This is an optimization exercise on Yosys and OpenROAD, whose aim is small area and a short achievable clock period, not a production implementation. At most, simulation tests tie the RTL to the original design; equivalence was not proved. The series may have gaps, and a smaller design here may also do less where the tests do not look. No functional check of the RTL was part of runs 1 to 3, 7, 9 and 12 to 16. Power figures rest on the tool's default switching activity, not on a simulated workload.

Fig. 1: run 1, M1 wires
Drawn at 2 px/micron. Supply wires on this layer in gray.
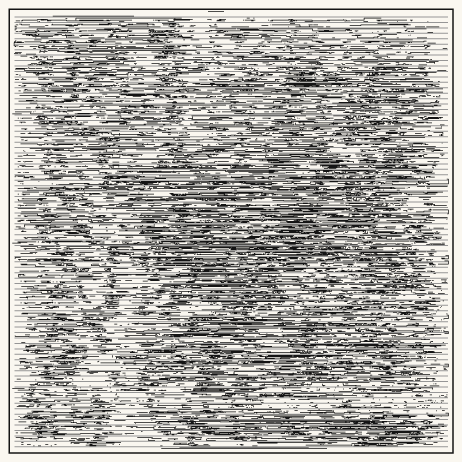
Fig. 2: run 1, signal wires on met2
Drawn at 2 px/micron.
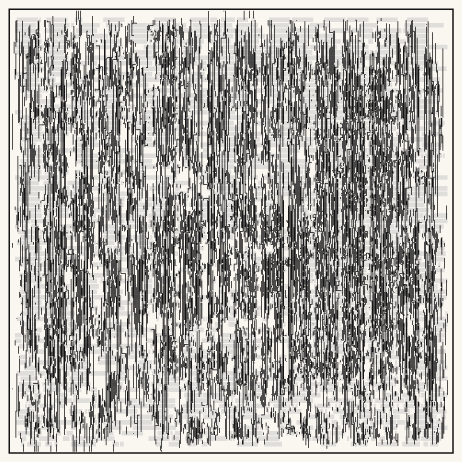
Fig. 3: run 1, the metal 3 layer
Drawn at 1.5 px/micron.
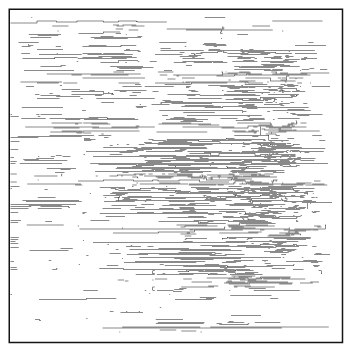
**design/flow/run.sh**
```bash
#!/bin/bash
# synth_recipe.tcl (not shown) runs the flow's synth.tcl, then flattens the netlist and writes it again
# the make line also repeats each setting of config.mk as NAME=value (left out here)
make -C /OpenROAD-flow-scripts/flow DESIGN_CONFIG=/design/flow/config.mk WORK_HOME=/design/flow/orfs CLKGATE_MAP_FILE= SYNTH_SCRIPT=/design/flow/synth_recipe.tcl finish
```
**design/flow/config.mk**
```make
export PLATFORM = sky130hd
export DESIGN_NAME = processor
export DESIGN_NICKNAME = processor
export VERILOG_FILES = /design/flow/design.v
export SDC_FILE = /design/flow/constraint.sdc
export NUM_CORES = 4
export LEC_CHECK = 0
export CAP_MARGIN = 20
export CORE_MARGIN = 2
export CORE_UTILIZATION = 60
export SETUP_SLACK_MARGIN = 5
export SLEW_MARGIN = 20
```
**design/flow/constraint.sdc**
```tcl
create_clock -name core_clock -period 11.0 [get_ports {clock}]
set_input_delay 2.2000 -clock core_clock [delete_from_list [all_inputs] [get_ports {clock}]]
set_output_delay 2.2000 -clock core_clock [all_outputs]
set_load 0.01 [all_outputs]
```
**design/flow/design.v**
```verilog
module mul16(a, b, x, y);
input [15:0] a, b;
output [31:0] x, y;
wire pp0_0 = a[0] & b[0];
wire pp0_1 = a[0] & b[1];
wire pp0_2 = a[0] & b[2];
wire pp0_3 = a[0] & b[3];
wire pp0_4 = a[0] & b[4];
wire pp0_5 = a[0] & b[5];
wire pp0_6 = a[0] & b[6];
wire pp0_7 = a[0] & b[7];
wire pp0_8 = a[0] & b[8];
wire pp0_9 = a[0] & b[9];
wire pp0_10 = a[0] & b[10];
wire pp0_11 = a[0] & b[11];
wire pp0_12 = a[0] & b[12];
wire pp0_13 = a[0] & b[13];
wire pp0_14 = a[0] & b[14];
wire pp0_15 = a[0] & b[15];
wire pp1_0 = a[1] & b[0];
wire pp1_1 = a[1] & b[1];
wire pp1_2 = a[1] & b[2];
wire pp1_3 = a[1] & b[3];
wire pp1_4 = a[1] & b[4];
wire pp1_5 = a[1] & b[5];
wire pp1_6 = a[1] & b[6];
wire pp1_7 = a[1] & b[7];
wire pp1_8 = a[1] & b[8];
wire pp1_9 = a[1] & b[9];
wire pp1_10 = a[1] & b[10];
wire pp1_11 = a[1] & b[11];
wire pp1_12 = a[1] & b[12];
wire pp1_13 = a[1] & b[13];
wire pp1_14 = a[1] & b[14];
wire pp1_15 = a[1] & b[15];
wire pp2_0 = a[2] & b[0];
wire pp2_1 = a[2] & b[1];
wire pp2_2 = a[2] & b[2];
wire pp2_3 = a[2] & b[3];
wire pp2_4 = a[2] & b[4];
wire pp2_5 = a[2] & b[5];
wire pp2_6 = a[2] & b[6];
wire pp2_7 = a[2] & b[7];
wire pp2_8 = a[2] & b[8];
wire pp2_9 = a[2] & b[9];
wire pp2_10 = a[2] & b[10];
wire pp2_11 = a[2] & b[11];
wire pp2_12 = a[2] & b[12];
wire pp2_13 = a[2] & b[13];
wire pp2_14 = a[2] & b[14];
wire pp2_15 = a[2] & b[15];
wire pp3_0 = a[3] & b[0];
wire pp3_1 = a[3] & b[1];
wire pp3_2 = a[3] & b[2];
wire pp3_3 = a[3] & b[3];
wire pp3_4 = a[3] & b[4];
wire pp3_5 = a[3] & b[5];
wire pp3_6 = a[3] & b[6];
wire pp3_7 = a[3] & b[7];
wire pp3_8 = a[3] & b[8];
wire pp3_9 = a[3] & b[9];
wire pp3_10 = a[3] & b[10];
wire pp3_11 = a[3] & b[11];
wire pp3_12 = a[3] & b[12];
wire pp3_13 = a[3] & b[13];
wire pp3_14 = a[3] & b[14];
wire pp3_15 = a[3] & b[15];
wire pp4_0 = a[4] & b[0];
wire pp4_1 = a[4] & b[1];
wire pp4_2 = a[4] & b[2];
wire pp4_3 = a[4] & b[3];
wire pp4_4 = a[4] & b[4];
wire pp4_5 = a[4] & b[5];
wire pp4_6 = a[4] & b[6];
wire pp4_7 = a[4] & b[7];
wire pp4_8 = a[4] & b[8];
wire pp4_9 = a[4] & b[9];
wire pp4_10 = a[4] & b[10];
wire pp4_11 = a[4] & b[11];
wire pp4_12 = a[4] & b[12];
wire pp4_13 = a[4] & b[13];
wire pp4_14 = a[4] & b[14];
wire pp4_15 = a[4] & b[15];
wire pp5_0 = a[5] & b[0];
wire pp5_1 = a[5] & b[1];
wire pp5_2 = a[5] & b[2];
wire pp5_3 = a[5] & b[3];
wire pp5_4 = a[5] & b[4];
wire pp5_5 = a[5] & b[5];
wire pp5_6 = a[5] & b[6];
wire pp5_7 = a[5] & b[7];
wire pp5_8 = a[5] & b[8];
wire pp5_9 = a[5] & b[9];
wire pp5_10 = a[5] & b[10];
wire pp5_11 = a[5] & b[11];
wire pp5_12 = a[5] & b[12];
wire pp5_13 = a[5] & b[13];
wire pp5_14 = a[5] & b[14];
wire pp5_15 = a[5] & b[15];
wire pp6_0 = a[6] & b[0];
wire pp6_1 = a[6] & b[1];
wire pp6_2 = a[6] & b[2];
wire pp6_3 = a[6] & b[3];
wire pp6_4 = a[6] & b[4];
wire pp6_5 = a[6] & b[5];
wire pp6_6 = a[6] & b[6];
wire pp6_7 = a[6] & b[7];
wire pp6_8 = a[6] & b[8];
wire pp6_9 = a[6] & b[9];
wire pp6_10 = a[6] & b[10];
wire pp6_11 = a[6] & b[11];
wire pp6_12 = a[6] & b[12];
wire pp6_13 = a[6] & b[13];
wire pp6_14 = a[6] & b[14];
wire pp6_15 = a[6] & b[15];
wire pp7_0 = a[7] & b[0];
wire pp7_1 = a[7] & b[1];
wire pp7_2 = a[7] & b[2];
wire pp7_3 = a[7] & b[3];
wire pp7_4 = a[7] & b[4];
wire pp7_5 = a[7] & b[5];
wire pp7_6 = a[7] & b[6];
wire pp7_7 = a[7] & b[7];
wire pp7_8 = a[7] & b[8];
wire pp7_9 = a[7] & b[9];
wire pp7_10 = a[7] & b[10];
wire pp7_11 = a[7] & b[11];
wire pp7_12 = a[7] & b[12];
wire pp7_13 = a[7] & b[13];
wire pp7_14 = a[7] & b[14];
wire pp7_15 = a[7] & b[15];
wire pp8_0 = a[8] & b[0];
wire pp8_1 = a[8] & b[1];
wire pp8_2 = a[8] & b[2];
wire pp8_3 = a[8] & b[3];
wire pp8_4 = a[8] & b[4];
wire pp8_5 = a[8] & b[5];
wire pp8_6 = a[8] & b[6];
wire pp8_7 = a[8] & b[7];
wire pp8_8 = a[8] & b[8];
wire pp8_9 = a[8] & b[9];
wire pp8_10 = a[8] & b[10];
wire pp8_11 = a[8] & b[11];
wire pp8_12 = a[8] & b[12];
wire pp8_13 = a[8] & b[13];
wire pp8_14 = a[8] & b[14];
wire pp8_15 = a[8] & b[15];
wire pp9_0 = a[9] & b[0];
wire pp9_1 = a[9] & b[1];
wire pp9_2 = a[9] & b[2];
wire pp9_3 = a[9] & b[3];
wire pp9_4 = a[9] & b[4];
wire pp9_5 = a[9] & b[5];
wire pp9_6 = a[9] & b[6];
wire pp9_7 = a[9] & b[7];
wire pp9_8 = a[9] & b[8];
wire pp9_9 = a[9] & b[9];
wire pp9_10 = a[9] & b[10];
wire pp9_11 = a[9] & b[11];
wire pp9_12 = a[9] & b[12];
wire pp9_13 = a[9] & b[13];
wire pp9_14 = a[9] & b[14];
wire pp9_15 = a[9] & b[15];
wire pp10_0 = a[10] & b[0];
wire pp10_1 = a[10] & b[1];
wire pp10_2 = a[10] & b[2];
wire pp10_3 = a[10] & b[3];
wire pp10_4 = a[10] & b[4];
wire pp10_5 = a[10] & b[5];
wire pp10_6 = a[10] & b[6];
wire pp10_7 = a[10] & b[7];
wire pp10_8 = a[10] & b[8];
wire pp10_9 = a[10] & b[9];
wire pp10_10 = a[10] & b[10];
wire pp10_11 = a[10] & b[11];
wire pp10_12 = a[10] & b[12];
wire pp10_13 = a[10] & b[13];
wire pp10_14 = a[10] & b[14];
wire pp10_15 = a[10] & b[15];
wire pp11_0 = a[11] & b[0];
wire pp11_1 = a[11] & b[1];
wire pp11_2 = a[11] & b[2];
wire pp11_3 = a[11] & b[3];
wire pp11_4 = a[11] & b[4];
wire pp11_5 = a[11] & b[5];
wire pp11_6 = a[11] & b[6];
wire pp11_7 = a[11] & b[7];
wire pp11_8 = a[11] & b[8];
wire pp11_9 = a[11] & b[9];
wire pp11_10 = a[11] & b[10];
wire pp11_11 = a[11] & b[11];
wire pp11_12 = a[11] & b[12];
wire pp11_13 = a[11] & b[13];
wire pp11_14 = a[11] & b[14];
wire pp11_15 = a[11] & b[15];
wire pp12_0 = a[12] & b[0];
wire pp12_1 = a[12] & b[1];
wire pp12_2 = a[12] & b[2];
wire pp12_3 = a[12] & b[3];
wire pp12_4 = a[12] & b[4];
wire pp12_5 = a[12] & b[5];
wire pp12_6 = a[12] & b[6];
wire pp12_7 = a[12] & b[7];
wire pp12_8 = a[12] & b[8];
wire pp12_9 = a[12] & b[9];
wire pp12_10 = a[12] & b[10];
wire pp12_11 = a[12] & b[11];
wire pp12_12 = a[12] & b[12];
wire pp12_13 = a[12] & b[13];
wire pp12_14 = a[12] & b[14];
wire pp12_15 = a[12] & b[15];
wire pp13_0 = a[13] & b[0];
wire pp13_1 = a[13] & b[1];
wire pp13_2 = a[13] & b[2];
wire pp13_3 = a[13] & b[3];
wire pp13_4 = a[13] & b[4];
wire pp13_5 = a[13] & b[5];
wire pp13_6 = a[13] & b[6];
wire pp13_7 = a[13] & b[7];
wire pp13_8 = a[13] & b[8];
wire pp13_9 = a[13] & b[9];
wire pp13_10 = a[13] & b[10];
wire pp13_11 = a[13] & b[11];
wire pp13_12 = a[13] & b[12];
wire pp13_13 = a[13] & b[13];
wire pp13_14 = a[13] & b[14];
wire pp13_15 = a[13] & b[15];
wire pp14_0 = a[14] & b[0];
wire pp14_1 = a[14] & b[1];
wire pp14_2 = a[14] & b[2];
wire pp14_3 = a[14] & b[3];
wire pp14_4 = a[14] & b[4];
wire pp14_5 = a[14] & b[5];
wire pp14_6 = a[14] & b[6];
wire pp14_7 = a[14] & b[7];
wire pp14_8 = a[14] & b[8];
wire pp14_9 = a[14] & b[9];
wire pp14_10 = a[14] & b[10];
wire pp14_11 = a[14] & b[11];
wire pp14_12 = a[14] & b[12];
wire pp14_13 = a[14] & b[13];
wire pp14_14 = a[14] & b[14];
wire pp14_15 = a[14] & b[15];
wire pp15_0 = a[15] & b[0];
wire pp15_1 = a[15] & b[1];
wire pp15_2 = a[15] & b[2];
wire pp15_3 = a[15] & b[3];
wire pp15_4 = a[15] & b[4];
wire pp15_5 = a[15] & b[5];
wire pp15_6 = a[15] & b[6];
wire pp15_7 = a[15] & b[7];
wire pp15_8 = a[15] & b[8];
wire pp15_9 = a[15] & b[9];
wire pp15_10 = a[15] & b[10];
wire pp15_11 = a[15] & b[11];
wire pp15_12 = a[15] & b[12];
wire pp15_13 = a[15] & b[13];
wire pp15_14 = a[15] & b[14];
wire pp15_15 = a[15] & b[15];
wire s0 = pp0_13 ^ pp1_12;
wire c0 = pp0_13 & pp1_12;
wire s1 = pp0_14 ^ pp1_13 ^ pp2_12;
wire c1 = (pp0_14 & pp1_13) | (pp0_14 & pp2_12) | (pp1_13 & pp2_12);
wire s2 = pp3_11 ^ pp4_10;
wire c2 = pp3_11 & pp4_10;
wire s3 = pp0_15 ^ pp1_14 ^ pp2_13;
wire c3 = (pp0_15 & pp1_14) | (pp0_15 & pp2_13) | (pp1_14 & pp2_13);
wire s4 = pp3_12 ^ pp4_11 ^ pp5_10;
wire c4 = (pp3_12 & pp4_11) | (pp3_12 & pp5_10) | (pp4_11 & pp5_10);
wire s5 = pp6_9 ^ pp7_8;
wire c5 = pp6_9 & pp7_8;
wire s6 = pp1_15 ^ pp2_14 ^ pp3_13;
wire c6 = (pp1_15 & pp2_14) | (pp1_15 & pp3_13) | (pp2_14 & pp3_13);
wire s7 = pp4_12 ^ pp5_11 ^ pp6_10;
wire c7 = (pp4_12 & pp5_11) | (pp4_12 & pp6_10) | (pp5_11 & pp6_10);
wire s8 = pp7_9 ^ pp8_8;
wire c8 = pp7_9 & pp8_8;
wire s9 = pp2_15 ^ pp3_14 ^ pp4_13;
wire c9 = (pp2_15 & pp3_14) | (pp2_15 & pp4_13) | (pp3_14 & pp4_13);
wire s10 = pp5_12 ^ pp6_11 ^ pp7_10;
wire c10 = (pp5_12 & pp6_11) | (pp5_12 & pp7_10) | (pp6_11 & pp7_10);
wire s11 = pp3_15 ^ pp4_14 ^ pp5_13;
wire c11 = (pp3_15 & pp4_14) | (pp3_15 & pp5_13) | (pp4_14 & pp5_13);
wire s12 = pp0_9 ^ pp1_8;
wire c12 = pp0_9 & pp1_8;
wire s13 = pp0_10 ^ pp1_9 ^ pp2_8;
wire c13 = (pp0_10 & pp1_9) | (pp0_10 & pp2_8) | (pp1_9 & pp2_8);
wire s14 = pp3_7 ^ pp4_6;
wire c14 = pp3_7 & pp4_6;
wire s15 = pp0_11 ^ pp1_10 ^ pp2_9;
wire c15 = (pp0_11 & pp1_10) | (pp0_11 & pp2_9) | (pp1_10 & pp2_9);
wire s16 = pp3_8 ^ pp4_7 ^ pp5_6;
wire c16 = (pp3_8 & pp4_7) | (pp3_8 & pp5_6) | (pp4_7 & pp5_6);
wire s17 = pp6_5 ^ pp7_4;
wire c17 = pp6_5 & pp7_4;
wire s18 = pp0_12 ^ pp1_11 ^ pp2_10;
wire c18 = (pp0_12 & pp1_11) | (pp0_12 & pp2_10) | (pp1_11 & pp2_10);
wire s19 = pp3_9 ^ pp4_8 ^ pp5_7;
wire c19 = (pp3_9 & pp4_8) | (pp3_9 & pp5_7) | (pp4_8 & pp5_7);
wire s20 = pp6_6 ^ pp7_5 ^ pp8_4;
wire c20 = (pp6_6 & pp7_5) | (pp6_6 & pp8_4) | (pp7_5 & pp8_4);
wire s21 = pp9_3 ^ pp10_2;
wire c21 = pp9_3 & pp10_2;
wire s22 = pp2_11 ^ pp3_10 ^ pp4_9;
wire c22 = (pp2_11 & pp3_10) | (pp2_11 & pp4_9) | (pp3_10 & pp4_9);
wire s23 = pp5_8 ^ pp6_7 ^ pp7_6;
wire c23 = (pp5_8 & pp6_7) | (pp5_8 & pp7_6) | (pp6_7 & pp7_6);
wire s24 = pp8_5 ^ pp9_4 ^ pp10_3;
wire c24 = (pp8_5 & pp9_4) | (pp8_5 & pp10_3) | (pp9_4 & pp10_3);
wire s25 = pp11_2 ^ pp12_1 ^ pp13_0;
wire c25 = (pp11_2 & pp12_1) | (pp11_2 & pp13_0) | (pp12_1 & pp13_0);
wire s26 = pp5_9 ^ pp6_8 ^ pp7_7;
wire c26 = (pp5_9 & pp6_8) | (pp5_9 & pp7_7) | (pp6_8 & pp7_7);
wire s27 = pp8_6 ^ pp9_5 ^ pp10_4;
wire c27 = (pp8_6 & pp9_5) | (pp8_6 & pp10_4) | (pp9_5 & pp10_4);
wire s28 = pp11_3 ^ pp12_2 ^ pp13_1;
wire c28 = (pp11_3 & pp12_2) | (pp11_3 & pp13_1) | (pp12_2 & pp13_1);
wire s29 = pp14_0 ^ s1 ^ s2;
wire c29 = (pp14_0 & s1) | (pp14_0 & s2) | (s1 & s2);
wire s30 = pp8_7 ^ pp9_6 ^ pp10_5;
wire c30 = (pp8_7 & pp9_6) | (pp8_7 & pp10_5) | (pp9_6 & pp10_5);
wire s31 = pp11_4 ^ pp12_3 ^ pp13_2;
wire c31 = (pp11_4 & pp12_3) | (pp11_4 & pp13_2) | (pp12_3 & pp13_2);
wire s32 = pp14_1 ^ pp15_0 ^ s3;
wire c32 = (pp14_1 & pp15_0) | (pp14_1 & s3) | (pp15_0 & s3);
wire s33 = s4 ^ s5 ^ c1;
wire c33 = (s4 & s5) | (s4 & c1) | (s5 & c1);
wire s34 = pp9_7 ^ pp10_6 ^ pp11_5;
wire c34 = (pp9_7 & pp10_6) | (pp9_7 & pp11_5) | (pp10_6 & pp11_5);
wire s35 = pp12_4 ^ pp13_3 ^ pp14_2;
wire c35 = (pp12_4 & pp13_3) | (pp12_4 & pp14_2) | (pp13_3 & pp14_2);
wire s36 = pp15_1 ^ s6 ^ s7;
wire c36 = (pp15_1 & s6) | (pp15_1 & s7) | (s6 & s7);
wire s37 = s8 ^ c3 ^ c4;
wire c37 = (s8 & c3) | (s8 & c4) | (c3 & c4);
wire s38 = pp8_9 ^ pp9_8 ^ pp10_7;
wire c38 = (pp8_9 & pp9_8) | (pp8_9 & pp10_7) | (pp9_8 & pp10_7);
wire s39 = pp11_6 ^ pp12_5 ^ pp13_4;
wire c39 = (pp11_6 & pp12_5) | (pp11_6 & pp13_4) | (pp12_5 & pp13_4);
wire s40 = pp14_3 ^ pp15_2 ^ s9;
wire c40 = (pp14_3 & pp15_2) | (pp14_3 & s9) | (pp15_2 & s9);
wire s41 = s10 ^ c6 ^ c7;
wire c41 = (s10 & c6) | (s10 & c7) | (c6 & c7);
wire s42 = pp6_12 ^ pp7_11 ^ pp8_10;
wire c42 = (pp6_12 & pp7_11) | (pp6_12 & pp8_10) | (pp7_11 & pp8_10);
wire s43 = pp9_9 ^ pp10_8 ^ pp11_7;
wire c43 = (pp9_9 & pp10_8) | (pp9_9 & pp11_7) | (pp10_8 & pp11_7);
wire s44 = pp12_6 ^ pp13_5 ^ pp14_4;
wire c44 = (pp12_6 & pp13_5) | (pp12_6 & pp14_4) | (pp13_5 & pp14_4);
wire s45 = pp15_3 ^ s11 ^ c9;
wire c45 = (pp15_3 & s11) | (pp15_3 & c9) | (s11 & c9);
wire s46 = pp4_15 ^ pp5_14 ^ pp6_13;
wire c46 = (pp4_15 & pp5_14) | (pp4_15 & pp6_13) | (pp5_14 & pp6_13);
wire s47 = pp7_12 ^ pp8_11 ^ pp9_10;
wire c47 = (pp7_12 & pp8_11) | (pp7_12 & pp9_10) | (pp8_11 & pp9_10);
wire s48 = pp10_9 ^ pp11_8 ^ pp12_7;
wire c48 = (pp10_9 & pp11_8) | (pp10_9 & pp12_7) | (pp11_8 & pp12_7);
wire s49 = pp13_6 ^ pp14_5 ^ pp15_4;
wire c49 = (pp13_6 & pp14_5) | (pp13_6 & pp15_4) | (pp14_5 & pp15_4);
wire s50 = pp5_15 ^ pp6_14 ^ pp7_13;
wire c50 = (pp5_15 & pp6_14) | (pp5_15 & pp7_13) | (pp6_14 & pp7_13);
wire s51 = pp8_12 ^ pp9_11 ^ pp10_10;
wire c51 = (pp8_12 & pp9_11) | (pp8_12 & pp10_10) | (pp9_11 & pp10_10);
wire s52 = pp11_9 ^ pp12_8 ^ pp13_7;
wire c52 = (pp11_9 & pp12_8) | (pp11_9 & pp13_7) | (pp12_8 & pp13_7);
wire s53 = pp6_15 ^ pp7_14 ^ pp8_13;
wire c53 = (pp6_15 & pp7_14) | (pp6_15 & pp8_13) | (pp7_14 & pp8_13);
wire s54 = pp9_12 ^ pp10_11 ^ pp11_10;
wire c54 = (pp9_12 & pp10_11) | (pp9_12 & pp11_10) | (pp10_11 & pp11_10);
wire s55 = pp7_15 ^ pp8_14 ^ pp9_13;
wire c55 = (pp7_15 & pp8_14) | (pp7_15 & pp9_13) | (pp8_14 & pp9_13);
wire s56 = pp0_6 ^ pp1_5;
wire c56 = pp0_6 & pp1_5;
wire s57 = pp0_7 ^ pp1_6 ^ pp2_5;
wire c57 = (pp0_7 & pp1_6) | (pp0_7 & pp2_5) | (pp1_6 & pp2_5);
wire s58 = pp3_4 ^ pp4_3;
wire c58 = pp3_4 & pp4_3;
wire s59 = pp0_8 ^ pp1_7 ^ pp2_6;
wire c59 = (pp0_8 & pp1_7) | (pp0_8 & pp2_6) | (pp1_7 & pp2_6);
wire s60 = pp3_5 ^ pp4_4 ^ pp5_3;
wire c60 = (pp3_5 & pp4_4) | (pp3_5 & pp5_3) | (pp4_4 & pp5_3);
wire s61 = pp6_2 ^ pp7_1;
wire c61 = pp6_2 & pp7_1;
wire s62 = pp2_7 ^ pp3_6 ^ pp4_5;
wire c62 = (pp2_7 & pp3_6) | (pp2_7 & pp4_5) | (pp3_6 & pp4_5);
wire s63 = pp5_4 ^ pp6_3 ^ pp7_2;
wire c63 = (pp5_4 & pp6_3) | (pp5_4 & pp7_2) | (pp6_3 & pp7_2);
wire s64 = pp8_1 ^ pp9_0 ^ s12;
wire c64 = (pp8_1 & pp9_0) | (pp8_1 & s12) | (pp9_0 & s12);
wire s65 = pp5_5 ^ pp6_4 ^ pp7_3;
wire c65 = (pp5_5 & pp6_4) | (pp5_5 & pp7_3) | (pp6_4 & pp7_3);
wire s66 = pp8_2 ^ pp9_1 ^ pp10_0;
wire c66 = (pp8_2 & pp9_1) | (pp8_2 & pp10_0) | (pp9_1 & pp10_0);
wire s67 = s13 ^ s14 ^ c12;
wire c67 = (s13 & s14) | (s13 & c12) | (s14 & c12);
wire s68 = pp8_3 ^ pp9_2 ^ pp10_1;
wire c68 = (pp8_3 & pp9_2) | (pp8_3 & pp10_1) | (pp9_2 & pp10_1);
wire s69 = pp11_0 ^ s15 ^ s16;
wire c69 = (pp11_0 & s15) | (pp11_0 & s16) | (s15 & s16);
wire s70 = s17 ^ c13 ^ c14;
wire c70 = (s17 & c13) | (s17 & c14) | (c13 & c14);
wire s71 = pp11_1 ^ pp12_0 ^ s18;
wire c71 = (pp11_1 & pp12_0) | (pp11_1 & s18) | (pp12_0 & s18);
wire s72 = s19 ^ s20 ^ s21;
wire c72 = (s19 & s20) | (s19 & s21) | (s20 & s21);
wire s73 = c15 ^ c16 ^ c17;
wire c73 = (c15 & c16) | (c15 & c17) | (c16 & c17);
wire s74 = s0 ^ s22 ^ s23;
wire c74 = (s0 & s22) | (s0 & s23) | (s22 & s23);
wire s75 = s24 ^ s25 ^ c18;
wire c75 = (s24 & s25) | (s24 & c18) | (s25 & c18);
wire s76 = c19 ^ c20 ^ c21;
wire c76 = (c19 & c20) | (c19 & c21) | (c20 & c21);
wire s77 = c0 ^ s26 ^ s27;
wire c77 = (c0 & s26) | (c0 & s27) | (s26 & s27);
wire s78 = s28 ^ s29 ^ c22;
wire c78 = (s28 & s29) | (s28 & c22) | (s29 & c22);
wire s79 = c23 ^ c24 ^ c25;
wire c79 = (c23 & c24) | (c23 & c25) | (c24 & c25);
wire s80 = c2 ^ s30 ^ s31;
wire c80 = (c2 & s30) | (c2 & s31) | (s30 & s31);
wire s81 = s32 ^ s33 ^ c26;
wire c81 = (s32 & s33) | (s32 & c26) | (s33 & c26);
wire s82 = c27 ^ c28 ^ c29;
wire c82 = (c27 & c28) | (c27 & c29) | (c28 & c29);
wire s83 = c5 ^ s34 ^ s35;
wire c83 = (c5 & s34) | (c5 & s35) | (s34 & s35);
wire s84 = s36 ^ s37 ^ c30;
wire c84 = (s36 & s37) | (s36 & c30) | (s37 & c30);
wire s85 = c31 ^ c32 ^ c33;
wire c85 = (c31 & c32) | (c31 & c33) | (c32 & c33);
wire s86 = c8 ^ s38 ^ s39;
wire c86 = (c8 & s38) | (c8 & s39) | (s38 & s39);
wire s87 = s40 ^ s41 ^ c34;
wire c87 = (s40 & s41) | (s40 & c34) | (s41 & c34);
wire s88 = c35 ^ c36 ^ c37;
wire c88 = (c35 & c36) | (c35 & c37) | (c36 & c37);
wire s89 = c10 ^ s42 ^ s43;
wire c89 = (c10 & s42) | (c10 & s43) | (s42 & s43);
wire s90 = s44 ^ s45 ^ c38;
wire c90 = (s44 & s45) | (s44 & c38) | (s45 & c38);
wire s91 = c39 ^ c40 ^ c41;
wire c91 = (c39 & c40) | (c39 & c41) | (c40 & c41);
wire s92 = c11 ^ s46 ^ s47;
wire c92 = (c11 & s46) | (c11 & s47) | (s46 & s47);
wire s93 = s48 ^ s49 ^ c42;
wire c93 = (s48 & s49) | (s48 & c42) | (s49 & c42);
wire s94 = c43 ^ c44 ^ c45;
wire c94 = (c43 & c44) | (c43 & c45) | (c44 & c45);
wire s95 = pp14_6 ^ pp15_5 ^ s50;
wire c95 = (pp14_6 & pp15_5) | (pp14_6 & s50) | (pp15_5 & s50);
wire s96 = s51 ^ s52 ^ c46;
wire c96 = (s51 & s52) | (s51 & c46) | (s52 & c46);
wire s97 = c47 ^ c48 ^ c49;
wire c97 = (c47 & c48) | (c47 & c49) | (c48 & c49);
wire s98 = pp12_9 ^ pp13_8 ^ pp14_7;
wire c98 = (pp12_9 & pp13_8) | (pp12_9 & pp14_7) | (pp13_8 & pp14_7);
wire s99 = pp15_6 ^ s53 ^ s54;
wire c99 = (pp15_6 & s53) | (pp15_6 & s54) | (s53 & s54);
wire s100 = c50 ^ c51 ^ c52;
wire c100 = (c50 & c51) | (c50 & c52) | (c51 & c52);
wire s101 = pp10_12 ^ pp11_11 ^ pp12_10;
wire c101 = (pp10_12 & pp11_11) | (pp10_12 & pp12_10) | (pp11_11 & pp12_10);
wire s102 = pp13_9 ^ pp14_8 ^ pp15_7;
wire c102 = (pp13_9 & pp14_8) | (pp13_9 & pp15_7) | (pp14_8 & pp15_7);
wire s103 = s55 ^ c53 ^ c54;
wire c103 = (s55 & c53) | (s55 & c54) | (c53 & c54);
wire s104 = pp8_15 ^ pp9_14 ^ pp10_13;
wire c104 = (pp8_15 & pp9_14) | (pp8_15 & pp10_13) | (pp9_14 & pp10_13);
wire s105 = pp11_12 ^ pp12_11 ^ pp13_10;
wire c105 = (pp11_12 & pp12_11) | (pp11_12 & pp13_10) | (pp12_11 & pp13_10);
wire s106 = pp14_9 ^ pp15_8 ^ c55;
wire c106 = (pp14_9 & pp15_8) | (pp14_9 & c55) | (pp15_8 & c55);
wire s107 = pp9_15 ^ pp10_14 ^ pp11_13;
wire c107 = (pp9_15 & pp10_14) | (pp9_15 & pp11_13) | (pp10_14 & pp11_13);
wire s108 = pp12_12 ^ pp13_11 ^ pp14_10;
wire c108 = (pp12_12 & pp13_11) | (pp12_12 & pp14_10) | (pp13_11 & pp14_10);
wire s109 = pp10_15 ^ pp11_14 ^ pp12_13;
wire c109 = (pp10_15 & pp11_14) | (pp10_15 & pp12_13) | (pp11_14 & pp12_13);
wire s110 = pp0_4 ^ pp1_3;
wire c110 = pp0_4 & pp1_3;
wire s111 = pp0_5 ^ pp1_4 ^ pp2_3;
wire c111 = (pp0_5 & pp1_4) | (pp0_5 & pp2_3) | (pp1_4 & pp2_3);
wire s112 = pp3_2 ^ pp4_1;
wire c112 = pp3_2 & pp4_1;
wire s113 = pp2_4 ^ pp3_3 ^ pp4_2;
wire c113 = (pp2_4 & pp3_3) | (pp2_4 & pp4_2) | (pp3_3 & pp4_2);
wire s114 = pp5_1 ^ pp6_0 ^ s56;
wire c114 = (pp5_1 & pp6_0) | (pp5_1 & s56) | (pp6_0 & s56);
wire s115 = pp5_2 ^ pp6_1 ^ pp7_0;
wire c115 = (pp5_2 & pp6_1) | (pp5_2 & pp7_0) | (pp6_1 & pp7_0);
wire s116 = s57 ^ s58 ^ c56;
wire c116 = (s57 & s58) | (s57 & c56) | (s58 & c56);
wire s117 = pp8_0 ^ s59 ^ s60;
wire c117 = (pp8_0 & s59) | (pp8_0 & s60) | (s59 & s60);
wire s118 = s61 ^ c57 ^ c58;
wire c118 = (s61 & c57) | (s61 & c58) | (c57 & c58);
wire s119 = s62 ^ s63 ^ s64;
wire c119 = (s62 & s63) | (s62 & s64) | (s63 & s64);
wire s120 = c59 ^ c60 ^ c61;
wire c120 = (c59 & c60) | (c59 & c61) | (c60 & c61);
wire s121 = s65 ^ s66 ^ s67;
wire c121 = (s65 & s66) | (s65 & s67) | (s66 & s67);
wire s122 = c62 ^ c63 ^ c64;
wire c122 = (c62 & c63) | (c62 & c64) | (c63 & c64);
wire s123 = s68 ^ s69 ^ s70;
wire c123 = (s68 & s69) | (s68 & s70) | (s69 & s70);
wire s124 = c65 ^ c66 ^ c67;
wire c124 = (c65 & c66) | (c65 & c67) | (c66 & c67);
wire s125 = s71 ^ s72 ^ s73;
wire c125 = (s71 & s72) | (s71 & s73) | (s72 & s73);
wire s126 = c68 ^ c69 ^ c70;
wire c126 = (c68 & c69) | (c68 & c70) | (c69 & c70);
wire s127 = s74 ^ s75 ^ s76;
wire c127 = (s74 & s75) | (s74 & s76) | (s75 & s76);
wire s128 = c71 ^ c72 ^ c73;
wire c128 = (c71 & c72) | (c71 & c73) | (c72 & c73);
wire s129 = s77 ^ s78 ^ s79;
wire c129 = (s77 & s78) | (s77 & s79) | (s78 & s79);
wire s130 = c74 ^ c75 ^ c76;
wire c130 = (c74 & c75) | (c74 & c76) | (c75 & c76);
wire s131 = s80 ^ s81 ^ s82;
wire c131 = (s80 & s81) | (s80 & s82) | (s81 & s82);
wire s132 = c77 ^ c78 ^ c79;
wire c132 = (c77 & c78) | (c77 & c79) | (c78 & c79);
wire s133 = s83 ^ s84 ^ s85;
wire c133 = (s83 & s84) | (s83 & s85) | (s84 & s85);
wire s134 = c80 ^ c81 ^ c82;
wire c134 = (c80 & c81) | (c80 & c82) | (c81 & c82);
wire s135 = s86 ^ s87 ^ s88;
wire c135 = (s86 & s87) | (s86 & s88) | (s87 & s88);
wire s136 = c83 ^ c84 ^ c85;
wire c136 = (c83 & c84) | (c83 & c85) | (c84 & c85);
wire s137 = s89 ^ s90 ^ s91;
wire c137 = (s89 & s90) | (s89 & s91) | (s90 & s91);
wire s138 = c86 ^ c87 ^ c88;
wire c138 = (c86 & c87) | (c86 & c88) | (c87 & c88);
wire s139 = s92 ^ s93 ^ s94;
wire c139 = (s92 & s93) | (s92 & s94) | (s93 & s94);
wire s140 = c89 ^ c90 ^ c91;
wire c140 = (c89 & c90) | (c89 & c91) | (c90 & c91);
wire s141 = s95 ^ s96 ^ s97;
wire c141 = (s95 & s96) | (s95 & s97) | (s96 & s97);
wire s142 = c92 ^ c93 ^ c94;
wire c142 = (c92 & c93) | (c92 & c94) | (c93 & c94);
wire s143 = s98 ^ s99 ^ s100;
wire c143 = (s98 & s99) | (s98 & s100) | (s99 & s100);
wire s144 = c95 ^ c96 ^ c97;
wire c144 = (c95 & c96) | (c95 & c97) | (c96 & c97);
wire s145 = s101 ^ s102 ^ s103;
wire c145 = (s101 & s102) | (s101 & s103) | (s102 & s103);
wire s146 = c98 ^ c99 ^ c100;
wire c146 = (c98 & c99) | (c98 & c100) | (c99 & c100);
wire s147 = s104 ^ s105 ^ s106;
wire c147 = (s104 & s105) | (s104 & s106) | (s105 & s106);
wire s148 = c101 ^ c102 ^ c103;
wire c148 = (c101 & c102) | (c101 & c103) | (c102 & c103);
wire s149 = pp15_9 ^ s107 ^ s108;
wire c149 = (pp15_9 & s107) | (pp15_9 & s108) | (s107 & s108);
wire s150 = c104 ^ c105 ^ c106;
wire c150 = (c104 & c105) | (c104 & c106) | (c105 & c106);
wire s151 = pp13_12 ^ pp14_11 ^ pp15_10;
wire c151 = (pp13_12 & pp14_11) | (pp13_12 & pp15_10) | (pp14_11 & pp15_10);
wire s152 = s109 ^ c107 ^ c108;
wire c152 = (s109 & c107) | (s109 & c108) | (c107 & c108);
wire s153 = pp11_15 ^ pp12_14 ^ pp13_13;
wire c153 = (pp11_15 & pp12_14) | (pp11_15 & pp13_13) | (pp12_14 & pp13_13);
wire s154 = pp14_12 ^ pp15_11 ^ c109;
wire c154 = (pp14_12 & pp15_11) | (pp14_12 & c109) | (pp15_11 & c109);
wire s155 = pp12_15 ^ pp13_14 ^ pp14_13;
wire c155 = (pp12_15 & pp13_14) | (pp12_15 & pp14_13) | (pp13_14 & pp14_13);
wire s156 = pp0_3 ^ pp1_2;
wire c156 = pp0_3 & pp1_2;
wire s157 = pp2_2 ^ pp3_1 ^ pp4_0;
wire c157 = (pp2_2 & pp3_1) | (pp2_2 & pp4_0) | (pp3_1 & pp4_0);
wire s158 = pp5_0 ^ s111 ^ s112;
wire c158 = (pp5_0 & s111) | (pp5_0 & s112) | (s111 & s112);
wire s159 = s113 ^ s114 ^ c111;
wire c159 = (s113 & s114) | (s113 & c111) | (s114 & c111);
wire s160 = s115 ^ s116 ^ c113;
wire c160 = (s115 & s116) | (s115 & c113) | (s116 & c113);
wire s161 = s117 ^ s118 ^ c115;
wire c161 = (s117 & s118) | (s117 & c115) | (s118 & c115);
wire s162 = s119 ^ s120 ^ c117;
wire c162 = (s119 & s120) | (s119 & c117) | (s120 & c117);
wire s163 = s121 ^ s122 ^ c119;
wire c163 = (s121 & s122) | (s121 & c119) | (s122 & c119);
wire s164 = s123 ^ s124 ^ c121;
wire c164 = (s123 & s124) | (s123 & c121) | (s124 & c121);
wire s165 = s125 ^ s126 ^ c123;
wire c165 = (s125 & s126) | (s125 & c123) | (s126 & c123);
wire s166 = s127 ^ s128 ^ c125;
wire c166 = (s127 & s128) | (s127 & c125) | (s128 & c125);
wire s167 = s129 ^ s130 ^ c127;
wire c167 = (s129 & s130) | (s129 & c127) | (s130 & c127);
wire s168 = s131 ^ s132 ^ c129;
wire c168 = (s131 & s132) | (s131 & c129) | (s132 & c129);
wire s169 = s133 ^ s134 ^ c131;
wire c169 = (s133 & s134) | (s133 & c131) | (s134 & c131);
wire s170 = s135 ^ s136 ^ c133;
wire c170 = (s135 & s136) | (s135 & c133) | (s136 & c133);
wire s171 = s137 ^ s138 ^ c135;
wire c171 = (s137 & s138) | (s137 & c135) | (s138 & c135);
wire s172 = s139 ^ s140 ^ c137;
wire c172 = (s139 & s140) | (s139 & c137) | (s140 & c137);
wire s173 = s141 ^ s142 ^ c139;
wire c173 = (s141 & s142) | (s141 & c139) | (s142 & c139);
wire s174 = s143 ^ s144 ^ c141;
wire c174 = (s143 & s144) | (s143 & c141) | (s144 & c141);
wire s175 = s145 ^ s146 ^ c143;
wire c175 = (s145 & s146) | (s145 & c143) | (s146 & c143);
wire s176 = s147 ^ s148 ^ c145;
wire c176 = (s147 & s148) | (s147 & c145) | (s148 & c145);
wire s177 = s149 ^ s150 ^ c147;
wire c177 = (s149 & s150) | (s149 & c147) | (s150 & c147);
wire s178 = s151 ^ s152 ^ c149;
wire c178 = (s151 & s152) | (s151 & c149) | (s152 & c149);
wire s179 = s153 ^ s154 ^ c151;
wire c179 = (s153 & s154) | (s153 & c151) | (s154 & c151);
wire s180 = pp15_12 ^ s155 ^ c153;
wire c180 = (pp15_12 & s155) | (pp15_12 & c153) | (s155 & c153);
wire s181 = pp13_15 ^ pp14_14 ^ pp15_13;
wire c181 = (pp13_15 & pp14_14) | (pp13_15 & pp15_13) | (pp14_14 & pp15_13);
wire s182 = pp0_2 ^ pp1_1;
wire c182 = pp0_2 & pp1_1;
wire s183 = pp2_1 ^ pp3_0 ^ s156;
wire c183 = (pp2_1 & pp3_0) | (pp2_1 & s156) | (pp3_0 & s156);
wire s184 = s110 ^ s157 ^ c156;
wire c184 = (s110 & s157) | (s110 & c156) | (s157 & c156);
wire s185 = c110 ^ s158 ^ c157;
wire c185 = (c110 & s158) | (c110 & c157) | (s158 & c157);
wire s186 = c112 ^ s159 ^ c158;
wire c186 = (c112 & s159) | (c112 & c158) | (s159 & c158);
wire s187 = c114 ^ s160 ^ c159;
wire c187 = (c114 & s160) | (c114 & c159) | (s160 & c159);
wire s188 = c116 ^ s161 ^ c160;
wire c188 = (c116 & s161) | (c116 & c160) | (s161 & c160);
wire s189 = c118 ^ s162 ^ c161;
wire c189 = (c118 & s162) | (c118 & c161) | (s162 & c161);
wire s190 = c120 ^ s163 ^ c162;
wire c190 = (c120 & s163) | (c120 & c162) | (s163 & c162);
wire s191 = c122 ^ s164 ^ c163;
wire c191 = (c122 & s164) | (c122 & c163) | (s164 & c163);
wire s192 = c124 ^ s165 ^ c164;
wire c192 = (c124 & s165) | (c124 & c164) | (s165 & c164);
wire s193 = c126 ^ s166 ^ c165;
wire c193 = (c126 & s166) | (c126 & c165) | (s166 & c165);
wire s194 = c128 ^ s167 ^ c166;
wire c194 = (c128 & s167) | (c128 & c166) | (s167 & c166);
wire s195 = c130 ^ s168 ^ c167;
wire c195 = (c130 & s168) | (c130 & c167) | (s168 & c167);
wire s196 = c132 ^ s169 ^ c168;
wire c196 = (c132 & s169) | (c132 & c168) | (s169 & c168);
wire s197 = c134 ^ s170 ^ c169;
wire c197 = (c134 & s170) | (c134 & c169) | (s170 & c169);
wire s198 = c136 ^ s171 ^ c170;
wire c198 = (c136 & s171) | (c136 & c170) | (s171 & c170);
wire s199 = c138 ^ s172 ^ c171;
wire c199 = (c138 & s172) | (c138 & c171) | (s172 & c171);
wire s200 = c140 ^ s173 ^ c172;
wire c200 = (c140 & s173) | (c140 & c172) | (s173 & c172);
wire s201 = c142 ^ s174 ^ c173;
wire c201 = (c142 & s174) | (c142 & c173) | (s174 & c173);
wire s202 = c144 ^ s175 ^ c174;
wire c202 = (c144 & s175) | (c144 & c174) | (s175 & c174);
wire s203 = c146 ^ s176 ^ c175;
wire c203 = (c146 & s176) | (c146 & c175) | (s176 & c175);
wire s204 = c148 ^ s177 ^ c176;
wire c204 = (c148 & s177) | (c148 & c176) | (s177 & c176);
wire s205 = c150 ^ s178 ^ c177;
wire c205 = (c150 & s178) | (c150 & c177) | (s178 & c177);
wire s206 = c152 ^ s179 ^ c178;
wire c206 = (c152 & s179) | (c152 & c178) | (s179 & c178);
wire s207 = c154 ^ s180 ^ c179;
wire c207 = (c154 & s180) | (c154 & c179) | (s180 & c179);
wire s208 = c155 ^ s181 ^ c180;
wire c208 = (c155 & s181) | (c155 & c180) | (s181 & c180);
wire s209 = pp14_15 ^ pp15_14 ^ c181;
wire c209 = (pp14_15 & pp15_14) | (pp14_15 & c181) | (pp15_14 & c181);
assign x = {1'b0, pp15_15, s209, s208, s207, s206, s205, s204, s203, s202, s201, s200, s199, s198, s197, s196, s195, s194, s193, s192, s191, s190, s189, s188, s187, s186, s185, s184, s183, pp2_0, pp0_1, pp0_0};
assign y = {1'b0, c209, c208, c207, c206, c205, c204, c203, c202, c201, c200, c199, c198, c197, c196, c195, c194, c193, c192, c191, c190, c189, c188, c187, c186, c185, c184, c183, c182, s182, pp1_0, 1'b0};
endmodule
module processor(clock,reset,imem_addr,imem_data,wb_en,wb_addr,wb_data,flags);
input clock,reset;
output [7:0] imem_addr;
input [15:0] imem_data;
output wb_en;
output [2:0] wb_addr;
output [15:0] wb_data;
output [3:0] flags;
reg [7:0] pc;
reg [15:0] ir;
reg [3:0] fl;             
reg [15:0] rf [0:7];
reg [7:0] rv;
reg [15:0] dm [0:9];
reg [9:0] dv;
reg [14:0] hi;
reg [15:0] lo;
reg hlv;
reg [15:0] opa, opb;      
reg s_sum, s_shl, s_shr, s_or, s_and, s_mem, s_lo, s_hi;
wire [3:0] op = ir[3:0];
wire [2:0] rd = ir[6:4];
wire [2:0] f  = ir[15:13];
wire [5:0] c6 = ir[15:10];
wire [15:0] sx = {1'b0, {9{c6[5]}}, c6};
wire fZ = fl[3], fN = fl[2], fC = fl[1], fV = fl[0];
wire [15:0] A = opa;
wire [15:0] B = opb;
wire [16:0] sum = {1'b0, A} + {1'b0, B};
wire [16:0] shl = {1'b0, A} << f;
reg [15:0] shr;
integer b;
always @* for (b = 0; b < 16; b = b + 1) shr[b] = shl[15 - b];
wire addok = (op == 4'd0) & ((f == 3'd0) | ((f == 3'd1) & fN) | ((f == 3'd2) & fZ));
wire [16:0] res = ({17{s_sum}} & sum) | ({17{s_shl}} & shl) | ({17{s_shr}} & {1'b0, shr}) |
                  ({17{s_or}} & {1'b0, A | B}) | ({17{s_and}} & {1'b0, A & B});
wire [9:0] hit;
genvar k;
generate
  for (k = 0; k < 10; k = k + 1) begin : g_hit
    wire [15:0] kk = k;
    wire [15:0] t = A ^ sx ^ kk;
    wire [15:1] g = (A[14:0] & sx[14:0]) | (A[14:0] & t[14:0]) | (sx[14:0] & t[14:0]);
    assign hit[k] = ~t[0] & ~|(t[15:1] ^ g);
  end
endgenerate
reg [15:0] mdata;
integer j;
always @* begin
  mdata = 16'd0;
  for (j = 0; j < 10; j = j + 1)
    if (hit[j]) mdata = mdata | (dv[j] ? dm[j] : (16'h4000 | j));
end
wire [31:0] mx, my;
mul16 u_mul(.a(A), .b(B), .x(mx), .y(my));
wire [31:0] P = mx + my;
wire pz_hi = &((mx[31:17] ^ my[31:17]) ~^ (mx[30:16] | my[30:16])) & ~P[16];
wire [15:0] wd = res[15:0] | ({16{s_mem}} & mdata) | ({16{s_lo & hlv}} & lo) |
                 ({16{s_hi & hlv}} & {1'b0, hi});
wire we = addok | (op == 4'd1) | (op == 4'd2) | (op == 4'd3) | (op == 4'd4) |
          (op == 4'd5) | (op == 4'd6) | (op == 4'd7) | (op == 4'd11) | (op == 4'd12);
wire setfl = addok | (op == 4'd1) | (op == 4'd2) | (op == 4'd3) | (op == 4'd4) | (op == 4'd5);
wire st = (op == 4'd8);
wire mul = (op == 4'd10);
always @(posedge clock) begin
  if (we) rf[rd] <= wd;
  for (j = 0; j < 10; j = j + 1)
    if (st & hit[j]) dm[j] <= B;
  if (mul) begin
    hi <= P[31:17];
    lo <= P[15:0];
  end
end
always @(posedge clock, posedge reset) begin
  if (reset) begin
    rv <= 8'd0;
    dv <= 10'd0;
    hlv <= 1'b0;
  end else begin
    if (we) rv[rd] <= 1'b1;
    for (j = 0; j < 10; j = j + 1)
      if (st & hit[j]) dv[j] <= 1'b1;
    if (mul) hlv <= 1'b1;
  end
end
always @(posedge clock, posedge reset) begin
  if (reset)
    fl <= 4'd0;
  else if (setfl)
    fl <= {res == 17'd0, res[16:15] == 2'b01, (op == 4'd0) & res[16], res[16]};
  else if (mul)
    fl <= {(A == 16'd0) | (B == 16'd0), pz_hi & P[15], 2'b00};
end
wire [3:0] nop = imem_data[3:0];
wire [2:0] nrs = imem_data[9:7];
wire [2:0] nrt = (nop == 4'd8) ? imem_data[6:4] : imem_data[12:10];
wire [5:0] nc6 = imem_data[15:10];
wire [15:0] nsx = {1'b0, {9{nc6[5]}}, nc6};
wire nimm = (nop == 4'd5) | (nop == 4'd6);
wire nli = (nop == 4'd6);
wire [15:0] rA = (rv[nrs] & ~nli) ? rf[nrs] : 16'd0;
wire [15:0] rB = rv[nrt] ? rf[nrt] : 16'd0;
wire fwa = we & (rd == nrs) & ~nli;
wire nsr = (nop == 4'd2);
wire [15:0] ra_in = fwa ? wd : rA;
reg [15:0] ra_rev;
always @* for (b = 0; b < 16; b = b + 1) ra_rev[b] = ra_in[15 - b];
wire fwb = we & (rd == nrt);
wire brc = (op == 4'd9) & (((f == 3'd1) & fN) | ((f == 3'd2) & fZ) | ((f == 3'd3) & fV) | ((f == 3'd4) & fC));
wire jmp = (op == 4'd9) & (f == 3'd0);
always @(posedge clock, posedge reset) begin
  if (reset) begin
    pc <= 8'd0;
    ir <= 16'd0;
    opa <= 16'd0;
    opb <= 16'd0;
    s_sum <= 1'b1;
    s_shl <= 1'b0;
    s_shr <= 1'b0;
    s_or <= 1'b0;
    s_and <= 1'b0;
    s_mem <= 1'b0;
    s_lo <= 1'b0;
    s_hi <= 1'b0;
  end else begin
    ir <= imem_data;
    opa <= nsr ? ra_rev : ra_in;
    opb <= nimm ? nsx : fwb ? wd : rB;
    s_sum <= (nop == 4'd0) | (nop == 4'd5) | (nop == 4'd6);
    s_shl <= (nop == 4'd1);
    s_shr <= (nop == 4'd2);
    s_or <= (nop == 4'd3);
    s_and <= (nop == 4'd4);
    s_mem <= (nop == 4'd7);
    s_lo <= (nop == 4'd11);
    s_hi <= (nop == 4'd12);
    if (jmp) pc <= pc + ir[11:4];
    else if (brc) pc <= ir[11:4];
    else pc <= pc + 8'd1;
  end
end
assign imem_addr = pc;
assign wb_en = we;
assign wb_addr = rd;
assign wb_data = wd;
assign flags = fl;
endmodule
```
==> impl_table.tex, run 1 <==
\begin{tabular}{lr}
\hline
Metric & Value \\
\hline
\multicolumn{2}{l}{\textbf{Global routing}} \\
\quad Initial antenna violation count & 1 \\
\quad Pin count of the biggest net entering global routing & 70 \\
\quad Via count of the first global-routing pass & 22400 \\
\quad Wire length of the first global-routing pass & 143000 microns \\
\quad Global routing usage summed across all routing layers & 39.4\% \\
\quad Grt ovf & 0 \\
\multicolumn{2}{l}{\textbf{Die}} \\
\quad Placeable core area & 0.0466 sq mm \\
\quad Top Ports & 50 \\
\quad Die X-Extent & 221 microns \\
\quad Initial core utilization & 60.8\% \\
\quad Die Y & 221 microns \\
\quad Overall die area & 0.0489 sq mm \\
\quad Number of rows in the core area & 79 \\
\quad Number of well-tap cells placed & 607 \\
\multicolumn{2}{l}{\textbf{Timing}} \\
\quad Minimum period implied by the final worst setup slack & 6.23 ns \\
\quad Post-Route Skew & 0.0481 ns \\
\quad Setup repair after global routing missed its margin & true \\
\quad Remaining max-slew budget at the tightest pin & 21.7\% \\
\quad Slew at the pin closest to its max-slew limit & 1.17 ns \\
\quad Accumulated negative setup slack & 0 ns \\
\quad Max Slew Vio Count & 0 \\
\quad Post-route clock period utilization & 56.6\% \\
\quad Final setup margin & 4.77 ns \\
\quad Max Freq & 0.161 GHz \\
\quad Number of hold-slack violations in the final timing report & 0 \\
\multicolumn{2}{l}{\textbf{Synthesis}} \\
\quad Net Count, Synth & 2943 \\
\quad Synth top area share & 33.9\% \\
\quad Flops \& latches, synth & 406 \\
\quad Post-Synthesis Mean Instance Area & 10.9 sq um \\
\quad Number of warnings reported in the yosys synthesis log & 2 \\
\quad Leading cell type by number of instances after synthesis & sky130\_fd\_sc\_hd\_\_edfxtp\_1 \\
\quad Proportion of register bits with asynchronous set or reset after synthesis & 21.4\% \\
\quad Cell type with the largest total area after synthesis & sky130\_fd\_sc\_hd\_\_edfxtp\_1 \\
\quad Total standard cell area after synthesis & 0.0283 sq mm \\
\quad Sequential element share of the synthesized area & 41.6\% \\
\quad Count of flip-flops with a built-in enable after synthesis & 319 \\
\quad Synth area leaders & sky130\_fd\_sc\_hd\_\_edfxtp\_1 34\%, sky130\_fd\_sc\_hd\_\_fa\_1 14\%, sky130\_fd\_sc\_hd\_\_dfrtp\_1 7.6\%, sky130\_fd\_sc\_hd\_\_ha\_1 5.4\%, sky130\_fd\_sc\_hd\_\_inv\_1 4.0\% \\
\quad Number of distinct library cells after synthesis & 89 \\
\quad Main flop type after synthesis & sky130\_fd\_sc\_hd\_\_edfxtp\_1 \\
\quad Top post-synthesis cells by count & 319 x sky130\_fd\_sc\_hd\_\_edfxtp\_1, 300 x sky130\_fd\_sc\_hd\_\_inv\_1, 267 x sky130\_fd\_sc\_hd\_\_nor2\_1 \\
\quad Number of instances in the synthesized netlist & 2605 \\
\multicolumn{2}{l}{\textbf{Placed design}} \\
\quad Gpl congestion & 1.01 \\
\quad Placed wire-length estimate after detailed placement & 63300 microns \\
\multicolumn{2}{l}{\textbf{Finish}} \\
\quad Post-layout nets & 3174 \\
\quad Layout cells sized above 1 & 24.6\% \\
\quad Number of multi-input combinational cells in the layout & 1750 \\
\quad Clk\_buf instances & 54 \\
\quad Biggest area consumer among cell classes & multi-input combinational cells \\
\quad Sequential cell count of the final layout & 406 \\
\quad Diode insertion count for antenna repair & 2 \\
\quad Sequential share of cell area & 34.1\% \\
\quad Most common library cell in the layout ignoring fill and taps & sky130\_fd\_sc\_hd\_\_edfxtp\_1 \\
\quad Clock buffers and inverters, area share & 4.19\% \\
\quad FF+latch area & 0.0118 sq mm \\
\quad Multi-input gate share of total cell area & 47.0\% \\
\quad Relative area of non-clock buffer cells in the final design & 8.78\% \\
\quad Most used cells in the layout excluding fill and tap cells & 319 x sky130\_fd\_sc\_hd\_\_edfxtp\_1, 267 x sky130\_fd\_sc\_hd\_\_inv\_1, 252 x sky130\_fd\_sc\_hd\_\_nand2\_1 \\
\quad Footprint of the multi-input gates & 0.0163 sq mm \\
\quad Area added between synthesis and finish & 22.2\% \\
\multicolumn{2}{l}{\textbf{Clocking}} \\
\quad Number of H-tree levels & 2 \\
\quad Root buffer cell & sky130\_fd\_sc\_hd\_\_clkbuf\_16 \\
\quad Largest buffer count on any clock path & 3 \\
\quad Post-CTS clock slew at the launch and capture registers of the worst setup and hold paths & 0.07 ns \\
\quad CTS tree & built \\
\quad TritonCTS Buffers & 43 \\
\quad Clk\_lat worst skew & 0.62 ns \\
\quad Post-CTS Hold Buffers & 0 \\
\multicolumn{2}{l}{\textbf{Hold path}} \\
\quad Min-delay src & hlv \\
\quad Type of the most critical hold path & flop to flop \\
\quad Hold depth & 1 \\
\multicolumn{2}{l}{\textbf{Critical path}} \\
\quad Reg-to-reg startpoint & opb[6] \\
\quad Maximum net fanout on the critical path & 16 \\
\quad Ordered list of cells on the worst path & buf\_12 -> clkinvlp\_4 -> buf\_6 -> nor2\_2 -> fa\_2 -> fa\_1 -> inv\_1 -> fa\_1 -> fa\_1 -> inv\_1 -> fa\_2 -> ha\_4 -> and4\_1 -> a21oi\_1 -> o211ai\_1 -> a221o\_1 -> a21o\_1 -> o221ai\_4 -> a21oi\_1 -> xor2\_1 \\
\quad Required @ worst endpoint & 11.33 ns \\
\quad Arrival time of the worst setup path & 6.56 ns \\
\quad Most frequent cell on the critical path & sky130\_fd\_sc\_hd\_\_fa\_1 \\
\quad Kind of critical path & flop to flop \\
\quad Critical path startpoint & opb[6] \\
\quad Setup crit end kind & flop \\
\quad Worst setup SP type & flop \\
\quad R2R depth & 20 \\
\quad Slowest cell delay on critical path & 0.60 ns \\
\multicolumn{2}{l}{\textbf{Status}} \\
\quad Outcome & no timing/DRC/antenna violations \\
\multicolumn{2}{l}{\textbf{Routing}} \\
\quad Number of violations reported at the end of detailed-routing iteration 0 & 3101 \\
\quad Residual DRC count & 0 \\
\quad Routed Antenna Nets & 0 \\
\quad Length of the first detailed-routing pass in iterations & 7 \\
\quad Per-cell routed wire length & 28.7 microns \\
\multicolumn{2}{l}{\textbf{Pwr}} \\
\quad IR Drop Worst-Case VDD & 0.00120 V \\
\quad P\_leak & 13.8 nW \\
\quad Power per Cell Area & 265 mW/mm\^{}2 \\
\hline
\end{tabular}
## Picture notes: Fig. 1
2952 nets have wire on it. The layer holds 37% of the routed length.
GRT met1 Usage: 53.9%
via total after detailed routing: 23300
total length of routed wires: 99900 microns

## Picture notes: Fig. 2
The wires run mostly vertical. The layer holds 44% of the routed length. The layer carries 43.6 mm of wire. The longest straight run is 81.4 microns.
global-route met2 utilization: 59.2%

## Picture notes: Fig. 3
The wires run mostly horizontal. The layer carries 13400 microns of wire.
met3 track demand over resource: 10.7%

## run 1: worst paths after layout
| check | slack (ns) | endpoint |
|---|---|---|
| max in group asynchronous | 7.76 | opb[5] |
| max reg2reg | 4.77 | hi[13] |
| min | 0.47 | hlv |
| min reg2reg | 0.47 | hlv |
| max | 4.77 | hi[13] |
| min in group asynchronous | 1.93 | pc[4] |
## run 1: cells by family (layout without fill, tap and decap cells)
| group | Yosys count | count (layout) | share of synthesized area, % |
|---|---|---|---|
| and+or+nand+nor | 804 | 805 | 13.2 |
| buffers and inverters | 450 | 713 | 6.27 |
| AOI/OAI and AO/OA | 432 | 432 | 10.9 |
| DFF | 406 | 406 | 41.6 |
| adders and majority gates | 320 | 320 | 19.4 |
| muxes | 109 | 109 | 6.02 |
| xor gates and xnor gates | 84 | 84 | 2.60 |
| other | 0 | 2 | 0 |
## run 1: worst max-delay path: cells and delay by family (launching register included)
family                     cells  cell delay [ns]
adders and majority gates      6             2.94
AOI/OAI and AO/OA              6             1.43
buffers and inverters          5             0.62
DFF                            1             0.38
and+or+nand+nor                2             0.38
xor gates and xnor gates       1             0.17
## run 1: what timing repair did
action,in CTS,in global routing
buffers inserted,145,83
setup endpoints to repair,44,35
cloned,5,0
pin swaps,73,72
resized for setup,334,134
## run 1: state kept, by name (all words and copies together) (netlist names), 10 cells and up
register  cells
opa          16
hi           15
lo           16
rf          128
ir           16
opb          16
dm          160
dv           10
## run 1: per-layer routing
metal / track usage, % / part of all wire, % / routed length [microns] / vias to the layer above
met5: 0 / 0.032 / 32 / -
met4: 18.0 / 5.9 / 5910 / 2
met3: 10.7 / 13 / 13400 / 376
met2: 59.2 / 44 / 43600 / 1747
met1: 53.9 / 37 / 37000 / 11600
li1: - / - / - / 9594
## run 1: where the power goes
group	internal, W	switching, W	total [W]
Sequential	0.00189	0.000103	0.00199
Combinational	0.00228	0.00338	0.00566
Clock	0.000864	0.000640	0.00150
## run 1: stage by stage
step | cells | instance area, sq um | power (W) | hold WS [ns] | util (%)
6_report | 3478 | 34600 | 0.00915 | 0.474 | 74.3
5_1_grt | 3476 | 34600 | 0.00952 | 0.502 | 74.3
2_1_floorplan | 2605 | 28300 | 0.00464 | 0.440 | -
4_1_cts | 3393 | 33400 | 0.00838 | 0.477 | 71.8
3_5_place_dp | 3165 | 29400 | 0.00604 | 0.464 | 63.1
3_3_place_gp | 3165 | 29400 | 0.00601 | 0.461 | 63.1
## Run 2: what changed since run 1
--- a/design/flow/config.mk
+++ b/design/flow/config.mk
@@ -8,5 +8,5 @@
 export CAP_MARGIN = 20
 export CORE_MARGIN = 2
-export CORE_UTILIZATION = 60
-export SETUP_SLACK_MARGIN = 5
+export CORE_UTILIZATION = 35
+export SETUP_SLACK_MARGIN = 4
 export SLEW_MARGIN = 20
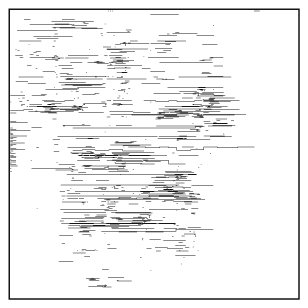
Fig. 4. The metal 3 layer (run 2).
Drawn at 1 px/micron.
met3 track demand over resource: 4.42%
via total after detailed routing: 21500
total length of routed wires: 94900 microns

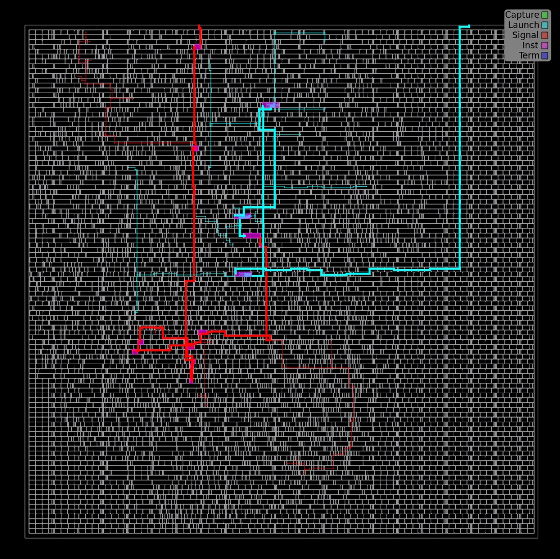
Fig. 5. Critical path on the layout (run 2).
minimum period implied by the final worst setup slack: 6.99 ns
accumulated negative setup slack: 0 ns

==> impl_table.tex, run 2 <==
\begin{tabular}{lr}
\hline
Metric & Value \\
\hline
\multicolumn{2}{l}{\textbf{Finish}} \\
\quad Most used cells in the layout excluding fill and tap cells & 319 x sky130\_fd\_sc\_hd\_\_edfxtp\_1, 284 x sky130\_fd\_sc\_hd\_\_inv\_1, 263 x sky130\_fd\_sc\_hd\_\_nor2\_1 (was 319 x sky130\_fd\_sc\_hd\_\_edfxtp\_1, 267 x sky130\_fd\_sc\_hd\_\_inv\_1, 252 x sky130\_fd\_sc\_hd\_\_nand2\_1) \\
\quad Post-layout instance count excluding filler cells & 3740 (was 3478) \\
\quad Core Util, Final & 39.9\% (was 74.3\%) \\
\quad Area added between synthesis and finish & 13.4\% (was 22.2\%) \\
\quad Most common library cell in the layout ignoring fill and taps & sky130\_fd\_sc\_hd\_\_edfxtp\_1 (unchanged) \\
\quad Register ranked first by flip-flop count & dm (unchanged) \\
\quad Largest registers & dm (160), rf (128) (unchanged) \\
\quad Number of flip-flops in the largest register & 160 (unchanged) \\
\quad Post-layout nets & 2983 (was 3174) \\
\multicolumn{2}{l}{\textbf{Die}} \\
\quad Overall die area & 0.0831 sq mm (was 0.0489 sq mm) \\
\quad Die Y & 288 microns (was 221 microns) \\
\quad Top Ports & 50 (unchanged) \\
\quad Placeable core area & 0.0803 sq mm (was 0.0466 sq mm) \\
\quad Initial core utilization & 35.2\% (was 60.8\%) \\
\quad Die X-Extent & 288 microns (was 221 microns) \\
\multicolumn{2}{l}{\textbf{Synthesis}} \\
\quad Count of flip-flops with a built-in enable after synthesis & 319 (unchanged) \\
\quad Total standard cell area after synthesis & 0.0283 sq mm (unchanged) \\
\quad Number of warnings reported in the yosys synthesis log & 2 (unchanged) \\
\quad Synth area leaders & sky130\_fd\_sc\_hd\_\_edfxtp\_1 34\%, sky130\_fd\_sc\_hd\_\_fa\_1 14\%, sky130\_fd\_sc\_hd\_\_dfrtp\_1 7.6\%, sky130\_fd\_sc\_hd\_\_ha\_1 5.4\%, sky130\_fd\_sc\_hd\_\_inv\_1 4.0\% (unchanged) \\
\quad Cell type with the largest total area after synthesis & sky130\_fd\_sc\_hd\_\_edfxtp\_1 (unchanged) \\
\quad Number of distinct library cells after synthesis & 89 (unchanged) \\
\quad Post-Synthesis Mean Instance Area & 10.9 sq um (unchanged) \\
\quad Number of instances in the synthesized netlist & 2605 (unchanged) \\
\quad Top post-synthesis cells by count & 319 x sky130\_fd\_sc\_hd\_\_edfxtp\_1, 300 x sky130\_fd\_sc\_hd\_\_inv\_1, 267 x sky130\_fd\_sc\_hd\_\_nor2\_1 (unchanged) \\
\quad Proportion of register bits with asynchronous set or reset after synthesis & 21.4\% (unchanged) \\
\quad Sequential element share of the synthesized area & 41.6\% (unchanged) \\
\quad Leading cell type by number of instances after synthesis & sky130\_fd\_sc\_hd\_\_edfxtp\_1 (unchanged) \\
\quad Synth top area share & 33.9\% (unchanged) \\
\quad Net Count, Synth & 2943 (unchanged) \\
\multicolumn{2}{l}{\textbf{Clocking}} \\
\quad Number of H-tree levels & 2 (unchanged) \\
\quad Clk\_lat worst skew & 0.59 ns (was 0.62 ns) \\
\quad TritonCTS Buffers & 45 (was 43) \\
\quad Root buffer cell & sky130\_fd\_sc\_hd\_\_clkbuf\_16 (unchanged) \\
\quad Post-CTS clock slew at the launch and capture registers of the worst setup and hold paths & 0.06 ns (was 0.07 ns) \\
\multicolumn{2}{l}{\textbf{Global routing}} \\
\quad Most utilized layer in the global route result & met2 (unchanged) \\
\quad GRT met1 Usage & 30.9\% (was 53.9\%) \\
\quad Wire length of the first global-routing pass & 141000 microns (was 143000 microns) \\
\quad Via count of the first global-routing pass & 21800 (was 22400) \\
\quad Initial antenna violation count & 1 (unchanged) \\
\quad Pin count of the biggest net entering global routing & 70 (unchanged) \\
\quad Grt ovf & 0 (unchanged) \\
\quad Global routing usage summed across all routing layers & 22.8\% (was 39.4\%) \\
\multicolumn{2}{l}{\textbf{Critical path}} \\
\quad Required @ worst endpoint & 8.80 ns (was 11.33 ns) \\
\quad Maximum net fanout on the critical path & 13 (was 16) \\
\quad Slowest cell delay on critical path & 0.61 ns (was 0.60 ns) \\
\quad Most frequent cell on the critical path & sky130\_fd\_sc\_hd\_\_a211o\_1 (was sky130\_fd\_sc\_hd\_\_fa\_1) \\
\quad Kind of critical path & flop to primary output (was flop to flop) \\
\quad Arrival time of the worst setup path & 4.79 ns (was 6.56 ns) \\
\quad Worst setup SP type & flop (unchanged) \\
\multicolumn{2}{l}{\textbf{Timing}} \\
\quad Slew at the pin closest to its max-slew limit & 1.04 ns (was 1.17 ns) \\
\quad Post-route clock period utilization & 63.5\% (was 56.6\%) \\
\quad Post-Route Skew & 0.0148 ns (was 0.0481 ns) \\
\quad Number of hold-slack violations in the final timing report & 0 (unchanged) \\
\quad Setup repair after global routing missed its margin & true (unchanged) \\
\quad Final setup margin & 4.01 ns (was 4.77 ns) \\
\quad Remaining max-slew budget at the tightest pin & 30.8\% (was 21.7\%) \\
\quad Max Slew Vio Count & 0 (unchanged) \\
\quad Max Freq & 0.143 GHz (was 0.161 GHz) \\
\multicolumn{2}{l}{\textbf{Hold path}} \\
\quad Type of the most critical hold path & flop to flop (unchanged) \\
\multicolumn{2}{l}{\textbf{Pwr}} \\
\quad P\_leak & 12.6 nW (was 13.8 nW) \\
\quad Power per Cell Area & 239 mW/mm\^{}2 (was 265 mW/mm\^{}2) \\
\quad IR Drop Worst-Case VDD & 0.000243 V (was 0.00120 V) \\
\multicolumn{2}{l}{\textbf{Routing}} \\
\quad Top sig layer & met4 (was met5) \\
\quad Met3 routed wirelength & 8700 microns (was 13400 microns) \\
\quad Length of the first detailed-routing pass in iterations & 6 (was 7) \\
\quad Number of violations reported at the end of detailed-routing iteration 0 & 2609 (was 3101) \\
\quad Per-cell routed wire length & 25.4 microns (was 28.7 microns) \\
\quad Routed Antenna Nets & 0 (unchanged) \\
\quad Wire length the detailed router placed on met1 & 38000 microns (was 37000 microns) \\
\quad Residual DRC count & 0 (unchanged) \\
\multicolumn{2}{l}{\textbf{Placed design}} \\
\quad Placed wire-length estimate after detailed placement & 66400 microns (was 63300 microns) \\
\multicolumn{2}{l}{\textbf{Status}} \\
\quad Outcome & no timing/DRC/antenna violations (unchanged) \\
\hline
\end{tabular}
==> run 2: cell counts after synthesis <==
Identical to the previous run, type by type.
==> run 2: path summary, 6_finish.rpt <==
path,slack (ns),depth (start not counted),startpoint,end
setup reg to reg,4.31,22,opa[3],hi[12]
min in group asynchronous,1.95,2,reset,rv[2]
hold / removal,0.47,1,hlv,hlv
setup / recovery,4.01,10,opb[6],wb_data[15]
max in group asynchronous,7.76,3,reset,opa[3]
hold reg to reg,0.47,1,hlv,hlv
==> run 2: power by group <==
part | internal [W] | switching (W) | leakage, nW
combinational | 0.00155 | 0.00257 | 7.83
sequential | 0.00189 | 0.000120 | 3.99
clock | 0.000923 | 0.000635 | 0.738
==> run 2: layout make-up <==
| class | count | area [sq um] | area share, % |
|---|---|---|---|
| multi-input cells | 1749 | 15100 | 47.0 |
| flip-flops and latches | 406 | 11800 | 36.7 |
| well taps | 1060 | 1330 | 4.14 |
| clock buffers | 60 | 1260 | 3.92 |
| inverters | 302 | 1200 | 3.73 |
| repair buffers | 141 | 1180 | 3.68 |
| clock inverters | 21 | 250 | 0.780 |
| diodes | 1 | 2.50 | 0.00780 |
==> run 2: cells by family (layout without fill, tap and decap cells) <==
| kind of cell | after synthesis | in the layout | synth area share, % |
|---|---|---|---|
| compound gates | 432 | 432 | 10.9 |
| xor+xnor | 84 | 84 | 2.60 |
| fa+ha+maj | 320 | 320 | 19.4 |
| buf+inv | 450 | 524 | 6.27 |
| flops | 406 | 406 | 41.6 |
| mux | 109 | 109 | 6.02 |
| other cells | 0 | 1 | 0 |
| simple gates | 804 | 804 | 13.2 |
==> run 2: stage by stage <==
stage | instance area (sq um) | hold WS (ns) | total power (W)
finish | 32100 | 0.472 | 0.00768
global route | 32100 | 0.503 | 0.00814
CTS | 31900 | 0.479 | 0.00762
detailed placement | 30000 | 0.465 | 0.00597
global placement | 30000 | 0.468 | 0.00593
floorplan | 28300 | 0.440 | 0.00463
==> run 2: worst max-delay path, delay by kind of cell (launching register included) <==
family	cells	cell delay (ns)
fa+ha+maj	1	0.47
flops	1	0.37
compound gates	5	1.63
buf+inv	2	1.17
simple gates	2	0.55
==> run 2: repair_timing <==
item,CTS,global route
pin swaps,2,1
hold buffers,0,0
gates resized for setup,61,30
setup buffers,28,6
setup endpoints to repair,18,20
## Run 3: what changed since run 2
--- a/design/flow/config.mk
+++ b/design/flow/config.mk
@@ -9,4 +9,6 @@
 export CORE_MARGIN = 2
 export CORE_UTILIZATION = 35
-export SETUP_SLACK_MARGIN = 4
+export CTS_BUF_LIST = sky130_fd_sc_hd__clkbuf_4 sky130_fd_sc_hd__clkbuf_8
+export CTS_CLUSTER_SIZE = 30
+export SETUP_SLACK_MARGIN = 5
 export SLEW_MARGIN = 20
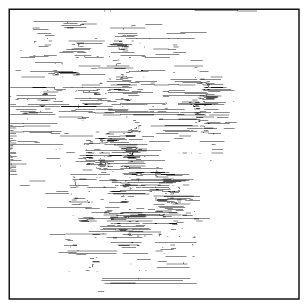
Fig. 6. The metal 3 layer (run 3).
Drawn at 1 px/micron.
The wires run mostly horizontal. The longest straight run is 132 microns. 445 nets have wire on it. The layer carries 9470 microns of wire.
total length of routed wires: 100000 microns
met3 track demand over resource: 5.00%
via total after detailed routing: 22600

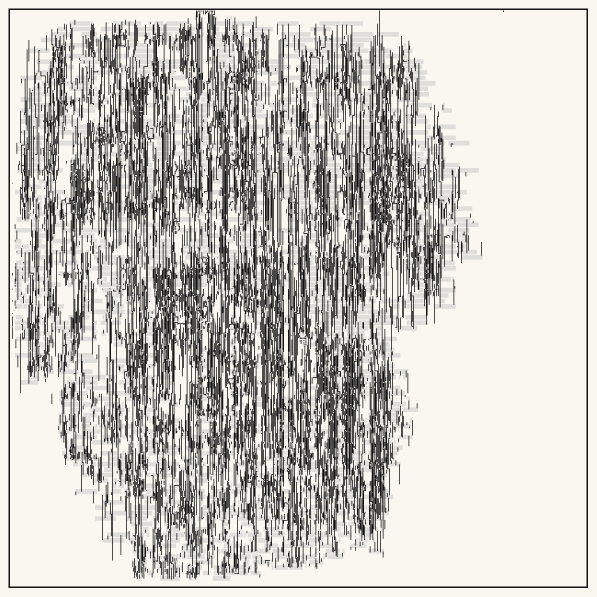
Fig. 7. Signal wires on met2 (run 3).
Drawn at 2 px/micron.
The layer holds 45% of the routed length. 2749 nets have wire on it. The layer carries 45.2 mm of wire. The wires run mostly vertical. The longest straight run is 114 microns.
global-route met2 utilization: 37.2%

==> impl_table.tex, run 3 <==
\begin{tabular}{lr}
\hline
Metric & Value \\
\hline
\multicolumn{2}{l}{\textbf{Finish}} \\
\quad Post-layout nets & 3166 (was 2983) \\
\quad Most used cells in the layout excluding fill and tap cells & 319 x sky130\_fd\_sc\_hd\_\_edfxtp\_1, 269 x sky130\_fd\_sc\_hd\_\_inv\_1, 253 x sky130\_fd\_sc\_hd\_\_nand2\_1 (was 319 x sky130\_fd\_sc\_hd\_\_edfxtp\_1, 284 x sky130\_fd\_sc\_hd\_\_inv\_1, 263 x sky130\_fd\_sc\_hd\_\_nor2\_1) \\
\quad Post-layout instance count excluding filler cells & 3946 (was 3740) \\
\quad Layout cells sized above 1 & 24.5\% (was 12.5\%) \\
\quad Core Util, Final & 43.3\% (was 39.9\%) \\
\quad Area added between synthesis and finish & 22.8\% (was 13.4\%) \\
\quad Register ranked first by flip-flop count & dm (unchanged) \\
\quad Number of flip-flops in the largest register & 160 (unchanged) \\
\quad Most common library cell in the layout ignoring fill and taps & sky130\_fd\_sc\_hd\_\_edfxtp\_1 (unchanged) \\
\quad Largest registers & dm (160), rf (128) (unchanged) \\
\quad Post-route cell area & 0.0347 sq mm (was 0.0321 sq mm) \\
\multicolumn{2}{l}{\textbf{Die}} \\
\quad Placeable core area & 0.0803 sq mm (unchanged) \\
\quad Top Ports & 50 (unchanged) \\
\quad Die X-Extent & 288 microns (unchanged) \\
\quad Initial core utilization & 35.2\% (unchanged) \\
\quad Overall die area & 0.0831 sq mm (unchanged) \\
\quad Die Y & 288 microns (unchanged) \\
\quad Number of rows in the core area & 104 (unchanged) \\
\multicolumn{2}{l}{\textbf{Critical path}} \\
\quad Cell type of the slowest stage on the worst timing path & sky130\_fd\_sc\_hd\_\_fa\_2 (was sky130\_fd\_sc\_hd\_\_clkdlybuf4s50\_1) \\
\quad Ordered list of cells on the worst path & clkinvlp\_4 -> nor2\_2 -> fa\_1 -> fa\_1 -> inv\_1 -> fa\_1 -> fa\_2 -> fa\_1 -> inv\_1 -> fa\_2 -> ha\_4 -> a21o\_1 -> a21oi\_2 -> nor2\_1 -> a21oi\_1 -> o31a\_1 -> o211ai\_1 -> nor2\_1 -> buf\_4 -> buf\_6 -> xnor2\_2 (was inv\_1 -> ha\_1 -> a211o\_1 -> a211o\_1 -> a2111o\_1 -> nand3\_1 -> a21oi\_1 -> o21ai\_1 -> nand3\_2 -> clkdlybuf4s50\_1) \\
\quad Kind of critical path & flop to flop (was flop to primary output) \\
\quad Minimum setup slack among reg-to-reg paths & 4.86 ns (was 4.31 ns) \\
\quad Arrival time of the worst setup path & 6.55 ns (was 4.79 ns) \\
\quad Maximum net fanout on the critical path & 6 (was 13) \\
\quad Most frequent cell on the critical path & sky130\_fd\_sc\_hd\_\_fa\_1 (was sky130\_fd\_sc\_hd\_\_a211o\_1) \\
\quad Critical path startpoint & opb[13] (was opb[6]) \\
\quad Required @ worst endpoint & 11.40 ns (was 8.80 ns) \\
\quad Slowest cell delay on critical path & 0.61 ns (about the same) \\
\quad Setup crit end kind & flop (was primary output) \\
\quad Reg-to-reg startpoint & opb[13] (was opa[3]) \\
\quad Worst setup SP type & flop (unchanged) \\
\multicolumn{2}{l}{\textbf{Global routing}} \\
\quad Initial antenna violation count & 4 (was 1) \\
\quad Pin count of the biggest net entering global routing & 70 (unchanged) \\
\quad Grt ovf & 0 (unchanged) \\
\quad Via count of the first global-routing pass & 22900 (was 21800) \\
\quad Global routing usage summed across all routing layers & 24.1\% (was 22.8\%) \\
\quad Wire length of the first global-routing pass & 148000 microns (was 141000 microns) \\
\quad GRT met1 Usage & 31.8\% (was 30.9\%) \\
\quad Most utilized layer in the global route result & met2 (unchanged) \\
\multicolumn{2}{l}{\textbf{Timing}} \\
\quad Minimum period implied by the final worst setup slack & 6.14 ns (was 6.99 ns) \\
\quad Accumulated negative setup slack & 0 ns (unchanged) \\
\quad Worst hold-check slack & 0.484 ns (was 0.472 ns) \\
\quad Remaining max-slew budget at the tightest pin & 23.3\% (was 30.8\%) \\
\quad Number of hold-slack violations in the final timing report & 0 (unchanged) \\
\quad Max Slew Vio Count & 0 (unchanged) \\
\quad Final setup margin & 4.86 ns (was 4.01 ns) \\
\quad Post-Route Skew & 0.0386 ns (was 0.0148 ns) \\
\quad Max Freq & 0.163 GHz (was 0.143 GHz) \\
\quad Post-route clock period utilization & 55.9\% (was 63.5\%) \\
\quad Setup-failing EPs final & 0 (unchanged) \\
\quad Slew at the pin closest to its max-slew limit & 1.15 ns (was 1.04 ns) \\
\quad Setup repair after global routing missed its margin & true (unchanged) \\
\multicolumn{2}{l}{\textbf{Placed design}} \\
\quad Placed wire-length estimate after detailed placement & 65500 microns (was 66400 microns) \\
\quad Cell count after placement & 3620 (was 3624) \\
\quad Gpl congestion & 0.968 (was 0.993) \\
\quad Worst slack at placement & 3.29 ns (was 3.08 ns) \\
\quad Placed standard-cell area & 0.0299 sq mm (was 0.0300 sq mm) \\
\multicolumn{2}{l}{\textbf{Routing}} \\
\quad Per-cell routed wire length & 25.4 microns (about the same) \\
\quad Length of the first detailed-routing pass in iterations & 6 (unchanged) \\
\quad Residual DRC count & 0 (unchanged) \\
\quad Routed Antenna Nets & 0 (unchanged) \\
\quad Number of violations reported at the end of detailed-routing iteration 0 & 2621 (was 2609) \\
\multicolumn{2}{l}{\textbf{Clocking}} \\
\quad TritonCTS Buffers & 72 (was 45) \\
\quad Post-CTS repair timing setup buffer count & 152 (was 28) \\
\quad Clk\_lat worst skew & 0.67 ns (was 0.59 ns) \\
\quad Post-CTS clock slew at the launch and capture registers of the worst setup and hold paths & 0.06 ns (about the same) \\
\quad Resized Gates After CTS & 346 (was 61) \\
\quad Largest buffer count on any clock path & 3 (unchanged) \\
\quad Root buffer cell & sky130\_fd\_sc\_hd\_\_clkbuf\_8 (was sky130\_fd\_sc\_hd\_\_clkbuf\_16) \\
\quad Number of H-tree levels & 3 (was 2) \\
\quad Post-CTS Hold Buffers & 0 (unchanged) \\
\quad CTS tree & built (unchanged) \\
\quad Number of sinks handled by clock tree synthesis & 406 (unchanged) \\
\multicolumn{2}{l}{\textbf{Synthesis}} \\
\quad Flops \& latches, synth & 406 (unchanged) \\
\quad Proportion of register bits with asynchronous set or reset after synthesis & 21.4\% (unchanged) \\
\quad Sequential element share of the synthesized area & 41.6\% (unchanged) \\
\quad Total standard cell area after synthesis & 0.0283 sq mm (unchanged) \\
\quad Post-Synthesis Mean Instance Area & 10.9 sq um (unchanged) \\
\quad Count of flip-flops with a built-in enable after synthesis & 319 (unchanged) \\
\quad Top post-synthesis cells by count & 319 x sky130\_fd\_sc\_hd\_\_edfxtp\_1, 300 x sky130\_fd\_sc\_hd\_\_inv\_1, 267 x sky130\_fd\_sc\_hd\_\_nor2\_1 (unchanged) \\
\quad Number of instances in the synthesized netlist & 2605 (unchanged) \\
\quad Number of distinct library cells after synthesis & 89 (unchanged) \\
\quad Number of warnings reported in the yosys synthesis log & 2 (unchanged) \\
\quad Cell type with the largest total area after synthesis & sky130\_fd\_sc\_hd\_\_edfxtp\_1 (unchanged) \\
\quad Main flop type after synthesis & sky130\_fd\_sc\_hd\_\_edfxtp\_1 (unchanged) \\
\quad Synth area leaders & sky130\_fd\_sc\_hd\_\_edfxtp\_1 34\%, sky130\_fd\_sc\_hd\_\_fa\_1 14\%, sky130\_fd\_sc\_hd\_\_dfrtp\_1 7.6\%, sky130\_fd\_sc\_hd\_\_ha\_1 5.4\%, sky130\_fd\_sc\_hd\_\_inv\_1 4.0\% (unchanged) \\
\quad Synth top area share & 33.9\% (unchanged) \\
\quad Net Count, Synth & 2943 (unchanged) \\
\quad Leading cell type by number of instances after synthesis & sky130\_fd\_sc\_hd\_\_edfxtp\_1 (unchanged) \\
\multicolumn{2}{l}{\textbf{Flow run}} \\
\quad Max-cap viol count & 0 (unchanged) \\
\multicolumn{2}{l}{\textbf{Pwr}} \\
\quad P\_leak & 13.6 nW (was 12.6 nW) \\
\quad IR Drop Worst-Case VDD & 0.000296 V (was 0.000243 V) \\
\quad Overall power after layout & 0.00846 W (was 0.00768 W) \\
\quad Switching Share & 43.9\% (was 43.3\%) \\
\quad Sequential Power Share & 23.5\% (was 26.1\%) \\
\quad Logic pwr share & 59.4\% (was 53.6\%) \\
\quad Share of power burned in the clock network & 17.1\% (was 20.3\%) \\
\quad P\_int & 0.00474 W (was 0.00436 W) \\
\quad Switching power & 0.00372 W (was 0.00332 W) \\
\quad Power per Cell Area & 244 mW/mm\^{}2 (was 239 mW/mm\^{}2) \\
\multicolumn{2}{l}{\textbf{Status}} \\
\quad Outcome & no timing/DRC/antenna violations (unchanged) \\
\multicolumn{2}{l}{\textbf{Hold path}} \\
\quad Type of the most critical hold path & flop to flop (unchanged) \\
\quad Min-delay src & hlv (unchanged) \\
\hline
\end{tabular}
## run 3: changes by cell type in the layout (fill, tap and decap cells not counted), moves of 16 or more
cell / change
sky130_fd_sc_hd__fa_2: +16
sky130_fd_sc_hd__clkbuf_4: +23
sky130_fd_sc_hd__clkbuf_8: +76
sky130_fd_sc_hd__ha_1: -29
sky130_fd_sc_hd__fa_1: -16
sky130_fd_sc_hd__buf_6: +17
sky130_fd_sc_hd__ha_4: +25
sky130_fd_sc_hd__clkdlybuf4s50_1: -16
sky130_fd_sc_hd__buf_12: +22
sky130_fd_sc_hd__clkbuf_16: -48
sky130_fd_sc_hd__buf_4: +110
## run 3: cells by family after synthesis
group | share of synthesized area, %
compound gates | 10.9
xor+xnor | 2.60
fa+ha+maj | 19.4
buf+inv | 6.27
flops | 41.6
mux | 6.02
simple gates | 13.2
## run 3: power by group through the flow
| stage | clock network (W) | logic (W) | registers [W] |
|---|---|---|---|
| 2_1_floorplan | 0 | 0.00265 | 0.00199 |
| 3_3_place_gp | 0 | 0.00389 | 0.00203 |
| 3_5_place_dp | 0 | 0.00397 | 0.00203 |
| 4_1_cts | 0.00147 | 0.00478 | 0.00198 |
| 5_1_grt | 0.00154 | 0.00545 | 0.00199 |
| 6_report | 0.00145 | 0.00503 | 0.00199 |
## run 3: critical path: cells and delay by family, from the launching register on
| family | cells | cell delay [ns] |
|---|---|---|
| buffers and inverters | 5 | 0.62 |
| XOR/XNOR | 1 | 0.06 |
| adder cells (fa/ha/maj) | 7 | 3.26 |
| flip-flops | 1 | 0.53 |
| AND/OR/NAND/NOR | 3 | 0.46 |
| AO/OA/AOI/OAI | 5 | 0.94 |
## run 3: cell type report
class	instances	area [sq um]
multi-input combinational	1750	16200
antenna	2	5.00
clock inverter	30	234
clock buffer	100	1230
tap	1060	1330
fill	7350	45600
inverter	302	1260
timing repair buffer	296	2720
sequential	406	11800
## run 3: metal layers
| metal | routed length (microns) | part of all wire [%] | vias up |
|---|---|---|---|
| met3 | 9470 | 9.5 | 277 |
| met5 | 0 | 0 | - |
| li1 | - | - | 9609 |
| met2 | 45200 | 45 | 1339 |
| met4 | 6120 | 6.1 | 0 |
| met1 | 39300 | 39 | 11300 |
## run 3: worst paths after layout
check	end	depth (start not counted)
setup / recovery	hi[10]	21
max in group asynchronous	opb[10]	3
hold reg to reg	hlv	1
min in group asynchronous	pc[4]	2
hold / removal	hlv	1
setup reg to reg	hi[10]	21
## Run 4: what changed since run 3
--- a/design/flow/design.v
+++ b/design/flow/design.v
@@ -696,5 +696,6 @@
 reg [15:0] dm [0:9];
 reg [9:0] dv;
-reg [14:0] hi;
+reg [14:0] hx, hy;       
+reg hc;
 reg [15:0] lo;
 reg hlv;
@@ -727,17 +728,31 @@
   end
 endgenerate
-reg [15:0] mdata;
-integer j;
+wire ahi0 = &((A[15:5] ^ sx[15:5]) ~^ (A[14:4] | sx[14:4])) & ~sum[4];
+reg [15:0] mword;
 always @* begin
-  mdata = 16'd0;
-  for (j = 0; j < 10; j = j + 1)
-    if (hit[j]) mdata = mdata | (dv[j] ? dm[j] : (16'h4000 | j));
+  case (sum[3:0])
+    4'd0: mword = dv[0] ? dm[0] : 16'h4000;
+    4'd1: mword = dv[1] ? dm[1] : 16'h4001;
+    4'd2: mword = dv[2] ? dm[2] : 16'h4002;
+    4'd3: mword = dv[3] ? dm[3] : 16'h4003;
+    4'd4: mword = dv[4] ? dm[4] : 16'h4004;
+    4'd5: mword = dv[5] ? dm[5] : 16'h4005;
+    4'd6: mword = dv[6] ? dm[6] : 16'h4006;
+    4'd7: mword = dv[7] ? dm[7] : 16'h4007;
+    4'd8: mword = dv[8] ? dm[8] : 16'h4008;
+    4'd9: mword = dv[9] ? dm[9] : 16'h4009;
+    default: mword = 16'd0;
+  endcase
 end
+wire [15:0] mdata = ahi0 ? mword : 16'd0;
+integer j;
 wire [31:0] mx, my;
 mul16 u_mul(.a(A), .b(B), .x(mx), .y(my));
-wire [31:0] P = mx + my;
-wire pz_hi = &((mx[31:17] ^ my[31:17]) ~^ (mx[30:16] | my[30:16])) & ~P[16];
+wire [16:0] P = {1'b0, mx[15:0]} + {1'b0, my[15:0]};    
+wire p16 = P[16] ^ mx[16] ^ my[16];                     
+wire [15:0] hsum = {1'b0, hx} + {1'b0, hy} + hc;
+wire pz_hi = &((mx[31:17] ^ my[31:17]) ~^ (mx[30:16] | my[30:16])) & ~p16;
 wire [15:0] wd = res[15:0] | ({16{s_mem}} & mdata) | ({16{s_lo & hlv}} & lo) |
-                 ({16{s_hi & hlv}} & {1'b0, hi});
+                 ({16{s_hi & hlv}} & {1'b0, hsum[15:1]});
 wire we = addok | (op == 4'd1) | (op == 4'd2) | (op == 4'd3) | (op == 4'd4) |
           (op == 4'd5) | (op == 4'd6) | (op == 4'd7) | (op == 4'd11) | (op == 4'd12);
@@ -750,5 +765,7 @@
     if (st & hit[j]) dm[j] <= B;
   if (mul) begin
-    hi <= P[31:17];
+    hx <= mx[30:16];
+    hy <= my[30:16];
+    hc <= P[16];
     lo <= P[15:0];
   end
@@ -779,5 +796,5 @@
 wire [5:0] nc6 = imem_data[15:10];
 wire [15:0] nsx = {1'b0, {9{nc6[5]}}, nc6};
-wire nimm = (nop == 4'd5) | (nop == 4'd6);
+wire nimm = (nop == 4'd5) | (nop == 4'd6) | (nop == 4'd7);
 wire nli = (nop == 4'd6);
 wire [15:0] rA = (rv[nrs] & ~nli) ? rf[nrs] : 16'd0;
==> design/flow/config.mk (replaced) <==
export PLATFORM = sky130hd
export DESIGN_NAME = processor
export DESIGN_NICKNAME = processor
export VERILOG_FILES = /design/flow/design.v
export SDC_FILE = /design/flow/constraint.sdc
export NUM_CORES = 4
export LEC_CHECK = 0
export CAP_MARGIN = 0
export CORE_MARGIN = 2
export CORE_UTILIZATION = 35
export SETUP_SLACK_MARGIN = 5
export SLEW_MARGIN = 0
export TNS_END_PERCENT = 5
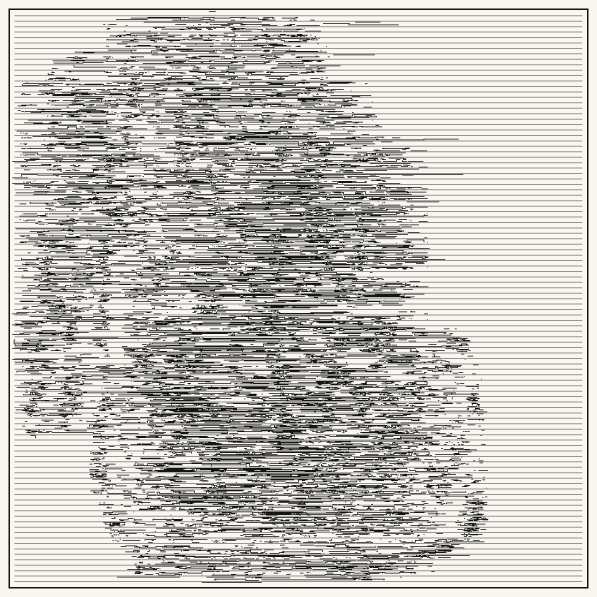
Fig. 8. M1 wires (run 4).
Drawn at 2 px/micron. Supply wires on this layer in gray.
The layer carries 40.7 mm of wire. The longest straight run is 115 microns. The layer holds 40% of the routed length. The wires run mostly horizontal.
via total after detailed routing: 21200
total length of routed wires: 101000 microns
GRT met1 Usage: 33.2%

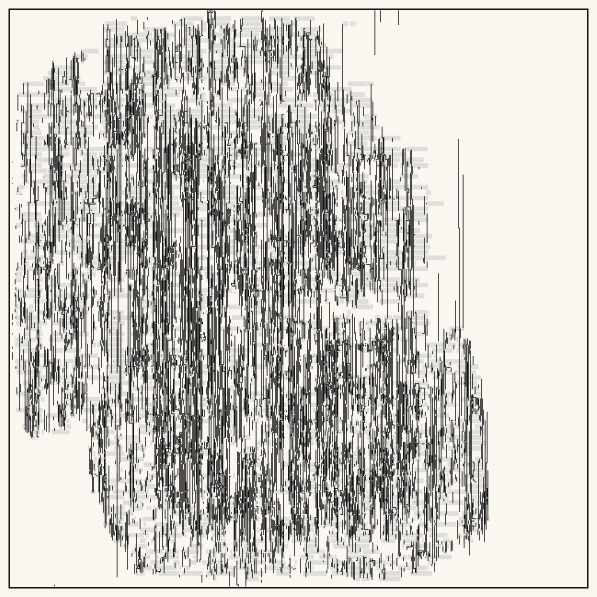
Fig. 9. Signal wires on met2 (run 4).
Drawn at 2 px/micron.
The layer holds 45% of the routed length. The longest straight run is 142 microns. The layer carries 45.6 mm of wire.
global-route met2 utilization: 37.6%

==> impl_table.tex, run 4 <==
\begin{tabular}{lr}
\hline
Metric & Value \\
\hline
\multicolumn{2}{l}{\textbf{Routing}} \\
\quad Top sig layer & met5 (was met4) \\
\quad Sum of met2 wire segment lengths after detailed routing & 45600 microns (was 45200 microns) \\
\quad Residual DRC count & 0 (unchanged) \\
\quad Met3 routed wirelength & 9470 microns (about the same) \\
\quad Wire length the detailed router placed on met1 & 40700 microns (was 39300 microns) \\
\quad Length of the first detailed-routing pass in iterations & 6 (unchanged) \\
\quad Routed Antenna Nets & 0 (unchanged) \\
\multicolumn{2}{l}{\textbf{Synthesis}} \\
\quad Flops \& latches, synth & 422 (was 406) \\
\quad Share of cell area taken by muxes after synthesis & 8.95\% (was 6.02\%) \\
\quad Number of distinct library cells after synthesis & 89 (unchanged) \\
\quad Synth top area share & 35.5\% (was 33.9\%) \\
\quad Synth Area in Simple Gates & 10.7\% (was 13.2\%) \\
\quad Main flop type after synthesis & sky130\_fd\_sc\_hd\_\_edfxtp\_1 (unchanged) \\
\quad Combinational family with the most area after synthesis & adder cells (unchanged) \\
\quad Adder-cell area share of the yosys netlist & 19.4\% (about the same) \\
\quad Post-Synthesis Mean Instance Area & 11.7 sq um (was 10.9 sq um) \\
\quad Count of flip-flops with a built-in enable after synthesis & 335 (was 319) \\
\quad Proportion of register bits with asynchronous set or reset after synthesis & 20.6\% (was 21.4\%) \\
\quad Post-synthesis share of cell area spent on xor and xnor gates & 2.57\% (was 2.60\%) \\
\multicolumn{2}{l}{\textbf{Pwr}} \\
\quad IR Drop Worst-Case VDD & 0.000213 V (was 0.000296 V) \\
\quad Power consumed by sequential cells & 0.00208 W (was 0.00199 W) \\
\quad Logic pwr share & 51.9\% (was 59.4\%) \\
\quad P\_int & 0.00448 W (was 0.00474 W) \\
\quad P\_leak & 12.7 nW (was 13.6 nW) \\
\quad Biggest consumer & combinational logic (unchanged) \\
\quad Power in combinational cells & 0.00399 W (was 0.00503 W) \\
\quad Sequential Power Share & 27.1\% (was 23.5\%) \\
\quad Switching power & 0.00320 W (was 0.00372 W) \\
\multicolumn{2}{l}{\textbf{Flow run}} \\
\quad Max-cap viol count & 0 (unchanged) \\
\multicolumn{2}{l}{\textbf{Die}} \\
\quad Placeable core area & 0.0803 sq mm (unchanged) \\
\quad Die Y & 288 microns (about the same) \\
\quad Top Ports & 50 (unchanged) \\
\quad Die X-Extent & 288 microns (about the same) \\
\multicolumn{2}{l}{\textbf{Global routing}} \\
\quad Met3 track demand over resource & 5.09\% (was 5.00\%) \\
\quad Initial antenna violation count & 2 (was 4) \\
\quad Global routing usage summed across all routing layers & 24.5\% (was 24.1\%) \\
\quad Via count of the first global-routing pass & 21500 (was 22900) \\
\quad Wire length of the first global-routing pass & 148000 microns (about the same) \\
\quad Pin count of the biggest net entering global routing & 71 (was 70) \\
\multicolumn{2}{l}{\textbf{Critical path}} \\
\quad Critical path startpoint & opa[8] (was opb[13]) \\
\quad Arrival time of the worst setup path & 3.97 ns (was 6.55 ns) \\
\quad Worst setup SP type & flop (unchanged) \\
\quad Required @ worst endpoint & 8.80 ns (was 11.40 ns) \\
\quad Maximum net fanout on the critical path & 15 (was 6) \\
\quad R2R depth & 19 (was 21) \\
\quad Reg-to-reg startpoint & opb[12] (was opb[13]) \\
\quad Terminus of the critical flop-to-flop path & fl[2] (was hi[10]) \\
\quad Minimum setup slack among reg-to-reg paths & 4.96 ns (was 4.86 ns) \\
\quad Kind of critical path & flop to primary output (was flop to flop) \\
\multicolumn{2}{l}{\textbf{Timing}} \\
\quad Slew at the pin closest to its max-slew limit & 1.26 ns (was 1.15 ns) \\
\quad Post-Route Skew & 0.0212 ns (was 0.0386 ns) \\
\quad Final setup margin & 4.83 ns (was 4.86 ns) \\
\quad Number of hold-slack violations in the final timing report & 0 (unchanged) \\
\quad Accumulated negative setup slack & 0 ns (unchanged) \\
\quad Remaining max-slew budget at the tightest pin & 15.9\% (was 23.3\%) \\
\quad Minimum period implied by the final worst setup slack & 6.17 ns (was 6.14 ns) \\
\multicolumn{2}{l}{\textbf{Clocking}} \\
\quad Post-CTS Hold Buffers & 0 (unchanged) \\
\quad Largest buffer count on any clock path & 3 (unchanged) \\
\quad Post-CTS repair timing setup buffer count & 88 (was 152) \\
\quad Number of sinks handled by clock tree synthesis & 422 (was 406) \\
\quad Root buffer cell & sky130\_fd\_sc\_hd\_\_clkbuf\_16 (was sky130\_fd\_sc\_hd\_\_clkbuf\_8) \\
\quad CTS tree & built (unchanged) \\
\quad Number of H-tree levels & 2 (was 3) \\
\quad Resized Gates After CTS & 209 (was 346) \\
\quad Post-CTS clock slew at the launch and capture registers of the worst setup and hold paths & 0.06 ns (about the same) \\
\multicolumn{2}{l}{\textbf{Placed design}} \\
\quad Placed standard-cell area & 0.0302 sq mm (was 0.0299 sq mm) \\
\quad Placed wire-length estimate after detailed placement & 71100 microns (was 65500 microns) \\
\quad Worst slack at placement & 3.10 ns (was 3.29 ns) \\
\quad Gpl congestion & 0.968 (about the same) \\
\multicolumn{2}{l}{\textbf{Finish}} \\
\quad Diode insertion count for antenna repair & 0 (was 2) \\
\quad Most used cells in the layout excluding fill and tap cells & 335 x sky130\_fd\_sc\_hd\_\_edfxtp\_1, 257 x sky130\_fd\_sc\_hd\_\_inv\_1, 219 x sky130\_fd\_sc\_hd\_\_nand2\_1 (was 319 x sky130\_fd\_sc\_hd\_\_edfxtp\_1, 269 x sky130\_fd\_sc\_hd\_\_inv\_1, 253 x sky130\_fd\_sc\_hd\_\_nand2\_1) \\
\quad Number of filler instances in the final layout & 7503 (was 7350) \\
\quad Layout cells sized above 1 & 19.9\% (was 24.5\%) \\
\quad Post-layout nets & 2906 (was 3166) \\
\quad Register ranked first by flip-flop count & dm (unchanged) \\
\quad Post-layout instance count excluding filler cells & 3665 (was 3946) \\
\quad Number of flip-flops in the largest register & 160 (unchanged) \\
\multicolumn{2}{l}{\textbf{Hold path}} \\
\quad Hold-critical path endpoint & rv[2] (was hlv) \\
\quad Type of the most critical hold path & flop to flop (unchanged) \\
\multicolumn{2}{l}{\textbf{Status}} \\
\quad Outcome & no timing/DRC/antenna violations (unchanged) \\
\hline
\end{tabular}
-- run 4: cell types whose count changed after synthesis, moves of 16 or more --
cell | before | now
sky130_fd_sc_hd__a21o_1 | 48 | 20
sky130_fd_sc_hd__mux4_2 | 47 | 81
sky130_fd_sc_hd__nand3_1 | 73 | 38
sky130_fd_sc_hd__inv_1 | 300 | 273
sky130_fd_sc_hd__nor2_1 | 267 | 209
sky130_fd_sc_hd__edfxtp_1 | 319 | 335
sky130_fd_sc_hd__nand2_1 | 256 | 221
sky130_fd_sc_hd__a22oi_1 | 41 | 24
sky130_fd_sc_hd__buf_2 | 30 | 12
sky130_fd_sc_hd__a31oi_1 | 23 | 7
sky130_fd_sc_hd__and3_1 | 50 | 15
-- run 4: worst max-delay path by stage --
stage / cells after the start / slack, ns / end
final: 13 / 4.83 / wb_data[14]
after global routing: 11 / 4.77 / wb_data[12]
after CTS: 12 / 4.80 / wb_data[14]
after detailed placement: 9 / 3.10 / wb_data[7]
after global placement: 9 / 3.45 / wb_data[7]
after floorplan: 11 / 5.47 / wb_data[7]
-- run 4: cell families after synthesis --
| kind of cell | after synthesis |
|---|---|
| simple gates | 658 |
| buf+inv | 409 |
| xor+xnor | 83 |
| flops | 422 |
| fa+ha+maj | 320 |
| compound gates | 377 |
| mux | 149 |
-- run 4: worst max-delay path: stages, from the launching register on --
cell and delay, ns:
sky130_fd_sc_hd__dfrtp_1 0.32, sky130_fd_sc_hd__buf_4 0.33, sky130_fd_sc_hd__clkinv_4 0.21, sky130_fd_sc_hd__ha_1 0.35
sky130_fd_sc_hd__xnor2_1 0.14, sky130_fd_sc_hd__nor3_2 0.21, sky130_fd_sc_hd__nand3_2 0.19, sky130_fd_sc_hd__buf_4 0.23
sky130_fd_sc_hd__nor4b_2 0.22, sky130_fd_sc_hd__buf_4 0.17, sky130_fd_sc_hd__nand3_1 0.10, sky130_fd_sc_hd__nand4b_1 0.16
sky130_fd_sc_hd__buf_6 0.17, sky130_fd_sc_hd__clkdlybuf4s50_1 0.55
-- run 4: final cells by class --
type                            instances  area (sq um)  share of cell area, %
Multi-Input combinational cell       1587         15200                   45.3
Clock inverter                         19           267                  0.794
Timing Repair Buffer                  221          2000                   5.96
Tap cell                             1060          1330                   3.95
Inverter                              291          1200                   3.57
Clock buffer                           65          1300                   3.88
Sequential cell                       422         12300                   36.5
## Run 5: what changed since run 4
--- a/design/flow/config.mk
+++ b/design/flow/config.mk
@@ -6,8 +6,8 @@
 export NUM_CORES = 4
 export LEC_CHECK = 0
-export CAP_MARGIN = 0
+export CAP_MARGIN = 20
 export CORE_MARGIN = 2
 export CORE_UTILIZATION = 35
+export PLACE_DENSITY = 0.8
 export SETUP_SLACK_MARGIN = 5
-export SLEW_MARGIN = 0
-export TNS_END_PERCENT = 5
+export SLEW_MARGIN = 20
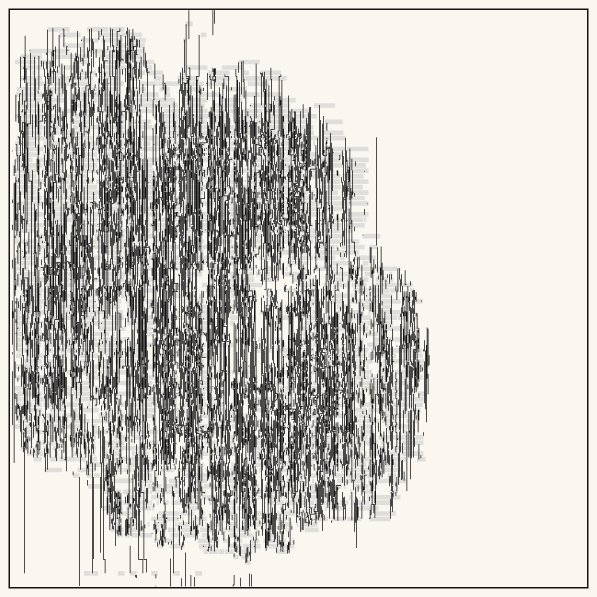
Fig. 10. Signal wires on met2 (run 5).
Drawn at 2 px/micron.
The longest straight run is 140 microns. 2546 nets have wire on it.
global-route met2 utilization: 35.2%
via total after detailed routing: 21700

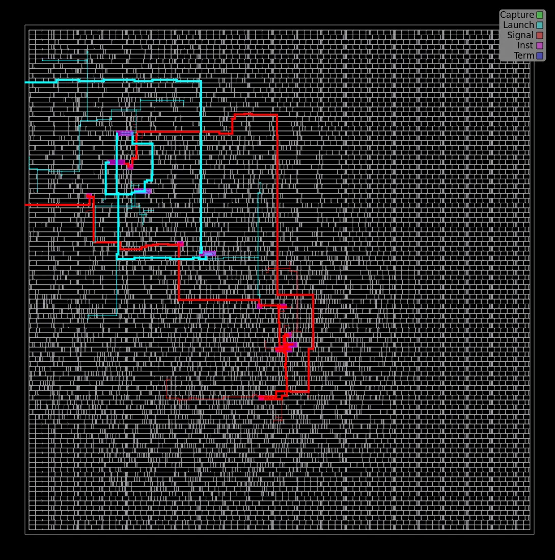
Fig. 11. Critical path on the layout (run 5).
Core Util, Final: 41.7%
minimum period implied by the final worst setup slack: 6.03 ns
post-layout instance count excluding filler cells: 3667
final setup margin: 4.97 ns

==> impl_table.tex, run 5 <==
\begin{tabular}{lr}
\hline
Metric & Value \\
\hline
\multicolumn{2}{l}{\textbf{Status}} \\
\quad Outcome & no timing/DRC/antenna violations (unchanged) \\
\multicolumn{2}{l}{\textbf{Clocking}} \\
\quad CTS tree & built (unchanged) \\
\quad Clk\_lat worst skew & 0.60 ns (about the same) \\
\quad Root buffer cell & sky130\_fd\_sc\_hd\_\_clkbuf\_16 (unchanged) \\
\quad Post-CTS clock slew at the launch and capture registers of the worst setup and hold paths & 0.07 ns (was 0.06 ns) \\
\quad Largest buffer count on any clock path & 3 (unchanged) \\
\quad TritonCTS Buffers & 42 (was 45) \\
\multicolumn{2}{l}{\textbf{Global routing}} \\
\quad Via count of the first global-routing pass & 21900 (was 21500) \\
\quad Pin count of the biggest net entering global routing & 73 (was 71) \\
\quad Global routing usage summed across all routing layers & 22.7\% (was 24.5\%) \\
\multicolumn{2}{l}{\textbf{Synthesis}} \\
\quad Total standard cell area after synthesis & 0.0283 sq mm (unchanged) \\
\quad Number of warnings reported in the yosys synthesis log & 2 (unchanged) \\
\quad Net Count, Synth & 2756 (unchanged) \\
\quad Number of distinct library cells after synthesis & 89 (unchanged) \\
\quad Post-Synthesis Mean Instance Area & 11.7 sq um (unchanged) \\
\quad Sequential element share of the synthesized area & 43.2\% (unchanged) \\
\quad Cell type with the largest total area after synthesis & sky130\_fd\_sc\_hd\_\_edfxtp\_1 (unchanged) \\
\quad Top post-synthesis cells by count & 335 x sky130\_fd\_sc\_hd\_\_edfxtp\_1, 273 x sky130\_fd\_sc\_hd\_\_inv\_1, 221 x sky130\_fd\_sc\_hd\_\_nand2\_1 (unchanged) \\
\multicolumn{2}{l}{\textbf{Finish}} \\
\quad Register ranked first by flip-flop count & dm (unchanged) \\
\quad Number of filler instances in the final layout & 7244 (was 7503) \\
\quad Diode insertion count for antenna repair & 0 (unchanged) \\
\multicolumn{2}{l}{\textbf{Critical path}} \\
\quad Ordered list of cells on the worst path & buf\_4 -> clkinvlp\_4 -> ha\_1 -> nand2\_1 -> nor2\_1 -> a21oi\_1 -> o31ai\_4 -> o2111ai\_1 -> o211ai\_1 -> nand4b\_1 -> buf\_4 (was buf\_4 -> clkinv\_4 -> ha\_1 -> xnor2\_1 -> nor3\_2 -> nand3\_2 -> buf\_4 -> nor4b\_2 -> buf\_4 -> nand3\_1 -> nand4b\_1 -> buf\_6 -> clkdlybuf4s50\_1) \\
\quad Arrival time of the worst setup path & 3.83 ns (was 3.97 ns) \\
\quad R2R depth & 16 (was 19) \\
\quad Cell type of the slowest stage on the worst timing path & sky130\_fd\_sc\_hd\_\_ha\_1 (was sky130\_fd\_sc\_hd\_\_clkdlybuf4s50\_1) \\
\quad Terminus of the critical flop-to-flop path & fl[2] (unchanged) \\
\quad Kind of critical path & flop to primary output (unchanged) \\
\multicolumn{2}{l}{\textbf{Die}} \\
\quad Die Y & 288 microns (unchanged) \\
\quad Overall die area & 0.0832 sq mm (unchanged) \\
\quad Die X-Extent & 288 microns (unchanged) \\
\quad Initial core utilization & 35.3\% (unchanged) \\
\multicolumn{2}{l}{\textbf{Pwr}} \\
\quad Sequential Power Share & 27.3\% (was 27.1\%) \\
\quad IR Drop Worst-Case VDD & 0.000162 V (was 0.000213 V) \\
\quad Share of power burned in the clock network & 19.5\% (was 21.0\%) \\
\quad Switching Share & 42.3\% (was 41.7\%) \\
\multicolumn{2}{l}{\textbf{Timing}} \\
\quad Accumulated negative setup slack & 0 ns (unchanged) \\
\quad Setup repair after global routing missed its margin & true (unchanged) \\
\quad Post-Route Skew & 0.0374 ns (was 0.0212 ns) \\
\quad Post-route clock period utilization & 54.8\% (was 56.1\%) \\
\quad Max Slew Vio Count & 0 (unchanged) \\
\quad Max Freq & 0.166 GHz (was 0.162 GHz) \\
\quad Number of hold-slack violations in the final timing report & 0 (unchanged) \\
\multicolumn{2}{l}{\textbf{Hold path}} \\
\quad Type of the most critical hold path & flop to flop (unchanged) \\
\quad Min-delay src & rv[5] (was rv[2]) \\
\quad Hold-critical path endpoint & rv[5] (was rv[2]) \\
\multicolumn{2}{l}{\textbf{Placed design}} \\
\quad Cell count after placement & 3471 (was 3477) \\
\multicolumn{2}{l}{\textbf{Routing}} \\
\quad Residual DRC count & 0 (unchanged) \\
\quad Length of the first detailed-routing pass in iterations & 8 (was 6) \\
\quad Per-cell routed wire length & 25.9 microns (was 27.6 microns) \\
\hline
\end{tabular}
==> run 5: critical path: cells and delay by family, from the launching register on <==
family	cells	cell delay, ns
buffers and inverters	3	0.85
flip-flops	1	0.33
adder cells (fa/ha/maj)	1	0.47
AO/OA/AOI/OAI	4	0.86
AND/OR/NAND/NOR	3	0.69
==> run 5: metal layers <==
| layer | GRT usage (%) | part of all wire [%] |
|---|---|---|
| met5 | 0 | 0.033 |
| met4 | 14.6 | 7.6 |
| met3 | 6.21 | 12 |
| met2 | 35.2 | 45 |
| met1 | 28.0 | 35 |
==> run 5: cell families (layout without fill, tap and decap cells) <==
family / after synthesis / after routing / share of synthesized area (%)
AO/OA/AOI/OAI: 377 / 378 / 9.56
XOR/XNOR: 83 / 83 / 2.57
adder cells (fa/ha/maj): 320 / 320 / 19.4
buffers and inverters: 409 / 596 / 5.59
flip-flops: 422 / 422 / 43.2
multiplexers: 149 / 149 / 8.95
AND/OR/NAND/NOR: 658 / 659 / 10.7
==> run 5: power groups by stage <==
stage          registers (W)  logic, W  clock network [W]
6_report             0.00208   0.00406            0.00149
5_1_grt              0.00209   0.00445            0.00154
4_1_cts              0.00207   0.00391            0.00150
3_5_place_dp         0.00212   0.00358                  0
3_3_place_gp         0.00212   0.00347                  0
2_1_floorplan        0.00208   0.00243                  0
==> run 5: through the flow <==
stage | utilization [%] | total power, W | instance area, sq um | hold WS [ns] | setup WS, ns
final | 41.7 | 0.00763 | 33500 | 0.508 | 4.97
after global routing | 41.7 | 0.00808 | 33500 | 0.516 | 4.89
after CTS | 41.2 | 0.00748 | 33100 | 0.498 | 4.92
after detailed placement | 37.6 | 0.00571 | 30200 | 0.481 | 3.14
after global placement | 37.6 | 0.00559 | 30200 | 0.470 | 3.40
after floorplan | - | 0.00451 | 28300 | 0.439 | 5.47
==> run 5: layout make-up <==
class	instances	area, sq um	area share (%)
timing repair buffer	226	1970	5.87
timing repair inverter	1	7.51	0.0224
inverter	291	1180	3.54
clock buffer	53	1160	3.48
multi-input combinational	1589	15300	45.8
sequential	422	12300	36.6
tap	1060	1330	3.96
clock inverter	25	265	0.792
==> run 5: timing repair <==
action	CTS	global route
pin swaps	40	32
endpoints found under the hold margin	0	0
resized for setup	221	67
cloned	6	1
buffers inserted	90	21
endpoints found under the setup margin	17	17
## Run 6: what changed since run 5
--- a/design/flow/config.mk
+++ b/design/flow/config.mk
@@ -6,8 +6,8 @@
 export NUM_CORES = 4
 export LEC_CHECK = 0
+export ABC_CLOCK_PERIOD_IN_PS = 5000
 export CAP_MARGIN = 20
 export CORE_MARGIN = 2
 export CORE_UTILIZATION = 35
-export PLACE_DENSITY = 0.8
 export SETUP_SLACK_MARGIN = 5
 export SLEW_MARGIN = 20
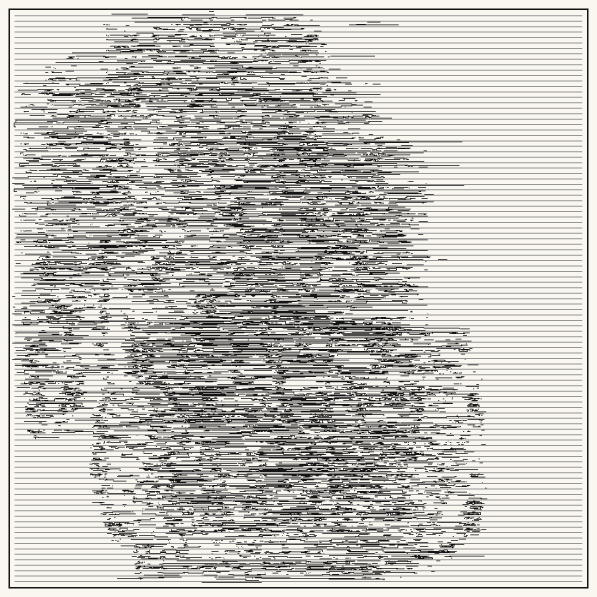
Fig. 12. M1 wires (run 6).
Drawn at 2 px/micron. Supply wires on this layer in gray.
The layer carries 41.3 mm of wire. The layer holds 41% of the routed length. The longest straight run is 91.1 microns.
GRT met1 Usage: 33.5%
via total after detailed routing: 21500
total length of routed wires: 102000 microns

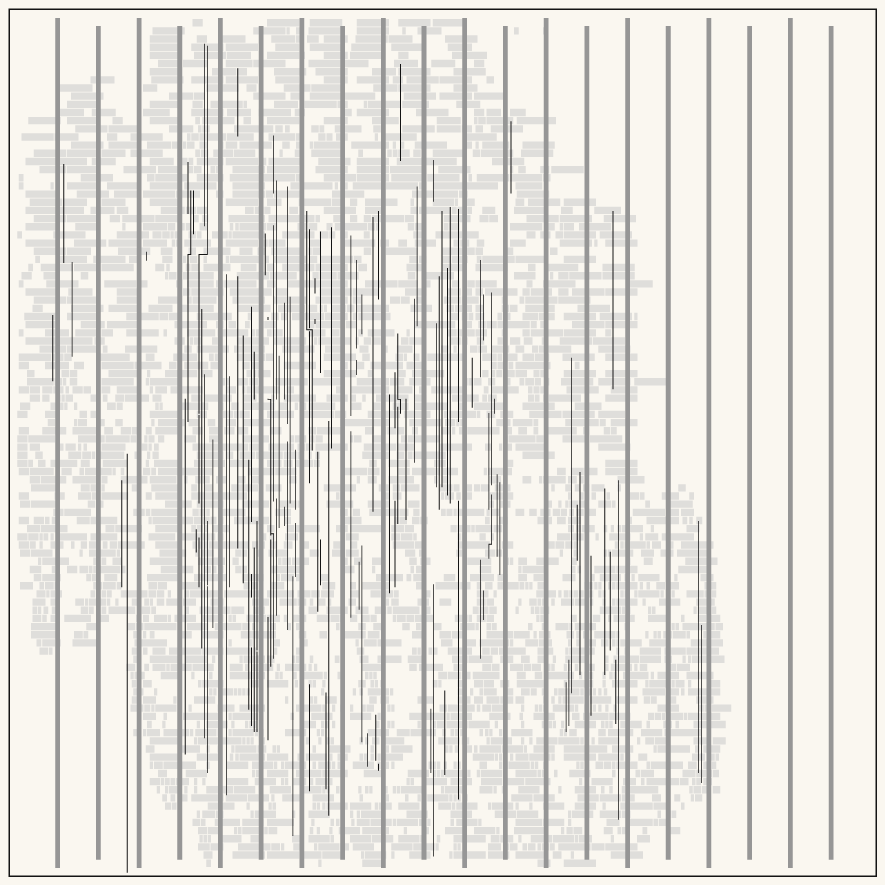
Fig. 13. The metal 4 layer (run 6).
Drawn at 3 px/micron. Supply wires on this layer in gray.
The wires run mostly vertical. 82 nets have wire on it. The layer carries 5780 microns of wire. The longest straight run is 173 microns. The layer holds 5.7% of the routed length.

==> impl_table.tex, run 6 <==
\begin{tabular}{lr}
\hline
Metric & Value \\
\hline
\multicolumn{2}{l}{\textbf{Status}} \\
\quad Outcome & no timing/DRC/antenna violations (unchanged) \\
\multicolumn{2}{l}{\textbf{Synthesis}} \\
\quad Sequential element share of the synthesized area & 43.2\% (unchanged) \\
\quad Proportion of register bits with asynchronous set or reset after synthesis & 20.6\% (unchanged) \\
\quad Flops \& latches, synth & 422 (unchanged) \\
\quad Synth top area share & 35.5\% (unchanged) \\
\quad Top post-synthesis cells by count & 335 x sky130\_fd\_sc\_hd\_\_edfxtp\_1, 273 x sky130\_fd\_sc\_hd\_\_inv\_1, 221 x sky130\_fd\_sc\_hd\_\_nand2\_1 (unchanged) \\
\quad Number of warnings reported in the yosys synthesis log & 2 (unchanged) \\
\quad Number of distinct library cells after synthesis & 89 (unchanged) \\
\multicolumn{2}{l}{\textbf{Global routing}} \\
\quad Grt ovf & 0 (unchanged) \\
\quad Pin count of the biggest net entering global routing & 71 (was 73) \\
\quad Met3 track demand over resource & 4.22\% (was 6.21\%) \\
\multicolumn{2}{l}{\textbf{Placed design}} \\
\quad Worst slack at placement & 3.09 ns (was 3.14 ns) \\
\quad Gpl congestion & 0.968 (was 0.993) \\
\multicolumn{2}{l}{\textbf{Timing}} \\
\quad Post-Route Skew & 0.0268 ns (was 0.0374 ns) \\
\quad Slew at the pin closest to its max-slew limit & 1.05 ns (about the same) \\
\quad Max Slew Vio Count & 0 (unchanged) \\
\quad Setup-failing EPs final & 0 (unchanged) \\
\quad Post-route clock period utilization & 54.6\% (was 54.8\%) \\
\quad Accumulated negative setup slack & 0 ns (unchanged) \\
\quad Number of hold-slack violations in the final timing report & 0 (unchanged) \\
\multicolumn{2}{l}{\textbf{Clocking}} \\
\quad Post-CTS Hold Buffers & 0 (unchanged) \\
\quad Number of H-tree levels & 2 (unchanged) \\
\quad Largest buffer count on any clock path & 3 (unchanged) \\
\quad Post-CTS clock slew at the launch and capture registers of the worst setup and hold paths & 0.06 ns (was 0.07 ns) \\
\quad Number of sinks handled by clock tree synthesis & 422 (unchanged) \\
\multicolumn{2}{l}{\textbf{Pwr}} \\
\quad Logic pwr share & 52.7\% (was 53.2\%) \\
\quad Switching power & 0.00327 W (was 0.00323 W) \\
\quad Power per Cell Area & 230 mW/mm\^{}2 (was 228 mW/mm\^{}2) \\
\quad P\_leak & 12.9 nW (was 12.7 nW) \\
\quad Share of power burned in the clock network & 20.6\% (was 19.5\%) \\
\quad IR Drop Worst-Case VDD & 0.000223 V (was 0.000162 V) \\
\multicolumn{2}{l}{\textbf{Flow run}} \\
\quad Max-cap viol count & 0 (unchanged) \\
\multicolumn{2}{l}{\textbf{Critical path}} \\
\quad Worst setup SP type & flop (unchanged) \\
\quad Setup crit end kind & primary output (unchanged) \\
\quad Gate family responsible for the most delay along the worst path & compound AO/OA/AOI/OAI gates (unchanged) \\
\quad Cell type of the slowest stage on the worst timing path & sky130\_fd\_sc\_hd\_\_a2111o\_2 (was sky130\_fd\_sc\_hd\_\_ha\_1) \\
\quad Kind of critical path & flop to primary output (unchanged) \\
\multicolumn{2}{l}{\textbf{Routing}} \\
\quad Met3 routed wirelength & 8770 microns (was 11600 microns) \\
\quad Per-cell routed wire length & 27.6 microns (was 25.9 microns) \\
\quad Number of violations reported at the end of detailed-routing iteration 0 & 2456 (was 3364) \\
\multicolumn{2}{l}{\textbf{Finish}} \\
\quad Largest registers & dm (160), rf (128) (unchanged) \\
\quad Most common library cell in the layout ignoring fill and taps & sky130\_fd\_sc\_hd\_\_edfxtp\_1 (unchanged) \\
\quad Register ranked first by flip-flop count & dm (unchanged) \\
\quad Area added between synthesis and finish & 19.7\% (was 18.3\%) \\
\quad Layout cells sized above 1 & 21.3\% (was 20.9\%) \\
\quad Post-layout nets & 2925 (was 2911) \\
\multicolumn{2}{l}{\textbf{Die}} \\
\quad Die Y & 288 microns (unchanged) \\
\quad Placeable core area & 0.0803 sq mm (unchanged) \\
\quad Top Ports & 50 (unchanged) \\
\hline
\end{tabular}
run 6: cell counts after synthesis:
Identical to the previous run, type by type.
run 6: final timing paths:
check                              end  slack [ns]     from  cells past startpoint
min reg2reg                      rv[5]        0.49    rv[5]                      1
max in group asynchronous       opb[0]        7.71    reset                      3
min                              rv[5]        0.49    rv[5]                      1
max                        wb_data[12]        4.99   opa[2]                     12
max reg2reg                      fl[2]        5.17  opb[15]                     16
min in group asynchronous        ir[4]        1.87    reset                      2
run 6: stage by stage:
step / hold slack, ns / utilization [%] / total power (W) / area [sq um]
3_3_place_gp: 0.473 / 37.6 / 0.00567 / 30200
4_1_cts: 0.492 / 41.8 / 0.00772 / 33500
5_1_grt: 0.517 / 42.2 / 0.00826 / 33900
3_5_place_dp: 0.479 / 37.6 / 0.00574 / 30200
2_1_floorplan: 0.439 / - / 0.00451 / 28300
6_report: 0.488 / 42.2 / 0.00779 / 33900
run 6: final cells by class:
| type | instances | area [sq um] |
|---|---|---|
| multi-input cells | 1588 | 15300 |
| flip-flops and latches | 422 | 12300 |
| clock buffers | 66 | 1300 |
| fillers | 7446 | 46400 |
| diodes | 1 | 2.50 |
| well taps | 1060 | 1330 |
| clock inverters | 20 | 274 |
| repair inverters | 1 | 7.51 |
| inverters | 291 | 1200 |
| repair buffers | 237 | 2200 |
run 6: kinds of logic after synthesis:
logic type / after synthesis / synth area share (%)
and+or+nand+nor: 658 / 10.7
DFF: 422 / 43.2
buffers and inverters: 409 / 5.59
AOI/OAI and AO/OA: 377 / 9.56
adders and majority gates: 320 / 19.4
muxes: 149 / 8.95
xor gates and xnor gates: 83 / 2.57
run 6: repair_timing:
action                                  4_1_cts  5_1_grt
endpoints found under the hold margin         0        0
resized for setup                           246       65
cloned                                        4        1
pin swaps                                    43       31
setup buffers                               103       14
endpoints found under the setup margin       17       17
run 6: power by group through the flow:
stage	registers (W)	logic (W)	clock network, W
after global routing	0.00209	0.00449	0.00168
after floorplan	0.00208	0.00243	0
after global placement	0.00211	0.00356	0
after CTS	0.00208	0.00401	0.00163
after detailed placement	0.00212	0.00362	0
final	0.00208	0.00411	0.00160
run 6: worst reg2reg max path, delay by kind of cell, from the launching register on:
kind	cells	cell delay (ns)
AO/OA/AOI/OAI	1	0.23
XOR/XNOR	1	0.29
adder cells (fa/ha/maj)	7	3.14
buffers and inverters	4	0.63
flip-flops	1	0.65
AND/OR/NAND/NOR	3	0.80
## Run 7: what changed since run 6
--- a/design/flow/design.v
+++ b/design/flow/design.v
@@ -707,5 +707,7 @@
 wire [5:0] c6 = ir[15:10];
 wire [15:0] sx = {1'b0, {9{c6[5]}}, c6};
-wire fZ = fl[3], fN = fl[2], fC = fl[1], fV = fl[0];
+reg nm;                   
+wire mulN;
+wire fZ = fl[3], fN = nm ? mulN : fl[2], fC = fl[1], fV = fl[0];
 wire [15:0] A = opa;
 wire [15:0] B = opb;
@@ -750,7 +752,8 @@
 mul16 u_mul(.a(A), .b(B), .x(mx), .y(my));
 wire [16:0] P = {1'b0, mx[15:0]} + {1'b0, my[15:0]};    
-wire p16 = P[16] ^ mx[16] ^ my[16];                     
 wire [15:0] hsum = {1'b0, hx} + {1'b0, hy} + hc;
-wire pz_hi = &((mx[31:17] ^ my[31:17]) ~^ (mx[30:16] | my[30:16])) & ~p16;
+wire mp16 = hc ^ hx[0] ^ hy[0];                         
+wire mpz = &((hx[14:1] ^ hy[14:1]) ~^ (hx[13:0] | hy[13:0])) & ~(hx[14] | hy[14]) & ~mp16;
+assign mulN = mpz & lo[15];
 wire [15:0] wd = res[15:0] | ({16{s_mem}} & mdata) | ({16{s_lo & hlv}} & lo) |
                  ({16{s_hi & hlv}} & {1'b0, hsum[15:1]});
@@ -784,10 +787,14 @@
 end
 always @(posedge clock, posedge reset) begin
-  if (reset)
+  if (reset) begin
     fl <= 4'd0;
-  else if (setfl)
+    nm <= 1'b0;
+  end else if (setfl) begin
     fl <= {res == 17'd0, res[16:15] == 2'b01, (op == 4'd0) & res[16], res[16]};
-  else if (mul)
-    fl <= {(A == 16'd0) | (B == 16'd0), pz_hi & P[15], 2'b00};
+    nm <= 1'b0;
+  end else if (mul) begin
+    fl <= {(A == 16'd0) | (B == 16'd0), 3'b000};
+    nm <= 1'b1;
+  end
 end
 wire [3:0] nop = imem_data[3:0];
@@ -843,4 +850,4 @@
 assign wb_addr = rd;
 assign wb_data = wd;
-assign flags = fl;
+assign flags = {fZ, fN, fC, fV};
 endmodule
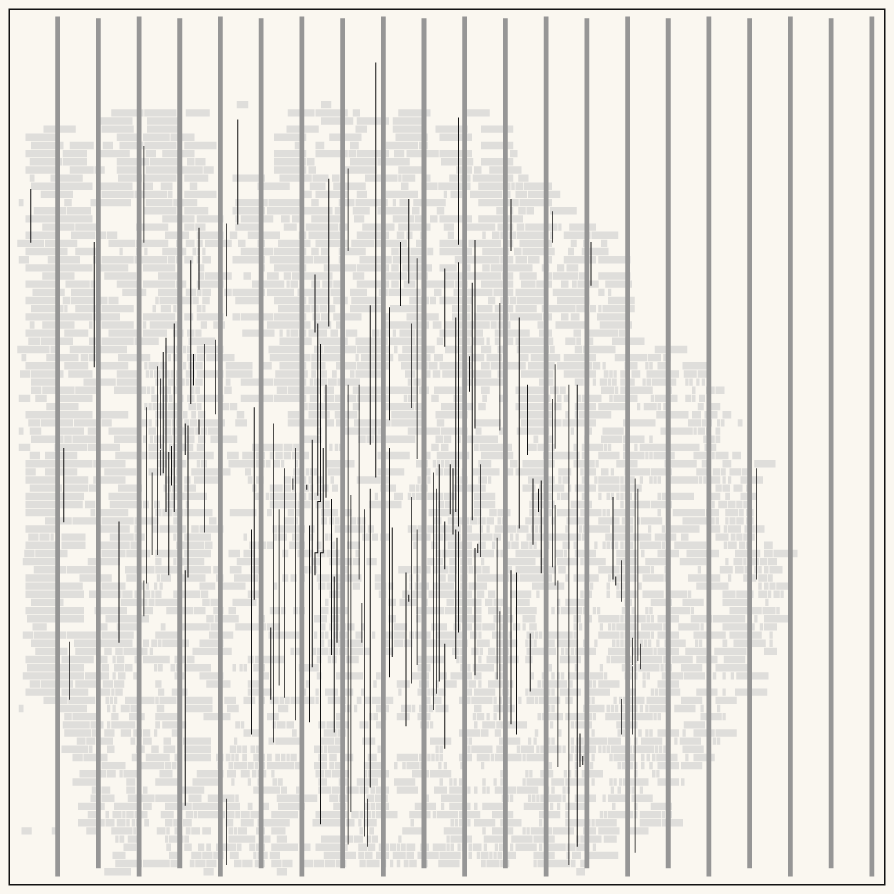
Fig. 14. The metal 4 layer (run 7).
Drawn at 3 px/micron. Supply wires on this layer in gray.
total length of routed wires: 98900 microns
via total after detailed routing: 22000

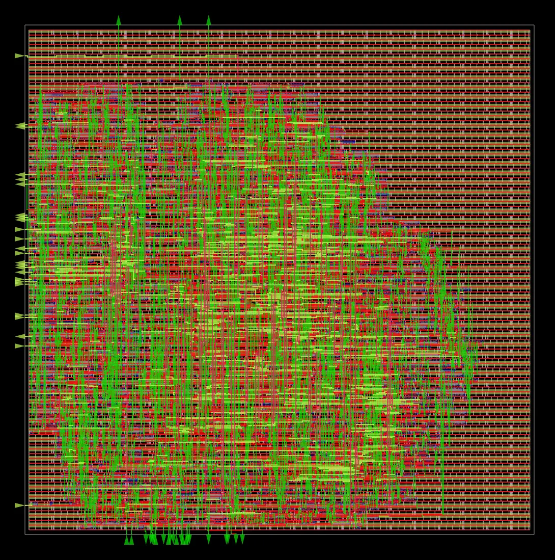
Fig. 15. Wires after detailed routing (run 7).
global routing usage summed across all routing layers: 23.1%
sum of met2 wire segment lengths after detailed routing: 46000 microns
top sig layer: met4
wire length the detailed router placed on met1: 39300 microns
per-cell routed wire length: 26.1 microns

==> impl_table.tex, run 7 <==
\begin{tabular}{lr}
\hline
Metric & Value \\
\hline
\multicolumn{2}{l}{\textbf{Critical path}} \\
\quad Number of buffer and inverter stages on the critical path & 3 (was 5) \\
\quad Worst setup SP type & flop (unchanged) \\
\quad Arrival time of the worst setup path & 4.04 ns (was 3.81 ns) \\
\quad Most frequent cell on the critical path & sky130\_fd\_sc\_hd\_\_buf\_6 (was sky130\_fd\_sc\_hd\_\_buf\_4) \\
\quad Ordered list of cells on the worst path & ha\_4 -> fa\_2 -> buf\_12 -> nor2b\_4 -> and3\_4 -> buf\_6 -> a222oi\_1 -> mux2\_4 -> a31o\_4 -> nand3\_4 -> or2\_4 -> buf\_6 (was buf\_4 -> ha\_1 -> a211o\_4 -> nand3\_4 -> buf\_12 -> a2111oi\_2 -> buf\_4 -> buf\_4 -> a222oi\_1 -> a31oi\_1 -> a2111o\_2 -> buf\_2) \\
\quad Maximum net fanout on the critical path & 5 (was 11) \\
\quad Setup crit end kind & primary output (unchanged) \\
\quad Cell type of the slowest stage on the worst timing path & sky130\_fd\_sc\_hd\_\_a222oi\_1 (was sky130\_fd\_sc\_hd\_\_a2111o\_2) \\
\quad Required @ worst endpoint & 8.80 ns (about the same) \\
\quad Kind of critical path & flop to primary output (unchanged) \\
\quad Gate family responsible for the most delay along the worst path & compound AO/OA/AOI/OAI gates (unchanged) \\
\multicolumn{2}{l}{\textbf{Timing}} \\
\quad Setup-failing EPs final & 0 (unchanged) \\
\quad Number of hold-slack violations in the final timing report & 0 (unchanged) \\
\quad Max Freq & 0.160 GHz (was 0.166 GHz) \\
\quad Remaining max-slew budget at the tightest pin & 30.6\% (was 29.3\%) \\
\quad Setup repair after global routing missed its margin & true (unchanged) \\
\quad Max Slew Vio Count & 0 (unchanged) \\
\quad Minimum period implied by the final worst setup slack & 6.24 ns (was 6.01 ns) \\
\quad Worst hold-check slack & 0.496 ns (was 0.488 ns) \\
\quad Slew at the pin closest to its max-slew limit & 1.04 ns (was 1.05 ns) \\
\quad Final setup margin & 4.76 ns (was 4.99 ns) \\
\quad Post-route clock period utilization & 56.7\% (was 54.6\%) \\
\quad Accumulated negative setup slack & 0 ns (unchanged) \\
\quad Post-Route Skew & 0.0415 ns (was 0.0268 ns) \\
\multicolumn{2}{l}{\textbf{Clocking}} \\
\quad Post-CTS clock slew at the launch and capture registers of the worst setup and hold paths & 0.07 ns (was 0.06 ns) \\
\quad Clk\_lat worst skew & 0.61 ns (was 0.62 ns) \\
\quad Root buffer cell & sky130\_fd\_sc\_hd\_\_clkbuf\_16 (unchanged) \\
\quad Number of H-tree levels & 2 (unchanged) \\
\quad TritonCTS Buffers & 47 (was 46) \\
\quad Post-CTS Hold Buffers & 0 (unchanged) \\
\quad Largest buffer count on any clock path & 3 (unchanged) \\
\multicolumn{2}{l}{\textbf{Die}} \\
\quad Overall die area & 0.0849 sq mm (was 0.0832 sq mm) \\
\quad Number of rows in the core area & 105 (was 104) \\
\quad Die Y & 291 microns (was 288 microns) \\
\quad Placeable core area & 0.0818 sq mm (was 0.0803 sq mm) \\
\quad Top Ports & 50 (unchanged) \\
\quad Die X-Extent & 291 microns (was 288 microns) \\
\quad Initial core utilization & 35.3\% (about the same) \\
\multicolumn{2}{l}{\textbf{Flow run}} \\
\quad Max-cap viol count & 0 (unchanged) \\
\multicolumn{2}{l}{\textbf{Routing}} \\
\quad Residual DRC count & 0 (unchanged) \\
\quad Number of violations reported at the end of detailed-routing iteration 0 & 2481 (was 2456) \\
\quad Met3 routed wirelength & 8180 microns (was 8770 microns) \\
\quad Length of the first detailed-routing pass in iterations & 6 (was 8) \\
\multicolumn{2}{l}{\textbf{Placed design}} \\
\quad Worst slack at placement & 3.08 ns (was 3.09 ns) \\
\quad Cell count after placement & 3557 (was 3477) \\
\quad Placed wire-length estimate after detailed placement & 69300 microns (was 71100 microns) \\
\multicolumn{2}{l}{\textbf{Synthesis}} \\
\quad Net Count, Synth & 2849 (was 2756) \\
\quad Synth top area share & 34.8\% (was 35.5\%) \\
\quad Sequential element share of the synthesized area & 42.4\% (was 43.2\%) \\
\quad Count of flip-flops with a built-in enable after synthesis & 335 (unchanged) \\
\quad Proportion of register bits with asynchronous set or reset after synthesis & 20.8\% (was 20.6\%) \\
\quad Number of distinct library cells after synthesis & 87 (was 89) \\
\quad Post-Synthesis Mean Instance Area & 11.5 sq um (was 11.7 sq um) \\
\quad Flops \& latches, synth & 423 (was 422) \\
\quad Synth area leaders & sky130\_fd\_sc\_hd\_\_edfxtp\_1 35\%, sky130\_fd\_sc\_hd\_\_fa\_1 14\%, sky130\_fd\_sc\_hd\_\_dfrtp\_1 7.5\%, sky130\_fd\_sc\_hd\_\_mux4\_2 6.3\%, sky130\_fd\_sc\_hd\_\_ha\_1 5.2\% (was sky130\_fd\_sc\_hd\_\_edfxtp\_1 36\%, sky130\_fd\_sc\_hd\_\_fa\_1 14\%, sky130\_fd\_sc\_hd\_\_dfrtp\_1 7.6\%, sky130\_fd\_sc\_hd\_\_mux4\_2 6.4\%, sky130\_fd\_sc\_hd\_\_ha\_1 5.3\%) \\
\quad Number of instances in the synthesized netlist & 2510 (was 2418) \\
\quad Total standard cell area after synthesis & 0.0289 sq mm (was 0.0283 sq mm) \\
\quad Cell type with the largest total area after synthesis & sky130\_fd\_sc\_hd\_\_edfxtp\_1 (unchanged) \\
\quad Number of warnings reported in the yosys synthesis log & 2 (unchanged) \\
\quad Main flop type after synthesis & sky130\_fd\_sc\_hd\_\_edfxtp\_1 (unchanged) \\
\quad Top post-synthesis cells by count & 335 x sky130\_fd\_sc\_hd\_\_edfxtp\_1, 312 x sky130\_fd\_sc\_hd\_\_inv\_1, 281 x sky130\_fd\_sc\_hd\_\_nor2\_1 (was 335 x sky130\_fd\_sc\_hd\_\_edfxtp\_1, 273 x sky130\_fd\_sc\_hd\_\_inv\_1, 221 x sky130\_fd\_sc\_hd\_\_nand2\_1) \\
\quad Leading cell type by number of instances after synthesis & sky130\_fd\_sc\_hd\_\_edfxtp\_1 (unchanged) \\
\multicolumn{2}{l}{\textbf{Finish}} \\
\quad Most used cells in the layout excluding fill and tap cells & 335 x sky130\_fd\_sc\_hd\_\_edfxtp\_1, 284 x sky130\_fd\_sc\_hd\_\_inv\_1, 278 x sky130\_fd\_sc\_hd\_\_nor2\_1 (was 335 x sky130\_fd\_sc\_hd\_\_edfxtp\_1, 257 x sky130\_fd\_sc\_hd\_\_inv\_1, 219 x sky130\_fd\_sc\_hd\_\_nand2\_1) \\
\quad Most common library cell in the layout ignoring fill and taps & sky130\_fd\_sc\_hd\_\_edfxtp\_1 (unchanged) \\
\quad Register ranked first by flip-flop count & dm (unchanged) \\
\quad Largest registers & dm (160), rf (128) (unchanged) \\
\quad Post-layout instance count excluding filler cells & 3794 (was 3686) \\
\quad Post-layout nets & 3027 (was 2925) \\
\quad Layout cells sized above 1 & 22.3\% (was 21.3\%) \\
\quad Number of flip-flops in the largest register & 160 (unchanged) \\
\quad Area added between synthesis and finish & 20.7\% (was 19.7\%) \\
\multicolumn{2}{l}{\textbf{Global routing}} \\
\quad Pin count of the biggest net entering global routing & 62 (was 71) \\
\quad Grt ovf & 0 (unchanged) \\
\quad Wire length of the first global-routing pass & 146000 microns (was 149000 microns) \\
\quad Initial antenna violation count & 0 (was 7) \\
\quad Via count of the first global-routing pass & 22100 (was 21700) \\
\multicolumn{2}{l}{\textbf{Pwr}} \\
\quad Share of power burned in the clock network & 19.4\% (was 20.6\%) \\
\quad Logic pwr share & 54.6\% (was 52.7\%) \\
\quad Power per Cell Area & 242 mW/mm\^{}2 (was 230 mW/mm\^{}2) \\
\quad Switching Share & 42.1\% (was 42.0\%) \\
\quad Power consumed by sequential cells & 0.00219 W (was 0.00208 W) \\
\quad Switching power & 0.00354 W (was 0.00327 W) \\
\quad P\_leak & 13.5 nW (was 12.9 nW) \\
\quad P\_int & 0.00488 W (was 0.00452 W) \\
\quad Power in combinational cells & 0.00460 W (was 0.00411 W) \\
\quad IR Drop Worst-Case VDD & 0.000297 V (was 0.000223 V) \\
\quad Sequential Power Share & 26.0\% (was 26.7\%) \\
\quad Clock distribution power & 0.00164 W (was 0.00160 W) \\
\multicolumn{2}{l}{\textbf{Status}} \\
\quad Outcome & no timing/DRC/antenna violations (unchanged) \\
\hline
\end{tabular}
-- run 7: cell types whose count changed after synthesis, moves of 17 or more --
cell	previous run	this run
sky130_fd_sc_hd__a31oi_1	7	35
sky130_fd_sc_hd__o2111ai_1	9	26
sky130_fd_sc_hd__nor2_1	209	281
sky130_fd_sc_hd__nand2_1	221	163
sky130_fd_sc_hd__a21oi_1	67	49
sky130_fd_sc_hd__or3_1	7	27
sky130_fd_sc_hd__inv_1	273	312
-- run 7: cell families (layout without fill, tap and decap cells) --
family	count (synthesis)	count (layout)	share of synthesized area (%)
mux	151	151	8.86
flops	423	423	42.4
simple gates	689	689	11.2
buf+inv	461	675	6.28
fa+ha+maj	321	321	19.1
compound gates	387	387	9.76
xor+xnor	78	78	2.39
-- run 7: final timing paths --
kind	startpoint	to	slack (ns)	depth (start not counted)
hold / removal	fl[2]	fl[2]	0.50	2
hold reg to reg	fl[2]	fl[2]	0.50	2
max in group asynchronous	reset	opb[3]	7.70	3
min in group asynchronous	reset	pc[0]	1.93	2
setup reg to reg	opb[10]	lo[14]	5.26	15
setup / recovery	opb[0]	wb_data[8]	4.76	12
-- run 7: worst min-delay path: cells and delay by family, from the launching register on --
| family | cells | cell delay, ns |
|---|---|---|
| flip-flops | 1 | 0.33 |
| AND/OR/NAND/NOR | 1 | 0.06 |
| AO/OA/AOI/OAI | 1 | 0.07 |
-- run 7: routing by layer --
layer / vias to the layer above / global-route usage (%)
met2: 1197 / 37.5
met5: - / 0
met4: 0 / 11.1
met3: 264 / 3.70
met1: 11300 / 30.2
li1: 9254 / -
-- run 7: cell type report --
type | count | area [sq um]
Timing Repair Buffer | 275 | 2560
Fill cell | 7462 | 47000
Multi-Input combinational cell | 1626 | 15800
Clock inverter | 23 | 259
Inverter | 315 | 1280
Tap cell | 1070 | 1340
Clock buffer | 62 | 1350
Sequential cell | 423 | 12300
-- run 7: timing repair --
action	4_1_cts	5_1_grt
buffers inserted	123	21
gates resized for setup	291	38
pin swaps	71	49
cloned	7	0
setup endpoints to repair	19	22
-- run 7: through the flow --
step / area [sq um] / total power [W] / utilization [%]
floorplan: 28900 / 0.00483 / -
global placement: 30700 / 0.00613 / 37.5
detailed placement: 30700 / 0.00619 / 37.5
CTS: 34500 / 0.00838 / 42.2
global route: 34900 / 0.00898 / 42.6
finish: 34900 / 0.00843 / 42.6
## Run 8: what changed since run 7
--- a/design/flow/design.v
+++ b/design/flow/design.v
@@ -698,4 +698,6 @@
 reg [14:0] hx, hy;       
 reg hc;
+reg [3:0] alo;            
+reg ac4;                  
 reg [15:0] lo;
 reg hlv;
@@ -730,8 +732,8 @@
   end
 endgenerate
-wire ahi0 = &((A[15:5] ^ sx[15:5]) ~^ (A[14:4] | sx[14:4])) & ~sum[4];
+wire ahi0 = &((A[15:5] ^ sx[15:5]) ~^ (A[14:4] | sx[14:4])) & ~(A[4] ^ sx[4] ^ ac4);
 reg [15:0] mword;
 always @* begin
-  case (sum[3:0])
+  case (alo)
     4'd0: mword = dv[0] ? dm[0] : 16'h4000;
     4'd1: mword = dv[1] ? dm[1] : 16'h4001;
@@ -803,5 +805,5 @@
 wire [5:0] nc6 = imem_data[15:10];
 wire [15:0] nsx = {1'b0, {9{nc6[5]}}, nc6};
-wire nimm = (nop == 4'd5) | (nop == 4'd6) | (nop == 4'd7);
+wire nimm = (nop == 4'd5) | (nop == 4'd6);
 wire nli = (nop == 4'd6);
 wire [15:0] rA = (rv[nrs] & ~nli) ? rf[nrs] : 16'd0;
@@ -846,4 +848,6 @@
   end
 end
+always @(posedge clock)
+  {ac4, alo} <= ra_in[3:0] + nsx[3:0];
 assign imem_addr = pc;
 assign wb_en = we;
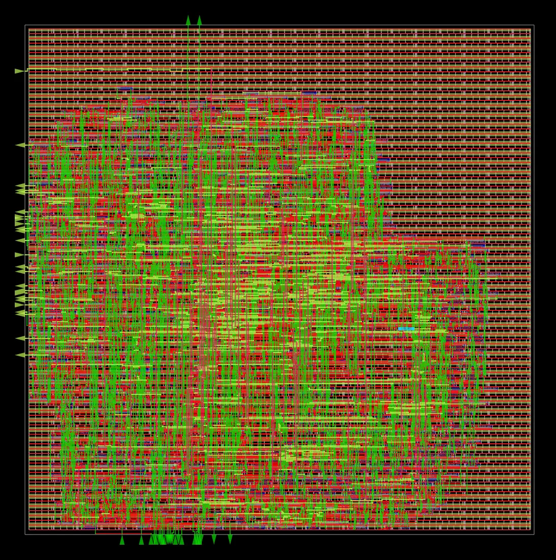
Fig. 16. Wires after detailed routing (run 8).
met3 routed wirelength: 9050 microns
per-cell routed wire length: 26.8 microns
total length of routed wires: 99600 microns
global routing usage summed across all routing layers: 23.4%
via total after detailed routing: 21200

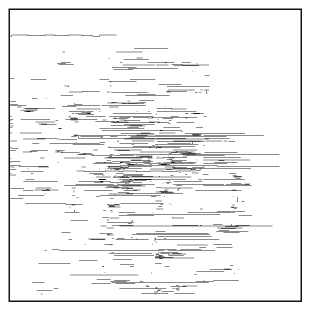
Fig. 17. The metal 3 layer (run 8).
Drawn at 1 px/micron.
The wires run mostly horizontal. The layer holds 9.1% of the routed length. The longest straight run is 159 microns. The layer carries 9050 microns of wire.
met3 track demand over resource: 4.93%

==> impl_table.tex, run 8 <==
\begin{tabular}{lr}
\hline
Metric & Value \\
\hline
\multicolumn{2}{l}{\textbf{Synthesis}} \\
\quad Proportion of register bits with asynchronous set or reset after synthesis & 20.6\% (was 20.8\%) \\
\quad Net Count, Synth & 2808 (was 2849) \\
\quad Synth area leaders & sky130\_fd\_sc\_hd\_\_edfxtp\_1 35\%, sky130\_fd\_sc\_hd\_\_fa\_1 14\%, sky130\_fd\_sc\_hd\_\_dfrtp\_1 7.6\%, sky130\_fd\_sc\_hd\_\_mux4\_2 6.3\%, sky130\_fd\_sc\_hd\_\_ha\_1 5.4\% (was sky130\_fd\_sc\_hd\_\_edfxtp\_1 35\%, sky130\_fd\_sc\_hd\_\_fa\_1 14\%, sky130\_fd\_sc\_hd\_\_dfrtp\_1 7.5\%, sky130\_fd\_sc\_hd\_\_mux4\_2 6.3\%, sky130\_fd\_sc\_hd\_\_ha\_1 5.2\%) \\
\quad Top post-synthesis cells by count & 335 x sky130\_fd\_sc\_hd\_\_edfxtp\_1, 301 x sky130\_fd\_sc\_hd\_\_inv\_1, 283 x sky130\_fd\_sc\_hd\_\_nor2\_1 (was 335 x sky130\_fd\_sc\_hd\_\_edfxtp\_1, 312 x sky130\_fd\_sc\_hd\_\_inv\_1, 281 x sky130\_fd\_sc\_hd\_\_nor2\_1) \\
\quad Total standard cell area after synthesis & 0.0287 sq mm (was 0.0289 sq mm) \\
\quad Post-Synthesis Mean Instance Area & 11.7 sq um (was 11.5 sq um) \\
\quad Flops \& latches, synth & 428 (was 423) \\
\quad Number of instances in the synthesized netlist & 2464 (was 2510) \\
\quad Leading cell type by number of instances after synthesis & sky130\_fd\_sc\_hd\_\_edfxtp\_1 (unchanged) \\
\quad Sequential element share of the synthesized area & 43.0\% (was 42.4\%) \\
\quad Cell type with the largest total area after synthesis & sky130\_fd\_sc\_hd\_\_edfxtp\_1 (unchanged) \\
\quad Number of distinct library cells after synthesis & 92 (was 87) \\
\quad Number of warnings reported in the yosys synthesis log & 2 (unchanged) \\
\quad Count of flip-flops with a built-in enable after synthesis & 335 (unchanged) \\
\multicolumn{2}{l}{\textbf{Finish}} \\
\quad Largest registers & dm (160), rf (128) (unchanged) \\
\quad Diode insertion count for antenna repair & 0 (unchanged) \\
\quad Post-layout instance count excluding filler cells & 3710 (was 3794) \\
\quad Post-layout nets & 2944 (was 3027) \\
\quad FF+latch area & 0.0124 sq mm (was 0.0123 sq mm) \\
\quad Area added between synthesis and finish & 17.9\% (was 20.7\%) \\
\quad Post-route cell area & 0.0339 sq mm (was 0.0349 sq mm) \\
\quad Number of flip-flops in the largest register & 160 (unchanged) \\
\quad Layout cells sized above 1 & 20.7\% (was 22.3\%) \\
\quad Footprint of the multi-input gates & 0.0154 sq mm (was 0.0158 sq mm) \\
\multicolumn{2}{l}{\textbf{Pwr}} \\
\quad Overall power after layout & 0.00792 W (was 0.00843 W) \\
\quad IR Drop Worst-Case VDD & 0.000207 V (was 0.000297 V) \\
\quad P\_leak & 13.0 nW (was 13.5 nW) \\
\quad Power per Cell Area & 234 mW/mm\^{}2 (was 242 mW/mm\^{}2) \\
\multicolumn{2}{l}{\textbf{Routing}} \\
\quad Routed Antenna Nets & 0 (unchanged) \\
\quad Length of the first detailed-routing pass in iterations & 7 (was 6) \\
\quad Number of violations reported at the end of detailed-routing iteration 0 & 2062 (was 2481) \\
\multicolumn{2}{l}{\textbf{Placed design}} \\
\quad Placed wire-length estimate after detailed placement & 70600 microns (was 69300 microns) \\
\quad Placed standard-cell area & 0.0305 sq mm (was 0.0307 sq mm) \\
\multicolumn{2}{l}{\textbf{Timing}} \\
\quad Max Slew Vio Count & 0 (unchanged) \\
\quad Worst hold-check slack & 0.479 ns (was 0.496 ns) \\
\quad Number of hold-slack violations in the final timing report & 0 (unchanged) \\
\quad Setup repair after global routing missed its margin & true (unchanged) \\
\quad Post-route clock period utilization & 54.3\% (was 56.7\%) \\
\quad Remaining max-slew budget at the tightest pin & 32.8\% (was 30.6\%) \\
\quad Slew at the pin closest to its max-slew limit & 1.01 ns (was 1.04 ns) \\
\quad Max Freq & 0.167 GHz (was 0.160 GHz) \\
\multicolumn{2}{l}{\textbf{Die}} \\
\quad Number of rows in the core area & 105 (unchanged) \\
\quad Die Y & 291 microns (about the same) \\
\quad Top Ports & 50 (unchanged) \\
\quad Overall die area & 0.0844 sq mm (was 0.0849 sq mm) \\
\quad Initial core utilization & 35.2\% (was 35.3\%) \\
\multicolumn{2}{l}{\textbf{Clocking}} \\
\quad Number of sinks handled by clock tree synthesis & 428 (was 423) \\
\quad CTS tree & built (unchanged) \\
\quad Post-CTS clock slew at the launch and capture registers of the worst setup and hold paths & 0.07 ns (about the same) \\
\quad Largest buffer count on any clock path & 3 (unchanged) \\
\quad Clk\_lat worst skew & 0.64 ns (was 0.61 ns) \\
\quad Root buffer cell & sky130\_fd\_sc\_hd\_\_clkbuf\_16 (unchanged) \\
\multicolumn{2}{l}{\textbf{Critical path}} \\
\quad Cell type of the slowest stage on the worst timing path & sky130\_fd\_sc\_hd\_\_mux4\_2 (was sky130\_fd\_sc\_hd\_\_a222oi\_1) \\
\quad Kind of critical path & flop to primary output (unchanged) \\
\quad Gate family responsible for the most delay along the worst path & compound AO/OA/AOI/OAI gates (unchanged) \\
\quad Worst setup SP type & flop (unchanged) \\
\quad Most frequent cell on the critical path & sky130\_fd\_sc\_hd\_\_a221o\_1 (was sky130\_fd\_sc\_hd\_\_buf\_6) \\
\quad Setup crit end kind & primary output (unchanged) \\
\quad Maximum net fanout on the critical path & 8 (was 5) \\
\quad Required @ worst endpoint & 8.80 ns (about the same) \\
\multicolumn{2}{l}{\textbf{Status}} \\
\quad Outcome & no timing/DRC/antenna violations (unchanged) \\
\multicolumn{2}{l}{\textbf{Flow run}} \\
\quad Max-cap viol count & 0 (unchanged) \\
\multicolumn{2}{l}{\textbf{Global routing}} \\
\quad Via count of the first global-routing pass & 21500 (was 22100) \\
\quad Wire length of the first global-routing pass & 146000 microns (about the same) \\
\hline
\end{tabular}
==> run 8: cell types whose count changed in the layout (fill, tap and decap cells not counted), moves of 24 or more <==
cell	before	now
sky130_fd_sc_hd__a31oi_1	32	4
sky130_fd_sc_hd__o211ai_1	35	11
sky130_fd_sc_hd__buf_4	185	145
sky130_fd_sc_hd__o21ai_0	49	76
sky130_fd_sc_hd__a22oi_1	18	50
sky130_fd_sc_hd__nand2_1	160	135
==> run 8: stage by stage <==
| stage | util, % | setup WS (ns) |
|---|---|---|
| finish | 41.5 | 5.03 |
| global placement | 37.3 | 3.77 |
| global route | 41.5 | 4.98 |
| CTS | 41.0 | 5.00 |
| detailed placement | 37.3 | 3.98 |
| floorplan | - | 5.67 |
==> run 8: layer usage <==
layer,up-vias,GRT usage [%],part of all wire (%)
li1,8990,-,-
met1,11000,31.0,40
met2,1044,37.2,46
met3,201,4.93,9.1
met4,2,9.67,4.7
met5,-,0,0.0070
==> run 8: area by class of cell <==
| class | instances | area share (%) |
|---|---|---|
| repair inverters | 1 | 0.0148 |
| clock buffers | 63 | 3.86 |
| flip-flops and latches | 428 | 36.7 |
| repair buffers | 210 | 5.29 |
| inverters | 303 | 3.62 |
| multi-input cells | 1608 | 45.6 |
| clock inverters | 27 | 0.953 |
| well taps | 1070 | 3.95 |
==> run 8: path summary, 6_finish.rpt <==
kind                            startpoint    endpoint  slack, ns  cells after the start
worst max-delay path                opa[6]  wb_data[4]       5.03                      9
worst min-delay path                 rv[2]       rv[2]       0.48                      1
worst max register to register     opb[12]      lo[15]       5.60                     16
worst min register to register       rv[2]       rv[2]       0.48                      1
max in group asynchronous            reset      opb[0]       7.78                      3
min in group asynchronous            reset       pc[4]       1.91                      2
==> run 8: repair_timing <==
action / in CTS / in global routing
pin swaps: 34 / 24
hold buffers: 0 / 0
gates cloned: 3 / 1
gates resized for setup: 210 / 40
setup buffers: 88 / 17
endpoints found under the setup margin: 18 / 15
==> run 8: logic make-up after synthesis <==
family	share of synthesized area, %
flip-flops	43.0
adder cells (fa/ha/maj)	19.4
AO/OA/AOI/OAI	9.80
AND/OR/NAND/NOR	10.9
buffers and inverters	5.91
multiplexers	8.59
XOR/XNOR	2.32
==> run 8: power by group <==
part	internal, W	switching (W)	leakage, nW
clock	0.000948	0.000717	0.796
combinational	0.00161	0.00235	8.02
sequential	0.00209	0.000204	4.16
total	0.00465	0.00327	13.0
## Run 9: what changed since run 8
--- a/design/flow/design.v
+++ b/design/flow/design.v
@@ -722,15 +722,6 @@
 wire [16:0] res = ({17{s_sum}} & sum) | ({17{s_shl}} & shl) | ({17{s_shr}} & {1'b0, shr}) |
                   ({17{s_or}} & {1'b0, A | B}) | ({17{s_and}} & {1'b0, A & B});
-wire [9:0] hit;
-genvar k;
-generate
-  for (k = 0; k < 10; k = k + 1) begin : g_hit
-    wire [15:0] kk = k;
-    wire [15:0] t = A ^ sx ^ kk;
-    wire [15:1] g = (A[14:0] & sx[14:0]) | (A[14:0] & t[14:0]) | (sx[14:0] & t[14:0]);
-    assign hit[k] = ~t[0] & ~|(t[15:1] ^ g);
-  end
-endgenerate
 wire ahi0 = &((A[15:5] ^ sx[15:5]) ~^ (A[14:4] | sx[14:4])) & ~(A[4] ^ sx[4] ^ ac4);
+wire [9:0] hit = {10{ahi0}} & (10'd1 << alo);
 reg [15:0] mword;
 always @* begin
@@ -821,7 +812,5 @@
     pc <= 8'd0;
     ir <= 16'd0;
-    opa <= 16'd0;
-    opb <= 16'd0;
-    s_sum <= 1'b1;
+    s_sum <= 1'b0;            
     s_shl <= 1'b0;
     s_shr <= 1'b0;
@@ -833,6 +822,4 @@
   end else begin
     ir <= imem_data;
-    opa <= nsr ? ra_rev : ra_in;
-    opb <= nimm ? nsx : fwb ? wd : rB;
     s_sum <= (nop == 4'd0) | (nop == 4'd5) | (nop == 4'd6);
     s_shl <= (nop == 4'd1);
@@ -848,6 +835,9 @@
   end
 end
-always @(posedge clock)
+always @(posedge clock) begin
+  opa <= nsr ? ra_rev : ra_in;
+  opb <= nimm ? nsx : fwb ? wd : rB;
   {ac4, alo} <= ra_in[3:0] + nsx[3:0];
+end
 assign imem_addr = pc;
 assign wb_en = we;
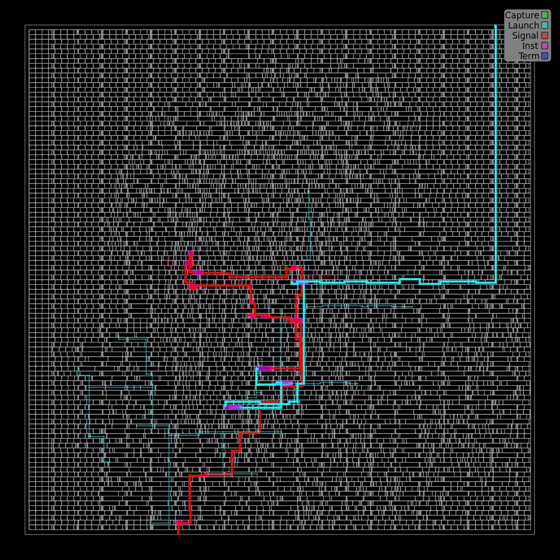
Fig. 18. Critical path on the layout (run 9).
minimum period implied by the final worst setup slack: 6.14 ns
final setup margin: 4.86 ns
post-layout instance count excluding filler cells: 3599

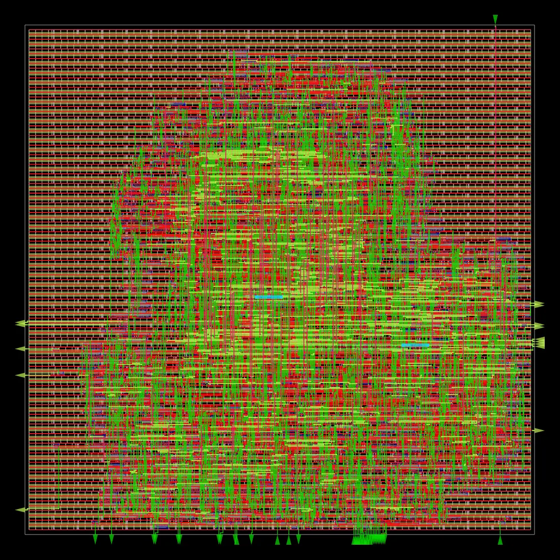
Fig. 19. Wires after detailed routing (run 9).
sum of met2 wire segment lengths after detailed routing: 43000 microns
per-cell routed wire length: 26.4 microns
wire length the detailed router placed on met1: 39000 microns
via total after detailed routing: 20400

==> impl_table.tex, run 9 <==
\begin{tabular}{lr}
\hline
Metric & Value \\
\hline
\multicolumn{2}{l}{\textbf{Placed design}} \\
\quad Cell count after placement & 3426 (was 3511) \\
\quad Gpl congestion & 0.998 (was 0.962) \\
\multicolumn{2}{l}{\textbf{Synthesis}} \\
\quad Adder-cell area share of the yosys netlist & 19.4\% (about the same) \\
\quad Net Count, Synth & 2733 (was 2808) \\
\quad Post-synthesis share of cell area spent on xor and xnor gates & 2.20\% (was 2.32\%) \\
\quad Number of warnings reported in the yosys synthesis log & 2 (unchanged) \\
\quad Synth top area share & 35.6\% (was 35.0\%) \\
\quad Synth area leaders & sky130\_fd\_sc\_hd\_\_edfxtp\_1 36\%, sky130\_fd\_sc\_hd\_\_fa\_1 14\%, sky130\_fd\_sc\_hd\_\_mux4\_2 6.1\%, sky130\_fd\_sc\_hd\_\_ha\_1 5.2\%, sky130\_fd\_sc\_hd\_\_dfrtp\_1 4.9\% (was sky130\_fd\_sc\_hd\_\_edfxtp\_1 35\%, sky130\_fd\_sc\_hd\_\_fa\_1 14\%, sky130\_fd\_sc\_hd\_\_dfrtp\_1 7.6\%, sky130\_fd\_sc\_hd\_\_mux4\_2 6.3\%, sky130\_fd\_sc\_hd\_\_ha\_1 5.4\%) \\
\quad Cell type with the largest total area after synthesis & sky130\_fd\_sc\_hd\_\_edfxtp\_1 (unchanged) \\
\quad Leading cell type by number of instances after synthesis & sky130\_fd\_sc\_hd\_\_edfxtp\_1 (unchanged) \\
\quad Number of distinct library cells after synthesis & 88 (was 92) \\
\quad Share of cell area taken by muxes after synthesis & 9.52\% (was 8.59\%) \\
\quad Post-Synthesis Mean Instance Area & 11.8 sq um (was 11.7 sq um) \\
\quad Sequential element share of the synthesized area & 43.1\% (was 43.0\%) \\
\quad Main flop type after synthesis & sky130\_fd\_sc\_hd\_\_edfxtp\_1 (unchanged) \\
\quad Count of flip-flops with a built-in enable after synthesis & 335 (unchanged) \\
\quad Synth Area in Simple Gates & 10.8\% (was 10.9\%) \\
\quad Total standard cell area after synthesis & 0.0283 sq mm (was 0.0287 sq mm) \\
\multicolumn{2}{l}{\textbf{Die}} \\
\quad Top Ports & 50 (unchanged) \\
\quad Overall die area & 0.0831 sq mm (was 0.0844 sq mm) \\
\quad Die X-Extent & 288 microns (was 291 microns) \\
\quad Number of rows in the core area & 104 (was 105) \\
\multicolumn{2}{l}{\textbf{Timing}} \\
\quad Slew at the pin closest to its max-slew limit & 1.14 ns (was 1.01 ns) \\
\quad Post-route clock period utilization & 55.8\% (was 54.3\%) \\
\quad Max Freq & 0.163 GHz (was 0.167 GHz) \\
\quad Accumulated negative setup slack & 0 ns (unchanged) \\
\quad Post-Route Skew & 0.0555 ns (was 0.0474 ns) \\
\quad Setup-failing EPs final & 0 (unchanged) \\
\multicolumn{2}{l}{\textbf{Flow run}} \\
\quad Max-cap viol count & 0 (unchanged) \\
\multicolumn{2}{l}{\textbf{Clocking}} \\
\quad Number of sinks handled by clock tree synthesis & 427 (was 428) \\
\quad Largest buffer count on any clock path & 3 (unchanged) \\
\quad Post-CTS clock slew at the launch and capture registers of the worst setup and hold paths & 0.06 ns (was 0.07 ns) \\
\multicolumn{2}{l}{\textbf{Routing}} \\
\quad Met3 routed wirelength & 8980 microns (was 9050 microns) \\
\quad Residual DRC count & 0 (unchanged) \\
\quad Number of violations reported at the end of detailed-routing iteration 0 & 2313 (was 2062) \\
\quad Total length of routed wires & 95100 microns (was 99600 microns) \\
\multicolumn{2}{l}{\textbf{Finish}} \\
\quad Post-layout nets & 2834 (was 2944) \\
\quad Most used cells in the layout excluding fill and tap cells & 335 x sky130\_fd\_sc\_hd\_\_edfxtp\_1, 263 x sky130\_fd\_sc\_hd\_\_inv\_1, 262 x sky130\_fd\_sc\_hd\_\_nor2\_1 (was 335 x sky130\_fd\_sc\_hd\_\_edfxtp\_1, 281 x sky130\_fd\_sc\_hd\_\_nor2\_1, 272 x sky130\_fd\_sc\_hd\_\_inv\_1) \\
\quad Area added between synthesis and finish & 16.0\% (was 17.9\%) \\
\quad Number of filler instances in the final layout & 7472 (was 7695) \\
\quad Layout cells sized above 1 & 20.0\% (was 20.7\%) \\
\multicolumn{2}{l}{\textbf{Critical path}} \\
\quad Setup crit end kind & primary output (unchanged) \\
\quad Number of buffer and inverter stages on the critical path & 3 (was 4) \\
\quad Kind of critical path & flop to primary output (unchanged) \\
\multicolumn{2}{l}{\textbf{Global routing}} \\
\quad Grt ovf & 0 (unchanged) \\
\quad Pin count of the biggest net entering global routing & 56 (was 65) \\
\quad Wire length of the first global-routing pass & 141000 microns (was 146000 microns) \\
\multicolumn{2}{l}{\textbf{Status}} \\
\quad Outcome & no timing/DRC/antenna violations (unchanged) \\
\hline
\end{tabular}
-- run 9: changes by cell type in the layout (fill, tap and decap cells not counted), moves of 18 or more --
| cell | previous run | this run |
|---|---|---|
| sky130_fd_sc_hd__nor2_1 | 281 | 262 |
| sky130_fd_sc_hd__buf_4 | 145 | 114 |
| sky130_fd_sc_hd__nand3_1 | 35 | 65 |
| sky130_fd_sc_hd__a22oi_1 | 50 | 24 |
| sky130_fd_sc_hd__dfxtp_4 | 1 | 23 |
| sky130_fd_sc_hd__dfrtp_2 | 20 | 2 |
-- run 9: final cells by class --
cell class	count	area, sq um	area share [%]
antenna	2	5.00	0.0153
clock buffer	61	1270	3.87
clock inverter	28	264	0.805
inverter	308	1260	3.84
sequential	427	12300	37.4
tap	1060	1330	4.04
timing repair buffer	174	1480	4.52
multi-input combinational	1539	14900	45.5
-- run 9: layer usage --
layer  global-route usage [%]  vias up
met1                     31.4    10600
met2                     35.6     1003
met5                        0        -
met4                     9.17        4
met3                     4.91      196
li1                         -     8657
-- run 9: final timing paths --
check / startpoint / to / slack [ns] / cells after the start
max in group asynchronous: reset / ir[13] / 8.31 / 3
worst max register to register: opa[0] / hc / 5.40 / 16
worst min-delay path: rv[0] / rv[0] / 0.50 / 1
min in group asynchronous: reset / rv[0] / 2.12 / 3
worst max-delay path: opa[5] / wb_data[13] / 4.86 / 11
worst min register to register: rv[0] / rv[0] / 0.50 / 1
-- run 9: cells by family after synthesis --
kind of cell	Yosys count
and+or+nand+nor	642
adders and majority gates	318
xor gates and xnor gates	71
muxes	157
DFF	427
buffers and inverters	431
AOI/OAI and AO/OA	351
-- run 9: through the flow --
stage | setup WS [ns] | total power [W] | instance area, sq um | util [%]
after global placement | 4.14 | 0.00622 | 29900 | 37.2
after detailed placement | 3.94 | 0.00628 | 29900 | 37.3
after global routing | 4.78 | 0.00874 | 32800 | 40.9
final | 4.86 | 0.00811 | 32800 | 40.9
after CTS | 4.83 | 0.00807 | 32300 | 40.3
after floorplan | 5.82 | 0.00495 | 28300 | -
-- run 9: timing repair --
item	in CTS	in global routing
setup endpoints to repair	17	18
pin swaps	18	19
resized for setup	158	57
gates cloned	0	2
buffers inserted	49	31
-- run 9: power by group --
part | switching, W | internal [W] | total [W]
Clock | 0.000696 | 0.000874 | 0.00157
Sequential | 0.000218 | 0.00212 | 0.00234
Combinational | 0.00248 | 0.00172 | 0.00420
Total | 0.00339 | 0.00472 | 0.00811
## Run 10: what changed since run 9
--- a/design/flow/design.v
+++ b/design/flow/design.v
@@ -702,4 +702,5 @@
 reg [15:0] lo;
 reg hlv;
+integer j;
 reg [15:0] opa, opb;      
 reg s_sum, s_shl, s_shr, s_or, s_and, s_mem, s_lo, s_hi;
@@ -717,6 +718,6 @@
 wire [16:0] shl = {1'b0, A} << f;
 reg [15:0] shr;
-integer b;
-always @* for (b = 0; b < 16; b = b + 1) shr[b] = shl[15 - b];
+integer bi;
+always @* for (bi = 0; bi < 16; bi = bi + 1) shr[bi] = shl[15 - bi];
 wire addok = (op == 4'd0) & ((f == 3'd0) | ((f == 3'd1) & fN) | ((f == 3'd2) & fZ));
 wire [16:0] res = ({17{s_sum}} & sum) | ({17{s_shl}} & shl) | ({17{s_shr}} & {1'b0, shr}) |
@@ -724,22 +725,12 @@
 wire ahi0 = &((A[15:5] ^ sx[15:5]) ~^ (A[14:4] | sx[14:4])) & ~(A[4] ^ sx[4] ^ ac4);
 wire [9:0] hit = {10{ahi0}} & (10'd1 << alo);
+wire [9:0] msel = 10'd1 << alo;
 reg [15:0] mword;
 always @* begin
-  case (alo)
-    4'd0: mword = dv[0] ? dm[0] : 16'h4000;
-    4'd1: mword = dv[1] ? dm[1] : 16'h4001;
-    4'd2: mword = dv[2] ? dm[2] : 16'h4002;
-    4'd3: mword = dv[3] ? dm[3] : 16'h4003;
-    4'd4: mword = dv[4] ? dm[4] : 16'h4004;
-    4'd5: mword = dv[5] ? dm[5] : 16'h4005;
-    4'd6: mword = dv[6] ? dm[6] : 16'h4006;
-    4'd7: mword = dv[7] ? dm[7] : 16'h4007;
-    4'd8: mword = dv[8] ? dm[8] : 16'h4008;
-    4'd9: mword = dv[9] ? dm[9] : 16'h4009;
-    default: mword = 16'd0;
-  endcase
+  mword = 16'd0;
+  for (j = 0; j < 10; j = j + 1)
+    mword = mword | ({16{msel[j] & dv[j]}} & dm[j]) | ({16{msel[j] & ~dv[j]}} & (16'h4000 | j));
 end
 wire [15:0] mdata = ahi0 ? mword : 16'd0;
-integer j;
 wire [31:0] mx, my;
 mul16 u_mul(.a(A), .b(B), .x(mx), .y(my));
@@ -798,11 +789,20 @@
 wire nimm = (nop == 4'd5) | (nop == 4'd6);
 wire nli = (nop == 4'd6);
-wire [15:0] rA = (rv[nrs] & ~nli) ? rf[nrs] : 16'd0;
-wire [15:0] rB = rv[nrt] ? rf[nrt] : 16'd0;
+wire [7:0] sela = {8{~nli}} & rv & (8'd1 << nrs);
+wire [7:0] selb = rv & (8'd1 << nrt);
+reg [15:0] rA, rB;
+always @* begin
+  rA = 16'd0;
+  rB = 16'd0;
+  for (j = 0; j < 8; j = j + 1) begin
+    rA = rA | ({16{sela[j]}} & rf[j]);
+    rB = rB | ({16{selb[j]}} & rf[j]);
+  end
+end
 wire fwa = we & (rd == nrs) & ~nli;
 wire nsr = (nop == 4'd2);
 wire [15:0] ra_in = fwa ? wd : rA;
 reg [15:0] ra_rev;
-always @* for (b = 0; b < 16; b = b + 1) ra_rev[b] = ra_in[15 - b];
+always @* for (bi = 0; bi < 16; bi = bi + 1) ra_rev[bi] = ra_in[15 - bi];
 wire fwb = we & (rd == nrt);
 wire brc = (op == 4'd9) & (((f == 3'd1) & fN) | ((f == 3'd2) & fZ) | ((f == 3'd3) & fV) | ((f == 3'd4) & fC));
--- a/design/flow/config.mk
+++ b/design/flow/config.mk
@@ -10,4 +10,4 @@
 export CORE_MARGIN = 2
 export CORE_UTILIZATION = 35
-export SETUP_SLACK_MARGIN = 5
+export SETUP_SLACK_MARGIN = 4.5
 export SLEW_MARGIN = 20
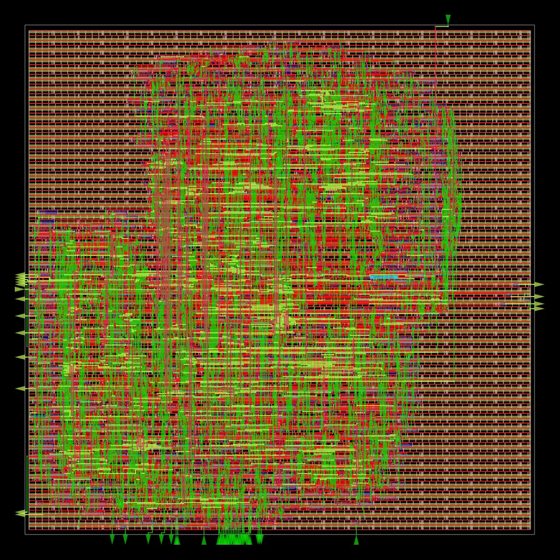
Fig. 20. Wires after detailed routing (run 10).
wire length the detailed router placed on met1: 39100 microns
via total after detailed routing: 20900
top sig layer: met5
total length of routed wires: 94600 microns

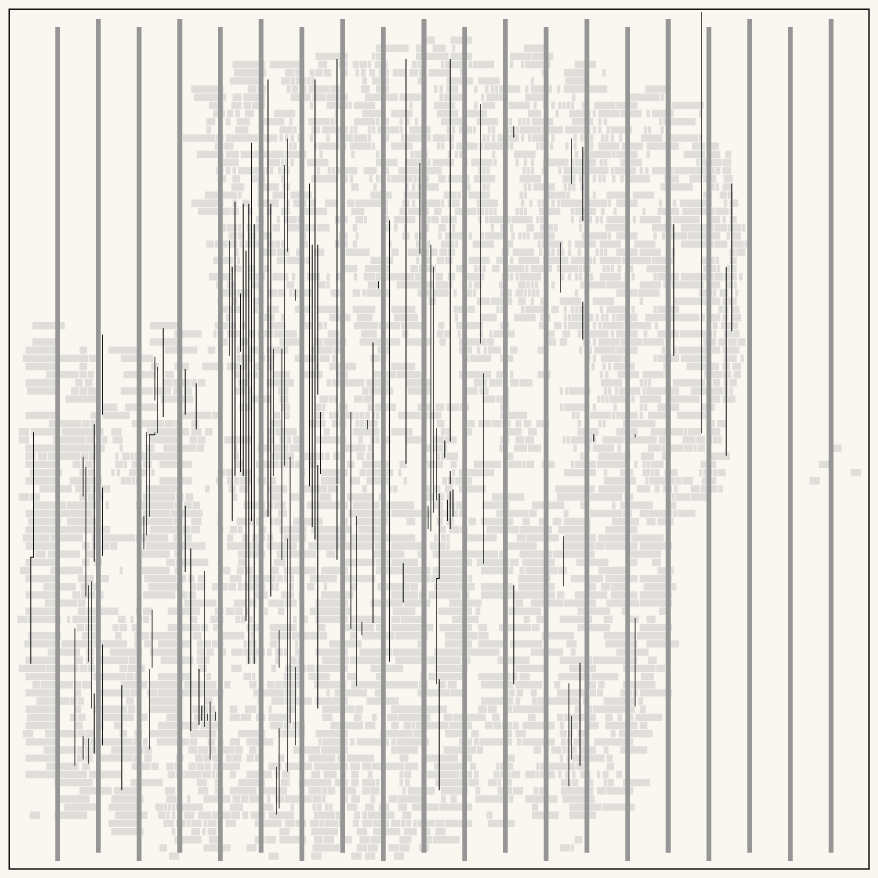
Fig. 21. The metal 4 layer (run 10).
Drawn at 3 px/micron. Supply wires on this layer in gray.
The longest straight run is 153 microns. The layer holds 5.2% of the routed length. 79 nets have wire on it.

==> impl_table.tex, run 10 <==
\begin{tabular}{lr}
\hline
Metric & Value \\
\hline
\multicolumn{2}{l}{\textbf{Status}} \\
\quad Outcome & no timing/DRC/antenna violations (unchanged) \\
\multicolumn{2}{l}{\textbf{Critical path}} \\
\quad Arrival time of the worst setup path & 4.23 ns (was 3.94 ns) \\
\quad Setup crit end kind & primary output (unchanged) \\
\quad Slowest cell delay on critical path & 0.84 ns (was 0.46 ns) \\
\quad Kind of critical path & flop to primary output (unchanged) \\
\quad Ordered list of cells on the worst path & buf\_4 -> mux4\_2 -> mux2\_2 -> a221oi\_1 -> nand3\_1 -> clkdlybuf4s50\_1 (was clkinvlp\_4 -> ha\_1 -> o21a\_1 -> o22a\_1 -> a32o\_2 -> o21ai\_0 -> o31ai\_1 -> a221o\_1 -> a211oi\_4 -> inv\_2 -> dlygate4sd2\_1) \\
\quad Minimum setup slack among reg-to-reg paths & 5.61 ns (was 5.40 ns) \\
\quad Maximum net fanout on the critical path & 26 (was 9) \\
\quad Terminus of the critical flop-to-flop path & lo[15] (was hc) \\
\quad R2R depth & 16 (unchanged) \\
\quad Critical path startpoint & ir[14] (was opa[5]) \\
\quad Reg-to-reg startpoint & opb[8] (was opa[0]) \\
\quad Number of buffer and inverter stages on the critical path & 2 (was 3) \\
\quad Cell type of the slowest stage on the worst timing path & sky130\_fd\_sc\_hd\_\_a221oi\_1 (was sky130\_fd\_sc\_hd\_\_a211oi\_4) \\
\quad Worst setup SP type & flop (unchanged) \\
\multicolumn{2}{l}{\textbf{Global routing}} \\
\quad Grt ovf & 0 (unchanged) \\
\quad GRT met1 Usage & 31.2\% (was 31.4\%) \\
\quad Initial antenna violation count & 1 (was 4) \\
\quad Most utilized layer in the global route result & met2 (unchanged) \\
\quad Pin count of the biggest net entering global routing & 56 (unchanged) \\
\quad Met3 track demand over resource & 4.24\% (was 4.91\%) \\
\quad Global-route met2 utilization & 35.0\% (was 35.6\%) \\
\quad Global routing usage summed across all routing layers & 22.8\% (was 23.0\%) \\
\quad Wire length of the first global-routing pass & 139000 microns (was 141000 microns) \\
\multicolumn{2}{l}{\textbf{Timing}} \\
\quad Slew at the pin closest to its max-slew limit & 1.08 ns (was 1.14 ns) \\
\quad Post-route clock period utilization & 58.5\% (was 55.8\%) \\
\quad Accumulated negative setup slack & 0 ns (unchanged) \\
\quad Number of hold-slack violations in the final timing report & 0 (unchanged) \\
\quad Setup repair after global routing missed its margin & true (unchanged) \\
\quad Minimum period implied by the final worst setup slack & 6.43 ns (was 6.14 ns) \\
\quad Remaining max-slew budget at the tightest pin & 27.7\% (was 24.3\%) \\
\quad Worst hold-check slack & 0.493 ns (was 0.502 ns) \\
\quad Max Slew Vio Count & 0 (unchanged) \\
\quad Setup-failing EPs final & 0 (unchanged) \\
\quad Final setup margin & 4.57 ns (was 4.86 ns) \\
\quad Post-Route Skew & 0.0274 ns (was 0.0555 ns) \\
\multicolumn{2}{l}{\textbf{Die}} \\
\quad Die X-Extent & 286 microns (was 288 microns) \\
\quad Initial core utilization & 35.3\% (was 35.2\%) \\
\quad Placeable core area & 0.0789 sq mm (was 0.0803 sq mm) \\
\quad Die Y & 286 microns (was 288 microns) \\
\quad Overall die area & 0.0819 sq mm (was 0.0831 sq mm) \\
\multicolumn{2}{l}{\textbf{Synthesis}} \\
\quad Proportion of register bits with asynchronous set or reset after synthesis & 12.9\% (unchanged) \\
\quad Count of flip-flops with a built-in enable after synthesis & 335 (unchanged) \\
\quad Top post-synthesis cells by count & 335 x sky130\_fd\_sc\_hd\_\_edfxtp\_1, 290 x sky130\_fd\_sc\_hd\_\_inv\_1, 247 x sky130\_fd\_sc\_hd\_\_nor2\_1 (was 335 x sky130\_fd\_sc\_hd\_\_edfxtp\_1, 304 x sky130\_fd\_sc\_hd\_\_inv\_1, 262 x sky130\_fd\_sc\_hd\_\_nor2\_1) \\
\quad Net Count, Synth & 2813 (was 2733) \\
\quad Synth top area share & 36.1\% (was 35.6\%) \\
\quad Share of cell area taken by muxes after synthesis & 3.08\% (was 9.52\%) \\
\quad Post-Synthesis Mean Instance Area & 11.2 sq um (was 11.8 sq um) \\
\quad Main flop type after synthesis & sky130\_fd\_sc\_hd\_\_edfxtp\_1 (unchanged) \\
\quad Adder-cell area share of the yosys netlist & 19.7\% (was 19.4\%) \\
\quad Number of instances in the synthesized netlist & 2477 (was 2397) \\
\quad Number of distinct library cells after synthesis & 96 (was 88) \\
\quad Synth area leaders & sky130\_fd\_sc\_hd\_\_edfxtp\_1 36\%, sky130\_fd\_sc\_hd\_\_fa\_1 14\%, sky130\_fd\_sc\_hd\_\_ha\_1 5.3\%, sky130\_fd\_sc\_hd\_\_dfrtp\_1 4.9\%, sky130\_fd\_sc\_hd\_\_inv\_1 3.9\% (was sky130\_fd\_sc\_hd\_\_edfxtp\_1 36\%, sky130\_fd\_sc\_hd\_\_fa\_1 14\%, sky130\_fd\_sc\_hd\_\_mux4\_2 6.1\%, sky130\_fd\_sc\_hd\_\_ha\_1 5.2\%, sky130\_fd\_sc\_hd\_\_dfrtp\_1 4.9\%) \\
\quad Leading cell type by number of instances after synthesis & sky130\_fd\_sc\_hd\_\_edfxtp\_1 (unchanged) \\
\quad Cell type with the largest total area after synthesis & sky130\_fd\_sc\_hd\_\_edfxtp\_1 (unchanged) \\
\multicolumn{2}{l}{\textbf{Routing}} \\
\quad Routed Antenna Nets & 0 (unchanged) \\
\multicolumn{2}{l}{\textbf{Finish}} \\
\quad Footprint of the multi-input gates & 0.0143 sq mm (was 0.0149 sq mm) \\
\quad Post-layout instance count excluding filler cells & 3614 (was 3599) \\
\quad Post-route cell area & 0.0319 sq mm (was 0.0328 sq mm) \\
\quad Number of flip-flops in the largest register & 160 (unchanged) \\
\quad Area added between synthesis and finish & 14.3\% (was 16.0\%) \\
\quad Register ranked first by flip-flop count & dm (unchanged) \\
\quad Largest registers & dm (160), rf (128) (unchanged) \\
\quad Core Util, Final & 40.4\% (was 40.9\%) \\
\quad Number of filler instances in the final layout & 7529 (was 7472) \\
\quad Most common library cell in the layout ignoring fill and taps & sky130\_fd\_sc\_hd\_\_edfxtp\_1 (unchanged) \\
\multicolumn{2}{l}{\textbf{Placed design}} \\
\quad Placed standard-cell area & 0.0295 sq mm (was 0.0299 sq mm) \\
\quad Worst slack at placement & 3.76 ns (was 3.94 ns) \\
\quad Placed wire-length estimate after detailed placement & 67200 microns (was 68600 microns) \\
\multicolumn{2}{l}{\textbf{Pwr}} \\
\quad Overall power after layout & 0.00665 W (was 0.00811 W) \\
\quad P\_leak & 12.1 nW (was 12.5 nW) \\
\quad Switching power & 0.00257 W (was 0.00339 W) \\
\quad Power per Cell Area & 209 mW/mm\^{}2 (was 247 mW/mm\^{}2) \\
\quad Share of power burned in the clock network & 24.8\% (was 19.4\%) \\
\multicolumn{2}{l}{\textbf{Clocking}} \\
\quad Clk\_lat worst skew & 0.60 ns (was 0.63 ns) \\
\quad Number of H-tree levels & 2 (unchanged) \\
\quad Root buffer cell & sky130\_fd\_sc\_hd\_\_clkbuf\_16 (unchanged) \\
\quad Post-CTS clock slew at the launch and capture registers of the worst setup and hold paths & 0.07 ns (was 0.06 ns) \\
\quad Largest buffer count on any clock path & 3 (unchanged) \\
\quad CTS tree & built (unchanged) \\
\quad Number of sinks handled by clock tree synthesis & 427 (unchanged) \\
\multicolumn{2}{l}{\textbf{Hold path}} \\
\quad Hold depth & 1 (unchanged) \\
\quad Hold-critical path endpoint & rv[5] (was rv[0]) \\
\quad Min-delay src & rv[5] (was rv[0]) \\
\multicolumn{2}{l}{\textbf{Flow run}} \\
\quad Max-cap viol count & 0 (unchanged) \\
\hline
\end{tabular}
==> run 10: final cells by class <==
type | count | area share [%]
timing repair buffer | 141 | 3.72
inverter | 295 | 3.75
antenna | 1 | 0.00786
sequential | 427 | 38.3
clock inverter | 32 | 1.21
clock buffer | 54 | 3.87
multi-input combinational | 1614 | 45.0
tap | 1050 | 4.12
==> run 10: cell families after synthesis <==
logic type,after synthesis
simple gates,667
buf+inv,436
compound gates,497
flops,427
xor+xnor,71
fa+ha+maj,318
mux,61
==> run 10: worst register-to-register path: stages, from the launching register on <==
cell	delay, ns
sky130_fd_sc_hd__dfxtp_2	0.62
sky130_fd_sc_hd__clkinvlp_4	0.26
sky130_fd_sc_hd__buf_4	0.23
sky130_fd_sc_hd__nor2_1	0.16
sky130_fd_sc_hd__fa_1	0.45
sky130_fd_sc_hd__fa_1	0.50
sky130_fd_sc_hd__inv_1	0.06
sky130_fd_sc_hd__fa_1	0.49
sky130_fd_sc_hd__fa_1	0.51
sky130_fd_sc_hd__inv_1	0.06
sky130_fd_sc_hd__fa_1	0.48
sky130_fd_sc_hd__ha_1	0.27
sky130_fd_sc_hd__or3_1	0.38
sky130_fd_sc_hd__a211oi_1	0.27
sky130_fd_sc_hd__o31ai_1	0.14
sky130_fd_sc_hd__a21oi_1	0.18
sky130_fd_sc_hd__xnor2_1	0.08
==> run 10: per-layer routing <==
metal	vias to the layer above	part of all wire (%)	wire, microns
met1	10600	41	39100
met2	1141	45	42200
li1	8920	-	-
met4	2	5.2	4890
met3	234	8.9	8410
met5	-	0.014	13
==> run 10: what timing repair did <==
action                                 4_1_cts  5_1_grt
pin swaps                                    8        5
resized for setup                           74       40
hold buffers                                 0        0
endpoints found under the hold margin        0        0
setup endpoints to repair                   17       14
buffers inserted                            40        2
==> run 10: power groups by stage <==
stage / clock network, W / logic [W] / registers (W)
after floorplan: 0 / 0.00187 / 0.00212
after global placement: 0 / 0.00264 / 0.00219
after detailed placement: 0 / 0.00270 / 0.00220
after CTS: 0.00168 / 0.00279 / 0.00218
after global routing: 0.00174 / 0.00315 / 0.00219
final: 0.00165 / 0.00282 / 0.00219
## Run 11: what changed since run 10
--- a/design/flow/config.mk
+++ b/design/flow/config.mk
@@ -10,4 +10,4 @@
 export CORE_MARGIN = 2
 export CORE_UTILIZATION = 35
-export SETUP_SLACK_MARGIN = 4.5
+export SETUP_SLACK_MARGIN = 5
 export SLEW_MARGIN = 20
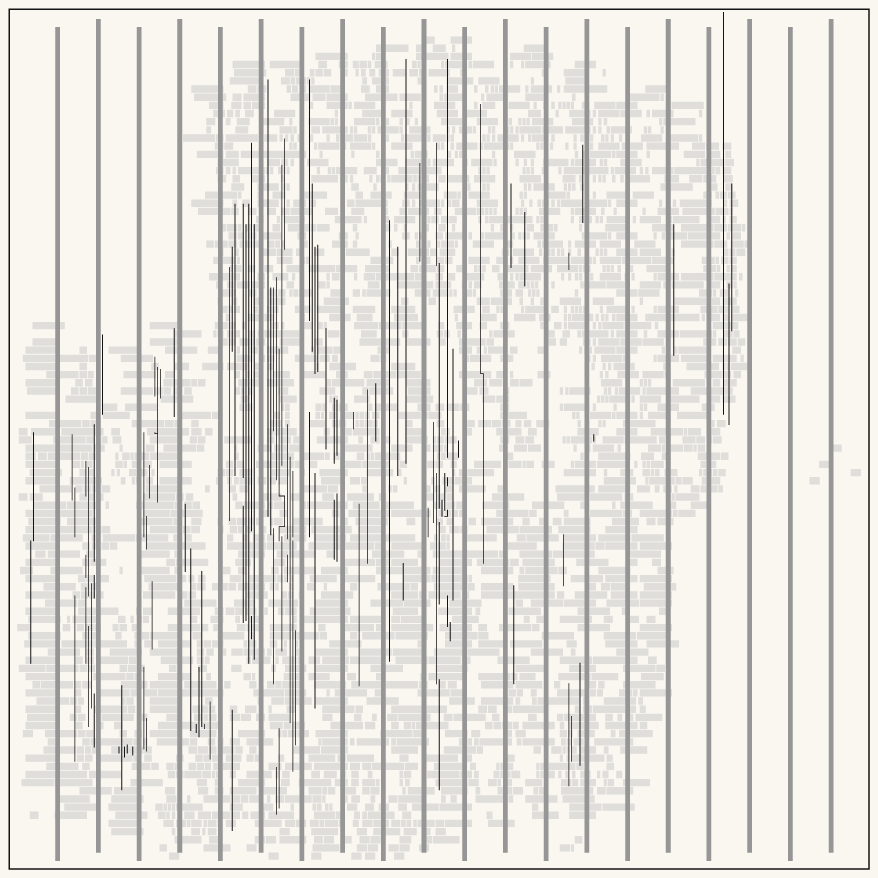
Fig. 22. The metal 4 layer (run 11).
Drawn at 3 px/micron. Supply wires on this layer in gray.
83 nets have wire on it. The layer holds 5.2% of the routed length. The wires run mostly vertical.
via total after detailed routing: 21200
total length of routed wires: 95800 microns

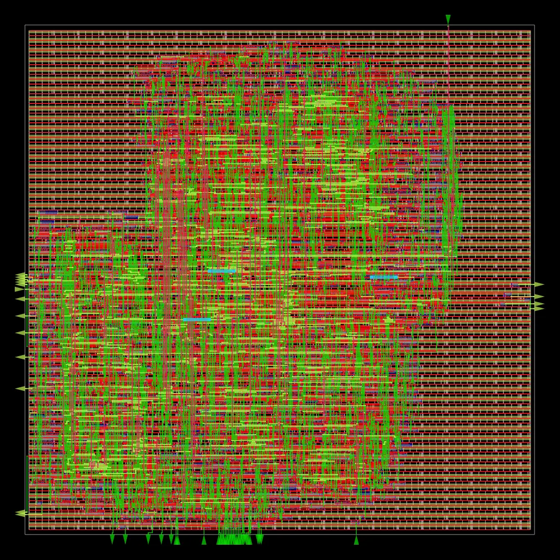
Fig. 23. Wires after detailed routing (run 11).
wire length the detailed router placed on met1: 39700 microns
sum of met2 wire segment lengths after detailed routing: 42700 microns
global routing usage summed across all routing layers: 23.1%
per-cell routed wire length: 26.2 microns

==> impl_table.tex, run 11 <==
\begin{tabular}{lr}
\hline
Metric & Value \\
\hline
\multicolumn{2}{l}{\textbf{Timing}} \\
\quad Slew at the pin closest to its max-slew limit & 1.12 ns (was 1.08 ns) \\
\quad Remaining max-slew budget at the tightest pin & 25.4\% (was 27.7\%) \\
\quad Minimum period implied by the final worst setup slack & 5.96 ns (was 6.43 ns) \\
\quad Accumulated negative setup slack & 0 ns (unchanged) \\
\quad Setup repair after global routing missed its margin & true (unchanged) \\
\quad Post-Route Skew & 0.0278 ns (was 0.0274 ns) \\
\quad Max Freq & 0.168 GHz (was 0.155 GHz) \\
\quad Setup-failing EPs final & 0 (unchanged) \\
\quad Post-route clock period utilization & 54.2\% (was 58.5\%) \\
\quad Number of hold-slack violations in the final timing report & 0 (unchanged) \\
\quad Max Slew Vio Count & 0 (unchanged) \\
\quad Final setup margin & 5.04 ns (was 4.57 ns) \\
\multicolumn{2}{l}{\textbf{Synthesis}} \\
\quad Leading cell type by number of instances after synthesis & sky130\_fd\_sc\_hd\_\_edfxtp\_1 (unchanged) \\
\quad Synth Area in Compound Gates & 13.3\% (unchanged) \\
\quad Count of flip-flops with a built-in enable after synthesis & 335 (unchanged) \\
\quad Top post-synthesis cells by count & 335 x sky130\_fd\_sc\_hd\_\_edfxtp\_1, 290 x sky130\_fd\_sc\_hd\_\_inv\_1, 247 x sky130\_fd\_sc\_hd\_\_nor2\_1 (unchanged) \\
\quad Share of cell area taken by muxes after synthesis & 3.08\% (unchanged) \\
\quad Net Count, Synth & 2813 (unchanged) \\
\quad Cell type with the largest total area after synthesis & sky130\_fd\_sc\_hd\_\_edfxtp\_1 (unchanged) \\
\quad Flops \& latches, synth & 427 (unchanged) \\
\quad Number of distinct library cells after synthesis & 96 (unchanged) \\
\quad Proportion of register bits with asynchronous set or reset after synthesis & 12.9\% (unchanged) \\
\quad Total standard cell area after synthesis & 0.0279 sq mm (unchanged) \\
\quad Synth Area in Simple Gates & 11.9\% (unchanged) \\
\quad Number of instances in the synthesized netlist & 2477 (unchanged) \\
\quad Synth area leaders & sky130\_fd\_sc\_hd\_\_edfxtp\_1 36\%, sky130\_fd\_sc\_hd\_\_fa\_1 14\%, sky130\_fd\_sc\_hd\_\_ha\_1 5.3\%, sky130\_fd\_sc\_hd\_\_dfrtp\_1 4.9\%, sky130\_fd\_sc\_hd\_\_inv\_1 3.9\% (unchanged) \\
\quad Synth top area share & 36.1\% (unchanged) \\
\quad Post-Synthesis Mean Instance Area & 11.2 sq um (unchanged) \\
\quad Post-synthesis share of cell area spent on xor and xnor gates & 2.23\% (unchanged) \\
\multicolumn{2}{l}{\textbf{Pwr}} \\
\quad IR Drop Worst-Case VDD & 0.000150 V (about the same) \\
\quad Overall power after layout & 0.00674 W (was 0.00665 W) \\
\quad P\_leak & 12.5 nW (was 12.1 nW) \\
\quad Power per Cell Area & 207 mW/mm\^{}2 (was 209 mW/mm\^{}2) \\
\multicolumn{2}{l}{\textbf{Clocking}} \\
\quad Root buffer cell & sky130\_fd\_sc\_hd\_\_clkbuf\_16 (unchanged) \\
\quad TritonCTS Buffers & 46 (unchanged) \\
\quad Number of sinks handled by clock tree synthesis & 427 (unchanged) \\
\quad Post-CTS Hold Buffers & 0 (unchanged) \\
\quad CTS tree & built (unchanged) \\
\quad Largest buffer count on any clock path & 3 (unchanged) \\
\quad Post-CTS clock slew at the launch and capture registers of the worst setup and hold paths & 0.07 ns (about the same) \\
\quad Clk\_lat worst skew & 0.61 ns (was 0.60 ns) \\
\quad Number of H-tree levels & 2 (unchanged) \\
\multicolumn{2}{l}{\textbf{Global routing}} \\
\quad Wire length of the first global-routing pass & 141000 microns (was 139000 microns) \\
\quad Via count of the first global-routing pass & 21400 (was 21200) \\
\quad Grt ovf & 0 (unchanged) \\
\quad Pin count of the biggest net entering global routing & 56 (unchanged) \\
\quad Initial antenna violation count & 3 (was 1) \\
\multicolumn{2}{l}{\textbf{Critical path}} \\
\quad Most frequent cell on the critical path & sky130\_fd\_sc\_hd\_\_o31a\_1 \\
\quad Cell type of the slowest stage on the worst timing path & sky130\_fd\_sc\_hd\_\_fa\_1 (was sky130\_fd\_sc\_hd\_\_a221oi\_1) \\
\quad Arrival time of the worst setup path & 3.76 ns (was 4.23 ns) \\
\quad Maximum net fanout on the critical path & 3 (was 26) \\
\quad Worst setup SP type & flop (unchanged) \\
\quad Kind of critical path & flop to primary output (unchanged) \\
\quad Setup crit end kind & primary output (unchanged) \\
\multicolumn{2}{l}{\textbf{Die}} \\
\quad Number of rows in the core area & 103 (unchanged) \\
\quad Overall die area & 0.0819 sq mm (unchanged) \\
\quad Top Ports & 50 (unchanged) \\
\quad Die X-Extent & 286 microns (unchanged) \\
\quad Initial core utilization & 35.3\% (unchanged) \\
\quad Placeable core area & 0.0789 sq mm (unchanged) \\
\quad Die Y & 286 microns (unchanged) \\
\multicolumn{2}{l}{\textbf{Routing}} \\
\quad Routed Antenna Nets & 0 (unchanged) \\
\quad Number of violations reported at the end of detailed-routing iteration 0 & 2863 (was 2602) \\
\quad Length of the first detailed-routing pass in iterations & 6 (unchanged) \\
\quad Residual DRC count & 0 (unchanged) \\
\multicolumn{2}{l}{\textbf{Finish}} \\
\quad Footprint of the multi-input gates & 0.0146 sq mm (was 0.0143 sq mm) \\
\quad Register ranked first by flip-flop count & dm (unchanged) \\
\quad FF+latch area & 0.0122 sq mm (about the same) \\
\quad Core Util, Final & 41.2\% (was 40.4\%) \\
\quad Number of filler instances in the final layout & 7492 (was 7529) \\
\quad Post-layout nets & 2898 (was 2861) \\
\quad Area added between synthesis and finish & 16.6\% (was 14.3\%) \\
\quad Most used cells in the layout excluding fill and tap cells & 335 x sky130\_fd\_sc\_hd\_\_edfxtp\_1, 257 x sky130\_fd\_sc\_hd\_\_inv\_1, 247 x sky130\_fd\_sc\_hd\_\_nor2\_1 (was 335 x sky130\_fd\_sc\_hd\_\_edfxtp\_1, 264 x sky130\_fd\_sc\_hd\_\_inv\_1, 247 x sky130\_fd\_sc\_hd\_\_nor2\_1) \\
\quad Number of flip-flops in the largest register & 160 (unchanged) \\
\quad Layout cells sized above 1 & 17.3\% (was 14.0\%) \\
\multicolumn{2}{l}{\textbf{Status}} \\
\quad Outcome & no timing/DRC/antenna violations (unchanged) \\
\multicolumn{2}{l}{\textbf{Placed design}} \\
\quad Worst slack at placement & 3.76 ns (unchanged) \\
\quad Gpl congestion & 0.947 (unchanged) \\
\quad Placed wire-length estimate after detailed placement & 67200 microns (unchanged) \\
\hline
\end{tabular}
[run 11: final timing paths]
kind	startpoint	to	slack [ns]	cells after the start
min in group asynchronous	reset	dv[9]	2.15	3
min reg2reg	rv[5]	rv[5]	0.49	1
max in group asynchronous	reset	ir[15]	8.20	3
max	hx[0]	wb_data[11]	5.04	12
min	rv[5]	rv[5]	0.49	1
max reg2reg	opb[13]	hc	5.66	15
[run 11: power by group]
group / internal [W] / switching [W]
registers: 0.00200 / 0.000185
clock network: 0.000957 / 0.000696
logic: 0.00117 / 0.00173
[run 11: cell families (layout without fill, tap and decap cells)]
logic type,after synthesis,after routing
xor+xnor,71,71
compound gates,497,497
other cells,0,3
flops,427,427
mux,61,61
buf+inv,436,558
simple gates,667,668
fa+ha+maj,318,318
[run 11: routing by layer]
| layer | track usage [%] | share of wire, % | vias up |
|---|---|---|---|
| li1 | - | - | 9008 |
| met4 | 10.9 | 5.2 | 6 |
| met1 | 31.5 | 41 | 10800 |
| met5 | 0 | 0.043 | - |
| met2 | 35.9 | 45 | 1192 |
| met3 | 4.16 | 8.8 | 267 |
[run 11: what timing repair did]
| item | CTS | global route |
|---|---|---|
| cloned | 1 | 2 |
| endpoints found under the setup margin | 18 | 15 |
| pin swaps | 27 | 18 |
| setup buffers | 63 | 13 |
| gates resized for setup | 174 | 43 |
[run 11: critical path, delay by kind of cell, from the launching register on]
kind / cells / cell delay, ns
XOR/XNOR: 1 / 0.23
AND/OR/NAND/NOR: 1 / 0.15
adder cells (fa/ha/maj): 2 / 0.85
flip-flops: 1 / 0.32
AO/OA/AOI/OAI: 4 / 0.94
buffers and inverters: 4 / 0.67
[run 11: final cells by class]
class	count	area share (%)
multi-input cells	1615	44.9
flip-flops and latches	427	37.7
repair buffers	176	4.65
well taps	1050	4.04
clock buffers	54	3.79
inverters	295	3.70
clock inverters	32	1.19
diodes	3	0.0231
repair inverters	1	0.0154
[run 11: through the flow]
step,cell area [sq um],hold slack (ns),std cells
2_1_floorplan,27900,0.433,2477
3_3_place_gp,29500,0.457,3485
3_5_place_dp,29500,0.465,3485
4_1_cts,32200,0.487,3635
5_1_grt,32500,0.515,3650
6_report,32500,0.493,3653
## Run 12: what changed since run 11
--- a/design/flow/design.v
+++ b/design/flow/design.v
@@ -736,10 +736,10 @@
 mul16 u_mul(.a(A), .b(B), .x(mx), .y(my));
 wire [16:0] P = {1'b0, mx[15:0]} + {1'b0, my[15:0]};    
-wire [15:0] hsum = {1'b0, hx} + {1'b0, hy} + hc;
+wire [16:0] hsum2 = {1'b0, hx, hc} + {1'b0, hy, hc};
 wire mp16 = hc ^ hx[0] ^ hy[0];                         
 wire mpz = &((hx[14:1] ^ hy[14:1]) ~^ (hx[13:0] | hy[13:0])) & ~(hx[14] | hy[14]) & ~mp16;
 assign mulN = mpz & lo[15];
 wire [15:0] wd = res[15:0] | ({16{s_mem}} & mdata) | ({16{s_lo & hlv}} & lo) |
-                 ({16{s_hi & hlv}} & {1'b0, hsum[15:1]});
+                 ({16{s_hi & hlv}} & {1'b0, hsum2[16:2]});
 wire we = addok | (op == 4'd1) | (op == 4'd2) | (op == 4'd3) | (op == 4'd4) |
           (op == 4'd5) | (op == 4'd6) | (op == 4'd7) | (op == 4'd11) | (op == 4'd12);
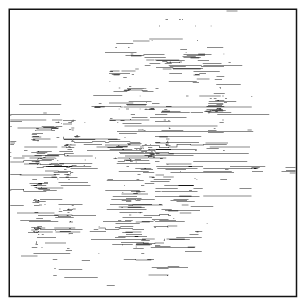
Fig. 24. The metal 3 layer (run 12).
Drawn at 1 px/micron.
The longest straight run is 136 microns. 317 nets have wire on it.
via total after detailed routing: 20900
total length of routed wires: 95500 microns
met3 track demand over resource: 3.52%

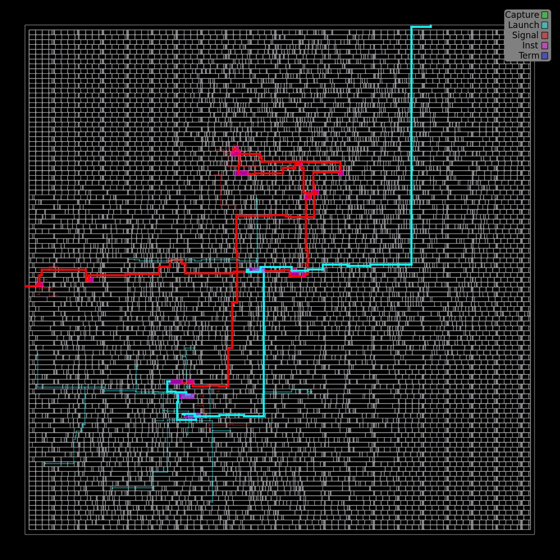
Fig. 25. Critical path on the layout (run 12).
post-layout instance count excluding filler cells: 3654
final setup margin: 4.93 ns
minimum period implied by the final worst setup slack: 6.07 ns
Core Util, Final: 41.2%

==> impl_table.tex, run 12 <==
\begin{tabular}{lr}
\hline
Metric & Value \\
\hline
\multicolumn{2}{l}{\textbf{Status}} \\
\quad Outcome & no timing/DRC/antenna violations (unchanged) \\
\multicolumn{2}{l}{\textbf{Clocking}} \\
\quad Largest buffer count on any clock path & 3 (unchanged) \\
\quad CTS tree & built (unchanged) \\
\quad Post-CTS clock slew at the launch and capture registers of the worst setup and hold paths & 0.06 ns (was 0.07 ns) \\
\quad Root buffer cell & sky130\_fd\_sc\_hd\_\_clkbuf\_16 (unchanged) \\
\quad Clk\_lat worst skew & 0.61 ns (about the same) \\
\multicolumn{2}{l}{\textbf{Synthesis}} \\
\quad Cell type with the largest total area after synthesis & sky130\_fd\_sc\_hd\_\_edfxtp\_1 (unchanged) \\
\quad Share of cell area taken by muxes after synthesis & 2.87\% (was 3.08\%) \\
\quad Synth area leaders & sky130\_fd\_sc\_hd\_\_edfxtp\_1 36\%, sky130\_fd\_sc\_hd\_\_fa\_1 14\%, sky130\_fd\_sc\_hd\_\_ha\_1 5.3\%, sky130\_fd\_sc\_hd\_\_dfrtp\_1 5.0\%, sky130\_fd\_sc\_hd\_\_inv\_1 4.0\% (was sky130\_fd\_sc\_hd\_\_edfxtp\_1 36\%, sky130\_fd\_sc\_hd\_\_fa\_1 14\%, sky130\_fd\_sc\_hd\_\_ha\_1 5.3\%, sky130\_fd\_sc\_hd\_\_dfrtp\_1 4.9\%, sky130\_fd\_sc\_hd\_\_inv\_1 3.9\%) \\
\quad Proportion of register bits with asynchronous set or reset after synthesis & 12.9\% (unchanged) \\
\quad Post-Synthesis Mean Instance Area & 11.2 sq um (about the same) \\
\quad Combinational family with the most area after synthesis & adder cells (unchanged) \\
\quad Synth top area share & 36.2\% (was 36.1\%) \\
\quad Flops \& latches, synth & 427 (unchanged) \\
\quad Leading cell type by number of instances after synthesis & sky130\_fd\_sc\_hd\_\_edfxtp\_1 (unchanged) \\
\quad Post-synthesis share of cell area spent on xor and xnor gates & 2.21\% (was 2.23\%) \\
\quad Count of flip-flops with a built-in enable after synthesis & 335 (unchanged) \\
\quad Adder-cell area share of the yosys netlist & 19.7\% (about the same) \\
\quad Total standard cell area after synthesis & 0.0278 sq mm (was 0.0279 sq mm) \\
\quad Net Count, Synth & 2808 (was 2813) \\
\quad Synth Area in Simple Gates & 12.0\% (was 11.9\%) \\
\quad Number of instances in the synthesized netlist & 2472 (was 2477) \\
\quad Main flop type after synthesis & sky130\_fd\_sc\_hd\_\_edfxtp\_1 (unchanged) \\
\quad Top post-synthesis cells by count & 335 x sky130\_fd\_sc\_hd\_\_edfxtp\_1, 295 x sky130\_fd\_sc\_hd\_\_inv\_1, 252 x sky130\_fd\_sc\_hd\_\_nor2\_1 (was 335 x sky130\_fd\_sc\_hd\_\_edfxtp\_1, 290 x sky130\_fd\_sc\_hd\_\_inv\_1, 247 x sky130\_fd\_sc\_hd\_\_nor2\_1) \\
\quad Sequential element share of the synthesized area & 43.9\% (was 43.7\%) \\
\multicolumn{2}{l}{\textbf{Critical path}} \\
\quad Kind of critical path & flop to primary output (unchanged) \\
\quad Setup crit end kind & primary output (unchanged) \\
\quad Worst setup SP type & flop (unchanged) \\
\quad Most frequent cell on the critical path & sky130\_fd\_sc\_hd\_\_clkinvlp\_4 (was sky130\_fd\_sc\_hd\_\_o31a\_1) \\
\quad Gate family responsible for the most delay along the worst path & buffers and inverters (was compound AO/OA/AOI/OAI gates) \\
\quad Arrival time of the worst setup path & 3.87 ns (was 3.76 ns) \\
\quad Ordered list of cells on the worst path & buf\_6 -> clkinvlp\_4 -> ha\_2 -> nand3\_1 -> o22ai\_4 -> o21ai\_2 -> mux2\_1 -> o211a\_1 -> o21ai\_0 -> a221oi\_2 -> buf\_4 -> clkinvlp\_4 -> clkdlybuf4s50\_1 (was inv\_1 -> fa\_1 -> fa\_2 -> nor2b\_2 -> o31a\_1 -> o31a\_1 -> o21ai\_1 -> xnor2\_2 -> a211oi\_2 -> buf\_4 -> clkinvlp\_4 -> dlygate4sd2\_1) \\
\quad Number of buffer and inverter stages on the critical path & 5 (was 4) \\
\quad Required @ worst endpoint & 8.80 ns (about the same) \\
\multicolumn{2}{l}{\textbf{Routing}} \\
\quad Residual DRC count & 0 (unchanged) \\
\quad Met3 routed wirelength & 7500 microns (was 8430 microns) \\
\quad Per-cell routed wire length & 26.1 microns (was 26.2 microns) \\
\quad Routed Antenna Nets & 0 (unchanged) \\
\quad Sum of met2 wire segment lengths after detailed routing & 44300 microns (was 42700 microns) \\
\quad Length of the first detailed-routing pass in iterations & 6 (unchanged) \\
\quad Top sig layer & met4 (was met5) \\
\multicolumn{2}{l}{\textbf{Finish}} \\
\quad Number of flip-flops in the largest register & 160 (unchanged) \\
\quad Largest registers & dm (160), rf (128) (unchanged) \\
\quad Area added between synthesis and finish & 16.8\% (was 16.6\%) \\
\quad Register ranked first by flip-flop count & dm (unchanged) \\
\quad Layout cells sized above 1 & 15.9\% (was 17.3\%) \\
\multicolumn{2}{l}{\textbf{Global routing}} \\
\quad Grt ovf & 0 (unchanged) \\
\quad Via count of the first global-routing pass & 21400 (about the same) \\
\quad Pin count of the biggest net entering global routing & 56 (unchanged) \\
\quad Most utilized layer in the global route result & met2 (unchanged) \\
\quad Global-route met2 utilization & 37.5\% (was 35.9\%) \\
\quad Wire length of the first global-routing pass & 141000 microns (about the same) \\
\multicolumn{2}{l}{\textbf{Timing}} \\
\quad Slew at the pin closest to its max-slew limit & 1.15 ns (was 1.12 ns) \\
\quad Max Slew Vio Count & 0 (unchanged) \\
\quad Post-route clock period utilization & 55.2\% (was 54.2\%) \\
\quad Setup-failing EPs final & 0 (unchanged) \\
\quad Post-Route Skew & 0.0359 ns (was 0.0278 ns) \\
\quad Accumulated negative setup slack & 0 ns (unchanged) \\
\quad Max Freq & 0.165 GHz (was 0.168 GHz) \\
\multicolumn{2}{l}{\textbf{Pwr}} \\
\quad Power per Cell Area & 207 mW/mm\^{}2 (about the same) \\
\quad P\_leak & 12.4 nW (was 12.5 nW) \\
\multicolumn{2}{l}{\textbf{Die}} \\
\quad Top Ports & 50 (unchanged) \\
\quad Die Y & 286 microns (about the same) \\
\quad Number of rows in the core area & 103 (unchanged) \\
\quad Overall die area & 0.0816 sq mm (was 0.0819 sq mm) \\
\quad Initial core utilization & 35.3\% (about the same) \\
\quad Die X-Extent & 286 microns (about the same) \\
\multicolumn{2}{l}{\textbf{Placed design}} \\
\quad Placed wire-length estimate after detailed placement & 66500 microns (was 67200 microns) \\
\hline
\end{tabular}
run 12: changes by cell type after synthesis, moves of 7 or more:
cell	before	now
sky130_fd_sc_hd__a211oi_1	22	13
sky130_fd_sc_hd__a22oi_1	137	124
sky130_fd_sc_hd__a41o_1	4	11
sky130_fd_sc_hd__and3_1	29	41
sky130_fd_sc_hd__buf_2	29	16
sky130_fd_sc_hd__clkbuf_1	82	96
sky130_fd_sc_hd__mux2_2	22	13
sky130_fd_sc_hd__nand2b_1	13	21
sky130_fd_sc_hd__nand3_1	46	35
sky130_fd_sc_hd__o21ai_1	11	24
run 12: final cells by class:
cell class / instances / area [sq um]
fill: 7398 / 46300
multi-input combinational: 1607 / 14500
sequential: 427 / 12200
timing repair buffer: 186 / 1660
tap: 1050 / 1310
clock buffer: 63 / 1270
inverter: 299 / 1240
clock inverter: 22 / 236
run 12: report_power, final:
part | total [W] | internal, W | switching (W)
registers | 0.00217 | 0.00201 | 0.000162
clock network | 0.00156 | 0.000886 | 0.000677
logic | 0.00297 | 0.00120 | 0.00177
total | 0.00670 | 0.00409 | 0.00261
run 12: per-stage QoR:
step / cell area (sq um) / total power (W) / hold WS, ns / worst slack (ns) / std cells
6_report: 32400 / 0.00670 / 0.496 / 4.93 / 3654
5_1_grt: 32400 / 0.00716 / 0.508 / 4.78 / 3654
4_1_cts: 32000 / 0.00667 / 0.489 / 4.77 / 3632
3_5_place_dp: 29500 / 0.00494 / 0.475 / 4.21 / 3492
3_3_place_gp: 29500 / 0.00488 / 0.468 / 4.28 / 3492
2_1_floorplan: 27800 / 0.00402 / 0.433 / 5.90 / 2472
run 12: kinds of logic after synthesis:
logic type	count (synthesis)
XOR/XNOR	70
AND/OR/NAND/NOR	673
AO/OA/AOI/OAI	492
flip-flops	427
adder cells (fa/ha/maj)	318
buffers and inverters	438
multiplexers	54
run 12: what timing repair did:
item,CTS,global route
cloned,0,1
resized for setup,151,64
hold buffers,0,0
pin swaps,14,12
endpoints found under the setup margin,18,16
setup buffers,55,21
run 12: path summary, 6_finish.rpt:
path / start / cells past startpoint / to
max in group asynchronous: reset / 3 / ir[14]
hold reg to reg: rv[5] / 1 / rv[5]
setup / recovery: opb[3] / 13 / wb_data[9]
min in group asynchronous: reset / 3 / dv[2]
hold / removal: rv[5] / 1 / rv[5]
setup reg to reg: opb[13] / 16 / hc
## Run 13: what changed since run 12
--- a/design/flow/config.mk
+++ b/design/flow/config.mk
@@ -10,4 +10,7 @@
 export CORE_MARGIN = 2
 export CORE_UTILIZATION = 35
+export CTS_BUF_LIST = sky130_fd_sc_hd__clkbuf_8 sky130_fd_sc_hd__clkbuf_16
+export CTS_CLUSTER_DIAMETER = 80
+export CTS_CLUSTER_SIZE = 25
 export SETUP_SLACK_MARGIN = 5
 export SLEW_MARGIN = 20
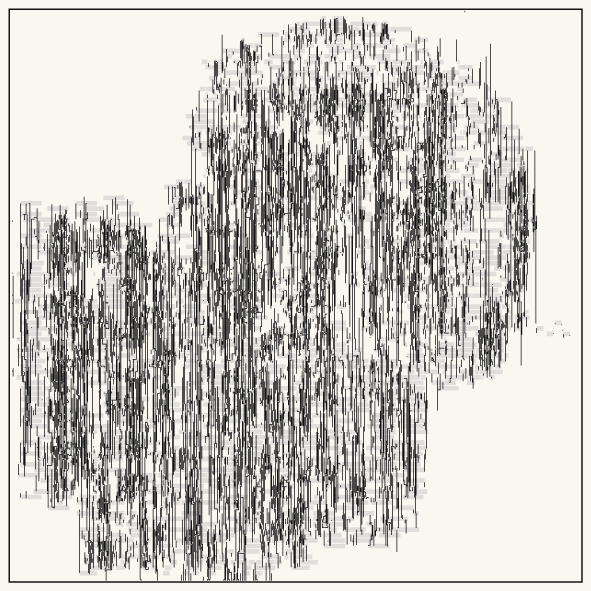
Fig. 26. Signal wires on met2 (run 13).
Drawn at 2 px/micron.
global-route met2 utilization: 36.9%
total length of routed wires: 94800 microns
via total after detailed routing: 20900

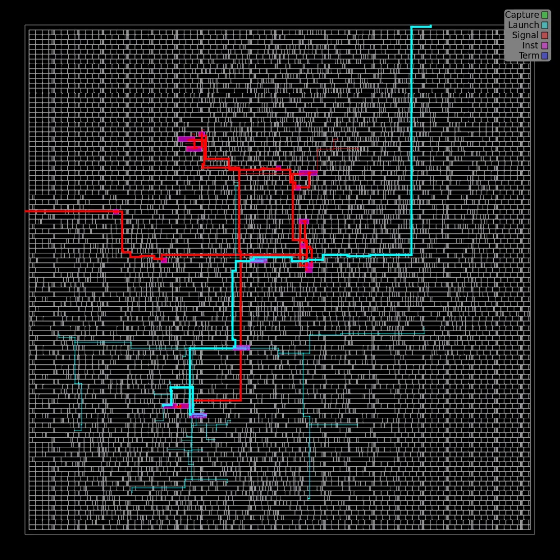
Fig. 27. Critical path on the layout (run 13).
post-layout instance count excluding filler cells: 3617
Core Util, Final: 40.5%
final setup margin: 4.93 ns
minimum period implied by the final worst setup slack: 6.07 ns

==> impl_table.tex, run 13 <==
\begin{tabular}{lr}
\hline
Metric & Value \\
\hline
\multicolumn{2}{l}{\textbf{Pwr}} \\
\quad Switching power & 0.00256 W (was 0.00261 W) \\
\quad P\_leak & 12.1 nW (was 12.4 nW) \\
\quad Share of power burned in the clock network & 18.3\% (was 23.3\%) \\
\quad P\_int & 0.00370 W (was 0.00409 W) \\
\quad Sequential Power Share & 34.6\% (was 32.4\%) \\
\quad Switching Share & 40.8\% (was 38.9\%) \\
\multicolumn{2}{l}{\textbf{Die}} \\
\quad Die X-Extent & 286 microns (unchanged) \\
\quad Number of rows in the core area & 103 (unchanged) \\
\quad Top Ports & 50 (unchanged) \\
\quad Die Y & 286 microns (unchanged) \\
\multicolumn{2}{l}{\textbf{Synthesis}} \\
\quad Number of distinct library cells after synthesis & 93 (unchanged) \\
\quad Post-Synthesis Mean Instance Area & 11.2 sq um (unchanged) \\
\quad Proportion of register bits with asynchronous set or reset after synthesis & 12.9\% (unchanged) \\
\quad Synth area leaders & sky130\_fd\_sc\_hd\_\_edfxtp\_1 36\%, sky130\_fd\_sc\_hd\_\_fa\_1 14\%, sky130\_fd\_sc\_hd\_\_ha\_1 5.3\%, sky130\_fd\_sc\_hd\_\_dfrtp\_1 5.0\%, sky130\_fd\_sc\_hd\_\_inv\_1 4.0\% (unchanged) \\
\quad Cell type with the largest total area after synthesis & sky130\_fd\_sc\_hd\_\_edfxtp\_1 (unchanged) \\
\multicolumn{2}{l}{\textbf{Critical path}} \\
\quad Worst setup SP type & flop (unchanged) \\
\quad Minimum setup slack among reg-to-reg paths & 5.46 ns (was 5.49 ns) \\
\quad Arrival time of the worst setup path & 3.87 ns (about the same) \\
\quad Kind of critical path & flop to primary output (unchanged) \\
\quad Number of buffer and inverter stages on the critical path & 4 (was 5) \\
\quad Required @ worst endpoint & 8.80 ns (about the same) \\
\quad WP depth & 13 (unchanged) \\
\quad Critical path startpoint & opb[0] (was opb[3]) \\
\quad Gate family responsible for the most delay along the worst path & compound AO/OA/AOI/OAI gates (was buffers and inverters) \\
\quad Worst Setup EP & wb\_data[12] (was wb\_data[9]) \\
\quad R2R depth & 16 (unchanged) \\
\quad Most frequent cell on the critical path & sky130\_fd\_sc\_hd\_\_buf\_4 (was sky130\_fd\_sc\_hd\_\_clkinvlp\_4) \\
\multicolumn{2}{l}{\textbf{Finish}} \\
\quad Post-route cell area & 0.0319 sq mm (was 0.0324 sq mm) \\
\quad Area added between synthesis and finish & 14.8\% (was 16.8\%) \\
\quad Post-layout nets & 2882 (was 2903) \\
\quad Largest registers & dm (160), rf (128) (unchanged) \\
\quad FF+latch area & 0.0122 sq mm (about the same) \\
\quad Most used cells in the layout excluding fill and tap cells & 335 x sky130\_fd\_sc\_hd\_\_edfxtp\_1, 271 x sky130\_fd\_sc\_hd\_\_inv\_1, 252 x sky130\_fd\_sc\_hd\_\_nor2\_1 (was 335 x sky130\_fd\_sc\_hd\_\_edfxtp\_1, 261 x sky130\_fd\_sc\_hd\_\_inv\_1, 252 x sky130\_fd\_sc\_hd\_\_nor2\_1) \\
\quad Diode insertion count for antenna repair & 0 (unchanged) \\
\quad Number of filler instances in the final layout & 7447 (was 7398) \\
\multicolumn{2}{l}{\textbf{Timing}} \\
\quad Number of hold-slack violations in the final timing report & 0 (unchanged) \\
\quad Post-Route Skew & 0.0302 ns (was 0.0359 ns) \\
\quad Remaining max-slew budget at the tightest pin & 23.8\% (was 23.4\%) \\
\multicolumn{2}{l}{\textbf{Clocking}} \\
\quad Clk\_lat worst skew & 0.63 ns (was 0.61 ns) \\
\quad Largest buffer count on any clock path & 3 (unchanged) \\
\quad TritonCTS Buffers & 27 (was 46) \\
\quad Resized Gates After CTS & 164 (was 151) \\
\quad Root buffer cell & sky130\_fd\_sc\_hd\_\_clkbuf\_16 (unchanged) \\
\multicolumn{2}{l}{\textbf{Placed design}} \\
\quad Worst slack at placement & 4.21 ns (unchanged) \\
\quad Placed wire-length estimate after detailed placement & 66500 microns (unchanged) \\
\quad Cell count after placement & 3492 (unchanged) \\
\quad Placed standard-cell area & 0.0295 sq mm (unchanged) \\
\quad Gpl congestion & 0.914 (unchanged) \\
\multicolumn{2}{l}{\textbf{Status}} \\
\quad Outcome & no timing/DRC/antenna violations (unchanged) \\
\multicolumn{2}{l}{\textbf{Routing}} \\
\quad Number of violations reported at the end of detailed-routing iteration 0 & 2604 (was 2637) \\
\multicolumn{2}{l}{\textbf{Global routing}} \\
\quad Wire length of the first global-routing pass & 140000 microns (was 141000 microns) \\
\multicolumn{2}{l}{\textbf{Hold path}} \\
\quad Min-delay src & fl[2] (was rv[5]) \\
\hline
\end{tabular}
## run 13: cell counts after synthesis
Identical to the previous run, type by type.
## run 13: layout make-up
| cell class | instances | area share [%] |
|---|---|---|
| sequential | 427 | 38.3 |
| timing repair inverter | 1 | 0.0157 |
| multi-input combinational | 1607 | 45.5 |
| clock inverter | 21 | 0.797 |
| inverter | 299 | 3.87 |
| tap | 1050 | 4.12 |
| clock buffer | 29 | 2.24 |
| timing repair buffer | 183 | 5.14 |
## run 13: metal layers
| metal | routed length (microns) | global-route usage [%] |
|---|---|---|
| met1 | 39100 | 31.2 |
| met2 | 43800 | 36.9 |
| met3 | 7680 | 3.03 |
| met4 | 4180 | 9.31 |
| met5 | 0 | 0 |
## run 13: worst reg2reg max path, cell delays in order (launching register included)
cell	delay, ns
sky130_fd_sc_hd__dfxtp_1	0.33
sky130_fd_sc_hd__buf_4	0.30
sky130_fd_sc_hd__clkinvlp_4	0.24
sky130_fd_sc_hd__buf_4	0.21
sky130_fd_sc_hd__nor2_1	0.15
sky130_fd_sc_hd__fa_1	0.46
sky130_fd_sc_hd__fa_1	0.53
sky130_fd_sc_hd__inv_1	0.05
sky130_fd_sc_hd__fa_1	0.47
sky130_fd_sc_hd__fa_1	0.56
sky130_fd_sc_hd__fa_1	0.47
sky130_fd_sc_hd__fa_1	0.53
sky130_fd_sc_hd__inv_1	0.04
sky130_fd_sc_hd__ha_1	0.33
sky130_fd_sc_hd__or3_1	0.36
sky130_fd_sc_hd__o21ai_0	0.09
sky130_fd_sc_hd__a21oi_1	0.13
## run 13: power by group through the flow
| stage | Combinational (W) | Clock, W | Sequential (W) |
|---|---|---|---|
| 3_5_place_dp | 0.00276 | 0 | 0.00218 |
| 5_1_grt | 0.00333 | 0.00122 | 0.00218 |
| 3_3_place_gp | 0.00271 | 0 | 0.00217 |
| 4_1_cts | 0.00292 | 0.00117 | 0.00216 |
| 2_1_floorplan | 0.00190 | 0 | 0.00213 |
| 6_report | 0.00295 | 0.00114 | 0.00216 |
## run 13: cells by family after synthesis
| family | synth area share [%] |
|---|---|
| adder cells (fa/ha/maj) | 19.7 |
| multiplexers | 2.87 |
| buffers and inverters | 6.16 |
| flip-flops | 43.9 |
| XOR/XNOR | 2.21 |
| AND/OR/NAND/NOR | 12.0 |
| AO/OA/AOI/OAI | 13.2 |
## Run 14: what changed since run 13
--- a/design/flow/config.mk
+++ b/design/flow/config.mk
@@ -10,7 +10,7 @@
 export CORE_MARGIN = 2
 export CORE_UTILIZATION = 35
-export CTS_BUF_LIST = sky130_fd_sc_hd__clkbuf_8 sky130_fd_sc_hd__clkbuf_16
-export CTS_CLUSTER_DIAMETER = 80
-export CTS_CLUSTER_SIZE = 25
+export CTS_BUF_LIST = sky130_fd_sc_hd__clkbuf_8
+export CTS_CLUSTER_DIAMETER = 60
+export CTS_CLUSTER_SIZE = 16
 export SETUP_SLACK_MARGIN = 5
 export SLEW_MARGIN = 20
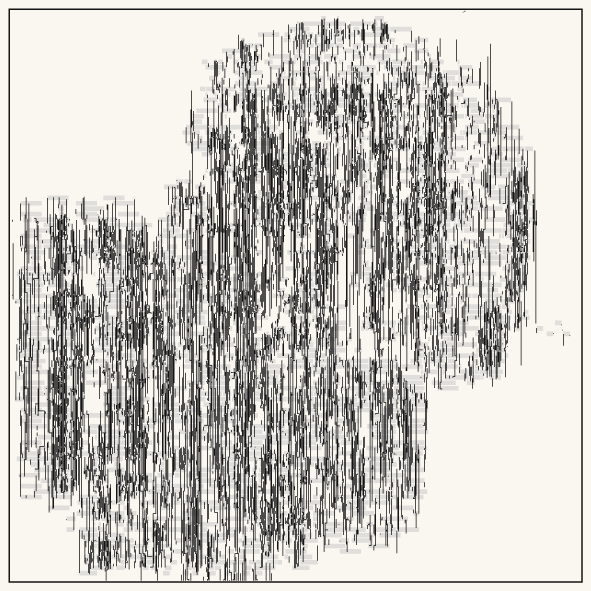
Fig. 28. Signal wires on met2 (run 14).
Drawn at 2 px/micron.
2479 nets have wire on it. The wires run mostly vertical.
global-route met2 utilization: 37.5%
via total after detailed routing: 21000

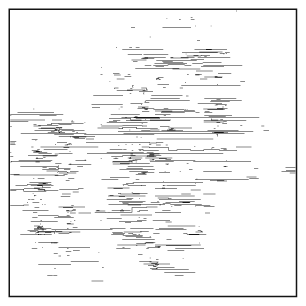
Fig. 29. The metal 3 layer (run 14).
Drawn at 1 px/micron.
met3 track demand over resource: 3.46%
total length of routed wires: 95800 microns

==> impl_table.tex, run 14 <==
\begin{tabular}{lr}
\hline
Metric & Value \\
\hline
\multicolumn{2}{l}{\textbf{Status}} \\
\quad Outcome & no timing/DRC/antenna violations (unchanged) \\
\multicolumn{2}{l}{\textbf{Placed design}} \\
\quad Placed standard-cell area & 0.0295 sq mm (unchanged) \\
\quad Cell count after placement & 3492 (unchanged) \\
\quad Gpl congestion & 0.914 (unchanged) \\
\multicolumn{2}{l}{\textbf{Global routing}} \\
\quad Grt ovf & 0 (unchanged) \\
\quad Pin count of the biggest net entering global routing & 56 (unchanged) \\
\quad Via count of the first global-routing pass & 21400 (was 21300) \\
\multicolumn{2}{l}{\textbf{Die}} \\
\quad Overall die area & 0.0816 sq mm (unchanged) \\
\quad Die Y & 286 microns (unchanged) \\
\quad Top Ports & 50 (unchanged) \\
\quad Placeable core area & 0.0787 sq mm (unchanged) \\
\multicolumn{2}{l}{\textbf{Synthesis}} \\
\quad Net Count, Synth & 2808 (unchanged) \\
\quad Count of flip-flops with a built-in enable after synthesis & 335 (unchanged) \\
\quad Cell type with the largest total area after synthesis & sky130\_fd\_sc\_hd\_\_edfxtp\_1 (unchanged) \\
\quad Flops \& latches, synth & 427 (unchanged) \\
\quad Number of distinct library cells after synthesis & 93 (unchanged) \\
\quad Top post-synthesis cells by count & 335 x sky130\_fd\_sc\_hd\_\_edfxtp\_1, 295 x sky130\_fd\_sc\_hd\_\_inv\_1, 252 x sky130\_fd\_sc\_hd\_\_nor2\_1 (unchanged) \\
\quad Post-Synthesis Mean Instance Area & 11.2 sq um (unchanged) \\
\quad Proportion of register bits with asynchronous set or reset after synthesis & 12.9\% (unchanged) \\
\multicolumn{2}{l}{\textbf{Critical path}} \\
\quad Worst setup SP type & flop (unchanged) \\
\quad Required @ worst endpoint & 8.80 ns (about the same) \\
\quad Maximum net fanout on the critical path & 15 (was 7) \\
\quad Setup crit end kind & primary output (unchanged) \\
\quad Arrival time of the worst setup path & 3.85 ns (was 3.87 ns) \\
\quad Slowest cell delay on critical path & 0.38 ns (was 0.35 ns) \\
\quad Kind of critical path & flop to primary output (unchanged) \\
\quad Ordered list of cells on the worst path & buf\_12 -> clkinvlp\_4 -> ha\_4 -> a211o\_1 -> a21o\_1 -> buf\_6 -> a32oi\_4 -> buf\_6 -> buf\_6 -> mux2i\_4 -> a221oi\_4 -> nand3\_2 -> or2\_4 -> buf\_6 (was buf\_12 -> ha\_4 -> fa\_2 -> a211o\_1 -> a21o\_1 -> buf\_4 -> a32oi\_4 -> buf\_6 -> mux2i\_1 -> a221oi\_2 -> nand3\_2 -> or2\_4 -> buf\_4) \\
\multicolumn{2}{l}{\textbf{Pwr}} \\
\quad Sequential Power Share & 34.5\% (was 34.6\%) \\
\quad P\_int & 0.00368 W (was 0.00370 W) \\
\quad Switching Share & 41.3\% (was 40.8\%) \\
\quad Power per Cell Area & 195 mW/mm\^{}2 (was 196 mW/mm\^{}2) \\
\quad Logic pwr share & 48.2\% (was 47.2\%) \\
\quad P\_leak & 12.3 nW (was 12.1 nW) \\
\quad IR Drop Worst-Case VDD & 0.000145 V (was 0.000143 V) \\
\multicolumn{2}{l}{\textbf{Finish}} \\
\quad Post-layout nets & 2910 (was 2882) \\
\quad Most used cells in the layout excluding fill and tap cells & 335 x sky130\_fd\_sc\_hd\_\_edfxtp\_1, 275 x sky130\_fd\_sc\_hd\_\_inv\_1, 252 x sky130\_fd\_sc\_hd\_\_nor2\_1 (was 335 x sky130\_fd\_sc\_hd\_\_edfxtp\_1, 271 x sky130\_fd\_sc\_hd\_\_inv\_1, 252 x sky130\_fd\_sc\_hd\_\_nor2\_1) \\
\quad Number of flip-flops in the largest register & 160 (unchanged) \\
\multicolumn{2}{l}{\textbf{Timing}} \\
\quad Setup repair after global routing missed its margin & true (unchanged) \\
\quad Minimum period implied by the final worst setup slack & 6.05 ns (was 6.07 ns) \\
\quad Post-route clock period utilization & 55.0\% (was 55.2\%) \\
\quad Slew at the pin closest to its max-slew limit & 1.15 ns (was 1.14 ns) \\
\quad Accumulated negative setup slack & 0 ns (unchanged) \\
\quad Max Slew Vio Count & 0 (unchanged) \\
\multicolumn{2}{l}{\textbf{Clocking}} \\
\quad Number of H-tree levels & 2 (was 1) \\
\quad CTS tree & built (unchanged) \\
\multicolumn{2}{l}{\textbf{Routing}} \\
\quad Per-cell routed wire length & 26.2 microns (about the same) \\
\quad Length of the first detailed-routing pass in iterations & 6 (was 5) \\
\multicolumn{2}{l}{\textbf{Hold path}} \\
\quad Type of the most critical hold path & flop to flop (unchanged) \\
\hline
\end{tabular}
==> run 14: cell counts after synthesis <==
No cell type changed its count.
==> run 14: power groups by stage <==
stage	registers [W]	clock network, W	logic [W]
final	0.00217	0.00108	0.00303
after global routing	0.00218	0.00116	0.00340
after CTS	0.00216	0.00110	0.00295
after detailed placement	0.00218	0	0.00276
after global placement	0.00217	0	0.00271
after floorplan	0.00213	0	0.00190
==> run 14: per-stage QoR <==
step / hold WS, ns / total power, W
finish: 0.493 / 0.00627
global route: 0.512 / 0.00673
CTS: 0.495 / 0.00621
detailed placement: 0.475 / 0.00494
global placement: 0.468 / 0.00488
floorplan: 0.433 / 0.00402
==> run 14: area by class of cell <==
| cell class | count | area (sq um) |
|---|---|---|
| diodes | 1 | 2.50 |
| repair inverters | 1 | 5.00 |
| multi-input cells | 1607 | 14700 |
| fillers | 7431 | 46600 |
| flip-flops and latches | 427 | 12200 |
| repair buffers | 197 | 1800 |
| clock buffers | 41 | 564 |
| inverters | 299 | 1240 |
| well taps | 1050 | 1310 |
| clock inverters | 35 | 323 |
==> run 14: kinds of logic after synthesis <==
logic type / Yosys count / synth area share (%)
AOI/OAI and AO/OA: 492 / 13.2
and+or+nand+nor: 673 / 12.0
adders and majority gates: 318 / 19.7
xor gates and xnor gates: 70 / 2.21
muxes: 54 / 2.87
buffers and inverters: 438 / 6.16
DFF: 427 / 43.9
==> run 14: path summary, 6_finish.rpt <==
| check | start | end | slack [ns] | depth (start not counted) |
|---|---|---|---|---|
| max reg2reg | opb[13] | hc | 5.45 | 16 |
| max in group asynchronous | reset | nm | 8.39 | 3 |
| min reg2reg | fl[2] | fl[2] | 0.49 | 1 |
| min in group asynchronous | reset | dv[1] | 2.04 | 3 |
| min | fl[2] | fl[2] | 0.49 | 1 |
| max | opb[2] | wb_data[12] | 4.95 | 14 |
==> run 14: layer usage <==
layer / up-vias / GRT usage [%] / part of all wire (%)
li1: 9007 / - / -
met2: 1064 / 37.5 / 47
met3: 203 / 3.46 / 7.9
met4: 0 / 9.53 / 4.4
met5: - / 0 / 0
met1: 10700 / 31.3 / 41
==> run 14: timing repair <==
item	in CTS	in global routing
hold buffers	0	0
cloned	1	1
pin swaps	17	15
setup buffers	64	23
resized for setup	182	75
endpoints found under the setup margin	18	15
## Run 15: what changed since run 14
--- a/design/flow/config.mk
+++ b/design/flow/config.mk
@@ -9,5 +9,5 @@
 export CAP_MARGIN = 20
 export CORE_MARGIN = 2
-export CORE_UTILIZATION = 35
+export CORE_UTILIZATION = 50
 export CTS_BUF_LIST = sky130_fd_sc_hd__clkbuf_8
 export CTS_CLUSTER_DIAMETER = 60
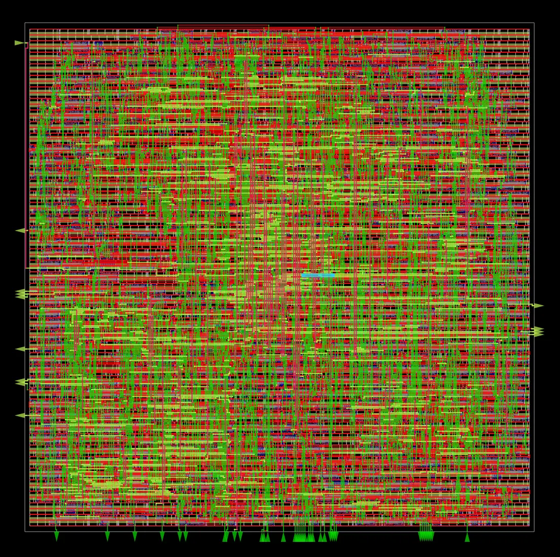
Fig. 30. Wires after detailed routing (run 15).
total length of routed wires: 95900 microns
wire length the detailed router placed on met1: 41000 microns

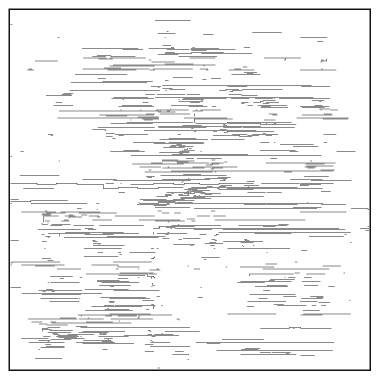
Fig. 31. The metal 3 layer (run 15).
Drawn at 1.5 px/micron.
The longest straight run is 127 microns. The wires run mostly horizontal. The layer carries 9540 microns of wire.
met3 track demand over resource: 7.03%
via total after detailed routing: 21200

==> impl_table.tex, run 15 <==
\begin{tabular}{lr}
\hline
Metric & Value \\
\hline
\multicolumn{2}{l}{\textbf{Synthesis}} \\
\quad Proportion of register bits with asynchronous set or reset after synthesis & 12.9\% (unchanged) \\
\quad Total standard cell area after synthesis & 0.0278 sq mm (unchanged) \\
\quad Post-synthesis share of cell area spent on xor and xnor gates & 2.21\% (unchanged) \\
\quad Number of warnings reported in the yosys synthesis log & 2 (unchanged) \\
\quad Cell type with the largest total area after synthesis & sky130\_fd\_sc\_hd\_\_edfxtp\_1 (unchanged) \\
\quad Net Count, Synth & 2808 (unchanged) \\
\quad Synth Area in Compound Gates & 13.2\% (unchanged) \\
\quad Synth area leaders & sky130\_fd\_sc\_hd\_\_edfxtp\_1 36\%, sky130\_fd\_sc\_hd\_\_fa\_1 14\%, sky130\_fd\_sc\_hd\_\_ha\_1 5.3\%, sky130\_fd\_sc\_hd\_\_dfrtp\_1 5.0\%, sky130\_fd\_sc\_hd\_\_inv\_1 4.0\% (unchanged) \\
\quad Main flop type after synthesis & sky130\_fd\_sc\_hd\_\_edfxtp\_1 (unchanged) \\
\quad Number of distinct library cells after synthesis & 93 (unchanged) \\
\quad Top post-synthesis cells by count & 335 x sky130\_fd\_sc\_hd\_\_edfxtp\_1, 295 x sky130\_fd\_sc\_hd\_\_inv\_1, 252 x sky130\_fd\_sc\_hd\_\_nor2\_1 (unchanged) \\
\quad Count of flip-flops with a built-in enable after synthesis & 335 (unchanged) \\
\quad Post-Synthesis Mean Instance Area & 11.2 sq um (unchanged) \\
\quad Adder-cell area share of the yosys netlist & 19.7\% (unchanged) \\
\quad Number of instances in the synthesized netlist & 2472 (unchanged) \\
\quad Share of cell area taken by muxes after synthesis & 2.87\% (unchanged) \\
\quad Sequential element share of the synthesized area & 43.9\% (unchanged) \\
\quad Synth top area share & 36.2\% (unchanged) \\
\quad Leading cell type by number of instances after synthesis & sky130\_fd\_sc\_hd\_\_edfxtp\_1 (unchanged) \\
\quad Flops \& latches, synth & 427 (unchanged) \\
\quad Combinational family with the most area after synthesis & adder cells (unchanged) \\
\multicolumn{2}{l}{\textbf{Routing}} \\
\quad Length of the first detailed-routing pass in iterations & 6 (unchanged) \\
\quad Per-cell routed wire length & 28.5 microns (was 26.2 microns) \\
\quad Residual DRC count & 0 (unchanged) \\
\quad Routed Antenna Nets & 0 (unchanged) \\
\quad Number of violations reported at the end of detailed-routing iteration 0 & 2575 (was 2621) \\
\multicolumn{2}{l}{\textbf{Timing}} \\
\quad Post-Route Skew & 0.0627 ns (was 0.0601 ns) \\
\quad Number of hold-slack violations in the final timing report & 0 (unchanged) \\
\quad Post-route clock period utilization & 54.5\% (was 55.0\%) \\
\quad Setup-failing EPs final & 0 (unchanged) \\
\quad Setup repair after global routing missed its margin & true (unchanged) \\
\quad Minimum period implied by the final worst setup slack & 6.00 ns (was 6.05 ns) \\
\quad Slew at the pin closest to its max-slew limit & 1.18 ns (was 1.15 ns) \\
\quad Accumulated negative setup slack & 0 ns (unchanged) \\
\quad Max Slew Vio Count & 0 (unchanged) \\
\quad Max Freq & 0.167 GHz (was 0.165 GHz) \\
\quad Remaining max-slew budget at the tightest pin & 21.5\% (was 23.2\%) \\
\multicolumn{2}{l}{\textbf{Finish}} \\
\quad Footprint of the multi-input gates & 0.0146 sq mm (was 0.0147 sq mm) \\
\quad Register ranked first by flip-flop count & dm (unchanged) \\
\quad FF+latch area & 0.0123 sq mm (was 0.0122 sq mm) \\
\quad Core Util, Final & 57.9\% (was 40.8\%) \\
\quad Number of flip-flops in the largest register & 160 (unchanged) \\
\quad Layout cells sized above 1 & 17.3\% (was 16.7\%) \\
\quad Post-layout nets & 2920 (was 2910) \\
\quad Largest registers & dm (160), rf (128) (unchanged) \\
\quad Area added between synthesis and finish & 14.6\% (was 15.7\%) \\
\quad Most used cells in the layout excluding fill and tap cells & 335 x sky130\_fd\_sc\_hd\_\_edfxtp\_1, 269 x sky130\_fd\_sc\_hd\_\_inv\_1, 251 x sky130\_fd\_sc\_hd\_\_nor2\_1 (was 335 x sky130\_fd\_sc\_hd\_\_edfxtp\_1, 275 x sky130\_fd\_sc\_hd\_\_inv\_1, 252 x sky130\_fd\_sc\_hd\_\_nor2\_1) \\
\quad Number of filler instances in the final layout & 4650 (was 7431) \\
\multicolumn{2}{l}{\textbf{Hold path}} \\
\quad Hold depth & 1 (unchanged) \\
\quad Type of the most critical hold path & flop to flop (unchanged) \\
\quad Hold-critical path endpoint & rv[0] (was fl[2]) \\
\quad Min-delay src & rv[0] (was fl[2]) \\
\multicolumn{2}{l}{\textbf{Clocking}} \\
\quad Root buffer cell & sky130\_fd\_sc\_hd\_\_clkbuf\_8 (unchanged) \\
\quad CTS tree & built (unchanged) \\
\quad TritonCTS Buffers & 42 (was 41) \\
\quad Clk\_lat worst skew & 0.70 ns (about the same) \\
\quad Post-CTS clock slew at the launch and capture registers of the worst setup and hold paths & 0.09 ns (was 0.11 ns) \\
\quad Number of H-tree levels & 2 (unchanged) \\
\quad Number of sinks handled by clock tree synthesis & 427 (unchanged) \\
\quad Post-CTS Hold Buffers & 0 (unchanged) \\
\multicolumn{2}{l}{\textbf{Global routing}} \\
\quad Pin count of the biggest net entering global routing & 56 (unchanged) \\
\quad Initial antenna violation count & 2 (unchanged) \\
\quad Wire length of the first global-routing pass & 141000 microns (was 142000 microns) \\
\quad Via count of the first global-routing pass & 21100 (was 21400) \\
\quad Grt ovf & 0 (unchanged) \\
\quad Global routing usage summed across all routing layers & 33.9\% (was 23.2\%) \\
\multicolumn{2}{l}{\textbf{Flow run}} \\
\quad Max-cap viol count & 0 (unchanged) \\
\multicolumn{2}{l}{\textbf{Die}} \\
\quad Die Y & 240 microns (was 286 microns) \\
\quad Initial core utilization & 50.5\% (was 35.3\%) \\
\quad Placeable core area & 0.0550 sq mm (was 0.0787 sq mm) \\
\quad Overall die area & 0.0574 sq mm (was 0.0816 sq mm) \\
\quad Top Ports & 50 (unchanged) \\
\quad Number of rows in the core area & 86 (was 103) \\
\multicolumn{2}{l}{\textbf{Critical path}} \\
\quad Cell type of the slowest stage on the worst timing path & sky130\_fd\_sc\_hd\_\_edfxtp\_1 (was sky130\_fd\_sc\_hd\_\_a211o\_1) \\
\quad Kind of critical path & flop to primary output (unchanged) \\
\quad Slowest cell delay on critical path & 0.56 ns (was 0.38 ns) \\
\quad Terminus of the critical flop-to-flop path & hc (unchanged) \\
\quad Arrival time of the worst setup path & 3.80 ns (was 3.85 ns) \\
\quad Reg-to-reg startpoint & opb[12] (was opb[13]) \\
\quad Maximum net fanout on the critical path & 4 (was 15) \\
\quad Setup crit end kind & primary output (unchanged) \\
\quad Critical path startpoint & hc (was opb[2]) \\
\quad Minimum setup slack among reg-to-reg paths & 5.56 ns (was 5.45 ns) \\
\quad Ordered list of cells on the worst path & inv\_1 -> fa\_1 -> nand4\_1 -> or4\_1 -> nor4\_2 -> buf\_4 -> o2111ai\_4 -> nand2\_2 -> clkdlybuf4s50\_1 (was buf\_12 -> clkinvlp\_4 -> ha\_4 -> a211o\_1 -> a21o\_1 -> buf\_6 -> a32oi\_4 -> buf\_6 -> buf\_6 -> mux2i\_4 -> a221oi\_4 -> nand3\_2 -> or2\_4 -> buf\_6) \\
\quad Worst setup SP type & flop (unchanged) \\
\quad R2R depth & 15 (was 16) \\
\multicolumn{2}{l}{\textbf{Pwr}} \\
\quad Power per Cell Area & 200 mW/mm\^{}2 (was 195 mW/mm\^{}2) \\
\quad P\_leak & 12.3 nW (about the same) \\
\quad IR Drop Worst-Case VDD & 0.000240 V (was 0.000145 V) \\
\multicolumn{2}{l}{\textbf{Status}} \\
\quad Outcome & no timing/DRC/antenna violations (unchanged) \\
\multicolumn{2}{l}{\textbf{Placed design}} \\
\quad Gpl congestion & 0.989 (was 0.914) \\
\quad Placed wire-length estimate after detailed placement & 67100 microns (was 66500 microns) \\
\hline
\end{tabular}
[run 15: cell counts after synthesis]
No cell type changed its count.
[run 15: worst max-delay path by stage]
stage	to	cells past startpoint	slack, ns
3_5_place_dp	wb_data[9]	11	4.28
2_1_floorplan	wb_data[12]	11	5.90
4_1_cts	wb_data[9]	12	4.84
5_1_grt	wb_en	9	4.98
6_report	wb_en	9	5.00
3_3_place_gp	wb_data[3]	9	3.96
[run 15: cell families (layout without fill, tap and decap cells)]
kind of cell / count (synthesis) / in the layout
compound gates: 492 / 492
xor+xnor: 70 / 70
fa+ha+maj: 318 / 318
buf+inv: 438 / 583
flops: 427 / 427
mux: 54 / 54
other cells: 0 / 1
simple gates: 673 / 673
[run 15: final cells by class]
class                      count  share of cell area [%]
tap                          748                    2.94
clock buffer                  44                    1.90
antenna                        1                 0.00787
multi-input combinational   1607                    46.0
inverter                     299                    3.94
sequential                   427                    38.5
clock inverter                33                   0.971
timing repair buffer         207                    5.69
[run 15: critical path, delay by kind of cell (launching register included)]
kind / cells / cell delay, ns
AO/OA/AOI/OAI: 1 / 0.16
adder cells (fa/ha/maj): 1 / 0.52
buffers and inverters: 3 / 0.88
flip-flops: 1 / 0.56
AND/OR/NAND/NOR: 4 / 1.00
[run 15: power by group]
group,internal [W],switching (W),total (W)
logic,0.00126,0.00181,0.00307
registers,0.00201,0.000183,0.00219
clock network,0.000451,0.000639,0.00109
[run 15: timing repair]
action	in CTS	in global routing
setup buffers	78	26
pin swaps	21	13
resized for setup	200	54
cloned	0	1
setup endpoints to repair	18	17
[run 15: per-layer routing]
metal	GRT usage [%]	wire length [microns]	vias up
met5	0	13	-
met4	13.1	3930	2
met3	7.03	9540	222
met2	49.7	41400	1208
met1	49.4	41000	10800
li1	-	-	9036
[run 15: metrics by stage]
stage	worst slack, ns	power, W	cells	cell area [sq um]	hold WS (ns)
5_1_grt	4.98	0.00678	3366	31800	0.516
3_3_place_gp	3.96	0.00494	3183	29100	0.462
3_5_place_dp	4.28	0.00497	3183	29100	0.468
4_1_cts	4.84	0.00629	3338	31400	0.492
6_report	5.00	0.00635	3366	31800	0.495
2_1_floorplan	5.90	0.00402	2472	27800	0.433
## Run 16: what changed since run 15
--- a/design/flow/config.mk
+++ b/design/flow/config.mk
@@ -9,5 +9,5 @@
 export CAP_MARGIN = 20
 export CORE_MARGIN = 2
-export CORE_UTILIZATION = 50
+export CORE_UTILIZATION = 65
 export CTS_BUF_LIST = sky130_fd_sc_hd__clkbuf_8
 export CTS_CLUSTER_DIAMETER = 60
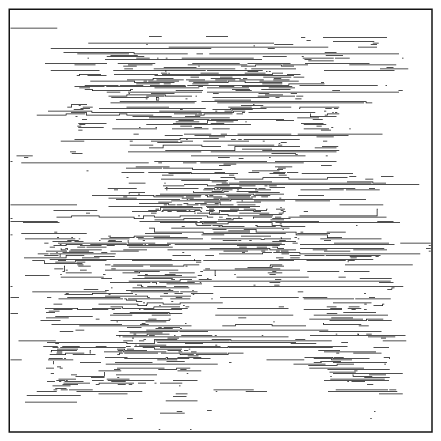
Fig. 32. The metal 3 layer (run 16).
Drawn at 2 px/micron.
The longest straight run is 101 microns. The wires run mostly horizontal.
total length of routed wires: 90200 microns
via total after detailed routing: 21600
met3 track demand over resource: 15.1%

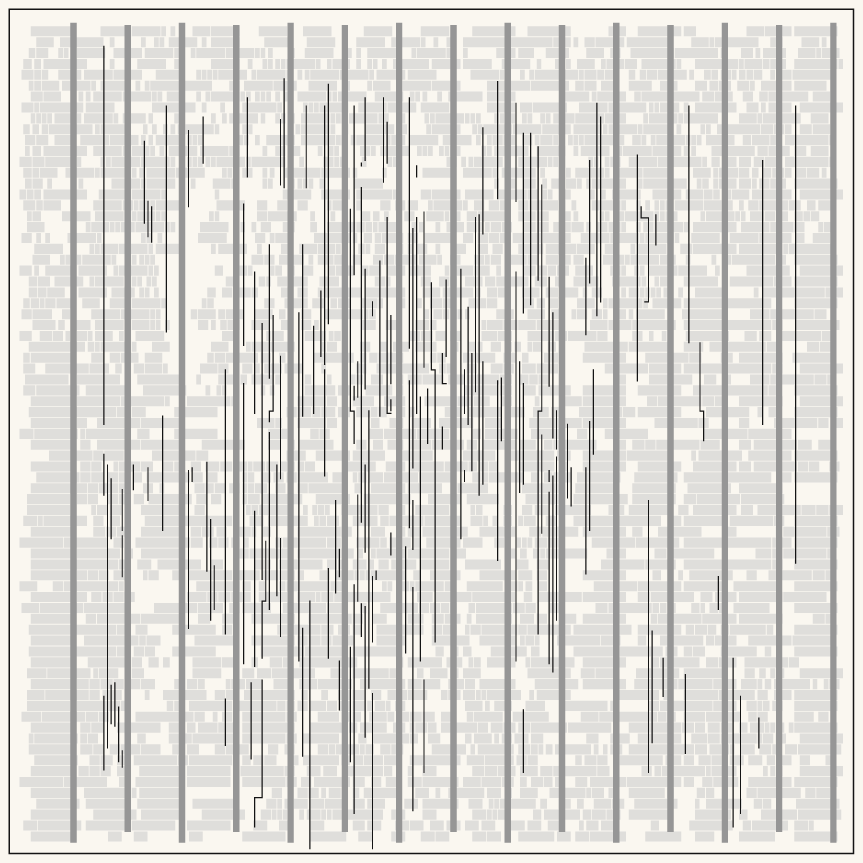
Fig. 33. The metal 4 layer (run 16).
Drawn at 4 px/micron. Supply wires on this layer in gray.
The wires run mostly vertical. The layer carries 4840 microns of wire. The longest straight run is 114 microns. The layer holds 5.4% of the routed length. 128 nets have wire on it.

==> impl_table.tex, run 16 <==
\begin{tabular}{lr}
\hline
Metric & Value \\
\hline
\multicolumn{2}{l}{\textbf{Status}} \\
\quad Outcome & no timing/DRC/antenna violations (unchanged) \\
\multicolumn{2}{l}{\textbf{Timing}} \\
\quad Setup repair after global routing missed its margin & true (unchanged) \\
\quad Post-route clock period utilization & 55.4\% (was 54.5\%) \\
\quad Max Slew Vio Count & 0 (unchanged) \\
\quad Setup-failing EPs final & 0 (unchanged) \\
\quad Number of hold-slack violations in the final timing report & 0 (unchanged) \\
\multicolumn{2}{l}{\textbf{Critical path}} \\
\quad R2R depth & 15 (unchanged) \\
\quad Worst setup SP type & flop (unchanged) \\
\quad Ordered list of cells on the worst path & buf\_12 -> clkinvlp\_4 -> ha\_1 -> a21oi\_1 -> o22ai\_2 -> o21ai\_1 -> mux2\_1 -> o211a\_1 -> o21ai\_0 -> a221oi\_4 -> inv\_2 -> clkdlybuf4s50\_1 (was inv\_1 -> fa\_1 -> nand4\_1 -> or4\_1 -> nor4\_2 -> buf\_4 -> o2111ai\_4 -> nand2\_2 -> clkdlybuf4s50\_1) \\
\quad Cell type of the slowest stage on the worst timing path & sky130\_fd\_sc\_hd\_\_clkdlybuf4s50\_1 (was sky130\_fd\_sc\_hd\_\_edfxtp\_1) \\
\quad Minimum setup slack among reg-to-reg paths & 5.54 ns (was 5.56 ns) \\
\quad Maximum net fanout on the critical path & 16 (was 4) \\
\quad Reg-to-reg startpoint & opb[12] (unchanged) \\
\quad Terminus of the critical flop-to-flop path & hc (unchanged) \\
\quad Gate family responsible for the most delay along the worst path & buffers and inverters (was simple AND/OR/NAND/NOR gates) \\
\multicolumn{2}{l}{\textbf{Synthesis}} \\
\quad Synth Area in Simple Gates & 12.0\% (unchanged) \\
\quad Synth top area share & 36.2\% (unchanged) \\
\quad Sequential element share of the synthesized area & 43.9\% (unchanged) \\
\quad Net Count, Synth & 2808 (unchanged) \\
\quad Main flop type after synthesis & sky130\_fd\_sc\_hd\_\_edfxtp\_1 (unchanged) \\
\quad Synth area leaders & sky130\_fd\_sc\_hd\_\_edfxtp\_1 36\%, sky130\_fd\_sc\_hd\_\_fa\_1 14\%, sky130\_fd\_sc\_hd\_\_ha\_1 5.3\%, sky130\_fd\_sc\_hd\_\_dfrtp\_1 5.0\%, sky130\_fd\_sc\_hd\_\_inv\_1 4.0\% (unchanged) \\
\quad Leading cell type by number of instances after synthesis & sky130\_fd\_sc\_hd\_\_edfxtp\_1 (unchanged) \\
\quad Number of warnings reported in the yosys synthesis log & 2 (unchanged) \\
\quad Share of cell area taken by muxes after synthesis & 2.87\% (unchanged) \\
\quad Combinational family with the most area after synthesis & adder cells (unchanged) \\
\quad Post-Synthesis Mean Instance Area & 11.2 sq um (unchanged) \\
\quad Number of instances in the synthesized netlist & 2472 (unchanged) \\
\quad Proportion of register bits with asynchronous set or reset after synthesis & 12.9\% (unchanged) \\
\quad Count of flip-flops with a built-in enable after synthesis & 335 (unchanged) \\
\multicolumn{2}{l}{\textbf{Clocking}} \\
\quad Number of sinks handled by clock tree synthesis & 427 (unchanged) \\
\quad CTS tree & built (unchanged) \\
\quad TritonCTS Buffers & 36 (was 42) \\
\quad Clk\_lat worst skew & 0.66 ns (was 0.70 ns) \\
\quad Post-CTS clock slew at the launch and capture registers of the worst setup and hold paths & 0.10 ns (was 0.09 ns) \\
\quad Number of H-tree levels & 2 (unchanged) \\
\quad Root buffer cell & sky130\_fd\_sc\_hd\_\_clkbuf\_8 (unchanged) \\
\quad Post-CTS repair timing setup buffer count & 63 (was 78) \\
\quad Post-CTS Hold Buffers & 0 (unchanged) \\
\quad Largest buffer count on any clock path & 3 (unchanged) \\
\multicolumn{2}{l}{\textbf{Finish}} \\
\quad Most used cells in the layout excluding fill and tap cells & 335 x sky130\_fd\_sc\_hd\_\_edfxtp\_1, 278 x sky130\_fd\_sc\_hd\_\_inv\_1, 251 x sky130\_fd\_sc\_hd\_\_nor2\_1 (was 335 x sky130\_fd\_sc\_hd\_\_edfxtp\_1, 269 x sky130\_fd\_sc\_hd\_\_inv\_1, 251 x sky130\_fd\_sc\_hd\_\_nor2\_1) \\
\quad Layout cells sized above 1 & 15.6\% (was 17.3\%) \\
\quad Number of filler instances in the final layout & 2916 (was 4650) \\
\quad Number of flip-flops in the largest register & 160 (unchanged) \\
\quad Area added between synthesis and finish & 11.7\% (was 14.6\%) \\
\quad Footprint of the multi-input gates & 0.0146 sq mm (about the same) \\
\quad Register ranked first by flip-flop count & dm (unchanged) \\
\quad Post-layout nets & 2887 (was 2920) \\
\multicolumn{2}{l}{\textbf{Global routing}} \\
\quad Wire length of the first global-routing pass & 133000 microns (was 141000 microns) \\
\quad Via count of the first global-routing pass & 21300 (was 21100) \\
\quad Initial antenna violation count & 4 (was 2) \\
\quad Pin count of the biggest net entering global routing & 56 (unchanged) \\
\multicolumn{2}{l}{\textbf{Flow run}} \\
\quad Max-cap viol count & 0 (unchanged) \\
\multicolumn{2}{l}{\textbf{Pwr}} \\
\quad Power per Cell Area & 196 mW/mm\^{}2 (was 200 mW/mm\^{}2) \\
\quad IR Drop Worst-Case VDD & 0.000347 V (was 0.000240 V) \\
\multicolumn{2}{l}{\textbf{Die}} \\
\quad Top Ports & 50 (unchanged) \\
\quad Die X-Extent & 211 microns (was 240 microns) \\
\quad Initial core utilization & 66.1\% (was 50.5\%) \\
\quad Number of rows in the core area & 75 (was 86) \\
\quad Placeable core area & 0.0420 sq mm (was 0.0550 sq mm) \\
\quad Overall die area & 0.0444 sq mm (was 0.0574 sq mm) \\
\multicolumn{2}{l}{\textbf{Routing}} \\
\quad Number of violations reported at the end of detailed-routing iteration 0 & 3308 (was 2575) \\
\quad Length of the first detailed-routing pass in iterations & 7 (was 6) \\
\multicolumn{2}{l}{\textbf{Hold path}} \\
\quad Type of the most critical hold path & flop to flop (unchanged) \\
\quad Hold depth & 1 (unchanged) \\
\multicolumn{2}{l}{\textbf{Placed design}} \\
\quad Gpl congestion & 1.04 (was 0.989) \\
\hline
\end{tabular}
## run 16: cell types whose count changed in the layout (fill, tap and decap cells not counted), moves of 4 or more
| cell | change |
|---|---|
| sky130_fd_sc_hd__buf_4 | -21 |
| sky130_fd_sc_hd__inv_1 | +9 |
| sky130_fd_sc_hd__clkbuf_8 | -7 |
| sky130_fd_sc_hd__clkinvlp_4 | -6 |
| sky130_fd_sc_hd__dfxtp_1 | -6 |
| sky130_fd_sc_hd__ha_1 | +5 |
| sky130_fd_sc_hd__ha_4 | -5 |
| sky130_fd_sc_hd__buf_8 | -4 |
| sky130_fd_sc_hd__dfxtp_4 | +4 |
## run 16: per-stage QoR
step	hold WS (ns)	instance area [sq um]	worst slack (ns)	cells	total power, W
final	0.498	31000	4.91	3121	0.00609
after global routing	0.517	31000	4.79	3120	0.00647
after CTS	0.496	30600	4.75	3094	0.00596
after detailed placement	0.463	28800	4.27	2965	0.00490
after global placement	0.465	28800	4.46	2964	0.00484
after floorplan	0.433	27800	5.90	2472	0.00402
## run 16: worst max-delay path by stage
stage,startpoint,slack (ns),endpoint,cells past startpoint
floorplan,opa[2],5.90,wb_data[12],11
finish,opb[3],4.91,wb_data[9],12
global placement,opb[7],4.46,wb_data[9],11
global route,opb[3],4.79,wb_data[9],12
CTS,hx[1],4.75,wb_data[10],10
detailed placement,opb[6],4.27,wb_data[9],11
## run 16: routing by layer
layer / wire [microns] / vias to the layer above / track usage [%]
li1: - / 8983 / -
met1: 33600 / 10700 / 56.0
met2: 38500 / 1629 / 59.9
met3: 13200 / 329 / 15.1
met4: 4840 / 4 / 17.4
met5: 28 / - / 0
## run 16: logic make-up (layout without fill, tap and decap cells)
kind of cell,Yosys count,in the layout
xor gates and xnor gates,70,70
AOI/OAI and AO/OA,492,492
buffers and inverters,438,545
DFF,427,427
adders and majority gates,318,318
and+or+nand+nor,673,673
muxes,54,54
other,0,3
## run 16: final cells by class
type	count	area share (%)
inverter	299	3.99
clock buffer	37	1.64
sequential	427	39.6
clock inverter	29	0.581
antenna	3	0.0242
timing repair buffer	180	5.06
multi-input combinational	1607	46.9
tap	539	2.17
## run 16: power breakdown
group          switching [W]  internal, W  total [W]
sequential          0.000212      0.00201    0.00222
combinational        0.00175      0.00122    0.00297
clock               0.000563     0.000333   0.000896
total                0.00253      0.00356    0.00609
## Run 17: what changed since run 16
--- a/design/flow/design.v
+++ b/design/flow/design.v
@@ -723,5 +723,8 @@
 wire [16:0] res = ({17{s_sum}} & sum) | ({17{s_shl}} & shl) | ({17{s_shr}} & {1'b0, shr}) |
                   ({17{s_or}} & {1'b0, A | B}) | ({17{s_and}} & {1'b0, A & B});
-wire ahi0 = &((A[15:5] ^ sx[15:5]) ~^ (A[14:4] | sx[14:4])) & ~(A[4] ^ sx[4] ^ ac4);
+wire ahi_p = (A[15:5] == 11'h7ff) | (A[15:5] == 11'h000);
+wire ahi_n = A[15] & (A[14:6] == 9'h000);
+wire a5ok = (A[5] ^ c6[5]) == (A[4] | c6[4]);
+wire ahi0 = (c6[5] ? ahi_n : ahi_p) & a5ok & ~(A[4] ^ c6[4] ^ ac4);
 wire [9:0] hit = {10{ahi0}} & (10'd1 << alo);
 wire [9:0] msel = 10'd1 << alo;
--- a/design/flow/config.mk
+++ b/design/flow/config.mk
@@ -9,5 +9,5 @@
 export CAP_MARGIN = 20
 export CORE_MARGIN = 2
-export CORE_UTILIZATION = 65
+export CORE_UTILIZATION = 35
 export CTS_BUF_LIST = sky130_fd_sc_hd__clkbuf_8
 export CTS_CLUSTER_DIAMETER = 60
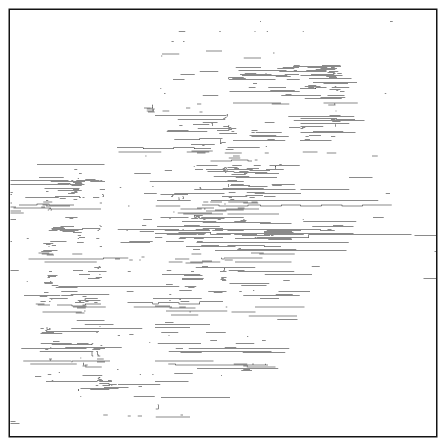
Fig. 34. The metal 3 layer (run 17).
Drawn at 1.5 px/micron.
The layer carries 7730 microns of wire. The layer holds 8.4% of the routed length. 350 nets have wire on it. The longest straight run is 111 microns.
met3 track demand over resource: 3.69%
total length of routed wires: 91800 microns
via total after detailed routing: 20900

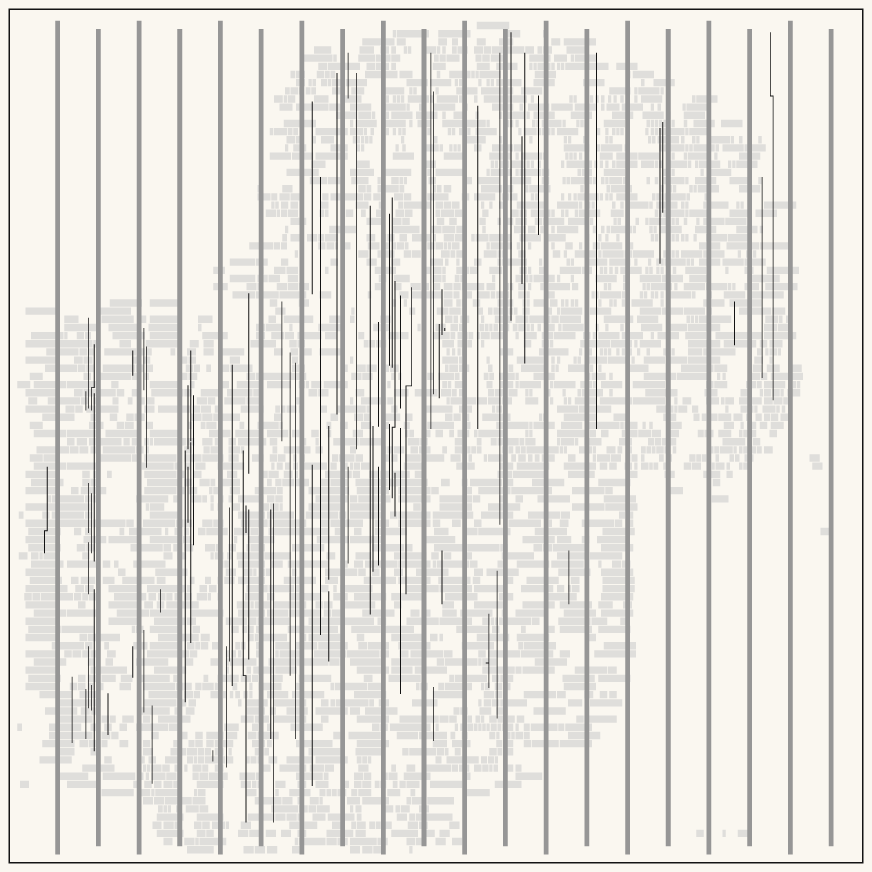
Fig. 35. The metal 4 layer (run 17).
Drawn at 3 px/micron. Supply wires on this layer in gray.
The longest straight run is 157 microns. The layer holds 4.8% of the routed length. 63 nets have wire on it. The layer carries 4380 microns of wire.

==> impl_table.tex, run 17 <==
\begin{tabular}{lr}
\hline
Metric & Value \\
\hline
\multicolumn{2}{l}{\textbf{Routing}} \\
\quad Wire length the detailed router placed on met1 & 38100 microns (was 33600 microns) \\
\quad Met3 routed wirelength & 7730 microns (was 13200 microns) \\
\quad Top sig layer & met4 (was met5) \\
\quad Length of the first detailed-routing pass in iterations & 5 (was 7) \\
\quad Residual DRC count & 0 (unchanged) \\
\quad Number of violations reported at the end of detailed-routing iteration 0 & 2214 (was 3308) \\
\quad Sum of met2 wire segment lengths after detailed routing & 41600 microns (was 38500 microns) \\
\quad Per-cell routed wire length & 25.2 microns (was 28.9 microns) \\
\quad Avg Vias per Cell & 5.74 (was 6.93) \\
\quad Routed Antenna Nets & 0 (unchanged) \\
\multicolumn{2}{l}{\textbf{Critical path}} \\
\quad Maximum net fanout on the critical path & 16 (unchanged) \\
\quad Worst setup SP type & flop (unchanged) \\
\quad Gate family responsible for the most delay along the worst path & compound AO/OA/AOI/OAI gates (was buffers and inverters) \\
\quad Cell type of the slowest stage on the worst timing path & sky130\_fd\_sc\_hd\_\_dfxtp\_2 (was sky130\_fd\_sc\_hd\_\_clkdlybuf4s50\_1) \\
\quad Slowest cell delay on critical path & 0.36 ns (was 0.56 ns) \\
\quad Required @ worst endpoint & 8.80 ns (about the same) \\
\quad Minimum setup slack among reg-to-reg paths & 5.54 ns (about the same) \\
\quad Arrival time of the worst setup path & 3.76 ns (was 3.89 ns) \\
\quad Ordered list of cells on the worst path & buf\_12 -> clkinvlp\_4 -> ha\_4 -> o21ai\_1 -> o21ai\_2 -> a21oi\_2 -> buf\_4 -> buf\_4 -> buf\_4 -> o2111a\_1 -> a311oi\_2 -> and3\_1 -> o311ai\_4 -> buf\_6 (was buf\_12 -> clkinvlp\_4 -> ha\_1 -> a21oi\_1 -> o22ai\_2 -> o21ai\_1 -> mux2\_1 -> o211a\_1 -> o21ai\_0 -> a221oi\_4 -> inv\_2 -> clkdlybuf4s50\_1) \\
\quad Setup crit end kind & primary output (unchanged) \\
\quad Kind of critical path & flop to primary output (unchanged) \\
\quad Most frequent cell on the critical path & sky130\_fd\_sc\_hd\_\_buf\_4 \\
\quad Number of buffer and inverter stages on the critical path & 6 (was 4) \\
\multicolumn{2}{l}{\textbf{Die}} \\
\quad Die Y & 284 microns (was 211 microns) \\
\quad Die X-Extent & 284 microns (was 211 microns) \\
\quad Placeable core area & 0.0776 sq mm (was 0.0420 sq mm) \\
\quad Top Ports & 50 (unchanged) \\
\quad Number of rows in the core area & 102 (was 75) \\
\quad Initial core utilization & 35.4\% (was 66.1\%) \\
\quad Overall die area & 0.0806 sq mm (was 0.0444 sq mm) \\
\multicolumn{2}{l}{\textbf{Synthesis}} \\
\quad Flops \& latches, synth & 427 (unchanged) \\
\quad Synth top area share & 36.7\% (was 36.2\%) \\
\quad Post-Synthesis Mean Instance Area & 11.0 sq um (was 11.2 sq um) \\
\quad Cell type with the largest total area after synthesis & sky130\_fd\_sc\_hd\_\_edfxtp\_1 (unchanged) \\
\quad Net Count, Synth & 2812 (was 2808) \\
\quad Sequential element share of the synthesized area & 44.4\% (was 43.9\%) \\
\quad Number of warnings reported in the yosys synthesis log & 2 (unchanged) \\
\quad Total standard cell area after synthesis & 0.0274 sq mm (was 0.0278 sq mm) \\
\quad Number of distinct library cells after synthesis & 77 (was 93) \\
\quad Top post-synthesis cells by count & 335 x sky130\_fd\_sc\_hd\_\_edfxtp\_1, 298 x sky130\_fd\_sc\_hd\_\_inv\_1, 255 x sky130\_fd\_sc\_hd\_\_nor2\_1 (was 335 x sky130\_fd\_sc\_hd\_\_edfxtp\_1, 295 x sky130\_fd\_sc\_hd\_\_inv\_1, 252 x sky130\_fd\_sc\_hd\_\_nor2\_1) \\
\quad Count of flip-flops with a built-in enable after synthesis & 335 (unchanged) \\
\quad Synth area leaders & sky130\_fd\_sc\_hd\_\_edfxtp\_1 37\%, sky130\_fd\_sc\_hd\_\_fa\_1 15\%, sky130\_fd\_sc\_hd\_\_dfrtp\_1 5.0\%, sky130\_fd\_sc\_hd\_\_ha\_1 4.9\%, sky130\_fd\_sc\_hd\_\_inv\_1 4.1\% (was sky130\_fd\_sc\_hd\_\_edfxtp\_1 36\%, sky130\_fd\_sc\_hd\_\_fa\_1 14\%, sky130\_fd\_sc\_hd\_\_ha\_1 5.3\%, sky130\_fd\_sc\_hd\_\_dfrtp\_1 5.0\%, sky130\_fd\_sc\_hd\_\_inv\_1 4.0\%) \\
\quad Proportion of register bits with asynchronous set or reset after synthesis & 12.9\% (unchanged) \\
\quad Leading cell type by number of instances after synthesis & sky130\_fd\_sc\_hd\_\_edfxtp\_1 (unchanged) \\
\quad Main flop type after synthesis & sky130\_fd\_sc\_hd\_\_edfxtp\_1 (unchanged) \\
\quad Number of instances in the synthesized netlist & 2486 (was 2472) \\
\multicolumn{2}{l}{\textbf{Clocking}} \\
\quad Post-CTS clock slew at the launch and capture registers of the worst setup and hold paths & 0.10 ns (about the same) \\
\quad CTS tree & built (unchanged) \\
\quad Largest buffer count on any clock path & 3 (unchanged) \\
\quad Number of sinks handled by clock tree synthesis & 427 (unchanged) \\
\quad Root buffer cell & sky130\_fd\_sc\_hd\_\_clkbuf\_8 (unchanged) \\
\quad Clk\_lat worst skew & 0.68 ns (was 0.66 ns) \\
\quad Post-CTS Hold Buffers & 0 (unchanged) \\
\quad TritonCTS Buffers & 39 (was 36) \\
\quad Number of H-tree levels & 2 (unchanged) \\
\multicolumn{2}{l}{\textbf{Pwr}} \\
\quad Switching Share & 40.4\% (was 41.5\%) \\
\quad Logic pwr share & 45.9\% (was 48.8\%) \\
\quad Switching power & 0.00241 W (was 0.00253 W) \\
\quad Share of power burned in the clock network & 17.9\% (was 14.7\%) \\
\quad Power per Cell Area & 189 mW/mm\^{}2 (was 196 mW/mm\^{}2) \\
\quad P\_int & 0.00356 W (about the same) \\
\quad Sequential Power Share & 36.3\% (was 36.5\%) \\
\quad IR Drop Worst-Case VDD & 0.000144 V (was 0.000347 V) \\
\quad P\_leak & 11.9 nW (was 12.1 nW) \\
\quad Overall power after layout & 0.00597 W (was 0.00609 W) \\
\multicolumn{2}{l}{\textbf{Finish}} \\
\quad Post-layout instance count excluding filler cells & 3641 (was 3121) \\
\quad Post-layout nets & 2895 (was 2887) \\
\quad Most common library cell in the layout ignoring fill and taps & sky130\_fd\_sc\_hd\_\_edfxtp\_1 (unchanged) \\
\quad Largest registers & dm (160), rf (128) (unchanged) \\
\quad Register ranked first by flip-flop count & dm (unchanged) \\
\quad Most used cells in the layout excluding fill and tap cells & 335 x sky130\_fd\_sc\_hd\_\_edfxtp\_1, 272 x sky130\_fd\_sc\_hd\_\_inv\_1, 255 x sky130\_fd\_sc\_hd\_\_nor2\_1 (was 335 x sky130\_fd\_sc\_hd\_\_edfxtp\_1, 278 x sky130\_fd\_sc\_hd\_\_inv\_1, 251 x sky130\_fd\_sc\_hd\_\_nor2\_1) \\
\quad Number of flip-flops in the largest register & 160 (unchanged) \\
\quad Post-route cell area & 0.0316 sq mm (was 0.0310 sq mm) \\
\quad Layout cells sized above 1 & 15.4\% (was 15.6\%) \\
\quad Area added between synthesis and finish & 15.1\% (was 11.7\%) \\
\multicolumn{2}{l}{\textbf{Timing}} \\
\quad Post-Route Skew & 0.0581 ns (was 0.0561 ns) \\
\quad Remaining max-slew budget at the tightest pin & 27.4\% (was 21.7\%) \\
\quad Minimum period implied by the final worst setup slack & 5.96 ns (was 6.09 ns) \\
\quad Worst hold-check slack & 0.495 ns (was 0.498 ns) \\
\quad Setup-failing EPs final & 0 (unchanged) \\
\quad Max Slew Vio Count & 0 (unchanged) \\
\quad Max Freq & 0.168 GHz (was 0.164 GHz) \\
\quad Slew at the pin closest to its max-slew limit & 1.06 ns (was 1.17 ns) \\
\quad Accumulated negative setup slack & 0 ns (unchanged) \\
\quad Number of hold-slack violations in the final timing report & 0 (unchanged) \\
\quad Post-route clock period utilization & 54.1\% (was 55.4\%) \\
\quad Setup repair after global routing missed its margin & true (unchanged) \\
\multicolumn{2}{l}{\textbf{Global routing}} \\
\quad Initial antenna violation count & 3 (was 4) \\
\quad Pin count of the biggest net entering global routing & 56 (unchanged) \\
\quad Via count of the first global-routing pass & 20900 (was 21300) \\
\quad Wire length of the first global-routing pass & 136000 microns (was 133000 microns) \\
\quad Grt ovf & 0 (unchanged) \\
\quad Global routing usage summed across all routing layers & 22.4\% (was 41.1\%) \\
\multicolumn{2}{l}{\textbf{Status}} \\
\quad Outcome & no timing/DRC/antenna violations (unchanged) \\
\multicolumn{2}{l}{\textbf{Flow run}} \\
\quad Max-cap viol count & 0 (unchanged) \\
\multicolumn{2}{l}{\textbf{Hold path}} \\
\quad Type of the most critical hold path & flop to flop (unchanged) \\
\multicolumn{2}{l}{\textbf{Placed design}} \\
\quad Placed wire-length estimate after detailed placement & 64000 microns (was 62800 microns) \\
\quad Gpl congestion & 0.971 (was 1.04) \\
\quad Cell count after placement & 3482 (was 2965) \\
\quad Placed standard-cell area & 0.0291 sq mm (was 0.0288 sq mm) \\
\hline
\end{tabular}
-- run 17: power groups by stage --
stage	clock network, W	logic [W]	registers (W)
global route	0.00114	0.00307	0.00217
detailed placement	0	0.00248	0.00218
global placement	0	0.00245	0.00218
finish	0.00107	0.00274	0.00216
CTS	0.00109	0.00267	0.00216
floorplan	0	0.00170	0.00211
-- run 17: cell families (layout without fill, tap and decap cells) --
group           count (synthesis)  in the layout  share of synthesized area, %
compound gates                494            494                          12.9
xor+xnor                       62             62                          1.98
fa+ha+maj                     308            308                          19.5
buf+inv                       449            562                          6.33
flops                         427            427                          44.4
mux                            83             83                          3.41
other cells                     0              1                             0
simple gates                  663            664                          11.4
-- run 17: layout make-up --
type,instances,area (sq um)
Antenna cell,1,2.50
Clock buffer,39,537
Clock inverter,33,342
Fill cell,7426,46000
Inverter,301,1260
Multi-Input combinational cell,1611,14200
Sequential cell,427,12200
Tap cell,1040,1300
Timing Repair Buffer,189,1710
-- run 17: final timing paths --
kind,from,cells past startpoint,to
max,opb[3],14,wb_data[12]
min,dv[0],1,dv[0]
max reg2reg,opb[13],15,hc
min reg2reg,dv[0],1,dv[0]
max in group asynchronous,reset,3,ir[14]
min in group asynchronous,reset,3,pc[4]
-- run 17: metal layers --
layer / vias up / GRT usage, %
met2: 1130 / 35.1
met3: 193 / 3.69
met5: - / 0
met4: 0 / 9.79
met1: 10600 / 30.5
li1: 8943 / -
-- run 17: what timing repair did --
action,in CTS,in global routing
pin swaps,26,18
cloned,1,1
buffers inserted,60,24
setup endpoints to repair,17,17
gates resized for setup,182,67
-- run 17: through the flow --
stage               util, %  setup WS (ns)
floorplan                 -           5.85
global placement       37.5           4.24
detailed placement     37.5           4.11
CTS                    40.1           4.83
global route           40.7           4.98
finish                 40.7           5.04

==> gallery <==
Wires after detailed routing.
(a)
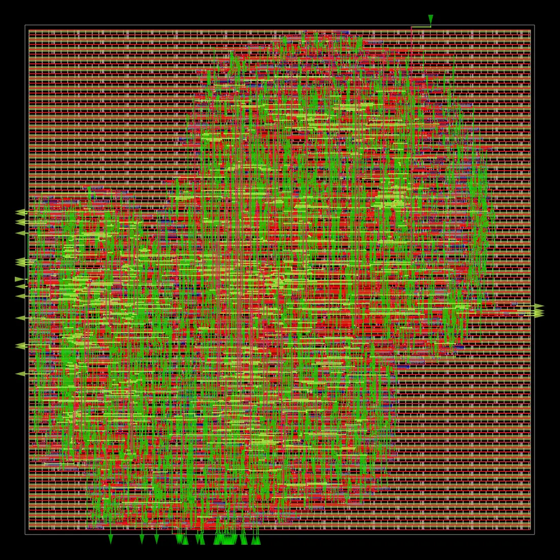
(b)
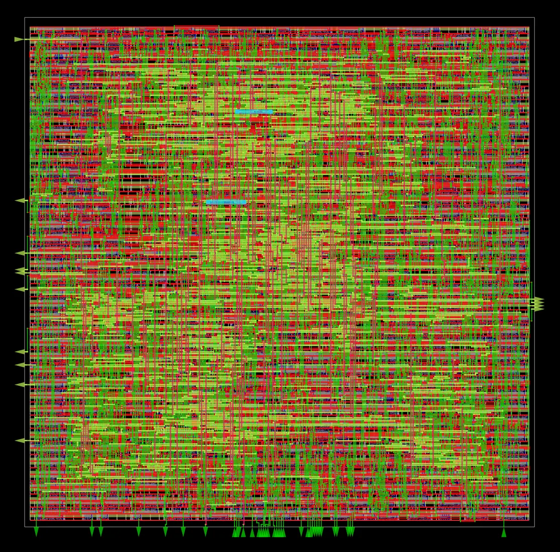
(c)
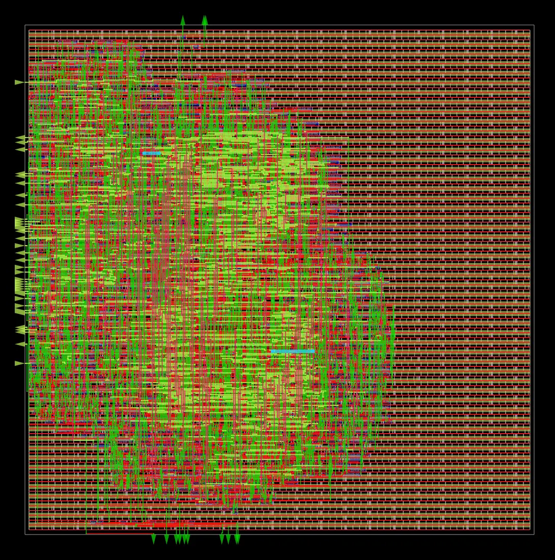
(d)
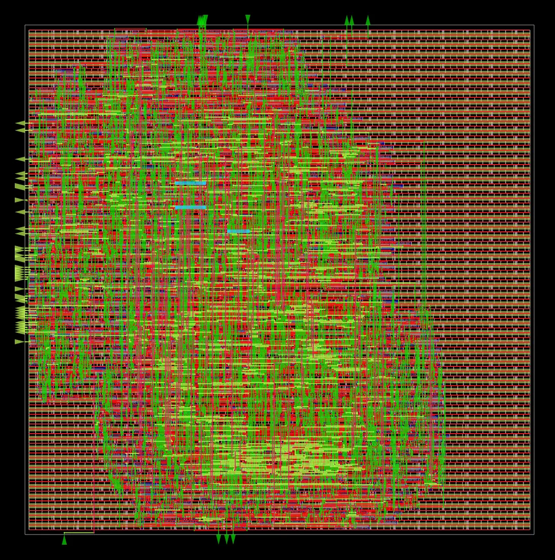
(e)
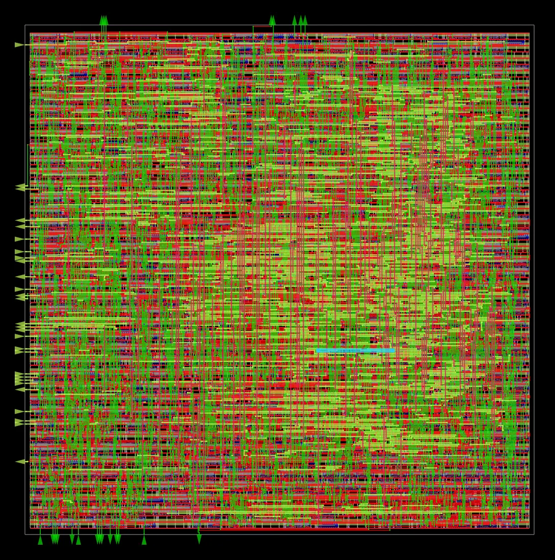
(f)
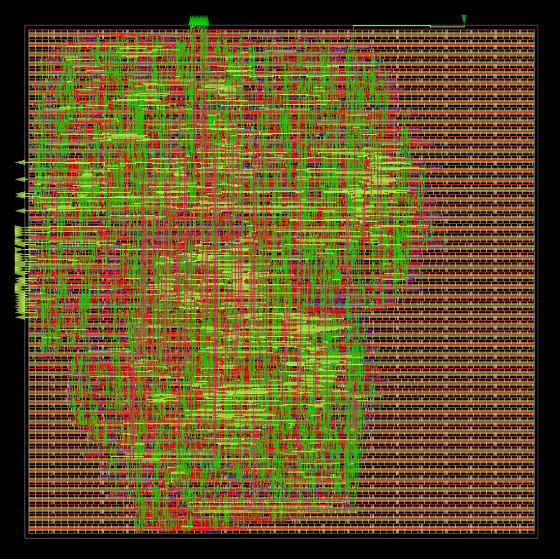
| picture | from |
|---|---|
| (d) | run 6 |
| (c) | run 5 |
| (e) | run 1 |
| (f) | run 3 |
| (b) | run 16 |
| (a) | run 12 |


==> gallery <==
Critical path on the layout.
picture 1
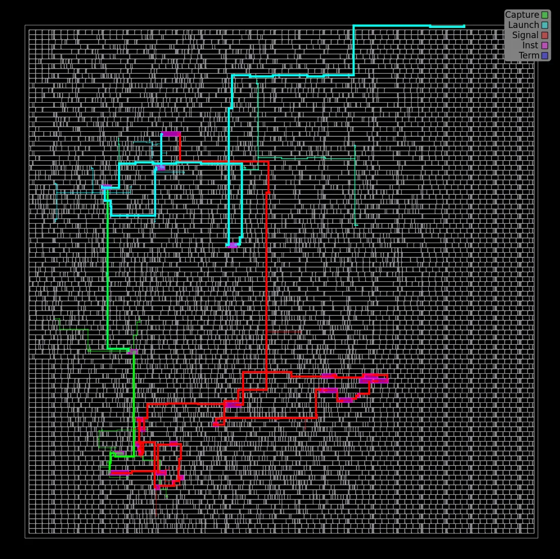
picture 2
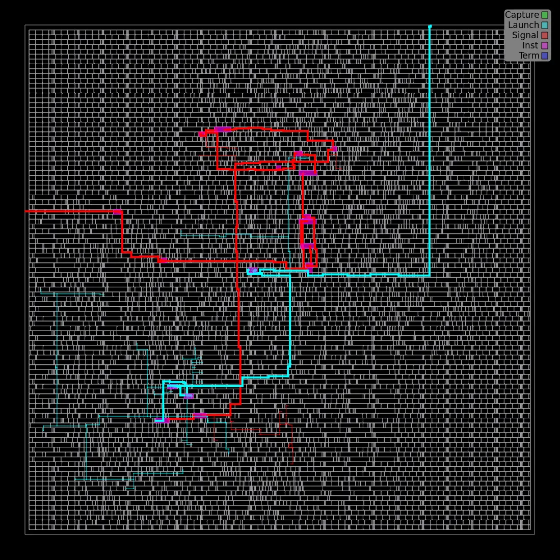
| from | picture |
|---|---|
| run 14 | picture 2 |
| run 3 | picture 1 |

port drivers added, routing unchanged:
How much do the figures lean on ideal ports? The routed layouts below were timed once more, with nothing changed but the port constraints.
Step 1 sets driving cells, clkbuf_16 on the clock port and buf_2 on the other inputs (assumed; they add their load-dependent delay and slew).
Step 2, shift: input delay + t, output delay - t, t = (earliest + latest rising clock arrival at the registers) / 2. This alone moves slack from input paths to output paths.
Slacks: ideal / step 1 / step 2; pairs: ideal / step 1.
run	t, ns	setup slack, ns	cell pins on the clock port's net
run 1	0.658	4.774 / 4.726 / 4.519	1
run 2	0.643	4.013 / 3.949 / 4.308	1
run 3	0.710	4.856 / 4.832 / 4.697	1
run 4	0.651	4.828 / 4.770 / 4.905	1
run 5	0.640	4.967 / 4.907 / 4.897	1
run 6	0.661	4.993 / 4.934 / 4.943	1
run 7	0.655	4.760 / 4.697 / 4.772	1
run 8	0.680	5.029 / 4.961 / 4.635	1
run 9	0.673	4.857 / 4.791 / 4.701	1
run 10	0.655	4.565 / 4.500 / 4.780	1
run 11	0.667	5.037 / 4.964 / 4.811	1
run 12	0.661	4.931 / 4.865 / 4.607	1
run 13	0.674	4.929 / 4.865 / 4.674	1
run 14	0.733	4.954 / 4.893 / 4.597	1
run 15	0.723	5.003 / 4.952 / 4.572	1
run 16	0.689	4.909 / 4.856 / 4.571	1
run 17	0.715	5.044 / 4.981 / 4.514	1
After both steps every run listed still meets setup and hold. For run 17, which loses most, drivers alone change the setup slack by -0.063 ns; drivers and shift together by -0.530 ns.
